What follows belongs to an exercise in optimizing a design on an open flow for small area; a production flow would make more cautious choices.
Function was checked by simulation only, so behaviour that the tests miss may differ from the original.
The series may have gaps, and a smaller design here may also do less where the tests do not look.
Power and IR drop assume default switching activity.

### config.mk
export PLATFORM = sky130hd
export DESIGN_NAME = can_ctrl
export DESIGN_NICKNAME = can_ctrl
export VERILOG_FILES = /design/flow/design.v
export SDC_FILE = /design/flow/constraint.sdc
export NUM_CORES = 4
export LEC_CHECK = 0
export CAP_MARGIN = 20
export CORE_MARGIN = 2
export CORE_UTILIZATION = 40
export PLACE_DENSITY = 0.6
export SLEW_MARGIN = 20
### constraint.sdc
create_clock -name core_clock -period 10.0 [get_ports {clk}]
set_input_delay 2.0000 -clock core_clock [delete_from_list [all_inputs] [get_ports {clk}]]
set_output_delay 2.0000 -clock core_clock [all_outputs]
set_load 0.01 [all_outputs]
### design.v
`timescale 1ns / 1ns
`timescale 1ns / 1ns
module can_register
( data_in,
  data_out,
  we,
  clk
);
parameter WIDTH = 8;  
input [WIDTH-1:0] data_in;
input             we;
input             clk;
output [WIDTH-1:0] data_out;
reg    [WIDTH-1:0] data_out;
always @ (posedge clk)
begin
  if (we)                         
    data_out<= data_in;
end
endmodule
`timescale 1ns / 1ns
module can_register_asyn
( data_in,
  data_out,
  we,
  clk,
  rst
);
parameter WIDTH = 8;  
parameter RESET_VALUE = 0;
input [WIDTH-1:0] data_in;
input             we;
input             clk;
input             rst;
output [WIDTH-1:0] data_out;
reg    [WIDTH-1:0] data_out;
always @ (posedge clk or posedge rst)
begin
  if (rst)                             
    data_out<= RESET_VALUE;
  else if (we)                         
    data_out<= data_in;
end
endmodule
`timescale 1ns / 1ns
module can_register_asyn_syn
( data_in,
  data_out,
  we,
  clk,
  rst,
  rst_sync
);
parameter WIDTH = 8;  
parameter RESET_VALUE = 0;
input [WIDTH-1:0] data_in;
input             we;
input             clk;
input             rst;
input             rst_sync;
output [WIDTH-1:0] data_out;
reg    [WIDTH-1:0] data_out;
always @ (posedge clk or posedge rst)
begin
  if(rst)
    data_out<= RESET_VALUE;
  else if (rst_sync)                   
    data_out<= RESET_VALUE;
  else if (we)                         
    data_out<= data_in;
end
endmodule
`timescale 1ns / 1ns
module can_registers
( 
  clk,
  rst,
  cs,
  we,
  addr,
  data_in,
  data_out,
  irq_n,
  sample_point,
  transmitting,
  set_reset_mode,
  node_bus_off,
  error_status,
  rx_err_cnt,
  tx_err_cnt,
  transmit_status,
  receive_status,
  tx_successful,
  need_to_tx,
  overrun,
  info_empty,
  set_bus_error_irq,
  set_arbitration_lost_irq,
  arbitration_lost_capture,
  node_error_passive,
  node_error_active,
  rx_message_counter,
  reset_mode,
  listen_only_mode,
  acceptance_filter_mode,
  self_test_mode,
  clear_data_overrun,
  release_buffer,
  abort_tx,
  tx_request,
  self_rx_request,
  single_shot_transmission,
  tx_state,
  tx_state_q,
  overload_request,
  overload_frame,
  read_arbitration_lost_capture_reg,
  read_error_code_capture_reg,
  error_capture_code,
  baud_r_presc,
  sync_jump_width,
  time_segment1,
  time_segment2,
  triple_sampling,
  error_warning_limit,
  we_rx_err_cnt,
  we_tx_err_cnt,
  extended_mode,
  clkout,
  acceptance_code_0,
  acceptance_mask_0,
  acceptance_code_1,
  acceptance_code_2,
  acceptance_code_3,
  acceptance_mask_1,
  acceptance_mask_2,
  acceptance_mask_3,
  tx_data_0,
  tx_data_1,
  tx_data_2,
  tx_data_3,
  tx_data_4,
  tx_data_5,
  tx_data_6,
  tx_data_7,
  tx_data_8,
  tx_data_9,
  tx_data_10,
  tx_data_11,
  tx_data_12
);
parameter Tp = 1;
input         clk;
input         rst;
input         cs;
input         we;
input   [7:0] addr;
input   [7:0] data_in;
output  [7:0] data_out;
reg     [7:0] data_out;
output        irq_n;
input         sample_point;
input         transmitting;
input         set_reset_mode;
input         node_bus_off;
input         error_status;
input   [7:0] rx_err_cnt;
input   [7:0] tx_err_cnt;
input         transmit_status;
input         receive_status;
input         tx_successful;
input         need_to_tx;
input         overrun;
input         info_empty;
input         set_bus_error_irq;
input         set_arbitration_lost_irq;
input   [4:0] arbitration_lost_capture;
input         node_error_passive;
input         node_error_active;
input   [6:0] rx_message_counter;
output        reset_mode;
output        listen_only_mode;
output        acceptance_filter_mode;
output        self_test_mode;
output        clear_data_overrun;
output        release_buffer;
output        abort_tx;
output        tx_request;
output        self_rx_request;
output        single_shot_transmission;
input         tx_state;
input         tx_state_q;
output        overload_request;
input         overload_frame;
output        read_arbitration_lost_capture_reg;
output        read_error_code_capture_reg;
input   [7:0] error_capture_code;
output  [5:0] baud_r_presc;
output  [1:0] sync_jump_width;
output  [3:0] time_segment1;
output  [2:0] time_segment2;
output        triple_sampling;
output  [7:0] error_warning_limit;
output        we_rx_err_cnt;
output        we_tx_err_cnt;
output        extended_mode;
output        clkout;
output  [7:0] acceptance_code_0;
output  [7:0] acceptance_mask_0;
output  [7:0] acceptance_code_1;
output  [7:0] acceptance_code_2;
output  [7:0] acceptance_code_3;
output  [7:0] acceptance_mask_1;
output  [7:0] acceptance_mask_2;
output  [7:0] acceptance_mask_3;
output  [7:0] tx_data_0;
output  [7:0] tx_data_1;
output  [7:0] tx_data_2;
output  [7:0] tx_data_3;
output  [7:0] tx_data_4;
output  [7:0] tx_data_5;
output  [7:0] tx_data_6;
output  [7:0] tx_data_7;
output  [7:0] tx_data_8;
output  [7:0] tx_data_9;
output  [7:0] tx_data_10;
output  [7:0] tx_data_11;
output  [7:0] tx_data_12;
reg           tx_successful_q;
reg           overrun_q;
reg           overrun_status;
reg           transmission_complete;
reg           transmit_buffer_status_q;
reg           receive_buffer_status;
reg           error_status_q;
reg           node_bus_off_q;
reg           node_error_passive_q;
reg           transmit_buffer_status;
reg           single_shot_transmission;
reg           self_rx_request;
reg           irq_n;
wire          data_overrun_irq_en;
wire          error_warning_irq_en;
wire          transmit_irq_en;
wire          receive_irq_en;
wire    [7:0] irq_reg;
wire          irq;
wire we_mode                  = cs & we & (addr == 8'd0);
wire we_command               = cs & we & (addr == 8'd1);
wire we_bus_timing_0          = cs & we & (addr == 8'd6) & reset_mode;
wire we_bus_timing_1          = cs & we & (addr == 8'd7) & reset_mode;
wire we_clock_divider_low     = cs & we & (addr == 8'd31);
wire we_clock_divider_hi      = we_clock_divider_low & reset_mode;
wire read = cs & (~we);
wire read_irq_reg = read & (addr == 8'd3);
assign read_arbitration_lost_capture_reg = read & extended_mode & (addr == 8'd11);
assign read_error_code_capture_reg = read & extended_mode & (addr == 8'd12);
wire we_acceptance_code_0       = cs & we &   reset_mode  & ((~extended_mode) & (addr == 8'd4)  | extended_mode & (addr == 8'd16));
wire we_acceptance_mask_0       = cs & we &   reset_mode  & ((~extended_mode) & (addr == 8'd5)  | extended_mode & (addr == 8'd20));
wire we_tx_data_0               = cs & we & (~reset_mode) & ((~extended_mode) & (addr == 8'd10) | extended_mode & (addr == 8'd16)) & transmit_buffer_status;
wire we_tx_data_1               = cs & we & (~reset_mode) & ((~extended_mode) & (addr == 8'd11) | extended_mode & (addr == 8'd17)) & transmit_buffer_status;
wire we_tx_data_2               = cs & we & (~reset_mode) & ((~extended_mode) & (addr == 8'd12) | extended_mode & (addr == 8'd18)) & transmit_buffer_status;
wire we_tx_data_3               = cs & we & (~reset_mode) & ((~extended_mode) & (addr == 8'd13) | extended_mode & (addr == 8'd19)) & transmit_buffer_status;
wire we_tx_data_4               = cs & we & (~reset_mode) & ((~extended_mode) & (addr == 8'd14) | extended_mode & (addr == 8'd20)) & transmit_buffer_status;
wire we_tx_data_5               = cs & we & (~reset_mode) & ((~extended_mode) & (addr == 8'd15) | extended_mode & (addr == 8'd21)) & transmit_buffer_status;
wire we_tx_data_6               = cs & we & (~reset_mode) & ((~extended_mode) & (addr == 8'd16) | extended_mode & (addr == 8'd22)) & transmit_buffer_status;
wire we_tx_data_7               = cs & we & (~reset_mode) & ((~extended_mode) & (addr == 8'd17) | extended_mode & (addr == 8'd23)) & transmit_buffer_status;
wire we_tx_data_8               = cs & we & (~reset_mode) & ((~extended_mode) & (addr == 8'd18) | extended_mode & (addr == 8'd24)) & transmit_buffer_status;
wire we_tx_data_9               = cs & we & (~reset_mode) & ((~extended_mode) & (addr == 8'd19) | extended_mode & (addr == 8'd25)) & transmit_buffer_status;
wire we_tx_data_10              = cs & we & (~reset_mode) & (                                     extended_mode & (addr == 8'd26)) & transmit_buffer_status;
wire we_tx_data_11              = cs & we & (~reset_mode) & (                                     extended_mode & (addr == 8'd27)) & transmit_buffer_status;
wire we_tx_data_12              = cs & we & (~reset_mode) & (                                     extended_mode & (addr == 8'd28)) & transmit_buffer_status;
wire   we_interrupt_enable      = cs & we & (addr == 8'd4)  & extended_mode;
wire   we_error_warning_limit   = cs & we & (addr == 8'd13) & reset_mode & extended_mode;
assign we_rx_err_cnt            = cs & we & (addr == 8'd14) & reset_mode & extended_mode;
assign we_tx_err_cnt            = cs & we & (addr == 8'd15) & reset_mode & extended_mode;
wire   we_acceptance_code_1     = cs & we & (addr == 8'd17) & reset_mode & extended_mode;
wire   we_acceptance_code_2     = cs & we & (addr == 8'd18) & reset_mode & extended_mode;
wire   we_acceptance_code_3     = cs & we & (addr == 8'd19) & reset_mode & extended_mode;
wire   we_acceptance_mask_1     = cs & we & (addr == 8'd21) & reset_mode & extended_mode;
wire   we_acceptance_mask_2     = cs & we & (addr == 8'd22) & reset_mode & extended_mode;
wire   we_acceptance_mask_3     = cs & we & (addr == 8'd23) & reset_mode & extended_mode;
always @ (posedge clk)
begin
  tx_successful_q           <= tx_successful;
  overrun_q                 <= overrun;
  transmit_buffer_status_q  <= transmit_buffer_status;
  error_status_q            <= error_status;
  node_bus_off_q            <= node_bus_off;
  node_error_passive_q      <= node_error_passive;
end
wire   [0:0] mode;
wire   [4:1] mode_basic;
wire   [3:1] mode_ext;
wire         receive_irq_en_basic;
wire         transmit_irq_en_basic;
wire         error_irq_en_basic;
wire         overrun_irq_en_basic;
can_register_asyn_syn #(1, 1'h1) MODE_REG0
( .data_in(data_in[0]),
  .data_out(mode[0]),
  .we(we_mode),
  .clk(clk),
  .rst(rst),
  .rst_sync(set_reset_mode)
);
can_register_asyn #(4, 0) MODE_REG_BASIC
( .data_in(data_in[4:1]),
  .data_out(mode_basic[4:1]),
  .we(we_mode),
  .clk(clk),
  .rst(rst)
);
can_register_asyn #(3, 0) MODE_REG_EXT
( .data_in(data_in[3:1]),
  .data_out(mode_ext[3:1]),
  .we(we_mode & reset_mode),
  .clk(clk),
  .rst(rst)
);
assign reset_mode             = mode[0];
assign listen_only_mode       = extended_mode & mode_ext[1];
assign self_test_mode         = extended_mode & mode_ext[2];
assign acceptance_filter_mode = extended_mode & mode_ext[3];
assign receive_irq_en_basic  = mode_basic[1];
assign transmit_irq_en_basic = mode_basic[2];
assign error_irq_en_basic    = mode_basic[3];
assign overrun_irq_en_basic  = mode_basic[4];
wire   [4:0] command;
can_register_asyn_syn #(1, 1'h0) COMMAND_REG0
( .data_in(data_in[0]),
  .data_out(command[0]),
  .we(we_command),
  .clk(clk),
  .rst(rst),
  .rst_sync(command[0] & sample_point | reset_mode)
);
can_register_asyn_syn #(1, 1'h0) COMMAND_REG1
( .data_in(data_in[1]),
  .data_out(command[1]),
  .we(we_command),
  .clk(clk),
  .rst(rst),
  .rst_sync(sample_point & (tx_request | (abort_tx & ~transmitting)) | reset_mode)
);
can_register_asyn_syn #(2, 2'h0) COMMAND_REG
( .data_in(data_in[3:2]),
  .data_out(command[3:2]),
  .we(we_command),
  .clk(clk),
  .rst(rst),
  .rst_sync(|command[3:2] | reset_mode)
);
can_register_asyn_syn #(1, 1'h0) COMMAND_REG4
( .data_in(data_in[4]),
  .data_out(command[4]),
  .we(we_command),
  .clk(clk),
  .rst(rst),
  .rst_sync(command[4] & sample_point | reset_mode)
);
always @ (posedge clk or posedge rst)
begin
  if (rst)
    self_rx_request <= 1'b0;
  else if (command[4] & (~command[0]))
    self_rx_request <= 1'b1;
  else if ((~tx_state) & tx_state_q)
    self_rx_request <= 1'b0;
end
assign clear_data_overrun = command[3];
assign release_buffer = command[2];
assign tx_request = command[0] | command[4];
assign abort_tx = command[1] & (~tx_request);
always @ (posedge clk or posedge rst)
begin
  if (rst)
    single_shot_transmission <= 1'b0;
  else if (tx_request & command[1] & sample_point)
    single_shot_transmission <= 1'b1;
  else if ((~tx_state) & tx_state_q)
    single_shot_transmission <= 1'b0;
end
assign overload_request = 0;   
wire   [7:0] status;
assign status[7] = node_bus_off;
assign status[6] = error_status;
assign status[5] = transmit_status;
assign status[4] = receive_status;
assign status[3] = transmission_complete;
assign status[2] = transmit_buffer_status;
assign status[1] = overrun_status;
assign status[0] = receive_buffer_status;
always @ (posedge clk or posedge rst)
begin
  if (rst)
    transmission_complete <= 1'b1;
  else if (tx_successful & (~tx_successful_q) | abort_tx)
    transmission_complete <= 1'b1;
  else if (tx_request)
    transmission_complete <= 1'b0;
end
always @ (posedge clk or posedge rst)
begin
  if (rst)
    transmit_buffer_status <= 1'b1;
  else if (tx_request)
    transmit_buffer_status <= 1'b0;
  else if (reset_mode || !need_to_tx)
    transmit_buffer_status <= 1'b1;
end
always @ (posedge clk or posedge rst)
begin
  if (rst)
    overrun_status <= 1'b0;
  else if (overrun & (~overrun_q))
    overrun_status <= 1'b1;
  else if (reset_mode || clear_data_overrun)
    overrun_status <= 1'b0;
end
always @ (posedge clk or posedge rst)
begin
  if (rst)
    receive_buffer_status <= 1'b0;
  else if (reset_mode || release_buffer)
    receive_buffer_status <= 1'b0;
  else if (~info_empty)
    receive_buffer_status <= 1'b1;
end
wire   [7:0] irq_en_ext;
wire         bus_error_irq_en;
wire         arbitration_lost_irq_en;
wire         error_passive_irq_en;
wire         data_overrun_irq_en_ext;
wire         error_warning_irq_en_ext;
wire         transmit_irq_en_ext;
wire         receive_irq_en_ext;
can_register #(8) IRQ_EN_REG
( .data_in(data_in),
  .data_out(irq_en_ext),
  .we(we_interrupt_enable),
  .clk(clk)
);
assign bus_error_irq_en             = irq_en_ext[7];
assign arbitration_lost_irq_en      = irq_en_ext[6];
assign error_passive_irq_en         = irq_en_ext[5];
assign data_overrun_irq_en_ext      = irq_en_ext[3];
assign error_warning_irq_en_ext     = irq_en_ext[2];
assign transmit_irq_en_ext          = irq_en_ext[1];
assign receive_irq_en_ext           = irq_en_ext[0];
wire   [7:0] bus_timing_0;
can_register #(8) BUS_TIMING_0_REG
( .data_in(data_in),
  .data_out(bus_timing_0),
  .we(we_bus_timing_0),
  .clk(clk)
);
assign baud_r_presc = bus_timing_0[5:0];
assign sync_jump_width = bus_timing_0[7:6];
wire   [7:0] bus_timing_1;
can_register #(8) BUS_TIMING_1_REG
( .data_in(data_in),
  .data_out(bus_timing_1),
  .we(we_bus_timing_1),
  .clk(clk)
);
assign time_segment1 = bus_timing_1[3:0];
assign time_segment2 = bus_timing_1[6:4];
assign triple_sampling = bus_timing_1[7];
can_register_asyn #(8, 96) ERROR_WARNING_REG
( .data_in(data_in),
  .data_out(error_warning_limit),
  .we(we_error_warning_limit),
  .clk(clk),
  .rst(rst)
);
wire   [7:0] clock_divider;
wire         clock_off;
wire   [2:0] cd;
reg    [2:0] clkout_div;
reg    [2:0] clkout_cnt;
reg          clkout_tmp;
can_register_asyn #(1, 0) CLOCK_DIVIDER_REG_7
( .data_in(data_in[7]),
  .data_out(clock_divider[7]),
  .we(we_clock_divider_hi),
  .clk(clk),
  .rst(rst)
);
assign clock_divider[6:4] = 3'h0;
can_register_asyn #(1, 0) CLOCK_DIVIDER_REG_3
( .data_in(data_in[3]),
  .data_out(clock_divider[3]),
  .we(we_clock_divider_hi),
  .clk(clk),
  .rst(rst)
);
can_register_asyn #(3, 0) CLOCK_DIVIDER_REG_LOW
( .data_in(data_in[2:0]),
  .data_out(clock_divider[2:0]),
  .we(we_clock_divider_low),
  .clk(clk),
  .rst(rst)
);
assign extended_mode = clock_divider[7];
assign clock_off     = clock_divider[3];
assign cd[2:0]       = clock_divider[2:0];
always @ (cd)
begin
  case (cd)                         
    3'b000 : clkout_div = 3'd0;
    3'b001 : clkout_div = 3'd1;
    3'b010 : clkout_div = 3'd2;
    3'b011 : clkout_div = 3'd3;
    3'b100 : clkout_div = 3'd4;
    3'b101 : clkout_div = 3'd5;
    3'b110 : clkout_div = 3'd6;
    3'b111 : clkout_div = 3'd0;
  endcase
end
always @ (posedge clk or posedge rst)
begin
  if (rst)
    clkout_cnt <= 3'h0;
  else if (clkout_cnt == clkout_div)
    clkout_cnt <= 3'h0;
  else
    clkout_cnt <= clkout_cnt + 1'b1;
end
always @ (posedge clk or posedge rst)
begin
  if (rst)
    clkout_tmp <= 1'b0;
  else if (clkout_cnt == clkout_div)
    clkout_tmp <= ~clkout_tmp;
end
assign clkout = clock_off ? 1'b1 : clkout_tmp;   
can_register #(8) ACCEPTANCE_CODE_REG0
( .data_in(data_in),
  .data_out(acceptance_code_0),
  .we(we_acceptance_code_0),
  .clk(clk)
);
can_register #(8) ACCEPTANCE_MASK_REG0
( .data_in(data_in),
  .data_out(acceptance_mask_0),
  .we(we_acceptance_mask_0),
  .clk(clk)
);
can_register #(8) TX_DATA_REG0
( .data_in(data_in),
  .data_out(tx_data_0),
  .we(we_tx_data_0),
  .clk(clk)
);
can_register #(8) TX_DATA_REG1
( .data_in(data_in),
  .data_out(tx_data_1),
  .we(we_tx_data_1),
  .clk(clk)
);
can_register #(8) TX_DATA_REG2
( .data_in(data_in),
  .data_out(tx_data_2),
  .we(we_tx_data_2),
  .clk(clk)
);
can_register #(8) TX_DATA_REG3
( .data_in(data_in),
  .data_out(tx_data_3),
  .we(we_tx_data_3),
  .clk(clk)
);
can_register #(8) TX_DATA_REG4
( .data_in(data_in),
  .data_out(tx_data_4),
  .we(we_tx_data_4),
  .clk(clk)
);
can_register #(8) TX_DATA_REG5
( .data_in(data_in),
  .data_out(tx_data_5),
  .we(we_tx_data_5),
  .clk(clk)
);
can_register #(8) TX_DATA_REG6
( .data_in(data_in),
  .data_out(tx_data_6),
  .we(we_tx_data_6),
  .clk(clk)
);
can_register #(8) TX_DATA_REG7
( .data_in(data_in),
  .data_out(tx_data_7),
  .we(we_tx_data_7),
  .clk(clk)
);
can_register #(8) TX_DATA_REG8
( .data_in(data_in),
  .data_out(tx_data_8),
  .we(we_tx_data_8),
  .clk(clk)
);
can_register #(8) TX_DATA_REG9
( .data_in(data_in),
  .data_out(tx_data_9),
  .we(we_tx_data_9),
  .clk(clk)
);
can_register #(8) TX_DATA_REG10
( .data_in(data_in),
  .data_out(tx_data_10),
  .we(we_tx_data_10),
  .clk(clk)
);
can_register #(8) TX_DATA_REG11
( .data_in(data_in),
  .data_out(tx_data_11),
  .we(we_tx_data_11),
  .clk(clk)
);
can_register #(8) TX_DATA_REG12
( .data_in(data_in),
  .data_out(tx_data_12),
  .we(we_tx_data_12),
  .clk(clk)
);
can_register #(8) ACCEPTANCE_CODE_REG1
( .data_in(data_in),
  .data_out(acceptance_code_1),
  .we(we_acceptance_code_1),
  .clk(clk)
);
can_register #(8) ACCEPTANCE_CODE_REG2
( .data_in(data_in),
  .data_out(acceptance_code_2),
  .we(we_acceptance_code_2),
  .clk(clk)
);
can_register #(8) ACCEPTANCE_CODE_REG3
( .data_in(data_in),
  .data_out(acceptance_code_3),
  .we(we_acceptance_code_3),
  .clk(clk)
);
can_register #(8) ACCEPTANCE_MASK_REG1
( .data_in(data_in),
  .data_out(acceptance_mask_1),
  .we(we_acceptance_mask_1),
  .clk(clk)
);
can_register #(8) ACCEPTANCE_MASK_REG2
( .data_in(data_in),
  .data_out(acceptance_mask_2),
  .we(we_acceptance_mask_2),
  .clk(clk)
);
can_register #(8) ACCEPTANCE_MASK_REG3
( .data_in(data_in),
  .data_out(acceptance_mask_3),
  .we(we_acceptance_mask_3),
  .clk(clk)
);
always @ ( addr or extended_mode or mode or bus_timing_0 or bus_timing_1 or clock_divider or
           acceptance_code_0 or acceptance_code_1 or acceptance_code_2 or acceptance_code_3 or
           acceptance_mask_0 or acceptance_mask_1 or acceptance_mask_2 or acceptance_mask_3 or
           reset_mode or tx_data_0 or tx_data_1 or tx_data_2 or tx_data_3 or tx_data_4 or 
           tx_data_5 or tx_data_6 or tx_data_7 or tx_data_8 or tx_data_9 or status or 
           error_warning_limit or rx_err_cnt or tx_err_cnt or irq_en_ext or irq_reg or mode_ext or
           arbitration_lost_capture or rx_message_counter or mode_basic or error_capture_code
         )
begin
  case({extended_mode, addr[4:0]})    
    {1'h1, 5'd00} :  data_out = {4'b0000, mode_ext[3:1], mode[0]};       
    {1'h1, 5'd01} :  data_out = 8'h0;                                    
    {1'h1, 5'd02} :  data_out = status;                                  
    {1'h1, 5'd03} :  data_out = irq_reg;                                 
    {1'h1, 5'd04} :  data_out = irq_en_ext;                              
    {1'h1, 5'd06} :  data_out = bus_timing_0;                            
    {1'h1, 5'd07} :  data_out = bus_timing_1;                            
    {1'h1, 5'd11} :  data_out = {3'h0, arbitration_lost_capture[4:0]};   
    {1'h1, 5'd12} :  data_out = error_capture_code;                      
    {1'h1, 5'd13} :  data_out = error_warning_limit;                     
    {1'h1, 5'd14} :  data_out = rx_err_cnt;                              
    {1'h1, 5'd15} :  data_out = tx_err_cnt;                              
    {1'h1, 5'd16} :  data_out = acceptance_code_0;                       
    {1'h1, 5'd17} :  data_out = acceptance_code_1;                       
    {1'h1, 5'd18} :  data_out = acceptance_code_2;                       
    {1'h1, 5'd19} :  data_out = acceptance_code_3;                       
    {1'h1, 5'd20} :  data_out = acceptance_mask_0;                       
    {1'h1, 5'd21} :  data_out = acceptance_mask_1;                       
    {1'h1, 5'd22} :  data_out = acceptance_mask_2;                       
    {1'h1, 5'd23} :  data_out = acceptance_mask_3;                       
    {1'h1, 5'd24} :  data_out = 8'h0;                                    
    {1'h1, 5'd25} :  data_out = 8'h0;                                    
    {1'h1, 5'd26} :  data_out = 8'h0;                                    
    {1'h1, 5'd27} :  data_out = 8'h0;                                    
    {1'h1, 5'd28} :  data_out = 8'h0;                                    
    {1'h1, 5'd29} :  data_out = {1'b0, rx_message_counter};              
    {1'h1, 5'd31} :  data_out = clock_divider;                           
    {1'h0, 5'd00} :  data_out = {3'b001, mode_basic[4:1], mode[0]};      
    {1'h0, 5'd01} :  data_out = 8'hff;                                   
    {1'h0, 5'd02} :  data_out = status;                                  
    {1'h0, 5'd03} :  data_out = {4'he, irq_reg[3:0]};                    
    {1'h0, 5'd04} :  data_out = reset_mode? acceptance_code_0 : 8'hff;   
    {1'h0, 5'd05} :  data_out = reset_mode? acceptance_mask_0 : 8'hff;   
    {1'h0, 5'd06} :  data_out = reset_mode? bus_timing_0 : 8'hff;        
    {1'h0, 5'd07} :  data_out = reset_mode? bus_timing_1 : 8'hff;        
    {1'h0, 5'd10} :  data_out = reset_mode? 8'hff : tx_data_0;           
    {1'h0, 5'd11} :  data_out = reset_mode? 8'hff : tx_data_1;           
    {1'h0, 5'd12} :  data_out = reset_mode? 8'hff : tx_data_2;           
    {1'h0, 5'd13} :  data_out = reset_mode? 8'hff : tx_data_3;           
    {1'h0, 5'd14} :  data_out = reset_mode? 8'hff : tx_data_4;           
    {1'h0, 5'd15} :  data_out = reset_mode? 8'hff : tx_data_5;           
    {1'h0, 5'd16} :  data_out = reset_mode? 8'hff : tx_data_6;           
    {1'h0, 5'd17} :  data_out = reset_mode? 8'hff : tx_data_7;           
    {1'h0, 5'd18} :  data_out = reset_mode? 8'hff : tx_data_8;           
    {1'h0, 5'd19} :  data_out = reset_mode? 8'hff : tx_data_9;           
    {1'h0, 5'd31} :  data_out = clock_divider;                           
    default :  data_out = 8'h0;                                    
  endcase
end
assign data_overrun_irq_en  = extended_mode ? data_overrun_irq_en_ext  : overrun_irq_en_basic;
assign error_warning_irq_en = extended_mode ? error_warning_irq_en_ext : error_irq_en_basic;
assign transmit_irq_en      = extended_mode ? transmit_irq_en_ext      : transmit_irq_en_basic;
assign receive_irq_en       = extended_mode ? receive_irq_en_ext       : receive_irq_en_basic;
reg data_overrun_irq;
always @ (posedge clk or posedge rst)
begin
  if (rst)
    data_overrun_irq <= 1'b0;
  else if (overrun & (~overrun_q) & data_overrun_irq_en)
    data_overrun_irq <= 1'b1;
  else if (reset_mode || read_irq_reg)
    data_overrun_irq <= 1'b0;
end
reg transmit_irq;
always @ (posedge clk or posedge rst)
begin
  if (rst)
    transmit_irq <= 1'b0;
  else if (reset_mode || read_irq_reg)
    transmit_irq <= 1'b0;
  else if (transmit_buffer_status & (~transmit_buffer_status_q) & transmit_irq_en)
    transmit_irq <= 1'b1;
end
reg receive_irq;
always @ (posedge clk or posedge rst)
begin
  if (rst)
    receive_irq <= 1'b0;
  else if ((~info_empty) & (~receive_irq) & receive_irq_en)
    receive_irq <= 1'b1;
  else if (reset_mode || release_buffer)
    receive_irq <= 1'b0;
end
reg error_irq;
always @ (posedge clk or posedge rst)
begin
  if (rst)
    error_irq <= 1'b0;
  else if (((error_status ^ error_status_q) | (node_bus_off ^ node_bus_off_q)) & error_warning_irq_en)
    error_irq <= 1'b1;
  else if (read_irq_reg)
    error_irq <= 1'b0;
end
reg bus_error_irq;
always @ (posedge clk or posedge rst)
begin
  if (rst)
    bus_error_irq <= 1'b0;
  else if (set_bus_error_irq & bus_error_irq_en)
    bus_error_irq <= 1'b1;
  else if (reset_mode || read_irq_reg)
    bus_error_irq <= 1'b0;
end
reg arbitration_lost_irq;
always @ (posedge clk or posedge rst)
begin
  if (rst)
    arbitration_lost_irq <= 1'b0;
  else if (set_arbitration_lost_irq & arbitration_lost_irq_en)
    arbitration_lost_irq <= 1'b1;
  else if (reset_mode || read_irq_reg)
    arbitration_lost_irq <= 1'b0;
end
reg error_passive_irq;
always @ (posedge clk or posedge rst)
begin
  if (rst)
    error_passive_irq <= 1'b0;
  else if ((node_error_passive & (~node_error_passive_q) | (~node_error_passive) & node_error_passive_q & node_error_active) & error_passive_irq_en)
    error_passive_irq <= 1'b1;
  else if (reset_mode || read_irq_reg)
    error_passive_irq <= 1'b0;
end
assign irq_reg = {bus_error_irq, arbitration_lost_irq, error_passive_irq, 1'b0, data_overrun_irq, error_irq, transmit_irq, receive_irq};
assign irq = data_overrun_irq | transmit_irq | receive_irq | error_irq | bus_error_irq | arbitration_lost_irq | error_passive_irq;
always @ (posedge clk or posedge rst)
begin
  if (rst)
    irq_n <= 1'b1;
  else if (read_irq_reg || release_buffer)
    irq_n <= 1'b1;
  else if (irq)
    irq_n <= 1'b0;
end
endmodule
`timescale 1ns / 1ns
module can_btl
( 
  clk,
  rst,
  rx,
  tx,
  baud_r_presc,
  sync_jump_width,
  time_segment1,
  time_segment2,
  triple_sampling,
  sample_point,
  sampled_bit,
  sampled_bit_q,
  tx_point,
  hard_sync,
  rx_idle,
  rx_inter,
  transmitting,
  transmitter,
  go_rx_inter,
  tx_next,
  go_overload_frame,
  go_error_frame,
  go_tx,
  send_ack,
  node_error_passive
);
parameter Tp = 1;
input         clk;
input         rst;
input         rx;
input         tx;
input   [5:0] baud_r_presc;
input   [1:0] sync_jump_width;
input   [3:0] time_segment1;
input   [2:0] time_segment2;
input         triple_sampling;
input         rx_idle;
input         rx_inter;
input         transmitting;
input         transmitter;
input         go_rx_inter;
input         tx_next;
input         go_overload_frame;
input         go_error_frame;
input         go_tx;
input         send_ack;
input         node_error_passive;
output        sample_point;
output        sampled_bit;
output        sampled_bit_q;
output        tx_point;
output        hard_sync;
reg     [6:0] clk_cnt;
reg           clk_en;
reg           clk_en_q;
reg           sync_blocked;
reg           hard_sync_blocked;
reg           sampled_bit;
reg           sampled_bit_q;
reg     [4:0] quant_cnt;
reg     [3:0] delay;
reg           sync;
reg           seg1;
reg           seg2;
reg           resync_latched;
reg           sample_point;
reg     [1:0] sample;
reg           tx_point;
reg           tx_next_sp;
wire          go_sync;
wire          go_seg1;
wire          go_seg2;
wire [7:0]    preset_cnt;
wire          sync_window;
wire          resync;
assign preset_cnt = (baud_r_presc + 1'b1)<<1;         
assign hard_sync  =   (rx_idle | rx_inter)    & (~rx) & sampled_bit & (~hard_sync_blocked);   
assign resync     =  (~rx_idle) & (~rx_inter) & (~rx) & sampled_bit & (~sync_blocked);        
always @ (posedge clk or posedge rst)
begin
  if (rst)
    clk_cnt <= 7'h0;
  else if (clk_cnt >= (preset_cnt-1'b1))
    clk_cnt <= 7'h0;
  else
    clk_cnt <= clk_cnt + 1'b1;
end
always @ (posedge clk or posedge rst)
begin
  if (rst)
    clk_en  <= 1'b0;
  else if ({1'b0, clk_cnt} == (preset_cnt-1'b1))
    clk_en  <= 1'b1;
  else
    clk_en  <= 1'b0;
end
always @ (posedge clk or posedge rst)
begin
  if (rst)
    clk_en_q  <= 1'b0;
  else
    clk_en_q  <= clk_en;
end
assign go_sync = clk_en_q & seg2 & (quant_cnt[2:0] == time_segment2) & (~hard_sync) & (~resync);
assign go_seg1 = clk_en_q & (sync | hard_sync | (resync & seg2 & sync_window) | (resync_latched & sync_window));
assign go_seg2 = clk_en_q & (seg1 & (~hard_sync) & (quant_cnt == (time_segment1 + delay)));
always @ (posedge clk or posedge rst)
begin
  if (rst)
    tx_point <= 1'b0;
  else
    tx_point <= ~tx_point & seg2 & (  clk_en & (quant_cnt[2:0] == time_segment2)
                                       | (clk_en | clk_en_q) & (resync | hard_sync)
                                      );     
end
always @ (posedge clk or posedge rst)
begin
  if (rst)
    resync_latched <= 1'b0;
  else if (resync & seg2 & (~sync_window))
    resync_latched <= 1'b1;
  else if (go_seg1)
    resync_latched <= 1'b0;
end
always @ (posedge clk or posedge rst)
begin
  if (rst)
    sync <= 1'b0;
  else if (clk_en_q)
    sync <= go_sync;
end
always @ (posedge clk or posedge rst)
begin
  if (rst)
    seg1 <= 1'b1;
  else if (go_seg1)
    seg1 <= 1'b1;
  else if (go_seg2)
    seg1 <= 1'b0;
end
always @ (posedge clk or posedge rst)
begin
  if (rst)
    seg2 <= 1'b0;
  else if (go_seg2)
    seg2 <= 1'b1;
  else if (go_sync | go_seg1)
    seg2 <= 1'b0;
end
always @ (posedge clk or posedge rst)
begin
  if (rst)
    quant_cnt <= 5'h0;
  else if (go_sync | go_seg1 | go_seg2)
    quant_cnt <= 5'h0;
  else if (clk_en_q)
    quant_cnt <= quant_cnt + 1'b1;
end
always @ (posedge clk or posedge rst)
begin
  if (rst)
    delay <= 4'h0;
  else if (resync & seg1 & (~transmitting | transmitting & (tx_next_sp | (tx & (~rx)))))   
    delay <= (quant_cnt > {3'h0, sync_jump_width})? ({2'h0, sync_jump_width} + 1'b1) : (quant_cnt + 1'b1);
  else if (go_sync | go_seg1)
    delay <= 4'h0;
end
assign sync_window = ((time_segment2 - quant_cnt[2:0]) < ( sync_jump_width + 1'b1));
always @ (posedge clk or posedge rst)
begin
  if (rst)
    sample <= 2'b11;
  else if (clk_en_q)
    sample <= {sample[0], rx};
end
always @ (posedge clk or posedge rst)
begin
  if (rst)
    begin
      sampled_bit <= 1'b1;
      sampled_bit_q <= 1'b1;
      sample_point <= 1'b0;
    end
  else if (go_error_frame)
    begin
      sampled_bit_q <= sampled_bit;
      sample_point <= 1'b0;
    end
  else if (clk_en_q & (~hard_sync))
    begin
      if (seg1 & (quant_cnt == (time_segment1 + delay)))
        begin
          sample_point <= 1'b1;
          sampled_bit_q <= sampled_bit;
          if (triple_sampling)
            sampled_bit <= (sample[0] & sample[1]) | ( sample[0] & rx) | (sample[1] & rx);
          else
            sampled_bit <= rx;
        end
    end
  else
    sample_point <= 1'b0;
end
always @ (posedge clk or posedge rst)
begin
  if (rst)
    tx_next_sp <= 1'b0;
  else if (go_overload_frame | (go_error_frame & (~node_error_passive)) | go_tx | send_ack)
    tx_next_sp <= 1'b0;
  else if (go_error_frame & node_error_passive)
    tx_next_sp <= 1'b1;
  else if (sample_point)
    tx_next_sp <= tx_next;
end
always @ (posedge clk or posedge rst)
begin
  if (rst)
    sync_blocked <= 1'b1;
  else if (clk_en_q)
    begin
      if (resync)
        sync_blocked <= 1'b1;
      else if (go_seg2)
        sync_blocked <= 1'b0;
    end
end
always @ (posedge clk or posedge rst)
begin
  if (rst)
    hard_sync_blocked <= 1'b0;
  else if (hard_sync & clk_en_q | (transmitting & transmitter | go_tx) & tx_point & (~tx_next))
    hard_sync_blocked <= 1'b1;
  else if (go_rx_inter | (rx_idle | rx_inter) & sample_point & sampled_bit)   
    hard_sync_blocked <= 1'b0;
end
endmodule
`timescale 1ns / 1ns
module can_crc (clk, data, enable, initialize, crc);
parameter Tp = 1;
input         clk;
input         data;
input         enable;
input         initialize;
output [14:0] crc;
reg    [14:0] crc;
wire          crc_next;
wire   [14:0] crc_tmp;
assign crc_next = data ^ crc[14];
assign crc_tmp = {crc[13:0], 1'b0};
always @ (posedge clk)
begin
  if(initialize)
    crc <= 15'h0;
  else if (enable)
    begin
      if (crc_next)
        crc <= crc_tmp ^ 15'h4599;
      else
        crc <= crc_tmp;
    end    
end
endmodule
`timescale 1ns / 1ns
module can_acf
( 
  clk,
  rst,
  id,
  reset_mode,
  acceptance_filter_mode,
  extended_mode,
  acceptance_code_0,
  acceptance_code_1,
  acceptance_code_2,
  acceptance_code_3,
  acceptance_mask_0,
  acceptance_mask_1,
  acceptance_mask_2,
  acceptance_mask_3,
  go_rx_crc_lim,
  go_rx_inter,
  go_error_frame,
  data0,
  data1,
  rtr1,
  rtr2,
  ide,
  no_byte0,
  no_byte1,
  id_ok
);
parameter Tp = 1;
input         clk;
input         rst;
input  [28:0] id;
input         reset_mode;
input         acceptance_filter_mode;
input         extended_mode;
input   [7:0] acceptance_code_0;
input   [7:0] acceptance_code_1;
input   [7:0] acceptance_code_2;
input   [7:0] acceptance_code_3;
input   [7:0] acceptance_mask_0;
input   [7:0] acceptance_mask_1;
input   [7:0] acceptance_mask_2;
input   [7:0] acceptance_mask_3;
input         go_rx_crc_lim;
input         go_rx_inter;
input         go_error_frame;
input   [7:0] data0;
input   [7:0] data1;
input         rtr1;
input         rtr2;
input         ide;
input         no_byte0;
input         no_byte1;
output        id_ok;
reg           id_ok;
wire          match;
wire          match_sf_std;
wire          match_sf_ext;
wire          match_df_std;
wire          match_df_ext;
assign match =        ( (id[3]  == acceptance_code_0[0] | acceptance_mask_0[0] ) &
                        (id[4]  == acceptance_code_0[1] | acceptance_mask_0[1] ) &
                        (id[5]  == acceptance_code_0[2] | acceptance_mask_0[2] ) &
                        (id[6]  == acceptance_code_0[3] | acceptance_mask_0[3] ) &
                        (id[7]  == acceptance_code_0[4] | acceptance_mask_0[4] ) &
                        (id[8]  == acceptance_code_0[5] | acceptance_mask_0[5] ) &
                        (id[9]  == acceptance_code_0[6] | acceptance_mask_0[6] ) &
                        (id[10] == acceptance_code_0[7] | acceptance_mask_0[7] )
                      );
assign match_sf_std = ( (id[3]  == acceptance_code_0[0] | acceptance_mask_0[0] ) &
                        (id[4]  == acceptance_code_0[1] | acceptance_mask_0[1] ) &
                        (id[5]  == acceptance_code_0[2] | acceptance_mask_0[2] ) &
                        (id[6]  == acceptance_code_0[3] | acceptance_mask_0[3] ) &
                        (id[7]  == acceptance_code_0[4] | acceptance_mask_0[4] ) &
                        (id[8]  == acceptance_code_0[5] | acceptance_mask_0[5] ) &
                        (id[9]  == acceptance_code_0[6] | acceptance_mask_0[6] ) &
                        (id[10] == acceptance_code_0[7] | acceptance_mask_0[7] ) &
                        (rtr1   == acceptance_code_1[4] | acceptance_mask_1[4] ) &
                        (id[0]  == acceptance_code_1[5] | acceptance_mask_1[5] ) &
                        (id[1]  == acceptance_code_1[6] | acceptance_mask_1[6] ) &
                        (id[2]  == acceptance_code_1[7] | acceptance_mask_1[7] ) &
                        (data0[0]  == acceptance_code_2[0] | acceptance_mask_2[0] | no_byte0) &
                        (data0[1]  == acceptance_code_2[1] | acceptance_mask_2[1] | no_byte0) &
                        (data0[2]  == acceptance_code_2[2] | acceptance_mask_2[2] | no_byte0) &
                        (data0[3]  == acceptance_code_2[3] | acceptance_mask_2[3] | no_byte0) &
                        (data0[4]  == acceptance_code_2[4] | acceptance_mask_2[4] | no_byte0) &
                        (data0[5]  == acceptance_code_2[5] | acceptance_mask_2[5] | no_byte0) &
                        (data0[6]  == acceptance_code_2[6] | acceptance_mask_2[6] | no_byte0) &
                        (data0[7]  == acceptance_code_2[7] | acceptance_mask_2[7] | no_byte0) &
                        (data1[0]  == acceptance_code_3[0] | acceptance_mask_3[0] | no_byte1) &
                        (data1[1]  == acceptance_code_3[1] | acceptance_mask_3[1] | no_byte1) &
                        (data1[2]  == acceptance_code_3[2] | acceptance_mask_3[2] | no_byte1) &
                        (data1[3]  == acceptance_code_3[3] | acceptance_mask_3[3] | no_byte1) &
                        (data1[4]  == acceptance_code_3[4] | acceptance_mask_3[4] | no_byte1) &
                        (data1[5]  == acceptance_code_3[5] | acceptance_mask_3[5] | no_byte1) &
                        (data1[6]  == acceptance_code_3[6] | acceptance_mask_3[6] | no_byte1) &
                        (data1[7]  == acceptance_code_3[7] | acceptance_mask_3[7] | no_byte1)
                      );
assign match_sf_ext = ( (id[21]  == acceptance_code_0[0] | acceptance_mask_0[0] ) &
                        (id[22]  == acceptance_code_0[1] | acceptance_mask_0[1] ) &
                        (id[23]  == acceptance_code_0[2] | acceptance_mask_0[2] ) &
                        (id[24]  == acceptance_code_0[3] | acceptance_mask_0[3] ) &
                        (id[25]  == acceptance_code_0[4] | acceptance_mask_0[4] ) &
                        (id[26]  == acceptance_code_0[5] | acceptance_mask_0[5] ) &
                        (id[27]  == acceptance_code_0[6] | acceptance_mask_0[6] ) &
                        (id[28]  == acceptance_code_0[7] | acceptance_mask_0[7] ) &
                        (id[13]  == acceptance_code_1[0] | acceptance_mask_1[0] ) &
                        (id[14]  == acceptance_code_1[1] | acceptance_mask_1[1] ) &
                        (id[15]  == acceptance_code_1[2] | acceptance_mask_1[2] ) &
                        (id[16]  == acceptance_code_1[3] | acceptance_mask_1[3] ) &
                        (id[17]  == acceptance_code_1[4] | acceptance_mask_1[4] ) &
                        (id[18]  == acceptance_code_1[5] | acceptance_mask_1[5] ) &
                        (id[19]  == acceptance_code_1[6] | acceptance_mask_1[6] ) &
                        (id[20]  == acceptance_code_1[7] | acceptance_mask_1[7] ) &
                        (id[5]  == acceptance_code_2[0] | acceptance_mask_2[0] ) &
                        (id[6]  == acceptance_code_2[1] | acceptance_mask_2[1] ) &
                        (id[7]  == acceptance_code_2[2] | acceptance_mask_2[2] ) &
                        (id[8]  == acceptance_code_2[3] | acceptance_mask_2[3] ) &
                        (id[9]  == acceptance_code_2[4] | acceptance_mask_2[4] ) &
                        (id[10] == acceptance_code_2[5] | acceptance_mask_2[5] ) &
                        (id[11] == acceptance_code_2[6] | acceptance_mask_2[6] ) &
                        (id[12] == acceptance_code_2[7] | acceptance_mask_2[7] ) &
                        (rtr2   == acceptance_code_3[2] | acceptance_mask_3[2] ) &
                        (id[0]  == acceptance_code_3[3] | acceptance_mask_3[3] ) &
                        (id[1]  == acceptance_code_3[4] | acceptance_mask_3[4] ) &
                        (id[2]  == acceptance_code_3[5] | acceptance_mask_3[5] ) &
                        (id[3]  == acceptance_code_3[6] | acceptance_mask_3[6] ) &
                        (id[4]  == acceptance_code_3[7] | acceptance_mask_3[7] )
                      );
assign match_df_std = (((id[3]  == acceptance_code_0[0] | acceptance_mask_0[0] ) &
                        (id[4]  == acceptance_code_0[1] | acceptance_mask_0[1] ) &
                        (id[5]  == acceptance_code_0[2] | acceptance_mask_0[2] ) &
                        (id[6]  == acceptance_code_0[3] | acceptance_mask_0[3] ) &
                        (id[7]  == acceptance_code_0[4] | acceptance_mask_0[4] ) &
                        (id[8]  == acceptance_code_0[5] | acceptance_mask_0[5] ) &
                        (id[9]  == acceptance_code_0[6] | acceptance_mask_0[6] ) &
                        (id[10] == acceptance_code_0[7] | acceptance_mask_0[7] ) &
                        (rtr1   == acceptance_code_1[4] | acceptance_mask_1[4] ) &
                        (id[0]  == acceptance_code_1[5] | acceptance_mask_1[5] ) &
                        (id[1]  == acceptance_code_1[6] | acceptance_mask_1[6] ) &
                        (id[2]  == acceptance_code_1[7] | acceptance_mask_1[7] ) &
                        (data0[0] == acceptance_code_3[0] | acceptance_mask_3[0] | no_byte0) &
                        (data0[1] == acceptance_code_3[1] | acceptance_mask_3[1] | no_byte0) &
                        (data0[2] == acceptance_code_3[2] | acceptance_mask_3[2] | no_byte0) &
                        (data0[3] == acceptance_code_3[3] | acceptance_mask_3[3] | no_byte0) &
                        (data0[4] == acceptance_code_1[0] | acceptance_mask_1[0] | no_byte0) &
                        (data0[5] == acceptance_code_1[1] | acceptance_mask_1[1] | no_byte0) &
                        (data0[6] == acceptance_code_1[2] | acceptance_mask_1[2] | no_byte0) &
                        (data0[7] == acceptance_code_1[3] | acceptance_mask_1[3] | no_byte0) )
                       |
                       ((id[3]  == acceptance_code_2[0] | acceptance_mask_2[0] ) &
                        (id[4]  == acceptance_code_2[1] | acceptance_mask_2[1] ) &
                        (id[5]  == acceptance_code_2[2] | acceptance_mask_2[2] ) &
                        (id[6]  == acceptance_code_2[3] | acceptance_mask_2[3] ) &
                        (id[7]  == acceptance_code_2[4] | acceptance_mask_2[4] ) &
                        (id[8]  == acceptance_code_2[5] | acceptance_mask_2[5] ) &
                        (id[9]  == acceptance_code_2[6] | acceptance_mask_2[6] ) &
                        (id[10] == acceptance_code_2[7] | acceptance_mask_2[7] ) &
                        (rtr1   == acceptance_code_3[4] | acceptance_mask_3[4] ) &
                        (id[0]  == acceptance_code_3[5] | acceptance_mask_3[5] ) &
                        (id[1]  == acceptance_code_3[6] | acceptance_mask_3[6] ) &
                        (id[2]  == acceptance_code_3[7] | acceptance_mask_3[7] ) )
                      );
assign match_df_ext = (((id[21]  == acceptance_code_0[0] | acceptance_mask_0[0] ) &
                        (id[22]  == acceptance_code_0[1] | acceptance_mask_0[1] ) &
                        (id[23]  == acceptance_code_0[2] | acceptance_mask_0[2] ) &
                        (id[24]  == acceptance_code_0[3] | acceptance_mask_0[3] ) &
                        (id[25]  == acceptance_code_0[4] | acceptance_mask_0[4] ) &
                        (id[26]  == acceptance_code_0[5] | acceptance_mask_0[5] ) &
                        (id[27]  == acceptance_code_0[6] | acceptance_mask_0[6] ) &
                        (id[28]  == acceptance_code_0[7] | acceptance_mask_0[7] ) &
                        (id[13]  == acceptance_code_1[0] | acceptance_mask_1[0] ) &
                        (id[14]  == acceptance_code_1[1] | acceptance_mask_1[1] ) &
                        (id[15]  == acceptance_code_1[2] | acceptance_mask_1[2] ) &
                        (id[16]  == acceptance_code_1[3] | acceptance_mask_1[3] ) &
                        (id[17]  == acceptance_code_1[4] | acceptance_mask_1[4] ) &
                        (id[18]  == acceptance_code_1[5] | acceptance_mask_1[5] ) &
                        (id[19]  == acceptance_code_1[6] | acceptance_mask_1[6] ) &
                        (id[20]  == acceptance_code_1[7] | acceptance_mask_1[7] ) )
                       |
                       ((id[21]  == acceptance_code_2[0] | acceptance_mask_2[0] ) &
                        (id[22]  == acceptance_code_2[1] | acceptance_mask_2[1] ) &
                        (id[23]  == acceptance_code_2[2] | acceptance_mask_2[2] ) &
                        (id[24]  == acceptance_code_2[3] | acceptance_mask_2[3] ) &
                        (id[25]  == acceptance_code_2[4] | acceptance_mask_2[4] ) &
                        (id[26]  == acceptance_code_2[5] | acceptance_mask_2[5] ) &
                        (id[27]  == acceptance_code_2[6] | acceptance_mask_2[6] ) &
                        (id[28]  == acceptance_code_2[7] | acceptance_mask_2[7] ) &
                        (id[13]  == acceptance_code_3[0] | acceptance_mask_3[0] ) &
                        (id[14]  == acceptance_code_3[1] | acceptance_mask_3[1] ) &
                        (id[15]  == acceptance_code_3[2] | acceptance_mask_3[2] ) &
                        (id[16]  == acceptance_code_3[3] | acceptance_mask_3[3] ) &
                        (id[17]  == acceptance_code_3[4] | acceptance_mask_3[4] ) &
                        (id[18]  == acceptance_code_3[5] | acceptance_mask_3[5] ) &
                        (id[19]  == acceptance_code_3[6] | acceptance_mask_3[6] ) &
                        (id[20]  == acceptance_code_3[7] | acceptance_mask_3[7] ) )
                      );
always @ (posedge clk or posedge rst)
begin
  if (rst)
    id_ok <= 1'b0;
  else if (go_rx_crc_lim)                    
    begin
      if (extended_mode)
        begin
          if (~acceptance_filter_mode)       
            begin
              if (ide)                       
                id_ok <= match_df_ext;
              else                           
                id_ok <= match_df_std;
            end           
          else                               
            begin
              if (ide)                       
                id_ok <= match_sf_ext;
              else                           
                id_ok <= match_sf_std;
            end
        end
      else      
        id_ok <= match;
    end
  else if (reset_mode | go_rx_inter | go_error_frame)         
    id_ok <= 1'b0;
end
endmodule
module can_ibo
( 
  di,
  dout
);
input   [7:0] di;
output  [7:0] dout; 
assign dout[0] = di[7];
assign dout[1] = di[6];
assign dout[2] = di[5];
assign dout[3] = di[4];
assign dout[4] = di[3];
assign dout[5] = di[2];
assign dout[6] = di[1];
assign dout[7] = di[0];
endmodule
`timescale 1ns / 1ns
module can_fifo
( 
  clk,
  rst,
  wr,
  data_in,
  addr,
  data_out,
  fifo_selected,
  reset_mode,
  release_buffer,
  extended_mode,
  overrun,
  info_empty,
  info_cnt
);
parameter Tp = 1;
input         clk;
input         rst;
input         wr;
input   [7:0] data_in;
input   [5:0] addr;
input         reset_mode;
input         release_buffer;
input         extended_mode;
input         fifo_selected;
output  [7:0] data_out;
output        overrun;
output        info_empty;
output  [6:0] info_cnt;
  reg     [7:0] fifo [0:63];
  reg     [3:0] length_fifo[0:63];
  reg           overrun_info[0:63];
reg     [5:0] rd_pointer;
reg     [5:0] wr_pointer;
reg     [5:0] read_address;
reg     [5:0] wr_info_pointer;
reg     [5:0] rd_info_pointer;
reg           wr_q;
reg     [3:0] len_cnt;
reg     [6:0] fifo_cnt;
reg     [6:0] info_cnt;
reg           latch_overrun;
reg           initialize_memories;
wire    [3:0] length_info;
wire          write_length_info;
wire          fifo_empty;
wire          fifo_full;
wire          info_full;
assign write_length_info = (~wr) & wr_q;
always @ (posedge clk or posedge rst)
begin
  if (rst)
    wr_q <= 1'b0;
  else if (reset_mode)
    wr_q <= 1'b0;
  else
    wr_q <= wr;
end
always @ (posedge clk or posedge rst)
begin
  if (rst)
    len_cnt <= 4'h0;
  else if (reset_mode | write_length_info)
    len_cnt <= 4'h0;
  else if (wr & (~fifo_full))
    len_cnt <= len_cnt + 1'b1;
end
always @ (posedge clk or posedge rst)
begin
  if (rst)
    wr_info_pointer <= 6'h0;
  else if (write_length_info & (~info_full) | initialize_memories)
    wr_info_pointer <= wr_info_pointer + 1'b1;
  else if (reset_mode)
    wr_info_pointer <= rd_info_pointer;
end
always @ (posedge clk or posedge rst)
begin
  if (rst)
    rd_info_pointer <= 6'h0;
  else if (release_buffer & (~info_full))
    rd_info_pointer <= rd_info_pointer + 1'b1;
end
always @ (posedge clk or posedge rst)
begin
  if (rst)
    rd_pointer <= 5'h0;
  else if (release_buffer & (~fifo_empty))
    rd_pointer <= rd_pointer + {2'h0, length_info};
end
always @ (posedge clk or posedge rst)
begin
  if (rst)
    wr_pointer <= 5'h0;
  else if (reset_mode)
    wr_pointer <= rd_pointer;
  else if (wr & (~fifo_full))
    wr_pointer <= wr_pointer + 1'b1;
end
always @ (posedge clk or posedge rst)
begin
  if (rst)
    latch_overrun <= 1'b0;
  else if (reset_mode | write_length_info)
    latch_overrun <= 1'b0;
  else if (wr & fifo_full)
    latch_overrun <= 1'b1;
end
always @ (posedge clk or posedge rst)
begin
  if (rst)
    fifo_cnt <= 7'h0;
  else if (reset_mode)
    fifo_cnt <= 7'h0;
  else if (wr & (~release_buffer) & (~fifo_full))
    fifo_cnt <= fifo_cnt + 1'b1;
  else if ((~wr) & release_buffer & (~fifo_empty))
    fifo_cnt <= fifo_cnt - {3'h0, length_info};
  else if (wr & release_buffer & (~fifo_full) & (~fifo_empty))
    fifo_cnt <= fifo_cnt - {3'h0, length_info} + 1'b1;
end
assign fifo_full = fifo_cnt == 7'd64;
assign fifo_empty = fifo_cnt == 7'd0;
always @ (posedge clk or posedge rst)
begin
  if (rst)
    info_cnt <= 7'h0;
  else if (reset_mode)
    info_cnt <= 7'h0;
  else if (write_length_info ^ release_buffer)
    begin
      if (release_buffer & (~info_empty))
        info_cnt <= info_cnt - 1'b1;
      else if (write_length_info & (~info_full))
        info_cnt <= info_cnt + 1'b1;
    end
end
assign info_full = info_cnt == 7'd64;
assign info_empty = info_cnt == 7'd0;
always @ (extended_mode or rd_pointer or addr)
begin
  if (extended_mode)       
    read_address = rd_pointer + (addr - 6'd16);
  else                     
    read_address = rd_pointer + (addr - 6'd20);
end
always @ (posedge clk or posedge rst)
begin
  if (rst)
    initialize_memories <= 1'b1;
  else if (&wr_info_pointer)
    initialize_memories <= 1'b0;
end
  always @ (posedge clk)
  begin
    if (wr & (~fifo_full))
      fifo[wr_pointer] <= data_in;
  end
  assign data_out = fifo[read_address];
  always @ (posedge clk)
  begin
    if (write_length_info & (~info_full) | initialize_memories)
      length_fifo[wr_info_pointer] <= len_cnt & {4{~initialize_memories}};
  end
  assign length_info = length_fifo[rd_info_pointer];
  always @ (posedge clk)
  begin
    if (write_length_info & (~info_full) | initialize_memories)
      overrun_info[wr_info_pointer] <= (latch_overrun | (wr & fifo_full)) & (~initialize_memories);
  end
  assign overrun = overrun_info[rd_info_pointer];
endmodule
`timescale 1ns / 1ns
module can_bsp
( 
  clk,
  rst,
  sample_point,
  sampled_bit,
  sampled_bit_q,
  tx_point,
  hard_sync,
  addr,
  data_in,
  data_out,
  fifo_selected,
  reset_mode,
  listen_only_mode,
  acceptance_filter_mode,
  self_test_mode,
  release_buffer,
  tx_request,
  abort_tx,
  self_rx_request,
  single_shot_transmission,
  tx_state,
  tx_state_q,
  overload_request,
  overload_frame,
  read_arbitration_lost_capture_reg,
  read_error_code_capture_reg,
  error_capture_code,
  error_warning_limit,
  we_rx_err_cnt,
  we_tx_err_cnt,
  extended_mode,
  rx_idle,
  transmitting,
  transmitter,
  go_rx_inter,
  not_first_bit_of_inter,
  rx_inter,
  set_reset_mode,
  node_bus_off,
  error_status,
  rx_err_cnt,
  tx_err_cnt,
  transmit_status,
  receive_status,
  tx_successful,
  need_to_tx,
  overrun,
  info_empty,
  set_bus_error_irq,
  set_arbitration_lost_irq,
  arbitration_lost_capture,
  node_error_passive,
  node_error_active,
  rx_message_counter,
  acceptance_code_0,
  acceptance_mask_0,
  acceptance_code_1,
  acceptance_code_2,
  acceptance_code_3,
  acceptance_mask_1,
  acceptance_mask_2,
  acceptance_mask_3,
  tx_data_0,
  tx_data_1,
  tx_data_2,
  tx_data_3,
  tx_data_4,
  tx_data_5,
  tx_data_6,
  tx_data_7,
  tx_data_8,
  tx_data_9,
  tx_data_10,
  tx_data_11,
  tx_data_12,
  tx,
  tx_next,
  bus_off_on,
  go_overload_frame,
  go_error_frame,
  go_tx,
  send_ack
);
parameter Tp = 1;
input         clk;
input         rst;
input         sample_point;
input         sampled_bit;
input         sampled_bit_q;
input         tx_point;
input         hard_sync;
input   [7:0] addr;
input   [7:0] data_in;
output  [7:0] data_out;
input         fifo_selected;
input         reset_mode;
input         listen_only_mode;
input         acceptance_filter_mode;
input         extended_mode;
input         self_test_mode;
input         release_buffer;
input         tx_request;
input         abort_tx;
input         self_rx_request;
input         single_shot_transmission;
output        tx_state;
output        tx_state_q;
input         overload_request;      
output        overload_frame;        
input         read_arbitration_lost_capture_reg;
input         read_error_code_capture_reg;
output  [7:0] error_capture_code;
input   [7:0] error_warning_limit;
input         we_rx_err_cnt;
input         we_tx_err_cnt;
output        rx_idle;
output        transmitting;
output        transmitter;
output        go_rx_inter;
output        not_first_bit_of_inter;
output        rx_inter;
output        set_reset_mode;
output        node_bus_off;
output        error_status;
output  [8:0] rx_err_cnt;
output  [8:0] tx_err_cnt;
output        transmit_status;
output        receive_status;
output        tx_successful;
output        need_to_tx;
output        overrun;
output        info_empty;
output        set_bus_error_irq;
output        set_arbitration_lost_irq;
output  [4:0] arbitration_lost_capture;
output        node_error_passive;
output        node_error_active;
output  [6:0] rx_message_counter;
input   [7:0] acceptance_code_0;
input   [7:0] acceptance_mask_0;
input   [7:0] acceptance_code_1;
input   [7:0] acceptance_code_2;
input   [7:0] acceptance_code_3;
input   [7:0] acceptance_mask_1;
input   [7:0] acceptance_mask_2;
input   [7:0] acceptance_mask_3;
input   [7:0] tx_data_0;
input   [7:0] tx_data_1;
input   [7:0] tx_data_2;
input   [7:0] tx_data_3;
input   [7:0] tx_data_4;
input   [7:0] tx_data_5;
input   [7:0] tx_data_6;
input   [7:0] tx_data_7;
input   [7:0] tx_data_8;
input   [7:0] tx_data_9;
input   [7:0] tx_data_10;
input   [7:0] tx_data_11;
input   [7:0] tx_data_12;
output        tx;
output        tx_next;
output        bus_off_on;
output        go_overload_frame;
output        go_error_frame;
output        go_tx;
output        send_ack;
reg           reset_mode_q;
reg     [5:0] bit_cnt;
reg     [3:0] data_len;
reg    [28:0] id;
reg     [2:0] bit_stuff_cnt;
reg     [2:0] bit_stuff_cnt_tx;
reg           tx_point_q;
reg           rx_idle;
reg           rx_id1;
reg           rx_rtr1;
reg           rx_ide;
reg           rx_id2;
reg           rx_rtr2;
reg           rx_r1;
reg           rx_r0;
reg           rx_dlc;
reg           rx_data;
reg           rx_crc;
reg           rx_crc_lim;
reg           rx_ack;
reg           rx_ack_lim;
reg           rx_eof;
reg           rx_inter;
reg           go_early_tx_latched;
reg           rtr1;
reg           ide;
reg           rtr2;
reg    [14:0] crc_in;
reg     [7:0] tmp_data;
reg     [7:0] tmp_fifo [0:7];
reg           write_data_to_tmp_fifo;
reg     [2:0] byte_cnt;
reg           bit_stuff_cnt_en;
reg           crc_enable;
reg     [2:0] eof_cnt;
reg     [2:0] passive_cnt;
reg           transmitting;
reg           error_frame;
reg           enable_error_cnt2;
reg     [2:0] error_cnt1;
reg     [2:0] error_cnt2;
reg     [2:0] delayed_dominant_cnt;
reg           enable_overload_cnt2;
reg           overload_frame;
reg           overload_frame_blocked;
reg     [1:0] overload_request_cnt;
reg     [2:0] overload_cnt1;
reg     [2:0] overload_cnt2;
reg           tx;
reg           crc_err;
reg           arbitration_lost;
reg           arbitration_lost_q;
reg           arbitration_field_d;
reg     [4:0] arbitration_lost_capture;
reg     [4:0] arbitration_cnt;
reg           arbitration_blocked;
reg           tx_q;
reg           need_to_tx;    
reg     [3:0] data_cnt;      
reg     [2:0] header_cnt;    
reg           wr_fifo;       
reg     [7:0] data_for_fifo; 
reg     [5:0] tx_pointer;
reg           tx_bit;
reg           tx_state;
reg           tx_state_q;
reg           transmitter;
reg           finish_msg;
reg     [8:0] rx_err_cnt;
reg     [8:0] tx_err_cnt;
reg     [3:0] bus_free_cnt;
reg           bus_free_cnt_en;
reg           bus_free;
reg           waiting_for_bus_free;
reg           node_error_passive;
reg           node_bus_off;
reg           node_bus_off_q;
reg           ack_err_latched;
reg           bit_err_latched;
reg           stuff_err_latched;
reg           form_err_latched;
reg           rule3_exc1_1;
reg           rule3_exc1_2;
reg           suspend;
reg           susp_cnt_en;
reg     [2:0] susp_cnt;
reg           error_flag_over_latched;
reg     [7:0] error_capture_code;
reg     [7:6] error_capture_code_type;
reg           error_capture_code_blocked;
reg           tx_next;
reg           first_compare_bit;
wire    [4:0] error_capture_code_segment;
wire          error_capture_code_direction;
wire          bit_de_stuff;
wire          bit_de_stuff_tx;
wire          rule5;
wire          go_rx_idle;
wire          go_rx_id1;
wire          go_rx_rtr1;
wire          go_rx_ide;
wire          go_rx_id2;
wire          go_rx_rtr2;
wire          go_rx_r1;
wire          go_rx_r0;
wire          go_rx_dlc;
wire          go_rx_data;
wire          go_rx_crc;
wire          go_rx_crc_lim;
wire          go_rx_ack;
wire          go_rx_ack_lim;
wire          go_rx_eof;
wire          go_rx_inter;
wire          last_bit_of_inter;
wire          go_crc_enable;
wire          rst_crc_enable;
wire          bit_de_stuff_set;
wire          bit_de_stuff_reset;
wire          go_early_tx;
wire   [14:0] calculated_crc;
wire   [15:0] r_calculated_crc;
wire          remote_rq;
wire    [3:0] limited_data_len;
wire          form_err;
wire          error_frame_ended;
wire          overload_frame_ended;
wire          bit_err;
wire          ack_err;
wire          stuff_err;
wire          id_ok;                 
wire          no_byte0;              
wire          no_byte1;              
wire    [2:0] header_len;
wire          storing_header;
wire    [3:0] limited_data_len_minus1;
wire          reset_wr_fifo;
wire          err;
wire          arbitration_field;
wire   [18:0] basic_chain;
wire   [63:0] basic_chain_data;
wire   [18:0] extended_chain_std;
wire   [38:0] extended_chain_ext;
wire   [63:0] extended_chain_data_std;
wire   [63:0] extended_chain_data_ext;
wire          rst_tx_pointer;
wire    [7:0] r_tx_data_0;
wire    [7:0] r_tx_data_1;
wire    [7:0] r_tx_data_2;
wire    [7:0] r_tx_data_3;
wire    [7:0] r_tx_data_4;
wire    [7:0] r_tx_data_5;
wire    [7:0] r_tx_data_6;
wire    [7:0] r_tx_data_7;
wire    [7:0] r_tx_data_8;
wire    [7:0] r_tx_data_9;
wire    [7:0] r_tx_data_10;
wire    [7:0] r_tx_data_11;
wire    [7:0] r_tx_data_12;
wire          send_ack;
wire          bit_err_exc1;
wire          bit_err_exc2;
wire          bit_err_exc3;
wire          bit_err_exc4;
wire          bit_err_exc5;
wire          bit_err_exc6;
wire          error_flag_over;
wire          overload_flag_over;
wire    [5:0] limited_tx_cnt_ext;
wire    [5:0] limited_tx_cnt_std;
assign go_rx_idle     =                   sample_point &  sampled_bit & last_bit_of_inter | bus_free & (~node_bus_off);
assign go_rx_id1      =                   sample_point &  (~sampled_bit) & (rx_idle | last_bit_of_inter);
assign go_rx_rtr1     = (~bit_de_stuff) & sample_point &  rx_id1  & (bit_cnt[3:0] == 4'd10);
assign go_rx_ide      = (~bit_de_stuff) & sample_point &  rx_rtr1;
assign go_rx_id2      = (~bit_de_stuff) & sample_point &  rx_ide  &   sampled_bit;
assign go_rx_rtr2     = (~bit_de_stuff) & sample_point &  rx_id2  & (bit_cnt[4:0] == 5'd17);
assign go_rx_r1       = (~bit_de_stuff) & sample_point &  rx_rtr2;
assign go_rx_r0       = (~bit_de_stuff) & sample_point & (rx_ide  & (~sampled_bit) | rx_r1);
assign go_rx_dlc      = (~bit_de_stuff) & sample_point &  rx_r0;
assign go_rx_data     = (~bit_de_stuff) & sample_point &  rx_dlc  & (bit_cnt[1:0] == 2'd3) &  (sampled_bit   |   (|data_len[2:0])) & (~remote_rq);
assign go_rx_crc      = (~bit_de_stuff) & sample_point & (rx_dlc  & (bit_cnt[1:0] == 2'd3) & ((~sampled_bit) & (~(|data_len[2:0])) | remote_rq) |
                                                          rx_data & (bit_cnt[5:0] == ((limited_data_len<<3) - 1'b1)));   
assign go_rx_crc_lim  = (~bit_de_stuff) & sample_point &  rx_crc  & (bit_cnt[3:0] == 4'd14);
assign go_rx_ack      = (~bit_de_stuff) & sample_point &  rx_crc_lim;
assign go_rx_ack_lim  =                   sample_point &  rx_ack;
assign go_rx_eof      =                   sample_point &  rx_ack_lim;
assign go_rx_inter    =                 ((sample_point &  rx_eof  & (eof_cnt == 3'd6)) | error_frame_ended | overload_frame_ended) & (~overload_request);
assign go_error_frame = (form_err | stuff_err | bit_err | ack_err | (crc_err & go_rx_eof));
assign error_frame_ended = (error_cnt2 == 3'd7) & tx_point;
assign overload_frame_ended = (overload_cnt2 == 3'd7) & tx_point;
assign go_overload_frame = (     sample_point & ((~sampled_bit) | overload_request) & (rx_eof & (~transmitter) & (eof_cnt == 3'd6) | error_frame_ended | overload_frame_ended) | 
                                 sample_point & (~sampled_bit) & rx_inter & (bit_cnt[1:0] < 2'd2)                                                            |
                                 sample_point & (~sampled_bit) & ((error_cnt2 == 3'd7) | (overload_cnt2 == 3'd7))
                           )
                           & (~overload_frame_blocked)
                           ;
assign go_crc_enable  = hard_sync | go_tx;
assign rst_crc_enable = go_rx_crc;
assign bit_de_stuff_set   = go_rx_id1 & (~go_error_frame);
assign bit_de_stuff_reset = go_rx_ack | go_error_frame | go_overload_frame;
assign remote_rq = ((~ide) & rtr1) | (ide & rtr2);
assign limited_data_len = (data_len < 4'h8)? data_len : 4'h8;
assign ack_err = rx_ack & sample_point & sampled_bit & tx_state & (~self_test_mode);
assign bit_err = (tx_state | error_frame | overload_frame | rx_ack) & sample_point & (tx != sampled_bit) & (~bit_err_exc1) & (~bit_err_exc2) & (~bit_err_exc3) & (~bit_err_exc4) & (~bit_err_exc5) & (~bit_err_exc6) & (~reset_mode);
assign bit_err_exc1 = tx_state & arbitration_field & tx;
assign bit_err_exc2 = rx_ack & tx;
assign bit_err_exc3 = error_frame & node_error_passive & (error_cnt1 < 3'd7);
assign bit_err_exc4 = (error_frame & (error_cnt1 == 3'd7) & (~enable_error_cnt2)) | (overload_frame & (overload_cnt1 == 3'd7) & (~enable_overload_cnt2));
assign bit_err_exc5 = (error_frame & (error_cnt2 == 3'd7)) | (overload_frame & (overload_cnt2 == 3'd7));
assign bit_err_exc6 = (eof_cnt == 3'd6) & rx_eof & (~transmitter); 
assign arbitration_field = rx_id1 | rx_rtr1 | rx_ide | rx_id2 | rx_rtr2;
assign last_bit_of_inter = rx_inter & (bit_cnt[1:0] == 2'd2);
assign not_first_bit_of_inter = rx_inter & (bit_cnt[1:0] != 2'd0);
always @ (posedge clk or posedge rst)
begin
  if (rst)
    rx_idle <= 1'b0;
  else if (go_rx_id1 | go_error_frame)
    rx_idle <= 1'b0;
  else if (go_rx_idle)
    rx_idle <= 1'b1;
end
always @ (posedge clk or posedge rst)
begin
  if (rst)
    rx_id1 <= 1'b0;
  else if (go_rx_rtr1 | go_error_frame)
    rx_id1 <= 1'b0;
  else if (go_rx_id1)
    rx_id1 <= 1'b1;
end
always @ (posedge clk or posedge rst)
begin
  if (rst)
    rx_rtr1 <= 1'b0;
  else if (go_rx_ide | go_error_frame)
    rx_rtr1 <= 1'b0;
  else if (go_rx_rtr1)
    rx_rtr1 <= 1'b1;
end
always @ (posedge clk or posedge rst)
begin
  if (rst)
    rx_ide <= 1'b0;
  else if (go_rx_r0 | go_rx_id2 | go_error_frame)
    rx_ide <= 1'b0;
  else if (go_rx_ide)
    rx_ide <= 1'b1;
end
always @ (posedge clk or posedge rst)
begin
  if (rst)
    rx_id2 <= 1'b0;
  else if (go_rx_rtr2 | go_error_frame)
    rx_id2 <= 1'b0;
  else if (go_rx_id2)
    rx_id2 <= 1'b1;
end
always @ (posedge clk or posedge rst)
begin
  if (rst)
    rx_rtr2 <= 1'b0;
  else if (go_rx_r1 | go_error_frame)
    rx_rtr2 <= 1'b0;
  else if (go_rx_rtr2)
    rx_rtr2 <= 1'b1;
end
always @ (posedge clk or posedge rst)
begin
  if (rst)
    rx_r1 <= 1'b0;
  else if (go_rx_r0 | go_error_frame)
    rx_r1 <= 1'b0;
  else if (go_rx_r1)
    rx_r1 <= 1'b1;
end
always @ (posedge clk or posedge rst)
begin
  if (rst)
    rx_r0 <= 1'b0;
  else if (go_rx_dlc | go_error_frame)
    rx_r0 <= 1'b0;
  else if (go_rx_r0)
    rx_r0 <= 1'b1;
end
always @ (posedge clk or posedge rst)
begin
  if (rst)
    rx_dlc <= 1'b0;
  else if (go_rx_data | go_rx_crc | go_error_frame)
    rx_dlc <= 1'b0;
  else if (go_rx_dlc)
    rx_dlc <= 1'b1;
end
always @ (posedge clk or posedge rst)
begin
  if (rst)
    rx_data <= 1'b0;
  else if (go_rx_crc | go_error_frame)
    rx_data <= 1'b0;
  else if (go_rx_data)
    rx_data <= 1'b1;
end
always @ (posedge clk or posedge rst)
begin
  if (rst)
    rx_crc <= 1'b0;
  else if (go_rx_crc_lim | go_error_frame)
    rx_crc <= 1'b0;
  else if (go_rx_crc)
    rx_crc <= 1'b1;
end
always @ (posedge clk or posedge rst)
begin
  if (rst)
    rx_crc_lim <= 1'b0;
  else if (go_rx_ack | go_error_frame)
    rx_crc_lim <= 1'b0;
  else if (go_rx_crc_lim)
    rx_crc_lim <= 1'b1;
end
always @ (posedge clk or posedge rst)
begin
  if (rst)
    rx_ack <= 1'b0;
  else if (go_rx_ack_lim | go_error_frame)
    rx_ack <= 1'b0;
  else if (go_rx_ack)
    rx_ack <= 1'b1;
end
always @ (posedge clk or posedge rst)
begin
  if (rst)
    rx_ack_lim <= 1'b0;
  else if (go_rx_eof | go_error_frame)
    rx_ack_lim <= 1'b0;
  else if (go_rx_ack_lim)
    rx_ack_lim <= 1'b1;
end
always @ (posedge clk or posedge rst)
begin
  if (rst)
    rx_eof <= 1'b0;
  else if (go_rx_inter | go_error_frame | go_overload_frame)
    rx_eof <= 1'b0;
  else if (go_rx_eof)
    rx_eof <= 1'b1;
end
always @ (posedge clk or posedge rst)
begin
  if (rst)
    rx_inter <= 1'b0;
  else if (go_rx_idle | go_rx_id1 | go_overload_frame | go_error_frame)
    rx_inter <= 1'b0;
  else if (go_rx_inter)
    rx_inter <= 1'b1;
end
always @ (posedge clk or posedge rst)
begin
  if (rst)
    id <= 29'h0;
  else if (sample_point & (rx_id1 | rx_id2) & (~bit_de_stuff))
    id <= {id[27:0], sampled_bit};
end
always @ (posedge clk or posedge rst)
begin
  if (rst)
    rtr1 <= 1'b0;
  else if (sample_point & rx_rtr1 & (~bit_de_stuff))
    rtr1 <= sampled_bit;
end
always @ (posedge clk or posedge rst)
begin
  if (rst)
    rtr2 <= 1'b0;
  else if (sample_point & rx_rtr2 & (~bit_de_stuff))
    rtr2 <= sampled_bit;
end
always @ (posedge clk or posedge rst)
begin
  if (rst)
    ide <= 1'b0;
  else if (sample_point & rx_ide & (~bit_de_stuff))
    ide <= sampled_bit;
end
always @ (posedge clk or posedge rst)
begin
  if (rst)
    data_len <= 4'b0;
  else if (sample_point & rx_dlc & (~bit_de_stuff))
    data_len <= {data_len[2:0], sampled_bit};
end
always @ (posedge clk or posedge rst)
begin
  if (rst)
    tmp_data <= 8'h0;
  else if (sample_point & rx_data & (~bit_de_stuff))
    tmp_data <= {tmp_data[6:0], sampled_bit};
end
always @ (posedge clk or posedge rst)
begin
  if (rst)
    write_data_to_tmp_fifo <= 1'b0;
  else if (sample_point & rx_data & (~bit_de_stuff) & (&bit_cnt[2:0]))
    write_data_to_tmp_fifo <= 1'b1;
  else
    write_data_to_tmp_fifo <= 1'b0;
end
always @ (posedge clk or posedge rst)
begin
  if (rst)
    byte_cnt <= 3'h0;
  else if (write_data_to_tmp_fifo)
    byte_cnt <= byte_cnt + 1'b1;
  else if (sample_point & go_rx_crc_lim)
    byte_cnt <= 3'h0;
end
always @ (posedge clk)
begin
  if (write_data_to_tmp_fifo)
    tmp_fifo[byte_cnt] <= tmp_data;
end
always @ (posedge clk or posedge rst)
begin
  if (rst)
    crc_in <= 15'h0;
  else if (sample_point & rx_crc & (~bit_de_stuff))
    crc_in <= {crc_in[13:0], sampled_bit};
end
always @ (posedge clk or posedge rst)
begin
  if (rst)
    bit_cnt <= 6'd0;
  else if (go_rx_id1 | go_rx_id2 | go_rx_dlc | go_rx_data | go_rx_crc | 
           go_rx_ack | go_rx_eof | go_rx_inter | go_error_frame | go_overload_frame)
    bit_cnt <= 6'd0;
  else if (sample_point & (~bit_de_stuff))
    bit_cnt <= bit_cnt + 1'b1;
end
always @ (posedge clk or posedge rst)
begin
  if (rst)
    eof_cnt <= 3'd0;
  else if (sample_point)
    begin
      if (go_rx_inter | go_error_frame | go_overload_frame)
        eof_cnt <= 3'd0;
      else if (rx_eof)
        eof_cnt <= eof_cnt + 1'b1;
    end
end
always @ (posedge clk or posedge rst)
begin
  if (rst)
    bit_stuff_cnt_en <= 1'b0;
  else if (bit_de_stuff_set)
    bit_stuff_cnt_en <= 1'b1;
  else if (bit_de_stuff_reset)
    bit_stuff_cnt_en <= 1'b0;
end
always @ (posedge clk or posedge rst)
begin
  if (rst)
    bit_stuff_cnt <= 3'h1;
  else if (bit_de_stuff_reset)
    bit_stuff_cnt <= 3'h1;
  else if (sample_point & bit_stuff_cnt_en)
    begin
      if (bit_stuff_cnt == 3'h5)
        bit_stuff_cnt <= 3'h1;
      else if (sampled_bit == sampled_bit_q)
        bit_stuff_cnt <= bit_stuff_cnt + 1'b1;
      else
        bit_stuff_cnt <= 3'h1;
    end
end
always @ (posedge clk or posedge rst)
begin
  if (rst)
    bit_stuff_cnt_tx <= 3'h1;
  else if (reset_mode || bit_de_stuff_reset)
    bit_stuff_cnt_tx <= 3'h1;
  else if (tx_point_q & bit_stuff_cnt_en)
    begin
      if (bit_stuff_cnt_tx == 3'h5)
        bit_stuff_cnt_tx <= 3'h1;
      else if (tx == tx_q)
        bit_stuff_cnt_tx <= bit_stuff_cnt_tx + 1'b1;
      else
        bit_stuff_cnt_tx <= 3'h1;
    end
end
assign bit_de_stuff = bit_stuff_cnt == 3'h5;
assign bit_de_stuff_tx = bit_stuff_cnt_tx == 3'h5;
assign stuff_err = sample_point & bit_stuff_cnt_en & bit_de_stuff & (sampled_bit == sampled_bit_q);
always @ (posedge clk or posedge rst)
begin
  if (rst)
    begin
      reset_mode_q <= 1'b0;
      node_bus_off_q <= 1'b0;
    end
  else
    begin
      reset_mode_q <= reset_mode;
      node_bus_off_q <= node_bus_off;
    end
end
always @ (posedge clk or posedge rst)
begin
  if (rst)
    crc_enable <= 1'b0;
  else if (rst_crc_enable)
    crc_enable <= 1'b0;
  else if (go_crc_enable)
    crc_enable <= 1'b1;
end
always @ (posedge clk or posedge rst)
begin
  if (rst)
    crc_err <= 1'b0;
  else if (reset_mode | error_frame_ended)
    crc_err <= 1'b0;
  else if (go_rx_ack)
    crc_err <= crc_in != calculated_crc;
end
assign form_err = sample_point & ( ((~bit_de_stuff) & rx_crc_lim & (~sampled_bit)                  ) |
                                   (                  rx_ack_lim & (~sampled_bit)                  ) |
                                   ((eof_cnt < 3'd6)& rx_eof     & (~sampled_bit) & (~transmitter) ) |
                                   (                & rx_eof     & (~sampled_bit) &   transmitter  )
                                 );
always @ (posedge clk or posedge rst)
begin
  if (rst)
    ack_err_latched <= 1'b0;
  else if (reset_mode | error_frame_ended | go_overload_frame)
    ack_err_latched <= 1'b0;
  else if (ack_err)
    ack_err_latched <= 1'b1;
end
always @ (posedge clk or posedge rst)
begin
  if (rst)
    bit_err_latched <= 1'b0;
  else if (reset_mode | error_frame_ended | go_overload_frame)
    bit_err_latched <= 1'b0;
  else if (bit_err)
    bit_err_latched <= 1'b1;
end
assign rule5 = bit_err &  ( (~node_error_passive) & error_frame    & (error_cnt1    < 3'd7)
                            | 
                                                    overload_frame & (overload_cnt1 < 3'd7)
                          );
always @ (posedge clk or posedge rst)
begin
  if (rst)
    rule3_exc1_1 <= 1'b0;
  else if (error_flag_over | rule3_exc1_2)
    rule3_exc1_1 <= 1'b0;
  else if (transmitter & node_error_passive & ack_err)
    rule3_exc1_1 <= 1'b1;
end
always @ (posedge clk or posedge rst)
begin
  if (rst)
    rule3_exc1_2 <= 1'b0;
  else if (go_error_frame | rule3_exc1_2)
    rule3_exc1_2 <= 1'b0;
  else if (rule3_exc1_1 & (error_cnt1 < 3'd7) & sample_point & (~sampled_bit))
    rule3_exc1_2 <= 1'b1;
end
always @ (posedge clk or posedge rst)
begin
  if (rst)
    stuff_err_latched <= 1'b0;
  else if (reset_mode | error_frame_ended | go_overload_frame)
    stuff_err_latched <= 1'b0;
  else if (stuff_err)
    stuff_err_latched <= 1'b1;
end
always @ (posedge clk or posedge rst)
begin
  if (rst)
    form_err_latched <= 1'b0;
  else if (reset_mode | error_frame_ended | go_overload_frame)
    form_err_latched <= 1'b0;
  else if (form_err)
    form_err_latched <= 1'b1;
end
can_crc i_can_crc_rx 
(
  .clk(clk),
  .data(sampled_bit),
  .enable(crc_enable & sample_point & (~bit_de_stuff)),
  .initialize(go_crc_enable),
  .crc(calculated_crc)
);
assign no_byte0 = rtr1 | (data_len<4'h1);
assign no_byte1 = rtr1 | (data_len<4'h2);
can_acf i_can_acf
(
  .clk(clk),
  .rst(rst),
  .id(id),
  .reset_mode(reset_mode),
  .acceptance_filter_mode(acceptance_filter_mode),
  .extended_mode(extended_mode),
  .acceptance_code_0(acceptance_code_0),
  .acceptance_mask_0(acceptance_mask_0),
  .acceptance_code_1(acceptance_code_1),
  .acceptance_code_2(acceptance_code_2),
  .acceptance_code_3(acceptance_code_3),
  .acceptance_mask_1(acceptance_mask_1),
  .acceptance_mask_2(acceptance_mask_2),
  .acceptance_mask_3(acceptance_mask_3),
  .go_rx_crc_lim(go_rx_crc_lim),
  .go_rx_inter(go_rx_inter),
  .go_error_frame(go_error_frame),
  .data0(tmp_fifo[0]),
  .data1(tmp_fifo[1]),
  .rtr1(rtr1),
  .rtr2(rtr2),
  .ide(ide),
  .no_byte0(no_byte0),
  .no_byte1(no_byte1),
  .id_ok(id_ok)
);
assign header_len[2:0] = extended_mode ? (ide? (3'h5) : (3'h3)) : 3'h2;
assign storing_header = header_cnt < header_len;
assign limited_data_len_minus1[3:0] = remote_rq? 4'hf : ((data_len < 4'h8)? (data_len -1'b1) : 4'h7);    
assign reset_wr_fifo = (data_cnt == (limited_data_len_minus1 + {1'b0, header_len})) || reset_mode;
assign err = form_err | stuff_err | bit_err | ack_err | form_err_latched | stuff_err_latched | bit_err_latched | ack_err_latched | crc_err;
always @ (posedge clk or posedge rst)
begin
  if (rst)
    wr_fifo <= 1'b0;
  else if (reset_wr_fifo)
    wr_fifo <= 1'b0;
  else if (go_rx_inter & id_ok & (~error_frame_ended) & ((~tx_state) | self_rx_request))
    wr_fifo <= 1'b1;
end
always @ (posedge clk or posedge rst)
begin
  if (rst)
    header_cnt <= 3'h0;
  else if (reset_wr_fifo)
    header_cnt <= 3'h0;
  else if (wr_fifo & storing_header)
    header_cnt <= header_cnt + 1'h1;
end
always @ (posedge clk or posedge rst)
begin
  if (rst)
    data_cnt <= 4'h0;
  else if (reset_wr_fifo)
    data_cnt <= 4'h0;
  else if (wr_fifo)
    data_cnt <= data_cnt + 4'h1;
end
always @ (extended_mode or ide or data_cnt or header_cnt or  header_len or 
          storing_header or id or rtr1 or rtr2 or data_len or
          tmp_fifo[0] or tmp_fifo[2] or tmp_fifo[4] or tmp_fifo[6] or 
          tmp_fifo[1] or tmp_fifo[3] or tmp_fifo[5] or tmp_fifo[7])
begin
  casex ({storing_header, extended_mode, ide, header_cnt})   
    6'b1_1_1_000  : data_for_fifo = {1'b1, rtr2, 2'h0, data_len};   
    6'b1_1_1_001  : data_for_fifo = id[28:21];                      
    6'b1_1_1_010  : data_for_fifo = id[20:13];                      
    6'b1_1_1_011  : data_for_fifo = id[12:5];                       
    6'b1_1_1_100  : data_for_fifo = {id[4:0], 3'h0};                
    6'b1_1_0_000  : data_for_fifo = {1'b0, rtr1, 2'h0, data_len};   
    6'b1_1_0_001  : data_for_fifo = id[10:3];                       
    6'b1_1_0_010  : data_for_fifo = {id[2:0], rtr1, 4'h0};          
    6'b1_0_x_000  : data_for_fifo = id[10:3];                       
    6'b1_0_x_001  : data_for_fifo = {id[2:0], rtr1, data_len};      
    default       : data_for_fifo = tmp_fifo[data_cnt - {1'b0, header_len}];  
  endcase
end
can_fifo i_can_fifo
( 
  .clk(clk),
  .rst(rst),
  .wr(wr_fifo),
  .data_in(data_for_fifo),
  .addr(addr[5:0]),
  .data_out(data_out),
  .fifo_selected(fifo_selected),
  .reset_mode(reset_mode),
  .release_buffer(release_buffer),
  .extended_mode(extended_mode),
  .overrun(overrun),
  .info_empty(info_empty),
  .info_cnt(rx_message_counter)
);
always @ (posedge clk or posedge rst)
begin
  if (rst)
    error_frame <= 1'b0;
  else if (set_reset_mode || error_frame_ended || go_overload_frame)
    error_frame <= 1'b0;
  else if (go_error_frame)
    error_frame <= 1'b1;
end
always @ (posedge clk or posedge rst)
begin
  if (rst)
    error_cnt1 <= 3'd0;
  else if (error_frame_ended | go_error_frame | go_overload_frame)
    error_cnt1 <= 3'd0;
  else if (error_frame & tx_point & (error_cnt1 < 3'd7))
    error_cnt1 <= error_cnt1 + 1'b1;
end
assign error_flag_over = ((~node_error_passive) & sample_point & (error_cnt1 == 3'd7) | node_error_passive  & sample_point & (passive_cnt == 3'h6)) & (~enable_error_cnt2);
always @ (posedge clk or posedge rst)
begin
  if (rst)
    error_flag_over_latched <= 1'b0;
  else if (error_frame_ended | go_error_frame | go_overload_frame)
    error_flag_over_latched <= 1'b0;
  else if (error_flag_over)
    error_flag_over_latched <= 1'b1;
end
always @ (posedge clk or posedge rst)
begin
  if (rst)
    enable_error_cnt2 <= 1'b0;
  else if (error_frame_ended | go_error_frame | go_overload_frame)
    enable_error_cnt2 <= 1'b0;
  else if (error_frame & (error_flag_over & sampled_bit))
    enable_error_cnt2 <= 1'b1;
end
always @ (posedge clk or posedge rst)
begin
  if (rst)
    error_cnt2 <= 3'd0;
  else if (error_frame_ended | go_error_frame | go_overload_frame)
    error_cnt2 <= 3'd0;
  else if (enable_error_cnt2 & tx_point)
    error_cnt2 <= error_cnt2 + 1'b1;
end
always @ (posedge clk or posedge rst)
begin
  if (rst)
    delayed_dominant_cnt <= 3'h0;
  else if (enable_error_cnt2 | go_error_frame | enable_overload_cnt2 | go_overload_frame)
    delayed_dominant_cnt <= 3'h0;
  else if (sample_point & (~sampled_bit) & ((error_cnt1 == 3'd7) | (overload_cnt1 == 3'd7)))
    delayed_dominant_cnt <= delayed_dominant_cnt + 1'b1;
end
always @ (posedge clk or posedge rst)
begin
  if (rst)
    passive_cnt <= 3'h1;
  else if (error_frame_ended | go_error_frame | go_overload_frame | first_compare_bit)
    passive_cnt <= 3'h1;
  else if (sample_point & (passive_cnt < 3'h6))
    begin
      if (error_frame & (~enable_error_cnt2) & (sampled_bit == sampled_bit_q))
        passive_cnt <= passive_cnt + 1'b1;
      else
        passive_cnt <= 3'h1;
    end
end
always @ (posedge clk or posedge rst)
begin
  if (rst)
    first_compare_bit <= 1'b0;
  else if (go_error_frame)
    first_compare_bit <= 1'b1;
  else if (sample_point)
    first_compare_bit <= 1'b0;
end
always @ (posedge clk or posedge rst)
begin
  if (rst)
    overload_frame <= 1'b0;
  else if (overload_frame_ended | go_error_frame)
    overload_frame <= 1'b0;
  else if (go_overload_frame)
    overload_frame <= 1'b1;
end
always @ (posedge clk or posedge rst)
begin
  if (rst)
    overload_cnt1 <= 3'd0;
  else if (overload_frame_ended | go_error_frame | go_overload_frame)
    overload_cnt1 <= 3'd0;
  else if (overload_frame & tx_point & (overload_cnt1 < 3'd7))
    overload_cnt1 <= overload_cnt1 + 1'b1;
end
assign overload_flag_over = sample_point & (overload_cnt1 == 3'd7) & (~enable_overload_cnt2);
always @ (posedge clk or posedge rst)
begin
  if (rst)
    enable_overload_cnt2 <= 1'b0;
  else if (overload_frame_ended | go_error_frame | go_overload_frame)
    enable_overload_cnt2 <= 1'b0;
  else if (overload_frame & (overload_flag_over & sampled_bit))
    enable_overload_cnt2 <= 1'b1;
end
always @ (posedge clk or posedge rst)
begin
  if (rst)
    overload_cnt2 <= 3'd0;
  else if (overload_frame_ended | go_error_frame | go_overload_frame)
    overload_cnt2 <= 3'd0;
  else if (enable_overload_cnt2 & tx_point)
    overload_cnt2 <= overload_cnt2 + 1'b1;
end
always @ (posedge clk or posedge rst)
begin
  if (rst)
    overload_request_cnt <= 2'b0;
  else if (go_error_frame | go_rx_id1)
    overload_request_cnt <= 2'b0;
  else if (overload_request & overload_frame)
    overload_request_cnt <= overload_request_cnt + 1'b1;
end
always @ (posedge clk or posedge rst)
begin
  if (rst)
    overload_frame_blocked <= 1'b0;
  else if (go_error_frame | go_rx_id1)
    overload_frame_blocked <= 1'b0;
  else if (overload_request & overload_frame & overload_request_cnt == 2'h2)    
    overload_frame_blocked <= 1'b1;
end
assign send_ack = (~tx_state) & rx_ack & (~err) & (~listen_only_mode);
always @ (reset_mode or node_bus_off or tx_state or go_tx or bit_de_stuff_tx or tx_bit or tx_q or
          send_ack or go_overload_frame or overload_frame or overload_cnt1 or
          go_error_frame or error_frame or error_cnt1 or node_error_passive)
begin
  if (reset_mode | node_bus_off)                                                 
    tx_next = 1'b1;
  else
    begin
      if (go_error_frame | error_frame)                                          
        begin
          if (error_cnt1 < 3'd6)
            begin
              if (node_error_passive)
                tx_next = 1'b1;
              else
                tx_next = 1'b0;
            end
          else
            tx_next = 1'b1;
        end
      else if (go_overload_frame | overload_frame)                               
        begin
          if (overload_cnt1 < 3'd6)
            tx_next = 1'b0;
          else
            tx_next = 1'b1;
        end
      else if (go_tx | tx_state)                                                         
        tx_next = ((~bit_de_stuff_tx) & tx_bit) | (bit_de_stuff_tx & (~tx_q));
      else if (send_ack)                                                         
        tx_next = 1'b0;
      else
        tx_next = 1'b1;
    end
end
always @ (posedge clk or posedge rst)
begin
  if (rst)
    tx <= 1'b1;
  else if (reset_mode)
    tx <= 1'b1;
  else if (tx_point)
    tx <= tx_next;
end
always @ (posedge clk or posedge rst)
begin
  if (rst)
    tx_q <= 1'b0;
  else if (reset_mode)
    tx_q <= 1'b0;
  else if (tx_point)
    tx_q <= tx & (~go_early_tx_latched);
end
always @ (posedge clk or posedge rst)
begin
  if (rst)
    tx_point_q <= 1'b0;
  else if (reset_mode)
    tx_point_q <= 1'b0;
  else
    tx_point_q <= tx_point;
end
can_ibo i_ibo_tx_data_0  (.di(tx_data_0),  .dout(r_tx_data_0));
can_ibo i_ibo_tx_data_1  (.di(tx_data_1),  .dout(r_tx_data_1));
can_ibo i_ibo_tx_data_2  (.di(tx_data_2),  .dout(r_tx_data_2));
can_ibo i_ibo_tx_data_3  (.di(tx_data_3),  .dout(r_tx_data_3));
can_ibo i_ibo_tx_data_4  (.di(tx_data_4),  .dout(r_tx_data_4));
can_ibo i_ibo_tx_data_5  (.di(tx_data_5),  .dout(r_tx_data_5));
can_ibo i_ibo_tx_data_6  (.di(tx_data_6),  .dout(r_tx_data_6));
can_ibo i_ibo_tx_data_7  (.di(tx_data_7),  .dout(r_tx_data_7));
can_ibo i_ibo_tx_data_8  (.di(tx_data_8),  .dout(r_tx_data_8));
can_ibo i_ibo_tx_data_9  (.di(tx_data_9),  .dout(r_tx_data_9));
can_ibo i_ibo_tx_data_10 (.di(tx_data_10), .dout(r_tx_data_10));
can_ibo i_ibo_tx_data_11 (.di(tx_data_11), .dout(r_tx_data_11));
can_ibo i_ibo_tx_data_12 (.di(tx_data_12), .dout(r_tx_data_12));
can_ibo i_calculated_crc0 (.di(calculated_crc[14:7]), .dout(r_calculated_crc[7:0]));
can_ibo i_calculated_crc1 (.di({calculated_crc[6:0], 1'b0}), .dout(r_calculated_crc[15:8]));
assign basic_chain = {r_tx_data_1[7:4], 2'h0, r_tx_data_1[3:0], r_tx_data_0[7:0], 1'b0};
assign basic_chain_data = {r_tx_data_9, r_tx_data_8, r_tx_data_7, r_tx_data_6, r_tx_data_5, r_tx_data_4, r_tx_data_3, r_tx_data_2};
assign extended_chain_std = {r_tx_data_0[7:4], 2'h0, r_tx_data_0[1], r_tx_data_2[2:0], r_tx_data_1[7:0], 1'b0};
assign extended_chain_ext = {r_tx_data_0[7:4], 2'h0, r_tx_data_0[1], r_tx_data_4[4:0], r_tx_data_3[7:0], r_tx_data_2[7:3], 1'b1, 1'b1, r_tx_data_2[2:0], r_tx_data_1[7:0], 1'b0};
assign extended_chain_data_std = {r_tx_data_10, r_tx_data_9, r_tx_data_8, r_tx_data_7, r_tx_data_6, r_tx_data_5, r_tx_data_4, r_tx_data_3};
assign extended_chain_data_ext = {r_tx_data_12, r_tx_data_11, r_tx_data_10, r_tx_data_9, r_tx_data_8, r_tx_data_7, r_tx_data_6, r_tx_data_5};
always @ (extended_mode or rx_data or tx_pointer or extended_chain_data_std or extended_chain_data_ext or rx_crc or r_calculated_crc or
          r_tx_data_0   or extended_chain_ext or extended_chain_std or basic_chain_data or basic_chain or
          finish_msg)
begin
  if (extended_mode)
    begin
      if (rx_data)   
        if (r_tx_data_0[0])     
          tx_bit = extended_chain_data_ext[tx_pointer];
        else
          tx_bit = extended_chain_data_std[tx_pointer];
      else if (rx_crc)
        tx_bit = r_calculated_crc[tx_pointer];
      else if (finish_msg)
        tx_bit = 1'b1;
      else
        begin
          if (r_tx_data_0[0])     
            tx_bit = extended_chain_ext[tx_pointer];
          else
            tx_bit = extended_chain_std[tx_pointer];
        end
    end
  else   
    begin
      if (rx_data)   
        tx_bit = basic_chain_data[tx_pointer];
      else if (rx_crc)
        tx_bit = r_calculated_crc[tx_pointer];
      else if (finish_msg)
        tx_bit = 1'b1;
      else
        tx_bit = basic_chain[tx_pointer];
    end
end
assign limited_tx_cnt_ext = tx_data_0[3] ? 6'h3f : ((tx_data_0[2:0] <<3) - 1'b1);
assign limited_tx_cnt_std = tx_data_1[3] ? 6'h3f : ((tx_data_1[2:0] <<3) - 1'b1);
assign rst_tx_pointer = ((~bit_de_stuff_tx) & tx_point & (~rx_data) &   extended_mode  &   r_tx_data_0[0]   & tx_pointer == 6'd38             ) |    
                        ((~bit_de_stuff_tx) & tx_point & (~rx_data) &   extended_mode  & (~r_tx_data_0[0])  & tx_pointer == 6'd18             ) |    
                        ((~bit_de_stuff_tx) & tx_point & (~rx_data) & (~extended_mode)                      & tx_pointer == 6'd18             ) |    
                        ((~bit_de_stuff_tx) & tx_point &   rx_data  &   extended_mode                       & tx_pointer == limited_tx_cnt_ext) |    
                        ((~bit_de_stuff_tx) & tx_point &   rx_data  & (~extended_mode)                      & tx_pointer == limited_tx_cnt_std) |    
                        (                     tx_point &   rx_crc_lim                                                                         ) |    
                        (go_rx_idle                                                                                                           ) |    
                        (reset_mode                                                                                                           ) |
                        (overload_frame                                                                                                       ) |
                        (error_frame                                                                                                          ) ;
always @ (posedge clk or posedge rst)
begin
  if (rst)
    tx_pointer <= 6'h0;
  else if (rst_tx_pointer)
    tx_pointer <= 6'h0;
  else if (go_early_tx | (tx_point & (tx_state | go_tx) & (~bit_de_stuff_tx)))
    tx_pointer <= tx_pointer + 1'b1;
end
assign tx_successful = transmitter & go_rx_inter & (~go_error_frame) & (~error_frame_ended) & (~overload_frame_ended) & (~arbitration_lost);
always @ (posedge clk or posedge rst)
begin
  if (rst)
    need_to_tx <= 1'b0;
  else if (tx_successful | reset_mode | (abort_tx & (~transmitting)) | ((~tx_state) & tx_state_q & single_shot_transmission))
    need_to_tx <= 1'h0;
  else if (tx_request & sample_point)
    need_to_tx <= 1'b1;
end
assign go_early_tx = (~listen_only_mode) & need_to_tx & (~tx_state) & (~suspend | (susp_cnt == 3'h7)) & sample_point & (~sampled_bit) & (rx_idle | last_bit_of_inter);
assign go_tx       = (~listen_only_mode) & need_to_tx & (~tx_state) & (~suspend | (sample_point & (susp_cnt == 3'h7))) & (go_early_tx | rx_idle);
always @ (posedge clk or posedge rst)
begin
  if (rst)
    go_early_tx_latched <= 1'b0;
  else if (reset_mode || tx_point)
    go_early_tx_latched <= 1'b0;
  else if (go_early_tx)
    go_early_tx_latched <= 1'b1;
end
always @ (posedge clk or posedge rst)
begin
  if (rst)
    tx_state <= 1'b0;
  else if (reset_mode | go_rx_inter | error_frame | arbitration_lost)
    tx_state <= 1'b0;
  else if (go_tx)
    tx_state <= 1'b1;
end
always @ (posedge clk or posedge rst)
begin
  if (rst)
    tx_state_q <= 1'b0;
  else if (reset_mode)
    tx_state_q <= 1'b0;
  else
    tx_state_q <= tx_state;
end
always @ (posedge clk or posedge rst)
begin
  if (rst)
    transmitter <= 1'b0;
  else if (go_tx)
    transmitter <= 1'b1;
  else if (reset_mode | go_rx_idle | suspend & go_rx_id1)
    transmitter <= 1'b0;
end
always @ (posedge clk or posedge rst)
begin
  if (rst)
    transmitting <= 1'b0;
  else if (go_error_frame | go_overload_frame | go_tx | send_ack)
    transmitting <= 1'b1;
  else if (reset_mode | go_rx_idle | (go_rx_id1 & (~tx_state)) | (arbitration_lost & tx_state))
    transmitting <= 1'b0;
end
always @ (posedge clk or posedge rst)
begin
  if (rst)
    suspend <= 1'b0;
  else if (reset_mode | (sample_point & (susp_cnt == 3'h7)))
    suspend <= 1'b0;
  else if (not_first_bit_of_inter & transmitter & node_error_passive)
    suspend <= 1'b1;
end
always @ (posedge clk or posedge rst)
begin
  if (rst)
    susp_cnt_en <= 1'b0;
  else if (reset_mode | (sample_point & (susp_cnt == 3'h7)))
    susp_cnt_en <= 1'b0;
  else if (suspend & sample_point & last_bit_of_inter)
    susp_cnt_en <= 1'b1;
end
always @ (posedge clk or posedge rst)
begin
  if (rst)
    susp_cnt <= 3'h0;
  else if (reset_mode | (sample_point & (susp_cnt == 3'h7)))
    susp_cnt <= 3'h0;
  else if (susp_cnt_en & sample_point)
    susp_cnt <= susp_cnt + 1'b1;
end
always @ (posedge clk or posedge rst)
begin
  if (rst)
    finish_msg <= 1'b0;
  else if (go_rx_idle | go_rx_id1 | error_frame | reset_mode)
    finish_msg <= 1'b0;
  else if (go_rx_crc_lim)
    finish_msg <= 1'b1;
end
always @ (posedge clk or posedge rst)
begin
  if (rst)
    arbitration_lost <= 1'b0;
  else if (go_rx_idle | error_frame_ended)
    arbitration_lost <= 1'b0;
  else if (transmitter & sample_point & tx & arbitration_field & ~sampled_bit)
    arbitration_lost <= 1'b1;
end
always @ (posedge clk or posedge rst)
begin
  if (rst)
    arbitration_lost_q <= 1'b0;
  else
    arbitration_lost_q <= arbitration_lost;
end
always @ (posedge clk or posedge rst)
begin
  if (rst)
    arbitration_field_d <= 1'b0;
  else if (sample_point)
    arbitration_field_d <= arbitration_field;
end
assign set_arbitration_lost_irq = arbitration_lost & (~arbitration_lost_q) & (~arbitration_blocked);
always @ (posedge clk or posedge rst)
begin
  if (rst)
    arbitration_cnt <= 5'h0;
  else if (sample_point && !bit_de_stuff)
    if (arbitration_field_d)
      arbitration_cnt <= arbitration_cnt + 1'b1;
    else
      arbitration_cnt <= 5'h0;
end
always @ (posedge clk or posedge rst)
begin
  if (rst)
    arbitration_lost_capture <= 5'h0;
  else if (set_arbitration_lost_irq)
    arbitration_lost_capture <= arbitration_cnt;
end
always @ (posedge clk or posedge rst)
begin
  if (rst)
    arbitration_blocked <= 1'b0;
  else if (read_arbitration_lost_capture_reg)
    arbitration_blocked <= 1'b0;
  else if (set_arbitration_lost_irq)
    arbitration_blocked <= 1'b1;
end
always @ (posedge clk or posedge rst)
begin
  if (rst)
    rx_err_cnt <= 9'h0;
  else if (we_rx_err_cnt & (~node_bus_off))
    rx_err_cnt <= {1'b0, data_in};
  else if (set_reset_mode)
    rx_err_cnt <= 9'h0;
  else
    begin
      if ((~listen_only_mode) & (~transmitter | arbitration_lost))
        begin
          if (go_rx_ack_lim & (~go_error_frame) & (~crc_err) & (rx_err_cnt > 9'h0))
            begin
              if (rx_err_cnt > 9'd127)
                rx_err_cnt <= 9'd127;
              else
                rx_err_cnt <= rx_err_cnt - 1'b1;
            end
          else if (rx_err_cnt < 9'd128)
            begin
              if (go_error_frame & (~rule5))                                                                                           
                rx_err_cnt <= rx_err_cnt + 1'b1;
              else if ( (error_flag_over & (~error_flag_over_latched) & sample_point & (~sampled_bit) & (error_cnt1 == 3'd7)     ) |   
                        (go_error_frame & rule5                                                                                  ) |   
                        (sample_point & (~sampled_bit) & (delayed_dominant_cnt == 3'h7)                            )                   
                      )
                rx_err_cnt <= rx_err_cnt + 4'h8;
            end
        end
    end
end
always @ (posedge clk or posedge rst)
begin
  if (rst)
    tx_err_cnt <= 9'h0;
  else if (we_tx_err_cnt)
    tx_err_cnt <= {1'b0, data_in};
  else
    begin
      if (set_reset_mode)
        tx_err_cnt <= 9'd128;
      else if ((tx_err_cnt > 9'd0) & (tx_successful | bus_free))
        tx_err_cnt <= tx_err_cnt - 1'h1;
      else if (transmitter & (~arbitration_lost))
        begin
          if ( (sample_point & (~sampled_bit) & (delayed_dominant_cnt == 3'h7)                                          ) |        
               (go_error_frame & rule5                                                                                  ) |        
               (go_error_frame & (~(transmitter & node_error_passive & ack_err)) & (~(transmitter & stuff_err & 
                arbitration_field & sample_point & tx & (~sampled_bit)))                                                ) |        
               (error_frame & rule3_exc1_2                                                                              )          
             )
            tx_err_cnt <= tx_err_cnt + 4'h8;
        end
    end
end
always @ (posedge clk or posedge rst)
begin
  if (rst)
    node_error_passive <= 1'b0;
  else if ((rx_err_cnt < 128) & (tx_err_cnt < 9'd128))
    node_error_passive <= 1'b0;
  else if (((rx_err_cnt >= 128) | (tx_err_cnt >= 9'd128)) & (error_frame_ended | go_error_frame | (~reset_mode) & reset_mode_q) & (~node_bus_off))
    node_error_passive <= 1'b1;
end
assign node_error_active = ~(node_error_passive | node_bus_off);
always @ (posedge clk or posedge rst)
begin
  if (rst)
    node_bus_off <= 1'b0;
  else if ((rx_err_cnt == 9'h0) & (tx_err_cnt == 9'd0) & (~reset_mode) | (we_tx_err_cnt & (data_in < 8'd255)))
    node_bus_off <= 1'b0;
  else if ((tx_err_cnt >= 9'd256) | (we_tx_err_cnt & (data_in == 8'd255)))
    node_bus_off <= 1'b1;
end
always @ (posedge clk or posedge rst)
begin
  if (rst)
    bus_free_cnt <= 4'h0;
  else if (sample_point)
    begin
      if (sampled_bit & bus_free_cnt_en & (bus_free_cnt < 4'd10))
        bus_free_cnt <= bus_free_cnt + 1'b1;
      else
        bus_free_cnt <= 4'h0;
    end
end
always @ (posedge clk or posedge rst)
begin
  if (rst)
    bus_free_cnt_en <= 1'b0;
  else if ((~reset_mode) & reset_mode_q | node_bus_off_q & (~reset_mode))
    bus_free_cnt_en <= 1'b1;
  else if (sample_point & sampled_bit & (bus_free_cnt==4'd10) & (~node_bus_off))
    bus_free_cnt_en <= 1'b0;
end
always @ (posedge clk or posedge rst)
begin
  if (rst)
    bus_free <= 1'b0;
  else if (sample_point & sampled_bit & (bus_free_cnt==4'd10) && waiting_for_bus_free)
    bus_free <= 1'b1;
  else
    bus_free <= 1'b0;
end
always @ (posedge clk or posedge rst)
begin
  if (rst)
    waiting_for_bus_free <= 1'b1;
  else if (bus_free & (~node_bus_off))
    waiting_for_bus_free <= 1'b0;
  else if (node_bus_off_q & (~reset_mode))
    waiting_for_bus_free <= 1'b1;
end
assign bus_off_on = ~node_bus_off;
assign set_reset_mode = node_bus_off & (~node_bus_off_q);
assign error_status = extended_mode? ((rx_err_cnt >= error_warning_limit) | (tx_err_cnt >= error_warning_limit))    :
                                     ((rx_err_cnt >= 9'd96) | (tx_err_cnt >= 9'd96))                                ;
assign transmit_status = transmitting  || (extended_mode && waiting_for_bus_free);
assign receive_status  = extended_mode ? (waiting_for_bus_free || (!rx_idle) && (!transmitting)) : 
                                         ((!waiting_for_bus_free) && (!rx_idle) && (!transmitting));
always @ (posedge clk or posedge rst)
begin
  if (rst)
    error_capture_code <= 8'h0;
  else if (read_error_code_capture_reg)
    error_capture_code <= 8'h0;
  else if (set_bus_error_irq)
    error_capture_code <= {error_capture_code_type[7:6], error_capture_code_direction, error_capture_code_segment[4:0]};
end
assign error_capture_code_segment[0] = rx_idle | rx_ide | (rx_id2 & (bit_cnt<6'd13)) | rx_r1 | rx_r0 | rx_dlc | rx_ack | rx_ack_lim | error_frame & node_error_active;
assign error_capture_code_segment[1] = rx_idle | rx_id1 | rx_id2 | rx_dlc | rx_data | rx_ack_lim | rx_eof | rx_inter | error_frame & node_error_passive;
assign error_capture_code_segment[2] = (rx_id1 & (bit_cnt>6'd7)) | rx_rtr1 | rx_ide | rx_id2 | rx_rtr2 | rx_r1 | error_frame & node_error_passive | overload_frame;
assign error_capture_code_segment[3] = (rx_id2 & (bit_cnt>6'd4)) | rx_rtr2 | rx_r1 | rx_r0 | rx_dlc | rx_data | rx_crc | rx_crc_lim | rx_ack | rx_ack_lim | rx_eof | overload_frame;
assign error_capture_code_segment[4] = rx_crc_lim | rx_ack | rx_ack_lim | rx_eof | rx_inter | error_frame | overload_frame;
assign error_capture_code_direction  = ~transmitting;
always @ (bit_err or form_err or stuff_err)
begin
  if (bit_err)
    error_capture_code_type[7:6] = 2'b00;
  else if (form_err)
    error_capture_code_type[7:6] = 2'b01;
  else if (stuff_err)
    error_capture_code_type[7:6] = 2'b10;
  else
    error_capture_code_type[7:6] = 2'b11;
end
assign set_bus_error_irq = go_error_frame & (~error_capture_code_blocked);
always @ (posedge clk or posedge rst)
begin
  if (rst)
    error_capture_code_blocked <= 1'b0;
  else if (read_error_code_capture_reg)
    error_capture_code_blocked <= 1'b0;
  else if (set_bus_error_irq)
    error_capture_code_blocked <= 1'b1;
end
endmodule
`timescale 1ns / 1ns
module can_top
( 
    wb_clk_i,
    wb_rst_i,
    wb_dat_i,
    wb_dat_o,
    wb_cyc_i,
    wb_stb_i,
    wb_we_i,
    wb_adr_i,
    wb_ack_o,
  clk_i,
  rx_i,
  tx_o,
  bus_off_on,
  irq_on,
  clkout_o,
  self_test_ctrl_o
);
parameter Tp = 1;
  input        wb_clk_i;
  input        wb_rst_i;
  input  [7:0] wb_dat_i;
  output [7:0] wb_dat_o;
  input        wb_cyc_i;
  input        wb_stb_i;
  input        wb_we_i;
  input  [7:0] wb_adr_i;
  output       wb_ack_o;
  reg          wb_ack_o;
  reg          cs_sync1;
  reg          cs_sync2;
  reg          cs_sync3;
  reg          cs_ack1;
  reg          cs_ack2;
  reg          cs_ack3;
  reg          cs_sync_rst1;
  reg          cs_sync_rst2;
  wire         cs_can_i;
input        clk_i;
input        rx_i;
output       tx_o;
output       bus_off_on;
output       irq_on;
output       clkout_o;
output       self_test_ctrl_o;
reg          data_out_fifo_selected;
wire   [7:0] data_out_fifo;
wire   [7:0] data_out_regs;
wire         reset_mode;
wire         listen_only_mode;
wire         acceptance_filter_mode;
wire         self_test_mode;
wire         release_buffer;
wire         tx_request;
wire         abort_tx;
wire         self_rx_request;
wire         single_shot_transmission;
wire         tx_state;
wire         tx_state_q;
wire         overload_request;
wire         overload_frame;
wire         read_arbitration_lost_capture_reg;
wire         read_error_code_capture_reg;
wire   [7:0] error_capture_code;
wire   [5:0] baud_r_presc;
wire   [1:0] sync_jump_width;
wire   [3:0] time_segment1;
wire   [2:0] time_segment2;
wire         triple_sampling;
wire   [7:0] error_warning_limit;
wire         we_rx_err_cnt;
wire         we_tx_err_cnt;
wire         extended_mode;
wire   [7:0] acceptance_code_0;
wire   [7:0] acceptance_mask_0;
wire   [7:0] acceptance_code_1;
wire   [7:0] acceptance_code_2;
wire   [7:0] acceptance_code_3;
wire   [7:0] acceptance_mask_1;
wire   [7:0] acceptance_mask_2;
wire   [7:0] acceptance_mask_3;
wire   [7:0] tx_data_0;
wire   [7:0] tx_data_1;
wire   [7:0] tx_data_2;
wire   [7:0] tx_data_3;
wire   [7:0] tx_data_4;
wire   [7:0] tx_data_5;
wire   [7:0] tx_data_6;
wire   [7:0] tx_data_7;
wire   [7:0] tx_data_8;
wire   [7:0] tx_data_9;
wire   [7:0] tx_data_10;
wire   [7:0] tx_data_11;
wire   [7:0] tx_data_12;
wire         cs;
wire         sample_point;
wire         sampled_bit;
wire         sampled_bit_q;
wire         tx_point;
wire         hard_sync;
wire         rx_idle;
wire         transmitting;
wire         transmitter;
wire         go_rx_inter;
wire         not_first_bit_of_inter;
wire         set_reset_mode;
wire         node_bus_off;
wire         error_status;
wire   [7:0] rx_err_cnt;
wire   [7:0] tx_err_cnt;
wire         rx_err_cnt_dummy;   
wire         tx_err_cnt_dummy;   
wire         transmit_status;
wire         receive_status;
wire         tx_successful;
wire         need_to_tx;
wire         overrun;
wire         info_empty;
wire         set_bus_error_irq;
wire         set_arbitration_lost_irq;
wire   [4:0] arbitration_lost_capture;
wire         node_error_passive;
wire         node_error_active;
wire   [6:0] rx_message_counter;
wire         tx_next;
wire         go_overload_frame;
wire         go_error_frame;
wire         go_tx;
wire         send_ack;
wire         rst;
wire         we;
wire   [7:0] addr;
wire   [7:0] data_in;
reg    [7:0] data_out;
reg          rx_sync_tmp;
reg          rx_sync;
can_registers i_can_registers
( 
  .clk(clk_i),
  .rst(rst),
  .cs(cs),
  .we(we),
  .addr(addr),
  .data_in(data_in),
  .data_out(data_out_regs),
  .irq_n(irq_on),
  .sample_point(sample_point),
  .transmitting(transmitting),
  .set_reset_mode(set_reset_mode),
  .node_bus_off(node_bus_off),
  .error_status(error_status),
  .rx_err_cnt(rx_err_cnt),
  .tx_err_cnt(tx_err_cnt),
  .transmit_status(transmit_status),
  .receive_status(receive_status),
  .tx_successful(tx_successful),
  .need_to_tx(need_to_tx),
  .overrun(overrun),
  .info_empty(info_empty),
  .set_bus_error_irq(set_bus_error_irq),
  .set_arbitration_lost_irq(set_arbitration_lost_irq),
  .arbitration_lost_capture(arbitration_lost_capture),
  .node_error_passive(node_error_passive),
  .node_error_active(node_error_active),
  .rx_message_counter(rx_message_counter),
  .reset_mode(reset_mode),
  .listen_only_mode(listen_only_mode),
  .acceptance_filter_mode(acceptance_filter_mode),
  .self_test_mode(self_test_mode),
  .clear_data_overrun(),
  .release_buffer(release_buffer),
  .abort_tx(abort_tx),
  .tx_request(tx_request),
  .self_rx_request(self_rx_request),
  .single_shot_transmission(single_shot_transmission),
  .tx_state(tx_state),
  .tx_state_q(tx_state_q),
  .overload_request(overload_request),
  .overload_frame(overload_frame),
  .read_arbitration_lost_capture_reg(read_arbitration_lost_capture_reg),
  .read_error_code_capture_reg(read_error_code_capture_reg),
  .error_capture_code(error_capture_code),
  .baud_r_presc(baud_r_presc),
  .sync_jump_width(sync_jump_width),
  .time_segment1(time_segment1),
  .time_segment2(time_segment2),
  .triple_sampling(triple_sampling),
  .error_warning_limit(error_warning_limit),
  .we_rx_err_cnt(we_rx_err_cnt),
  .we_tx_err_cnt(we_tx_err_cnt),
  .extended_mode(extended_mode),
  .clkout(clkout_o),
  .acceptance_code_0(acceptance_code_0),
  .acceptance_mask_0(acceptance_mask_0),
  .acceptance_code_1(acceptance_code_1),
  .acceptance_code_2(acceptance_code_2),
  .acceptance_code_3(acceptance_code_3),
  .acceptance_mask_1(acceptance_mask_1),
  .acceptance_mask_2(acceptance_mask_2),
  .acceptance_mask_3(acceptance_mask_3),
  .tx_data_0(tx_data_0),
  .tx_data_1(tx_data_1),
  .tx_data_2(tx_data_2),
  .tx_data_3(tx_data_3),
  .tx_data_4(tx_data_4),
  .tx_data_5(tx_data_5),
  .tx_data_6(tx_data_6),
  .tx_data_7(tx_data_7),
  .tx_data_8(tx_data_8),
  .tx_data_9(tx_data_9),
  .tx_data_10(tx_data_10),
  .tx_data_11(tx_data_11),
  .tx_data_12(tx_data_12)
);
can_btl i_can_btl
( 
  .clk(clk_i),
  .rst(rst),
  .rx(rx_sync), 
  .tx(tx_o),
  .baud_r_presc(baud_r_presc),
  .sync_jump_width(sync_jump_width),
  .time_segment1(time_segment1),
  .time_segment2(time_segment2),
  .triple_sampling(triple_sampling),
  .sample_point(sample_point),
  .sampled_bit(sampled_bit),
  .sampled_bit_q(sampled_bit_q),
  .tx_point(tx_point),
  .hard_sync(hard_sync),
  .rx_idle(rx_idle),
  .rx_inter(rx_inter),
  .transmitting(transmitting),
  .transmitter(transmitter),
  .go_rx_inter(go_rx_inter),
  .tx_next(tx_next),
  .go_overload_frame(go_overload_frame),
  .go_error_frame(go_error_frame),
  .go_tx(go_tx),
  .send_ack(send_ack),
  .node_error_passive(node_error_passive)
);
can_bsp i_can_bsp
(
  .clk(clk_i),
  .rst(rst),
  .sample_point(sample_point),
  .sampled_bit(sampled_bit),
  .sampled_bit_q(sampled_bit_q),
  .tx_point(tx_point),
  .hard_sync(hard_sync),
  .addr(addr),
  .data_in(data_in),
  .data_out(data_out_fifo),
  .fifo_selected(data_out_fifo_selected),
  .reset_mode(reset_mode),
  .listen_only_mode(listen_only_mode),
  .acceptance_filter_mode(acceptance_filter_mode),
  .self_test_mode(self_test_mode),
  .release_buffer(release_buffer),
  .tx_request(tx_request),
  .abort_tx(abort_tx),
  .self_rx_request(self_rx_request),
  .single_shot_transmission(single_shot_transmission),
  .tx_state(tx_state),
  .tx_state_q(tx_state_q),
  .overload_request(overload_request),
  .overload_frame(overload_frame),
  .read_arbitration_lost_capture_reg(read_arbitration_lost_capture_reg),
  .read_error_code_capture_reg(read_error_code_capture_reg),
  .error_capture_code(error_capture_code),
  .error_warning_limit(error_warning_limit),
  .we_rx_err_cnt(we_rx_err_cnt),
  .we_tx_err_cnt(we_tx_err_cnt),
  .extended_mode(extended_mode),
  .rx_idle(rx_idle),
  .transmitting(transmitting),
  .transmitter(transmitter),
  .go_rx_inter(go_rx_inter),
  .not_first_bit_of_inter(not_first_bit_of_inter),
  .rx_inter(rx_inter),
  .set_reset_mode(set_reset_mode),
  .node_bus_off(node_bus_off),
  .error_status(error_status),
  .rx_err_cnt({rx_err_cnt_dummy, rx_err_cnt[7:0]}),    
  .tx_err_cnt({tx_err_cnt_dummy, tx_err_cnt[7:0]}),    
  .transmit_status(transmit_status),
  .receive_status(receive_status),
  .tx_successful(tx_successful),
  .need_to_tx(need_to_tx),
  .overrun(overrun),
  .info_empty(info_empty),
  .set_bus_error_irq(set_bus_error_irq),
  .set_arbitration_lost_irq(set_arbitration_lost_irq),
  .arbitration_lost_capture(arbitration_lost_capture),
  .node_error_passive(node_error_passive),
  .node_error_active(node_error_active),
  .rx_message_counter(rx_message_counter),
  .acceptance_code_0(acceptance_code_0),
  .acceptance_mask_0(acceptance_mask_0),
  .acceptance_code_1(acceptance_code_1),
  .acceptance_code_2(acceptance_code_2),
  .acceptance_code_3(acceptance_code_3),
  .acceptance_mask_1(acceptance_mask_1),
  .acceptance_mask_2(acceptance_mask_2),
  .acceptance_mask_3(acceptance_mask_3),
  .tx_data_0(tx_data_0),
  .tx_data_1(tx_data_1),
  .tx_data_2(tx_data_2),
  .tx_data_3(tx_data_3),
  .tx_data_4(tx_data_4),
  .tx_data_5(tx_data_5),
  .tx_data_6(tx_data_6),
  .tx_data_7(tx_data_7),
  .tx_data_8(tx_data_8),
  .tx_data_9(tx_data_9),
  .tx_data_10(tx_data_10),
  .tx_data_11(tx_data_11),
  .tx_data_12(tx_data_12),
  .tx(tx_o),
  .tx_next(tx_next),
  .bus_off_on(bus_off_on),
  .go_overload_frame(go_overload_frame),
  .go_error_frame(go_error_frame),
  .go_tx(go_tx),
  .send_ack(send_ack)
);
assign self_test_ctrl_o = self_rx_request;
always @ (extended_mode or addr or reset_mode)
begin
  if (extended_mode & (~reset_mode) & ((addr >= 8'd16) && (addr <= 8'd28)) | (~extended_mode) & ((addr >= 8'd20) && (addr <= 8'd29)))
    data_out_fifo_selected = 1'b1;
  else
    data_out_fifo_selected = 1'b0;
end
always @ (posedge clk_i)
begin
  if (cs & (~we))
    begin
      if (data_out_fifo_selected)
        data_out <= data_out_fifo;
      else
        data_out <= data_out_regs;
    end
end
always @ (posedge clk_i or posedge rst)
begin
  if (rst)
    begin
      rx_sync_tmp <= 1'b1;
      rx_sync     <= 1'b1;
    end
  else
    begin
      rx_sync_tmp <= rx_i;
      rx_sync     <= rx_sync_tmp;
    end
end
  assign cs_can_i = 1'b1;
  always @ (posedge clk_i or posedge rst)
  begin
    if (rst)
      begin
        cs_sync1     <= 1'b0;
        cs_sync2     <= 1'b0;
        cs_sync3     <= 1'b0;
        cs_sync_rst1 <= 1'b0;
        cs_sync_rst2 <= 1'b0;
      end
    else
      begin
        cs_sync1     <= wb_cyc_i & wb_stb_i & (~cs_sync_rst2) & cs_can_i;
        cs_sync2     <= cs_sync1            & (~cs_sync_rst2);
        cs_sync3     <= cs_sync2            & (~cs_sync_rst2);
        cs_sync_rst1 <= cs_ack3;
        cs_sync_rst2 <= cs_sync_rst1;
      end
  end
  assign cs = wb_stb_i;
  always @ (posedge wb_clk_i)
  begin
    cs_ack1 <= cs_sync3;
    cs_ack2 <= cs_ack1;
    cs_ack3 <= cs_ack2;
  end
  always @ (posedge wb_clk_i)
  begin
    wb_ack_o <= (wb_stb_i & (~cs_sync1));
  end
  assign rst      = wb_rst_i;
  assign we       = wb_we_i;
  assign addr     = wb_adr_i;
  assign data_in  = wb_dat_i;
  assign wb_dat_o = data_out;
endmodule
module can_ctrl
(
  input        clk,
  input        rst,
  input  [7:0] wb_dat_i,
  output [7:0] wb_dat_o,
  input        wb_cyc_i,
  input        wb_stb_i,
  input        wb_we_i,
  input  [7:0] wb_adr_i,
  output       wb_ack_o,
  input        rx_i,
  output       tx_o,
  output       bus_off_on,
  output       irq_on,
  output       clkout_o,
  output       self_test_ctrl_o
);
can_top u_can_top
(
  .wb_clk_i         (clk),
  .wb_rst_i         (rst),
  .wb_dat_i         (wb_dat_i),
  .wb_dat_o         (wb_dat_o),
  .wb_cyc_i         (wb_cyc_i),
  .wb_stb_i         (wb_stb_i),
  .wb_we_i          (wb_we_i),
  .wb_adr_i         (wb_adr_i),
  .wb_ack_o         (wb_ack_o),
  .clk_i            (clk),
  .rx_i             (rx_i),
  .tx_o             (tx_o),
  .bus_off_on       (bus_off_on),
  .irq_on           (irq_on),
  .clkout_o         (clkout_o),
  .self_test_ctrl_o (self_test_ctrl_o)
);
endmodule
### run.sh
#!/bin/bash
# synth_recipe.tcl (not shown) runs the flow's synth.tcl, then flattens the netlist and writes it again
# the make line also repeats each setting of config.mk as NAME=value (left out here)
make -C /OpenROAD-flow-scripts/flow DESIGN_CONFIG=/design/flow/config.mk WORK_HOME=/design/flow/orfs CLKGATE_MAP_FILE= SYNTH_SCRIPT=/design/flow/synth_recipe.tcl finish
==> results.json, run 1 <==
{
  "top_layer": "met5",
  "syn_inst": 4881,
  "muxShareOfSynthArea_pct": 12.3,
  "nClkBuffers": 190,
  "clockRootBuffer": "clkbuf_16",
  "grt_pass1_wl_um": 297000,
  "synth.most_common_cell": "edfxtp_1",
  "pg_clk_w": 0.00584,
  "cts_resized": 0,
  "fillers": 14800,
  "r2r_slack_ps": 4240,
  "setup_viol": 0,
  "die_y_um": 414,
  "area_growth_pct": 12.1,
  "drc_errors": 0,
  "dr_wl_met3_um": 16600,
  "crit_buf_inv": 2,
  "hold_class": "reg -> reg",
  "endpoint": "u_can_top.data_out[3]$_DFFE_PP_",
  "path_clk_slew_ps": 70,
  "sh_seq_area_pct": 55.5,
  "reg2reg_depth": 15,
  "signal_buffers": 116,
  "core-area_um2": 167000,
  "viasPerCell": 6.02,
  "ir_drop_mv": 0.182,
  "diodes": 4,
  "gp_congestion": 1.02,
  "holdWs_ps": 328,
  "synth-edff-count": 1096,
  "regArea_um2": 41900,
  "outcome": "finished clean",
  "fmax_ghz": 0.161,
  "worst_slew_margin_rel_pct": 21.6,
  "synth_top_area_cell": "edfxtp_1",
  "r2r-end": "u_can_top.i_can_bsp.i_can_fifo.fifo_cnt[6]$_DFFE_PP0P_",
  "synth_nets": 5039,
  "syn_area_um2": 67300,
  "internal_power_w": 0.00999,
  "synth_cell_types": 91,
  "grt_max_degree": 109
}
run_1/met1.png
The bar under the picture is 100 µm long.
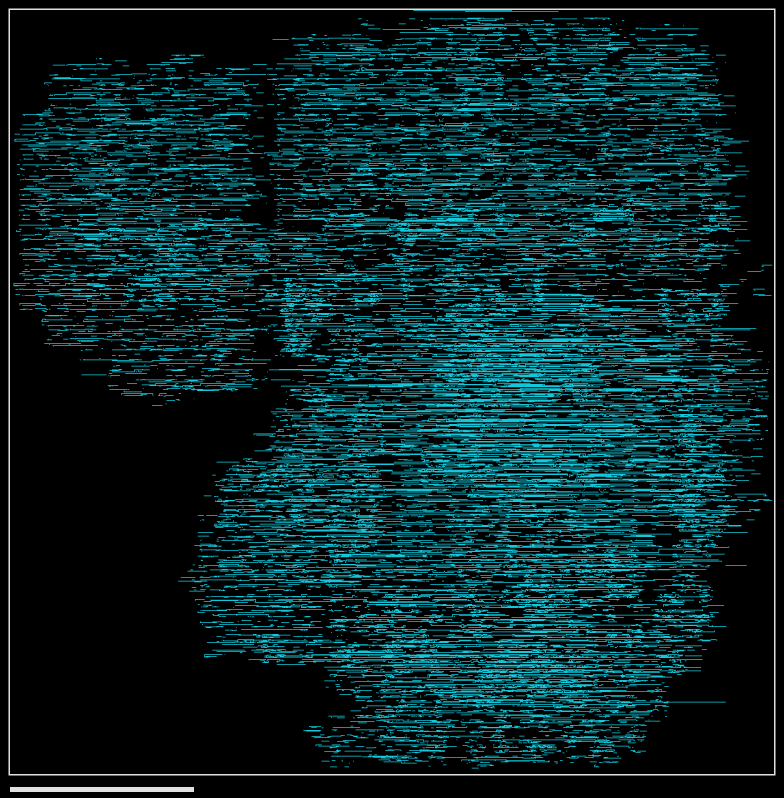
The layer holds 42% of the routed length. The longest straight run is 66.7 µm. The layer carries 84.6 mm of wire.

run_1/met2.png
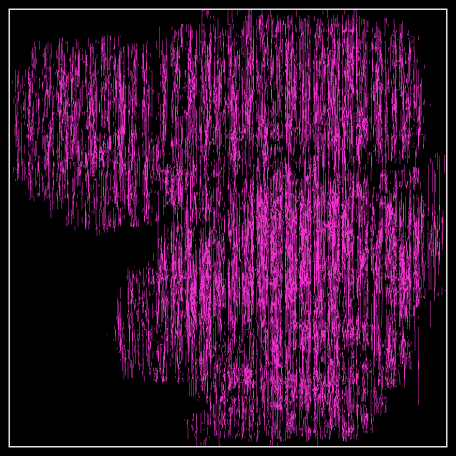
The wires run mostly vertical. The longest straight run is 128 µm.
drt total wl: 201,000 µm
DR vias: 43,500
met2 usage in global routing: 36.0%

run_1/met3.png
The bar under the picture is 100 µm long.
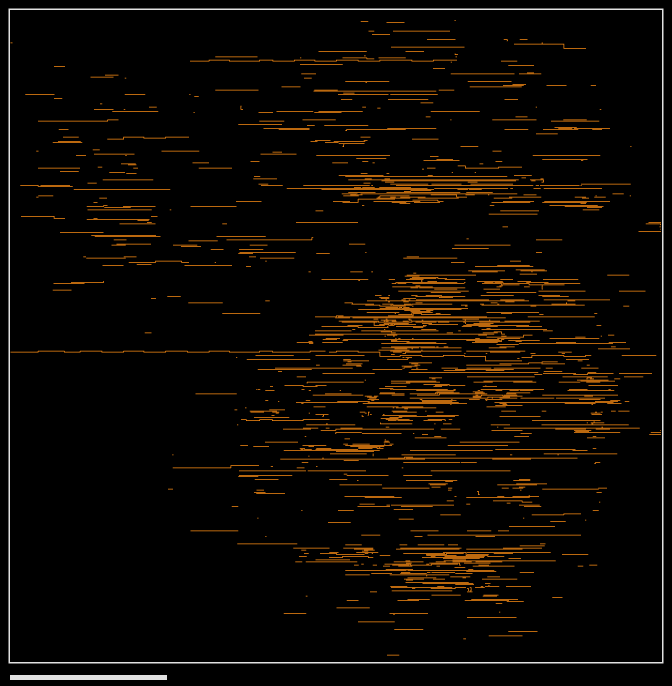
The longest straight run is 114 µm. The wires run mostly horizontal. The layer holds 8.3% of the routed length. 590 nets have wire on it. The layer carries 16,600 µm of wire.

run_1/met4.png
Cells faint in the background.
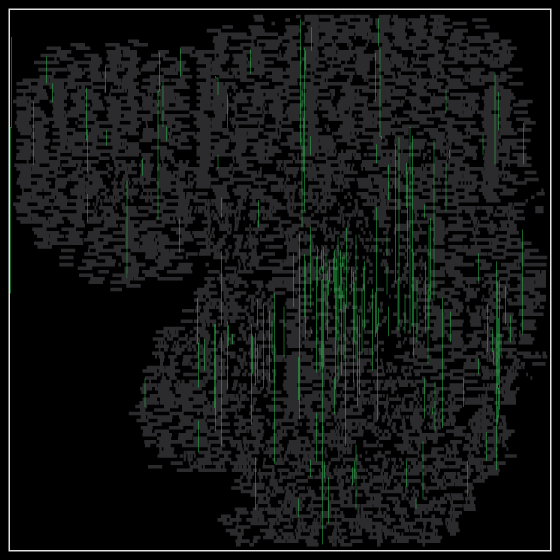
The wires run mostly vertical. The longest straight run is 203 µm. 120 nets have wire on it. The layer holds 3.8% of the routed length.

==> run 2, diff against run 1 <==
--- a/config.mk
+++ b/config.mk
@@ -9,4 +9,5 @@
 export CORE_MARGIN = 2
-export CORE_UTILIZATION = 40
-export PLACE_DENSITY = 0.6
+export CORE_UTILIZATION = 70
+export CTS_BUF_LIST = sky130_fd_sc_hd__clkbuf_4 sky130_fd_sc_hd__clkbuf_8
+export PLACE_DENSITY = 0.8
 export SLEW_MARGIN = 20
run_2/met4.png
Cells faint in the background.
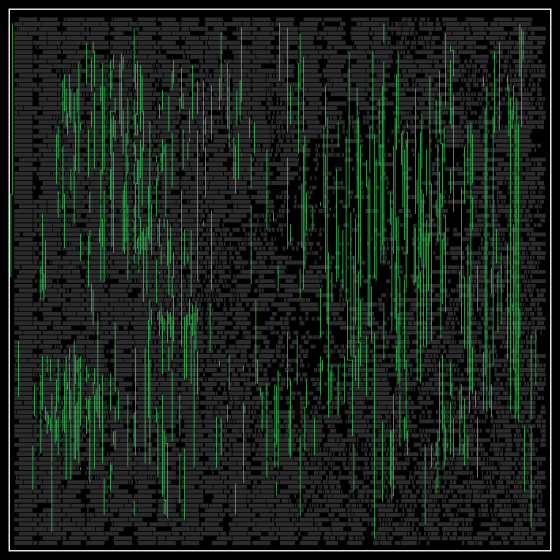
DR vias: 47,900
drt total wl: 218,000 µm

==> results.json, run 2 <==
{
  "synth_nets": 5039,
  "pg_clk_w": 0.00532,
  "fmax_ghz": 0.158,
  "die_y_um": 314,
  "reg2reg_depth": 15,
  "grt_max_degree": 164,
  "syn_inst": 4881,
  "ir_drop_mv": 0.179,
  "outcome": "finished clean",
  "setup_viol": 0,
  "path_clk_slew_ps": 60,
  "grt.met2_usage_pct": 70.8,
  "endpoint": "u_can_top.i_can_bsp.i_can_fifo.fifo_cnt[6]$_DFFE_PP0P_",
  "diodes": 2,
  "r2r_slack_ps": 3680,
  "area_growth_pct": 9.78,
  "top_layer": "met5",
  "synth_cell_types": 91,
  "nClkBuffers": 314,
  "r2r-end": "u_can_top.i_can_bsp.i_can_fifo.fifo_cnt[6]$_DFFE_PP0P_",
  "dr_wl_met3_um": 27000,
  "drc_errors": 0,
  "core-area_um2": 95200,
  "synth-edff-count": 1096,
  "viasPerCell": 7.46,
  "gp_congestion": 1.07,
  "holdWs_ps": 334,
  "muxShareOfSynthArea_pct": 12.3
}
run_2/met1.png
The bar under the picture is 100 µm long.
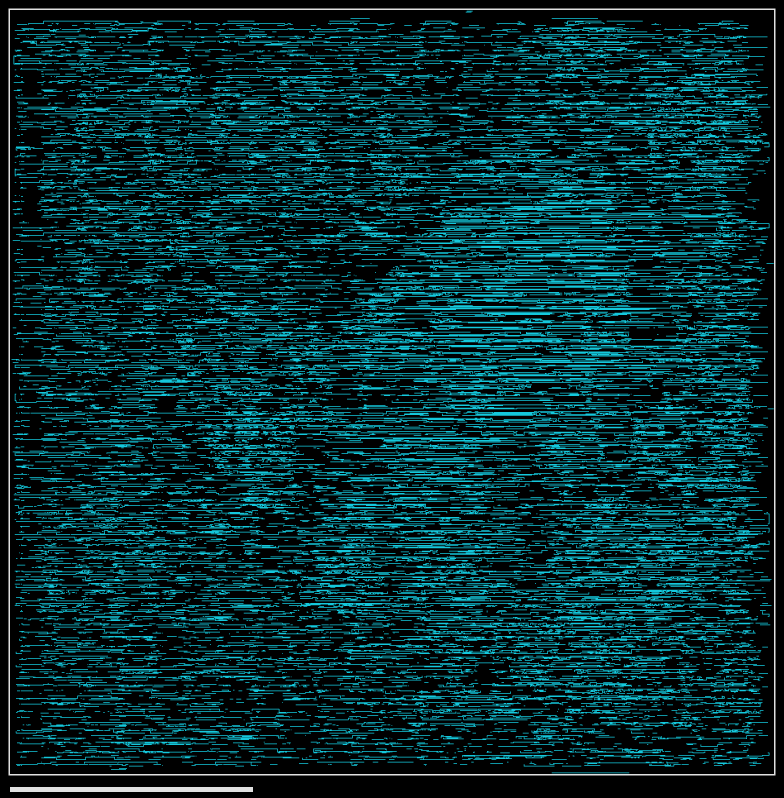
The longest straight run is 56.6 µm. The layer holds 34% of the routed length. The layer carries 73.3 mm of wire. The wires run mostly horizontal.

==> run 3, diff against run 2 <==
--- a/design.v
+++ b/design.v
@@ -1704,4 +1704,3 @@
 reg           overload_frame;
-reg           overload_frame_blocked;
-reg     [1:0] overload_request_cnt;
+wire          overload_frame_blocked = 1'b0;
 reg     [2:0] overload_cnt1;
@@ -1719,3 +1718,2 @@
 reg     [3:0] data_cnt;      
-reg     [2:0] header_cnt;    
 reg           wr_fifo;       
@@ -2287,3 +2285,3 @@
 assign header_len[2:0] = extended_mode ? (ide? (3'h5) : (3'h3)) : 3'h2;
-assign storing_header = header_cnt < header_len;
+assign storing_header = data_cnt < {1'b0, header_len};    
 assign limited_data_len_minus1[3:0] = remote_rq? 4'hf : ((data_len < 4'h8)? (data_len -1'b1) : 4'h7);    
@@ -2303,11 +2301,2 @@
   if (rst)
-    header_cnt <= 3'h0;
-  else if (reset_wr_fifo)
-    header_cnt <= 3'h0;
-  else if (wr_fifo & storing_header)
-    header_cnt <= header_cnt + 1'h1;
-end
-always @ (posedge clk or posedge rst)
-begin
-  if (rst)
     data_cnt <= 4'h0;
@@ -2318,3 +2307,3 @@
 end
-always @ (extended_mode or ide or data_cnt or header_cnt or  header_len or 
+always @ (extended_mode or ide or data_cnt or header_len or 
           storing_header or id or rtr1 or rtr2 or data_len or
@@ -2323,3 +2312,3 @@
 begin
-  casex ({storing_header, extended_mode, ide, header_cnt})   
+  casex ({storing_header, extended_mode, ide, data_cnt[2:0]})   
     6'b1_1_1_000  : data_for_fifo = {1'b1, rtr2, 2'h0, data_len};   
@@ -2468,20 +2457,2 @@
 end
-always @ (posedge clk or posedge rst)
-begin
-  if (rst)
-    overload_request_cnt <= 2'b0;
-  else if (go_error_frame | go_rx_id1)
-    overload_request_cnt <= 2'b0;
-  else if (overload_request & overload_frame)
-    overload_request_cnt <= overload_request_cnt + 1'b1;
-end
-always @ (posedge clk or posedge rst)
-begin
-  if (rst)
-    overload_frame_blocked <= 1'b0;
-  else if (go_error_frame | go_rx_id1)
-    overload_frame_blocked <= 1'b0;
-  else if (overload_request & overload_frame & overload_request_cnt == 2'h2)    
-    overload_frame_blocked <= 1'b1;
-end
 assign send_ack = (~tx_state) & rx_ack & (~err) & (~listen_only_mode);
@@ -3266,9 +3237,6 @@
 begin
-  if (cs & (~we))
-    begin
-      if (data_out_fifo_selected)
-        data_out <= data_out_fifo;
-      else
-        data_out <= data_out_regs;
-    end
+  if (data_out_fifo_selected)
+    data_out <= data_out_fifo;
+  else
+    data_out <= data_out_regs;
 end
@@ -3287,22 +3255,2 @@
 end
-  assign cs_can_i = 1'b1;
-  always @ (posedge clk_i or posedge rst)
-  begin
-    if (rst)
-      begin
-        cs_sync1     <= 1'b0;
-        cs_sync2     <= 1'b0;
-        cs_sync3     <= 1'b0;
-        cs_sync_rst1 <= 1'b0;
-        cs_sync_rst2 <= 1'b0;
-      end
-    else
-      begin
-        cs_sync1     <= wb_cyc_i & wb_stb_i & (~cs_sync_rst2) & cs_can_i;
-        cs_sync2     <= cs_sync1            & (~cs_sync_rst2);
-        cs_sync3     <= cs_sync2            & (~cs_sync_rst2);
-        cs_sync_rst1 <= cs_ack3;
-        cs_sync_rst2 <= cs_sync_rst1;
-      end
-  end
   assign cs = wb_stb_i;
@@ -3310,9 +3258,3 @@
   begin
-    cs_ack1 <= cs_sync3;
-    cs_ack2 <= cs_ack1;
-    cs_ack3 <= cs_ack2;
-  end
-  always @ (posedge wb_clk_i)
-  begin
-    wb_ack_o <= (wb_stb_i & (~cs_sync1));
+    wb_ack_o <= wb_stb_i;
   end
==> flow/run.sh (new file) <==
#!/bin/bash
# Own layout flow: the standard ORFS flow (standard.sh, with its standard synthesis script
# synth_recipe.tcl) with two changes in how the layout is made:
#  - Yosys's ABC technology-mapping step uses an area-oriented script (flow/abc_map.script)
#    instead of ORFS's delay-oriented abc_speed.script; registers are mapped before ABC runs,
#    so the registers, their names and cell types are those of the standard synthesis;
#  - clock tree synthesis inserts no dummy loads and clusters more sinks per buffer.
# Each tool's full output goes to the ORFS logs under orfs/logs, and make's to make.log.
set -euo pipefail
W=$(pwd)
rm -rf "$W/scripts"
cp -r "$FLOW_HOME/scripts" "$W/scripts"
cp "$W/flow/abc_map.script" "$W/scripts/abc_speed.script"
export CTS_ARGS="-sink_clustering_enable -repair_clock_nets -dont_use_dummy_load -sink_clustering_size 20 -sink_clustering_max_diameter 90 -buf_list sky130_fd_sc_hd__clkbuf_16"
bash "$W/standard.sh" SCRIPTS_DIR="$W/scripts" finish > "$W/make.log" 2>&1
==> flow/abc_map.script (new file) <==
strash
&get -n
&st
&deepsyn -T 60
&put
dch -f
amap
topo
==> standard.sh (new file) <==
#!/bin/bash
# synth_recipe.tcl (not shown) runs the flow's synth.tcl, then flattens the netlist and writes it again
# the make line also repeats each setting of config.mk as NAME=value (left out here)
make -C /OpenROAD-flow-scripts/flow DESIGN_CONFIG=/design/flow/config.mk WORK_HOME=/design/flow/orfs CLKGATE_MAP_FILE= SYNTH_SCRIPT=/design/flow/synth_recipe.tcl "${@:-finish}"
--- a/config.mk
+++ b/config.mk
@@ -9,5 +9,4 @@
 export CORE_MARGIN = 2
-export CORE_UTILIZATION = 70
-export CTS_BUF_LIST = sky130_fd_sc_hd__clkbuf_4 sky130_fd_sc_hd__clkbuf_8
-export PLACE_DENSITY = 0.8
+export CORE_UTILIZATION = 60
+export PLACE_DENSITY = 0.7
 export SLEW_MARGIN = 20
removed: run.sh
run_3/met4.png
Cells faint in the background.
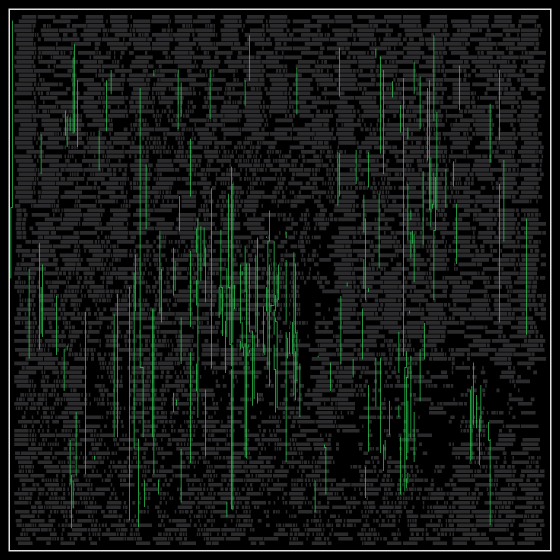
The layer carries 7,320 µm of wire. The wires run mostly vertical. The layer holds 3.7% of the routed length. 149 nets have wire on it.
DR vias: 46,700
drt total wl: 197,000 µm

==> results.json, run 3 <==
{
  "final_util_pct": 65.3,
  "clockRootBuffer": "clkbuf_16",
  "crit_start": "wb_adr_i[3]",
  "ir_drop_mv": 0.185,
  "wl_met1_um": 78900,
  "r2r-end": "u_can_top.i_can_bsp.i_can_fifo.fifo_cnt[6]$_DFFE_PP0P_",
  "r2r_slack_ps": 3630,
  "hold_violations": 0,
  "synth-adder-area-share_pct": 2.80,
  "setup_viol": 0,
  "outcome": "finished clean",
  "worstMarginPinSlew_ps": 1230,
  "die_y_um": 326,
  "viasPerCell": 6.87,
  "place_ws_ps": 2120,
  "crit_buf_inv": 7,
  "synth_nets": 5354,
  "holdWs_ps": 359,
  "dr_wl_met3_um": 24800,
  "hold_class": "reg -> reg",
  "grt_overflow": 0,
  "diodes": 4,
  "multi_input_area_share_pct": 27.9,
  "worst_slew_margin_rel_pct": 15.7,
  "grt.met2_usage_pct": 54.3,
  "endpoint": "u_can_top.data_out[3]$_DFF_P_",
  "grt_pass1_vias": 43900,
  "synth_top_area_cell": "edfxtp_1",
  "cts_buffers": 83,
  "regArea_um2": 41500,
  "nClkBuffers": 83,
  "internal_power_w": 0.00807,
  "fillers": 7953,
  "signal_buffers": 135,
  "syn_area_um2": 62400,
  "gp_congestion": 1.04,
  "synth-edff-count": 1088,
  "grt_pass1_wl_um": 290000,
  "path_clk_slew_ps": 80,
  "syn_inst": 5198,
  "cts_resized": 0,
  "synth-seq-cells": 1446,
  "muxShareOfSynthArea_pct": 0,
  "synth_cell_types": 61,
  "fmax_ghz": 0.136,
  "area_growth_pct": 8.19,
  "pg_clk_w": 0.00333,
  "reg2reg_depth": 20,
  "core-area_um2": 103000,
  "top_layer": "met5",
  "synth_xor_area_share_pct": 0,
  "synth.most_common_cell": "edfxtp_1",
  "largest_reg_flops": 512,
  "sh_seq_area_pct": 61.5,
  "drc_errors": 0,
  "synth_top_area_share_pct": 52.4
}
run_3/met2.png
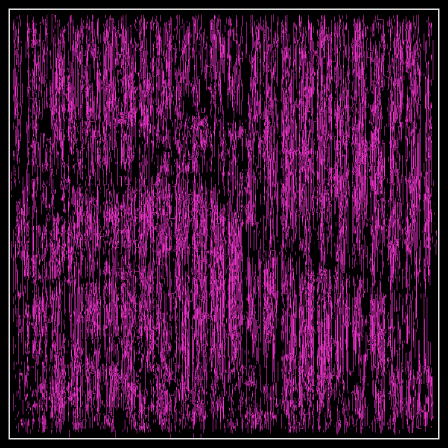
4,646 nets have wire on it. The longest straight run is 116 µm. The wires run mostly vertical. The layer carries 86.1 mm of wire. The layer holds 44% of the routed length.

==> run 4, diff against run 3 <==
--- a/flow/run.sh
+++ b/flow/run.sh
@@ -13,3 +13,3 @@
 cp "$W/flow/abc_map.script" "$W/scripts/abc_speed.script"
-export CTS_ARGS="-sink_clustering_enable -repair_clock_nets -dont_use_dummy_load -sink_clustering_size 20 -sink_clustering_max_diameter 90 -buf_list sky130_fd_sc_hd__clkbuf_16"
+export CTS_ARGS="-sink_clustering_enable -repair_clock_nets -dont_use_dummy_load -sink_clustering_size 18 -sink_clustering_max_diameter 80 -buf_list sky130_fd_sc_hd__clkbuf_16"
 bash "$W/standard.sh" SCRIPTS_DIR="$W/scripts" finish > "$W/make.log" 2>&1
--- a/config.mk
+++ b/config.mk
@@ -7,6 +7,7 @@
 export LEC_CHECK = 0
-export CAP_MARGIN = 20
+export CAP_MARGIN = 10
 export CORE_MARGIN = 2
 export CORE_UTILIZATION = 60
+export GPL_TIMING_DRIVEN = 0
 export PLACE_DENSITY = 0.7
-export SLEW_MARGIN = 20
+export SLEW_MARGIN = 10
run_4/met3.png
The bar under the picture is 100 µm long.
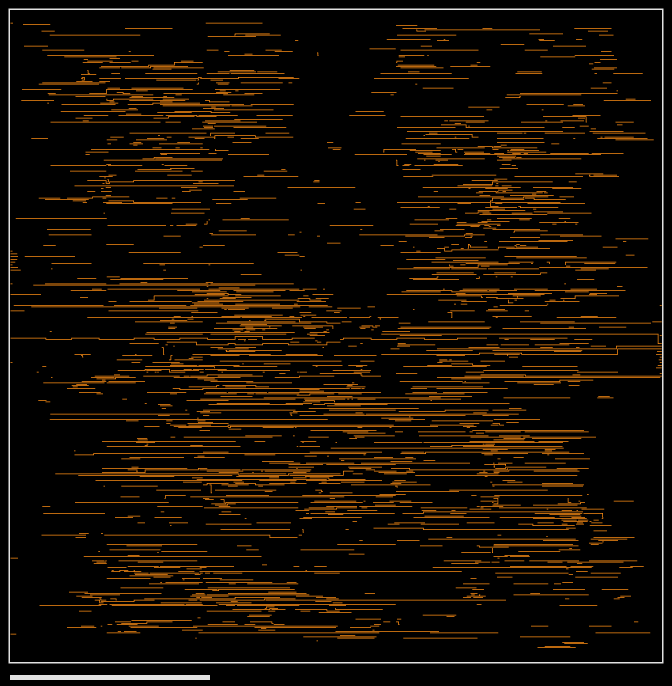
The wires run mostly horizontal. The layer holds 12% of the routed length.

==> results.json, run 4 <==
{
  "synth.most_common_cell": "edfxtp_1",
  "viasPerCell": 6.93,
  "hold_violations": 0,
  "cts_buffers": 90,
  "core-area_um2": 103000,
  "holdWs_ps": 364,
  "largest_reg_flops": 512,
  "synth_xor_area_share_pct": 0,
  "place_ws_ps": 191,
  "area_growth_pct": 9.05,
  "grt_pass1_wl_um": 295000,
  "worst_slew_margin_rel_pct": 10.3,
  "finalWirelength_um": 200000,
  "reg2reg_depth": 14,
  "grt_pass1_vias": 44200,
  "grt.met2_usage_pct": 56.2,
  "synth_nets": 5354,
  "internal_power_w": 0.00819,
  "clockRootBuffer": "clkbuf_16",
  "synth_cell_types": 61,
  "syn_inst": 5198,
  "outcome": "finished clean",
  "synth-adder-area-share_pct": 2.80,
  "wl_met1_um": 80600,
  "multi_input_area_share_pct": 27.8
}
run_4/met1.png
The bar under the picture is 100 µm long.
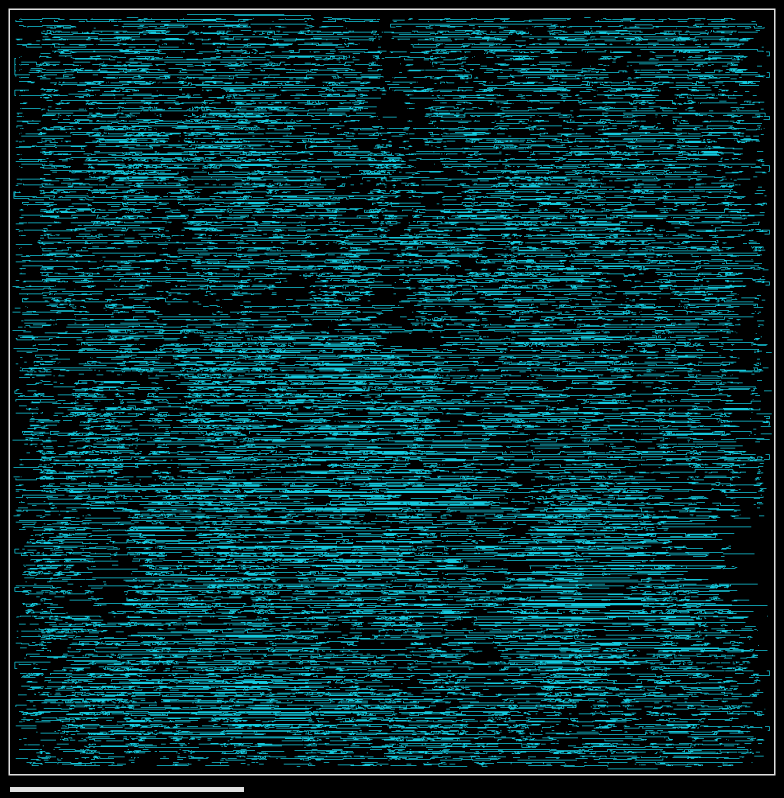
The layer carries 80.6 mm of wire. The longest straight run is 115 µm.

==> run 5, diff against run 4 <==
==> flow/run.sh (replaced) <==
#!/bin/bash
# Own layout flow: the standard ORFS flow (standard.sh, with its standard synthesis script
# synth_recipe.tcl) with these changes in how the layout is made:
#  - Yosys's ABC technology-mapping step uses an area-oriented script (flow/abc_map.script)
#    instead of ORFS's delay-oriented abc_speed.script, and adders are left to ABC as plain
#    logic (ADDER_MAP_FILE empty) instead of being mapped to half/full-adder cells. Registers
#    are mapped before ABC runs, so the registers, their names and cell types are those of the
#    standard synthesis;
#  - port buffers use the smallest buffer cell (buf_1);
#  - clock tree synthesis inserts no dummy loads and clusters more sinks per buffer.
# Each tool's full output goes to its ORFS log under orfs/logs; make's output goes to make.log.
set -euo pipefail
W=$(pwd)
rm -rf "$W/scripts"
cp -r "$FLOW_HOME/scripts" "$W/scripts"
cp "$W/flow/abc_map.script" "$W/scripts/abc_speed.script"
export BUFFER_PORTS_ARGS="-buffer_cell sky130_fd_sc_hd__buf_1"
export CTS_ARGS="-sink_clustering_enable -repair_clock_nets -dont_use_dummy_load -sink_clustering_size 20 -sink_clustering_max_diameter 90 -buf_list sky130_fd_sc_hd__clkbuf_16"
bash "$W/standard.sh" SCRIPTS_DIR="$W/scripts" ADDER_MAP_FILE= finish > "$W/make.log" 2>&1
==> flow/abc_map.script (replaced) <==
strash
&get -n
&st
&deepsyn -T 60
&dch -f
&nf -R 1000 -p -F 8 -A 4
&put
topo
--- a/config.mk
+++ b/config.mk
@@ -7,7 +7,6 @@
 export LEC_CHECK = 0
-export CAP_MARGIN = 10
+export CAP_MARGIN = 20
 export CORE_MARGIN = 2
 export CORE_UTILIZATION = 60
-export GPL_TIMING_DRIVEN = 0
 export PLACE_DENSITY = 0.7
-export SLEW_MARGIN = 10
+export SLEW_MARGIN = 20
run_5/met4.png
Cells faint in the background.
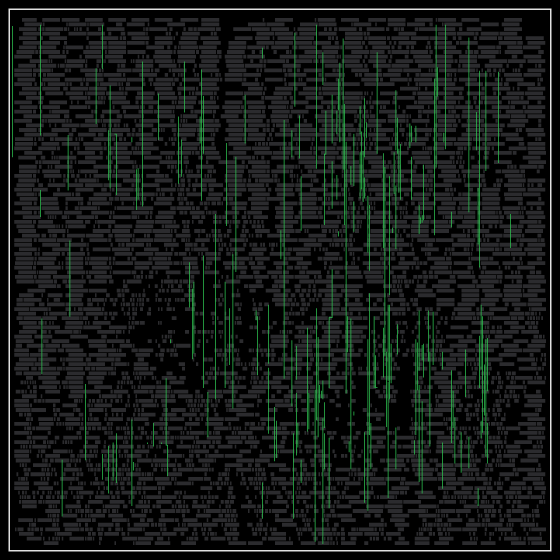
143 nets have wire on it. The wires run mostly vertical. The layer carries 6,830 µm of wire.

==> results.json, run 5 <==
{
  "final_util_pct": 65.8,
  "grt.met2_usage_pct": 53.6,
  "cts_buffers": 82,
  "reg2reg_depth": 15,
  "synth.most_common_cell": "edfxtp_1",
  "synth-seq-cells": 1446,
  "viasPerCell": 7.15,
  "fmax_ghz": 0.157,
  "r2r-end": "u_can_top.i_can_bsp.rx_err_cnt[5]$_DFFE_PP0P_",
  "synth_top_area_share_pct": 54.5,
  "regArea_um2": 41500,
  "pg_clk_w": 0.00330,
  "crit_start": "wb_adr_i[2]",
  "synth-adder-area-share_pct": 0.150,
  "worstMarginPinSlew_ps": 1230,
  "worst_slew_margin_rel_pct": 18.0,
  "internal_power_w": 0.00806,
  "hold_class": "reg -> reg",
  "sh_seq_area_pct": 63.9,
  "syn_inst": 4641,
  "outcome": "finished clean",
  "synth_top_area_cell": "edfxtp_1",
  "muxShareOfSynthArea_pct": 1.19,
  "holdWs_ps": 362,
  "signal_buffers": 160,
  "r2r_slack_ps": 4090,
  "fillers": 7340,
  "synth_xor_area_share_pct": 1.78,
  "wl_met1_um": 75700,
  "synth_nets": 4663,
  "nClkBuffers": 82,
  "top_layer": "met5",
  "grt_pass1_vias": 41000,
  "gp_congestion": 1.02,
  "diodes": 1,
  "grt_overflow": 0,
  "place_ws_ps": 3020,
  "ir_drop_mv": 0.146
}
run_5/met1.png
The bar under the picture is 100 µm long.
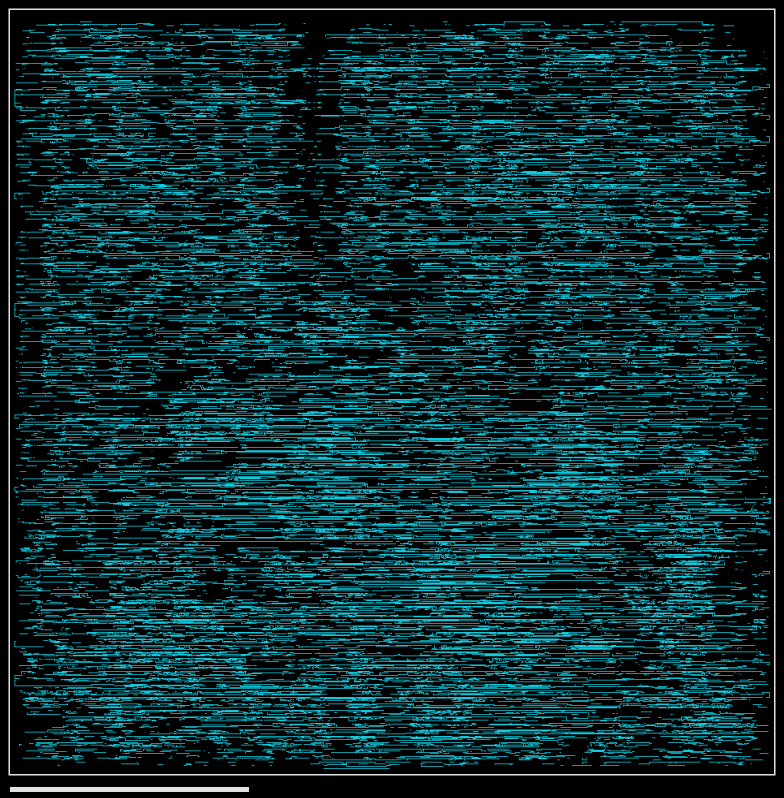
DR vias: 44,100
drt total wl: 191,000 µm

==> run 6, diff against run 5 <==
--- a/flow/run.sh
+++ b/flow/run.sh
@@ -17,3 +17,3 @@
 export BUFFER_PORTS_ARGS="-buffer_cell sky130_fd_sc_hd__buf_1"
-export CTS_ARGS="-sink_clustering_enable -repair_clock_nets -dont_use_dummy_load -sink_clustering_size 20 -sink_clustering_max_diameter 90 -buf_list sky130_fd_sc_hd__clkbuf_16"
+export CTS_ARGS="-sink_clustering_enable -repair_clock_nets -dont_use_dummy_load -sink_clustering_size 25 -sink_clustering_max_diameter 100 -buf_list sky130_fd_sc_hd__clkbuf_16"
 bash "$W/standard.sh" SCRIPTS_DIR="$W/scripts" ADDER_MAP_FILE= finish > "$W/make.log" 2>&1
run_6/met3.png
The bar under the picture is 100 µm long.
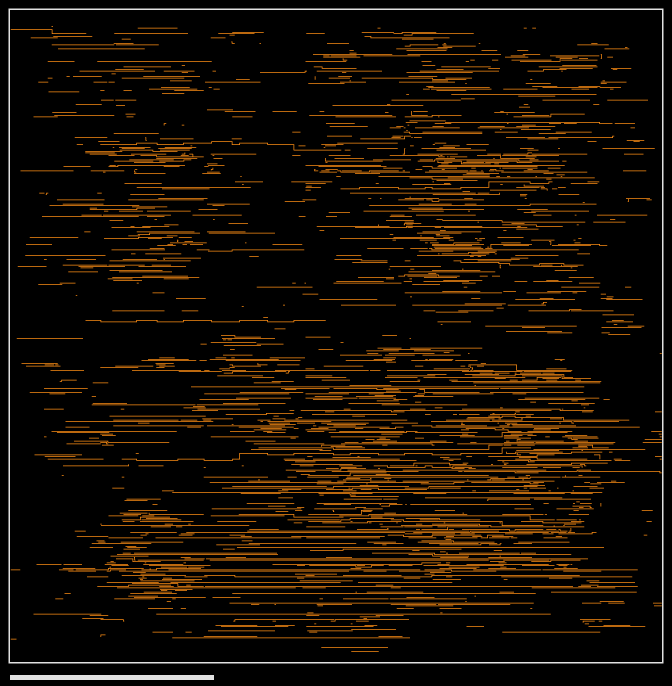
The wires run mostly horizontal. The layer carries 25.6 mm of wire. The layer holds 13% of the routed length.

==> results.json, run 6 <==
{
  "outcome": "finished clean",
  "synth_top_area_cell": "edfxtp_1",
  "drc_errors": 0,
  "hold_violations": 0,
  "path_clk_slew_ps": 100,
  "pg_clk_w": 0.00301,
  "gp_congestion": 1.02,
  "die_y_um": 320,
  "finalWirelength_um": 190000,
  "holdWs_ps": 363,
  "place_ws_ps": 3020,
  "top_layer": "met5",
  "area_growth_pct": 7.81,
  "cts_resized": 0,
  "synth-edff-count": 1088,
  "core-area_um2": 98700,
  "r2r_slack_ps": 4150,
  "worst_slew_margin_rel_pct": 17.4,
  "synth_xor_area_share_pct": 1.78,
  "syn_area_um2": 59900,
  "ir_drop_mv": 0.154,
  "internal_power_w": 0.00782,
  "grt.met2_usage_pct": 53.2,
  "viasPerCell": 7.11,
  "clockRootBuffer": "clkbuf_16",
  "hold_class": "reg -> reg",
  "regArea_um2": 41500,
  "nClkBuffers": 68,
  "fillers": 7368,
  "synth-seq-cells": 1446,
  "synth.most_common_cell": "edfxtp_1",
  "crit_buf_inv": 2,
  "signal_buffers": 160,
  "multi_input_area_share_pct": 28.4,
  "reg2reg_depth": 15,
  "syn_inst": 4641,
  "num_vias": 43800
}
run_6/met1.png
The bar under the picture is 100 µm long.
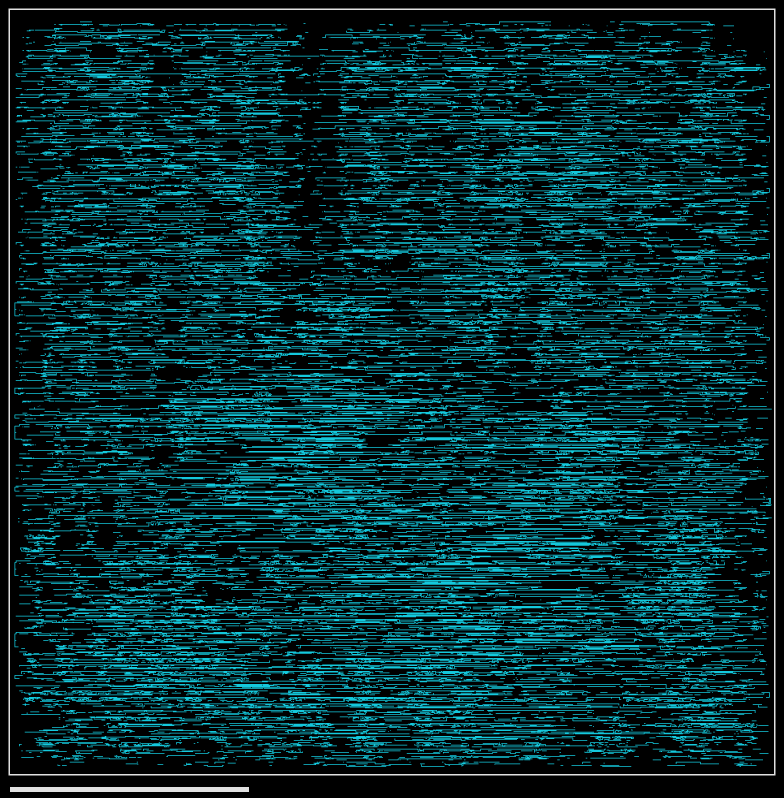
The layer carries 76.0 mm of wire. 4,673 nets have wire on it.

==> run 7, diff against run 6 <==
--- a/design.v
+++ b/design.v
@@ -1319,3 +1319,3 @@
 module can_fifo
-( 
+(
   clk,
@@ -1334,3 +1334,2 @@
 );
-parameter Tp = 1;
 input         clk;
@@ -1348,8 +1347,7 @@
 output  [6:0] info_cnt;
-  reg     [7:0] fifo [0:63];
-  reg     [3:0] length_fifo[0:63];
-  reg           overrun_info[0:63];
+reg     [7:0] fifo [0:63];
+reg     [3:0] length_fifo [0:63];
+reg           overrun_info [0:63];
 reg     [5:0] rd_pointer;
 reg     [5:0] wr_pointer;
-reg     [5:0] read_address;
 reg     [5:0] wr_info_pointer;
@@ -1367,2 +1365,3 @@
 wire          info_full;
+wire    [5:0] read_address;
 assign write_length_info = (~wr) & wr_q;
@@ -1405,3 +1404,3 @@
   if (rst)
-    rd_pointer <= 5'h0;
+    rd_pointer <= 6'h0;
   else if (release_buffer & (~fifo_empty))
@@ -1412,3 +1411,3 @@
   if (rst)
-    wr_pointer <= 5'h0;
+    wr_pointer <= 6'h0;
   else if (reset_mode)
@@ -1458,9 +1457,3 @@
 assign info_empty = info_cnt == 7'd0;
-always @ (extended_mode or rd_pointer or addr)
-begin
-  if (extended_mode)       
-    read_address = rd_pointer + (addr - 6'd16);
-  else                     
-    read_address = rd_pointer + (addr - 6'd20);
-end
+assign read_address = rd_pointer + (extended_mode ? (addr - 6'd16) : (addr - 6'd20));
 always @ (posedge clk or posedge rst)
@@ -1472,20 +1465,40 @@
 end
-  always @ (posedge clk)
-  begin
-    if (wr & (~fifo_full))
-      fifo[wr_pointer] <= data_in;
-  end
-  assign data_out = fifo[read_address];
-  always @ (posedge clk)
-  begin
-    if (write_length_info & (~info_full) | initialize_memories)
-      length_fifo[wr_info_pointer] <= len_cnt & {4{~initialize_memories}};
-  end
-  assign length_info = length_fifo[rd_info_pointer];
-  always @ (posedge clk)
-  begin
-    if (write_length_info & (~info_full) | initialize_memories)
-      overrun_info[wr_info_pointer] <= (latch_overrun | (wr & fifo_full)) & (~initialize_memories);
-  end
-  assign overrun = overrun_info[rd_info_pointer];
+wire       wr_data = wr & (~fifo_full);
+wire       wr_info = write_length_info & (~info_full) | initialize_memories;
+wire [3:0] info_len_in = len_cnt & {4{~initialize_memories}};
+wire       info_ovr_in = (latch_overrun | (wr & fifo_full)) & (~initialize_memories);
+wire [63:0] rd_sel   = 64'd1 << read_address;
+wire [63:0] info_sel = 64'd1 << rd_info_pointer;
+integer i;
+always @ (posedge clk)
+begin
+  if (wr_data)
+    fifo[wr_pointer] <= data_in;
+end
+always @ (posedge clk)
+begin
+  if (wr_info)
+    begin
+      length_fifo[wr_info_pointer] <= info_len_in;
+      overrun_info[wr_info_pointer] <= info_ovr_in;
+    end
+end
+reg [7:0] data_out_r;
+reg [3:0] length_info_r;
+reg       overrun_r;
+always @ (*)
+begin
+  data_out_r = 8'h0;
+  length_info_r = 4'h0;
+  overrun_r = 1'b0;
+  for (i = 0; i < 64; i = i + 1)
+    begin
+      data_out_r    = data_out_r    | ({8{rd_sel[i]}}   & fifo[i]);
+      length_info_r = length_info_r | ({4{info_sel[i]}} & length_fifo[i]);
+      overrun_r     = overrun_r     | (info_sel[i]      & overrun_info[i]);
+    end
+end
+assign data_out = data_out_r;
+assign length_info = length_info_r;
+assign overrun = overrun_r;
 endmodule
==> flow/abc_map.script (replaced) <==
strash
&get -n
&st
&deepsyn -T 60
&dch -f
&nf -R 1000 -p -F 16 -A 8 -C 32
&put
topo
run_7/met4.png
Cells faint in the background.
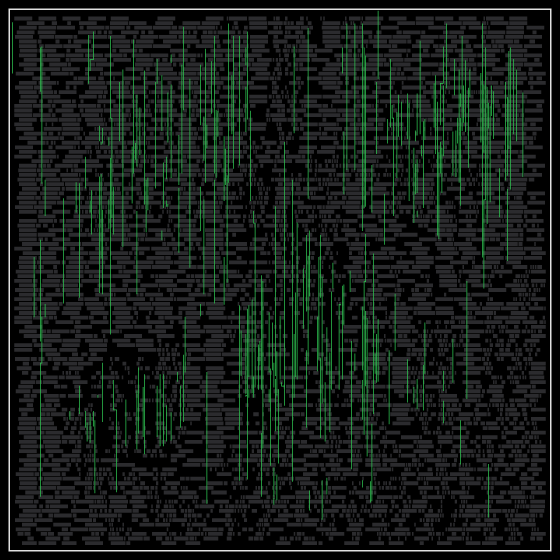
drt total wl: 204,000 µm
DR vias: 44,000

==> results.json, run 7 <==
{
  "synth_cell_types": 65,
  "multi_input_area_share_pct": 28.0,
  "syn_inst": 4437,
  "final_util_pct": 65.3,
  "grt_max_degree": 71,
  "dpl.cell_count": 5893,
  "syn_area_um2": 59600,
  "area_growth_pct": 7.78,
  "dpl-instance-area_um2": 62500,
  "antenna_left": 0,
  "setup_viol": 0,
  "path_clk_slew_ps": 100,
  "cts_buffers": 68,
  "synth_top_area_share_pct": 54.8,
  "fillers": 7302,
  "grt_pass1_vias": 40800,
  "cts_setup_buffers": 0,
  "reg2reg_depth": 19,
  "synth_top_area_cell": "edfxtp_1",
  "synth_nets": 4459,
  "outcome": "finished clean",
  "r2r_slack_ps": 4250,
  "grt_overflow": 0,
  "cts_resized": 0,
  "holdWs_ps": 366,
  "nNetsFinal": 4698,
  "muxShareOfSynthArea_pct": 1.58,
  "endpoint": "u_can_top.data_out[3]$_DFF_P_",
  "synth-edff-count": 1088,
  "sh_seq_area_pct": 64.6,
  "synth-adder-area-share_pct": 0.185,
  "crit_start": "wb_adr_i[0]",
  "synth_xor_area_share_pct": 1.82,
  "synth.most_common_cell": "edfxtp_1",
  "internal_power_w": 0.00778,
  "r2r-end": "u_can_top.data_out[3]$_DFF_P_",
  "clockRootBuffer": "clkbuf_16",
  "dr_wl_met3_um": 28300,
  "synth-seq-cells": 1446,
  "nClkBuffers": 68,
  "pg_clk_w": 0.00303,
  "ir_drop_mv": 0.154,
  "drc_errors": 0,
  "regArea_um2": 41500,
  "signal_buffers": 169,
  "seq_cell_count": 1446,
  "grt_pass1_wl_um": 291000,
  "core-area_um2": 98400,
  "gp_congestion": 1.04,
  "worstMarginPinSlew_ps": 1260,
  "grt.met2_usage_pct": 58.1,
  "final_common_cell": "edfxtp_1",
  "viasPerCell": 7.38,
  "wl_met1_um": 76500,
  "diodes": 1,
  "die_y_um": 319,
  "place_ws_ps": 1720,
  "fmax_ghz": 0.128
}
run_7/final_ir_drop.png
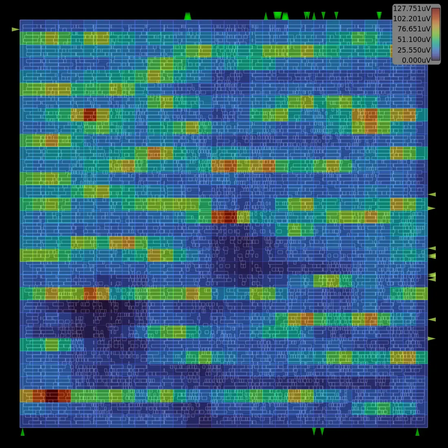
switching power: 0.00211 W
total power: 0.00989 W

==> run 8, diff against run 7 <==
--- a/config.mk
+++ b/config.mk
@@ -9,4 +9,4 @@
 export CORE_MARGIN = 2
-export CORE_UTILIZATION = 60
-export PLACE_DENSITY = 0.7
+export CORE_UTILIZATION = 70
+export PLACE_DENSITY = 0.8
 export SLEW_MARGIN = 20
run_8/final_ir_drop.png
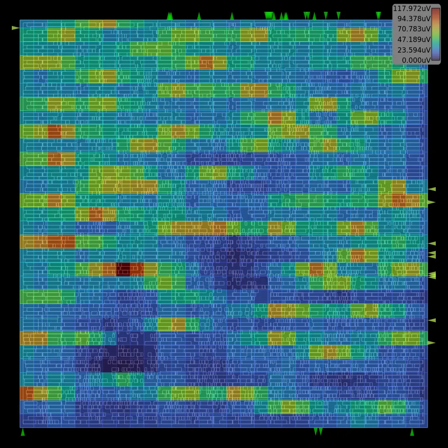
switching power: 0.00210 W
P_int: 0.00776 W
total power: 0.00986 W

==> results.json, run 8 <==
{
  "dpl.cell_count": 5732,
  "syn_inst": 4437,
  "regArea_um2": 41500,
  "hold_violations": 0,
  "cts_resized": 0,
  "largest_reg_flops": 512,
  "dpl-instance-area_um2": 62200,
  "grt_max_degree": 171,
  "nClkBuffers": 67,
  "synth_nets": 4459,
  "muxShareOfSynthArea_pct": 1.58,
  "worstMarginPinSlew_ps": 1220,
  "top_layer": "met5",
  "crit_buf_inv": 1,
  "r2r-end": "u_can_top.data_out[3]$_DFF_P_",
  "crit_start": "wb_adr_i[1]",
  "synth_xor_area_share_pct": 1.82,
  "grt_overflow": 0,
  "wl_met1_um": 68200,
  "r2r_slack_ps": 4120,
  "diodes": 6,
  "antenna_left": 0,
  "path_clk_slew_ps": 100,
  "fillers": 5403,
  "reg2reg_depth": 19,
  "setup_viol": 0,
  "sh_seq_area_pct": 64.9,
  "seq_cell_count": 1446,
  "hold_class": "reg -> reg",
  "area_growth_pct": 7.24,
  "synth-edff-count": 1088,
  "synth.most_common_cell": "edfxtp_1",
  "viasPerCell": 7.81,
  "multi_input_area_share_pct": 28.1,
  "cts_buffers": 67,
  "cts_setup_buffers": 0,
  "final_util_pct": 75.4,
  "outcome": "finished clean",
  "final_common_cell": "edfxtp_1",
  "core-area_um2": 84700,
  "ir_drop_mv": 0.208
}
run_8/met2.png
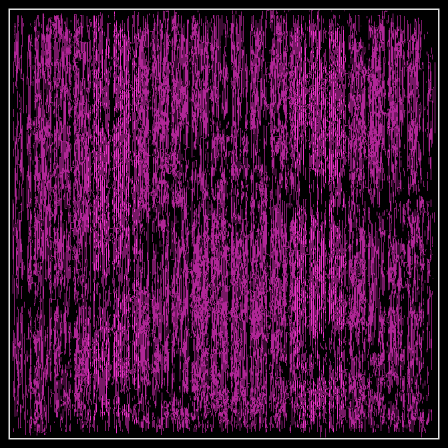
DR vias: 45,400
met2 usage in global routing: 65.0%
drt total wl: 198,000 µm

==> run 9, diff against run 8 <==
--- a/config.mk
+++ b/config.mk
@@ -7,3 +7,3 @@
 export LEC_CHECK = 0
-export CAP_MARGIN = 20
+export CAP_MARGIN = 5
 export CORE_MARGIN = 2
@@ -11,2 +11,2 @@
 export PLACE_DENSITY = 0.8
-export SLEW_MARGIN = 20
+export SLEW_MARGIN = 5
run_9/met2.png
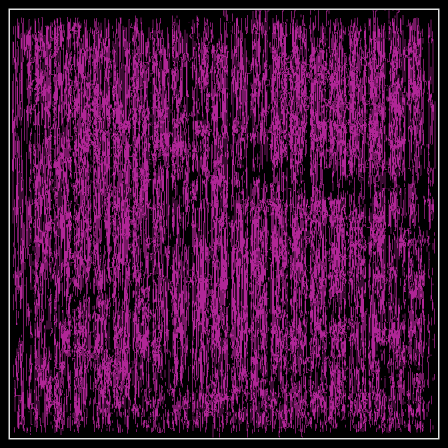
The longest straight run is 105 µm. 4,087 nets have wire on it.

==> results.json, run 9 <==
{
  "outcome": "finished clean",
  "synth.most_common_cell": "edfxtp_1",
  "regArea_um2": 41500,
  "cts_buffers": 67,
  "hold_class": "reg -> reg",
  "largest_reg_flops": 512,
  "internal_power_w": 0.00775,
  "syn_inst": 4431,
  "dpl-instance-area_um2": 61700,
  "ir_drop_mv": 0.164,
  "multi_input_area_share_pct": 28.0,
  "area_growth_pct": 6.75,
  "gp_congestion": 1.06,
  "grt_max_degree": 132,
  "diodes": 10,
  "sh_seq_area_pct": 65.4,
  "synth_cell_types": 64,
  "crit_start": "wb_adr_i[2]",
  "path_clk_slew_ps": 100,
  "synth_top_area_cell": "edfxtp_1",
  "r2r-end": "u_can_top.data_out[3]$_DFF_P_",
  "holdWs_ps": 389,
  "synth-adder-area-share_pct": 0.168,
  "signal_buffers": 120,
  "drc_errors": 0,
  "muxShareOfSynthArea_pct": 1.52,
  "grt_pass1_vias": 41700,
  "antenna_left": 0,
  "worst_slew_margin_rel_pct": 10.0,
  "r2r_slack_ps": 3360,
  "seq_cell_count": 1446,
  "fillers": 5236,
  "grt.met2_usage_pct": 65.6,
  "crit_buf_inv": 1,
  "num_vias": 45100,
  "nNetsFinal": 4642,
  "synth-seq-cells": 1446,
  "viasPerCell": 7.82,
  "nClkBuffers": 67,
  "place_ws_ps": 2080,
  "synth_nets": 4453,
  "dr_wl_met3_um": 32700,
  "fmax_ghz": 0.127,
  "dpl.cell_count": 5685,
  "synth_top_area_share_pct": 55.0
}
run_9/met3.png
The bar under the picture is 100 µm long.
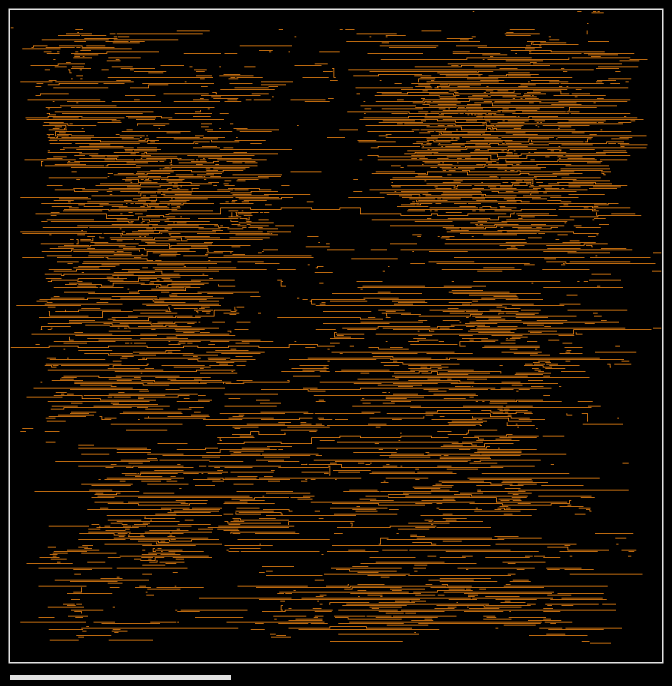
The layer carries 32.7 mm of wire. The longest straight run is 111 µm. 1,245 nets have wire on it.

==> run 10, diff against run 9 <==
--- a/design.v
+++ b/design.v
@@ -2027,42 +2027,30 @@
 end
-always @ (posedge clk or posedge rst)
+always @ (posedge clk)
 begin
-  if (rst)
-    id <= 29'h0;
-  else if (sample_point & (rx_id1 | rx_id2) & (~bit_de_stuff))
+  if (sample_point & (rx_id1 | rx_id2) & (~bit_de_stuff))
     id <= {id[27:0], sampled_bit};
 end
-always @ (posedge clk or posedge rst)
+always @ (posedge clk)
 begin
-  if (rst)
-    rtr1 <= 1'b0;
-  else if (sample_point & rx_rtr1 & (~bit_de_stuff))
+  if (sample_point & rx_rtr1 & (~bit_de_stuff))
     rtr1 <= sampled_bit;
 end
-always @ (posedge clk or posedge rst)
+always @ (posedge clk)
 begin
-  if (rst)
-    rtr2 <= 1'b0;
-  else if (sample_point & rx_rtr2 & (~bit_de_stuff))
+  if (sample_point & rx_rtr2 & (~bit_de_stuff))
     rtr2 <= sampled_bit;
 end
-always @ (posedge clk or posedge rst)
+always @ (posedge clk)
 begin
-  if (rst)
-    ide <= 1'b0;
-  else if (sample_point & rx_ide & (~bit_de_stuff))
+  if (sample_point & rx_ide & (~bit_de_stuff))
     ide <= sampled_bit;
 end
-always @ (posedge clk or posedge rst)
+always @ (posedge clk)
 begin
-  if (rst)
-    data_len <= 4'b0;
-  else if (sample_point & rx_dlc & (~bit_de_stuff))
+  if (sample_point & rx_dlc & (~bit_de_stuff))
     data_len <= {data_len[2:0], sampled_bit};
 end
-always @ (posedge clk or posedge rst)
+always @ (posedge clk)
 begin
-  if (rst)
-    tmp_data <= 8'h0;
-  else if (sample_point & rx_data & (~bit_de_stuff))
+  if (sample_point & rx_data & (~bit_de_stuff))
     tmp_data <= {tmp_data[6:0], sampled_bit};
@@ -2092,7 +2080,5 @@
 end
-always @ (posedge clk or posedge rst)
+always @ (posedge clk)
 begin
-  if (rst)
-    crc_in <= 15'h0;
-  else if (sample_point & rx_crc & (~bit_de_stuff))
+  if (sample_point & rx_crc & (~bit_de_stuff))
     crc_in <= {crc_in[13:0], sampled_bit};
--- a/config.mk
+++ b/config.mk
@@ -7,3 +7,3 @@
 export LEC_CHECK = 0
-export CAP_MARGIN = 5
+export CAP_MARGIN = 20
 export CORE_MARGIN = 2
@@ -11,2 +11,2 @@
 export PLACE_DENSITY = 0.8
-export SLEW_MARGIN = 5
+export SLEW_MARGIN = 20
run_10/met1.png
The bar under the picture is 100 µm long.
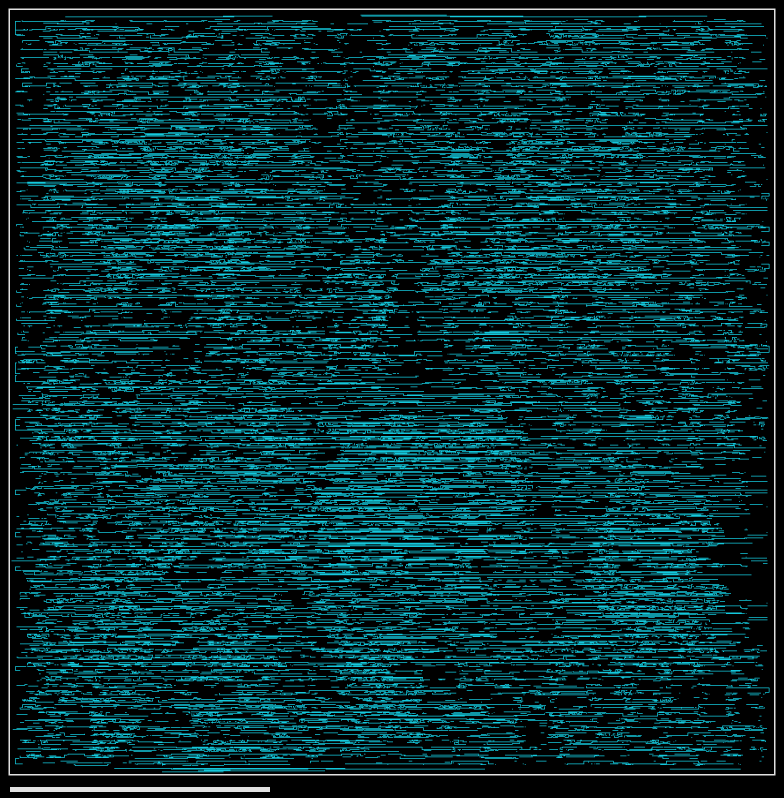
met1 Track Usage GR: 62.9%
drt total wl: 195,000 µm
DR vias: 44,300

==> results.json, run 10 <==
{
  "r2r-end": "u_can_top.data_out[4]$_DFF_P_",
  "setup_viol": 0,
  "signal_buffers": 137,
  "r2r_slack_ps": 4020,
  "drc_errors": 0,
  "grt_overflow": 0,
  "grt_pass1_wl_um": 279000,
  "dpl-instance-area_um2": 61300,
  "worst_slew_margin_rel_pct": 17.7,
  "nNetsFinal": 4547,
  "final_common_cell": "edfxtp_1",
  "internal_power_w": 0.00782,
  "synth-simple-area-share_pct": 12.1,
  "synth-adder-area-share_pct": 0.102,
  "inv_count": 70,
  "path_clk_slew_ps": 100,
  "hold_class": "reg -> reg",
  "crit_buf_inv": 1,
  "largest_reg_flops": 512,
  "wl_met1_um": 67400,
  "antenna_left": 0,
  "crit_family": "simple AND/OR/NAND/NOR gates",
  "holdWs_ps": 362,
  "grt_max_degree": 173,
  "die_y_um": 294,
  "clockRootBuffer": "clkbuf_16",
  "synth_nets": 4340,
  "final_util_pct": 75.5,
  "reg2reg_depth": 14,
  "grt_pass1_vias": 41100,
  "syn_inst": 4318,
  "cts_setup_buffers": 0,
  "gp_congestion": 1.11,
  "cts_buffers": 68,
  "fillers": 5221,
  "endpoint": "u_can_top.data_out[4]$_DFF_P_",
  "synth-edff-count": 1147,
  "synth.most_common_cell": "edfxtp_1",
  "crit_start": "wb_adr_i[2]",
  "cts_resized": 0,
  "dpl.cell_count": 5534,
  "outcome": "finished clean",
  "sh_seq_area_pct": 66.2,
  "power_w": 0.00987,
  "viasPerCell": 7.89,
  "pg_clk_w": 0.00297,
  "diodes": 6,
  "nClkBuffers": 68,
  "seq_cell_count": 1446,
  "top_layer": "met5",
  "fmax_ghz": 0.140,
  "hold_violations": 0,
  "regArea_um2": 41800,
  "ir_drop_mv": 0.185,
  "p_sw_w": 0.00206,
  "min_from": "u_can_top.rx_sync_tmp$_DFF_PP1_"
}
run_10/met4.png
Cells faint in the background.
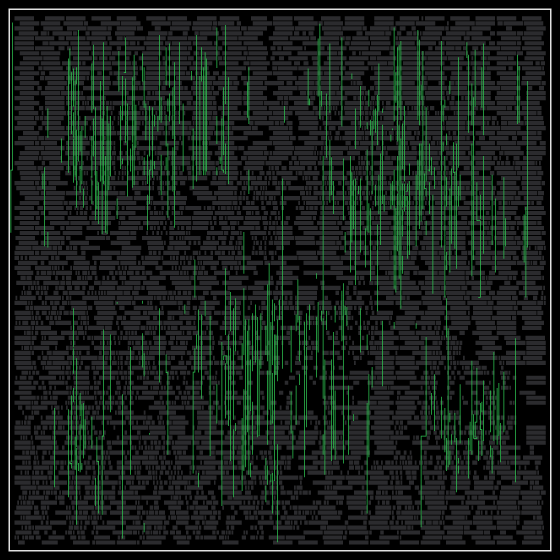

==> run 11, diff against run 10 <==
--- a/config.mk
+++ b/config.mk
@@ -7,3 +7,3 @@
 export LEC_CHECK = 0
-export CAP_MARGIN = 20
+export CAP_MARGIN = 5
 export CORE_MARGIN = 2
@@ -11,2 +11,2 @@
 export PLACE_DENSITY = 0.8
-export SLEW_MARGIN = 20
+export SLEW_MARGIN = 5
run_11/met1.png
The bar under the picture is 100 µm long.
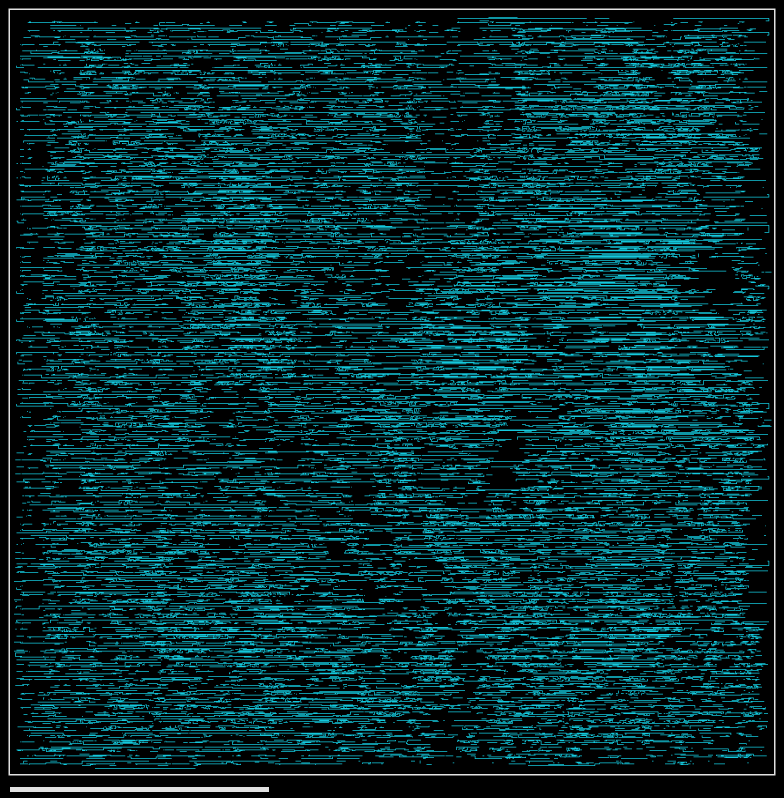
met1 Track Usage GR: 61.6%
drt total wl: 204,000 µm
DR vias: 45,500

==> results.json, run 11 <==
{
  "top_layer": "met5",
  "ir_drop_mv": 0.224,
  "maxCapViolations": 2,
  "worst_slew_margin_rel_pct": -0.149,
  "seq_cell_count": 1446,
  "regArea_um2": 41800,
  "violations": "capacitance limit, slew limit",
  "clockRootBuffer": "clkbuf_16",
  "synth.most_common_cell": "edfxtp_1",
  "grt_max_degree": 153,
  "signal_buffers": 156,
  "maxSlewViolCount": 1,
  "grt.met2_usage_pct": 67.9,
  "viasPerCell": 7.99,
  "area_growth_pct": 7.41,
  "final_common_cell": "edfxtp_1",
  "cts_setup_buffers": 0,
  "final_util_pct": 76.0,
  "outcome": "failed layout checks",
  "core-area_um2": 83700,
  "nNetsFinal": 4587,
  "largest_reg_flops": 512,
  "cts_resized": 0,
  "synth_cell_types": 70,
  "grt_overflow": 0,
  "endpoint": "u_can_top.data_out[6]$_DFF_P_",
  "synth_top_area_cell": "edfxtp_1"
}
run_11/final_ir_drop.png
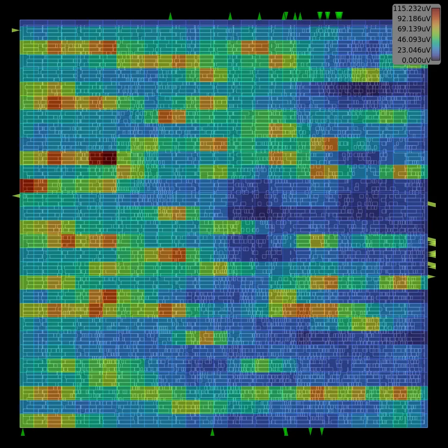
total power: 0.00995 W
P_int: 0.00782 W
pwr dens: 156 nW/µm²
switching power: 0.00212 W


==> notes/layouts.md <==
Pictures saved along the way, in no particular order.

Met4 routing.
Cells faint in the background.
shot_01.png
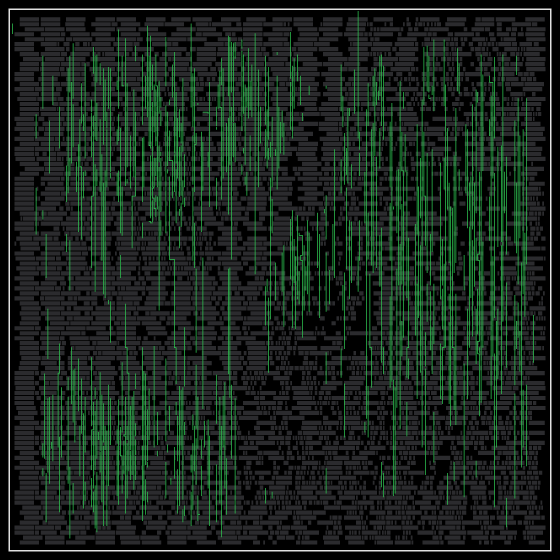
shot_02.png
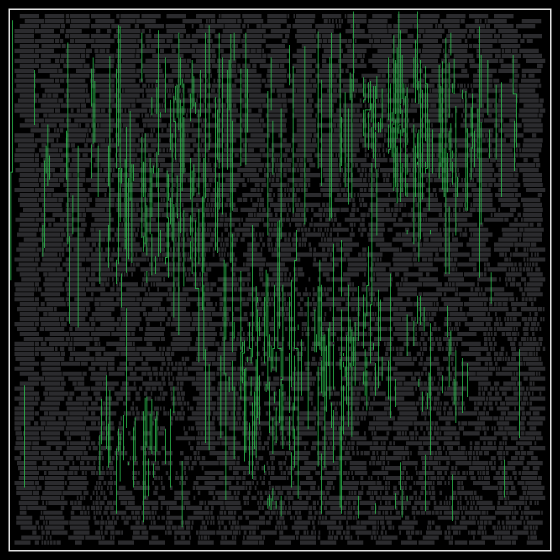
shot_03.png
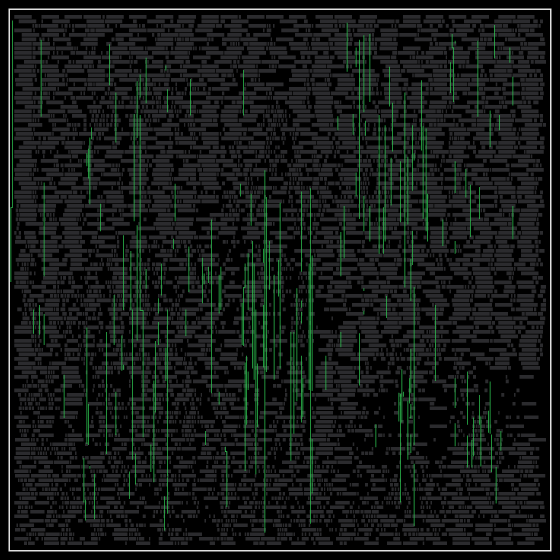
shot_04.png
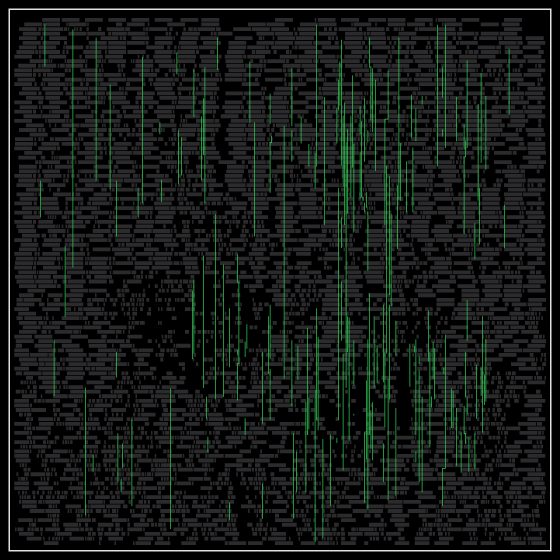
shot_02.png comes from run 8.
shot_01.png comes from run 11.
shot_04.png comes from run 6.
shot_03.png comes from run 4.

Key to shot_01.png:
The layer carries 17,600 µm of wire. The wires run mostly vertical.


==> gallery <==
Supply voltage drop heat map.
image #1
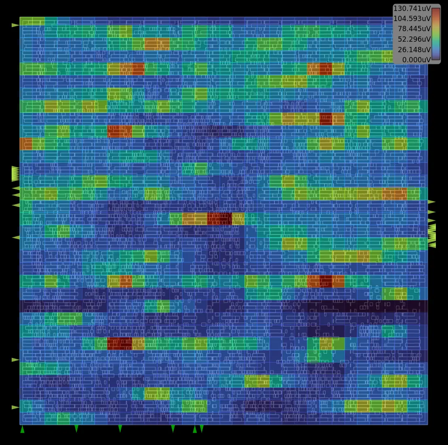
image #2
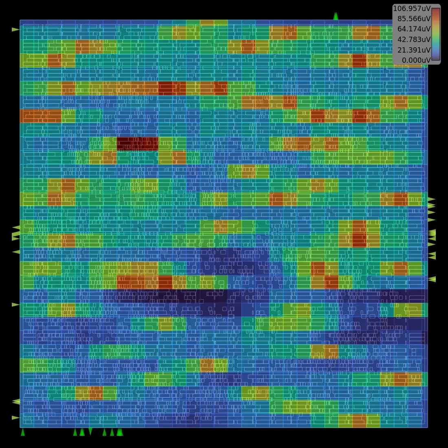
image #3
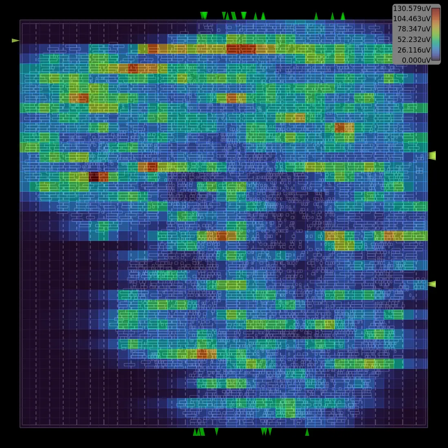
image #4
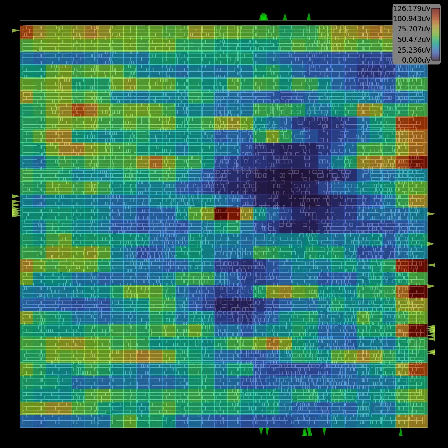
image #5
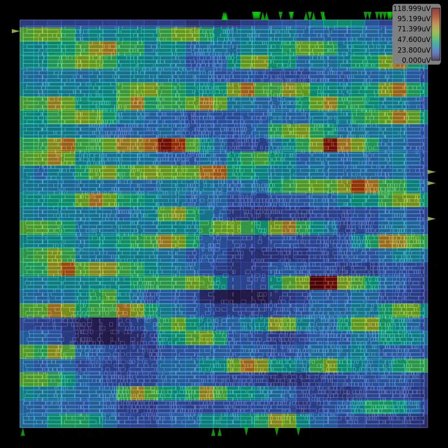
Image #2 is run 10.
Image #3 is run 1.
Image #4 is run 2.
Image #5 is run 9.
Image #1 is run 3.

[re-timing with driven ports]
No port has a modelled driver above. Below, the same layouts with a new extraction and two added sets of constraints. Step 1 assumes that a clkbuf_16 drives the clock port and a buf_2 every other input. Step 2 moves the port delays by t, midway between the first and last clock arrival at a register: inputs arrive t later, outputs are due t later. That takes back most of the time a late clock gives input paths. Three values: ideal ports, drivers, drivers and shift; two values: the first two.
run | t, ns | setup WS [ns] | cell pins on the clock port's net
run 1 | 0.881 | 3.794 / 3.737 / 2.856 | 1
run 2 | 0.998 | 3.677 / 3.677 / 2.755 | 1
run 3 | 0.750 | 2.672 / 2.576 / 1.826 | 1
run 4 | 0.748 | 0.488 / 0.383 / -0.364 | 1
run 5 | 0.737 | 3.625 / 3.620 / 2.883 | 1
run 6 | 0.730 | 3.479 / 3.480 / 2.750 | 1
run 7 | 0.748 | 2.216 / 2.231 / 1.483 | 1
run 8 | 0.713 | 2.494 / 2.374 / 1.661 | 1
run 9 | 0.722 | 2.122 / 2.162 / 1.441 | 1
run 10 | 0.684 | 2.864 / 2.855 / 2.171 | 1
run 11 | 0.732 | 2.689 / 2.739 / 2.007 | 1
With both steps, setup timing fails in run 4, where it was met with ideal ports. For run 1, which loses most, drivers alone change the setup slack by -0.057 ns; drivers and shift together by -0.938 ns.
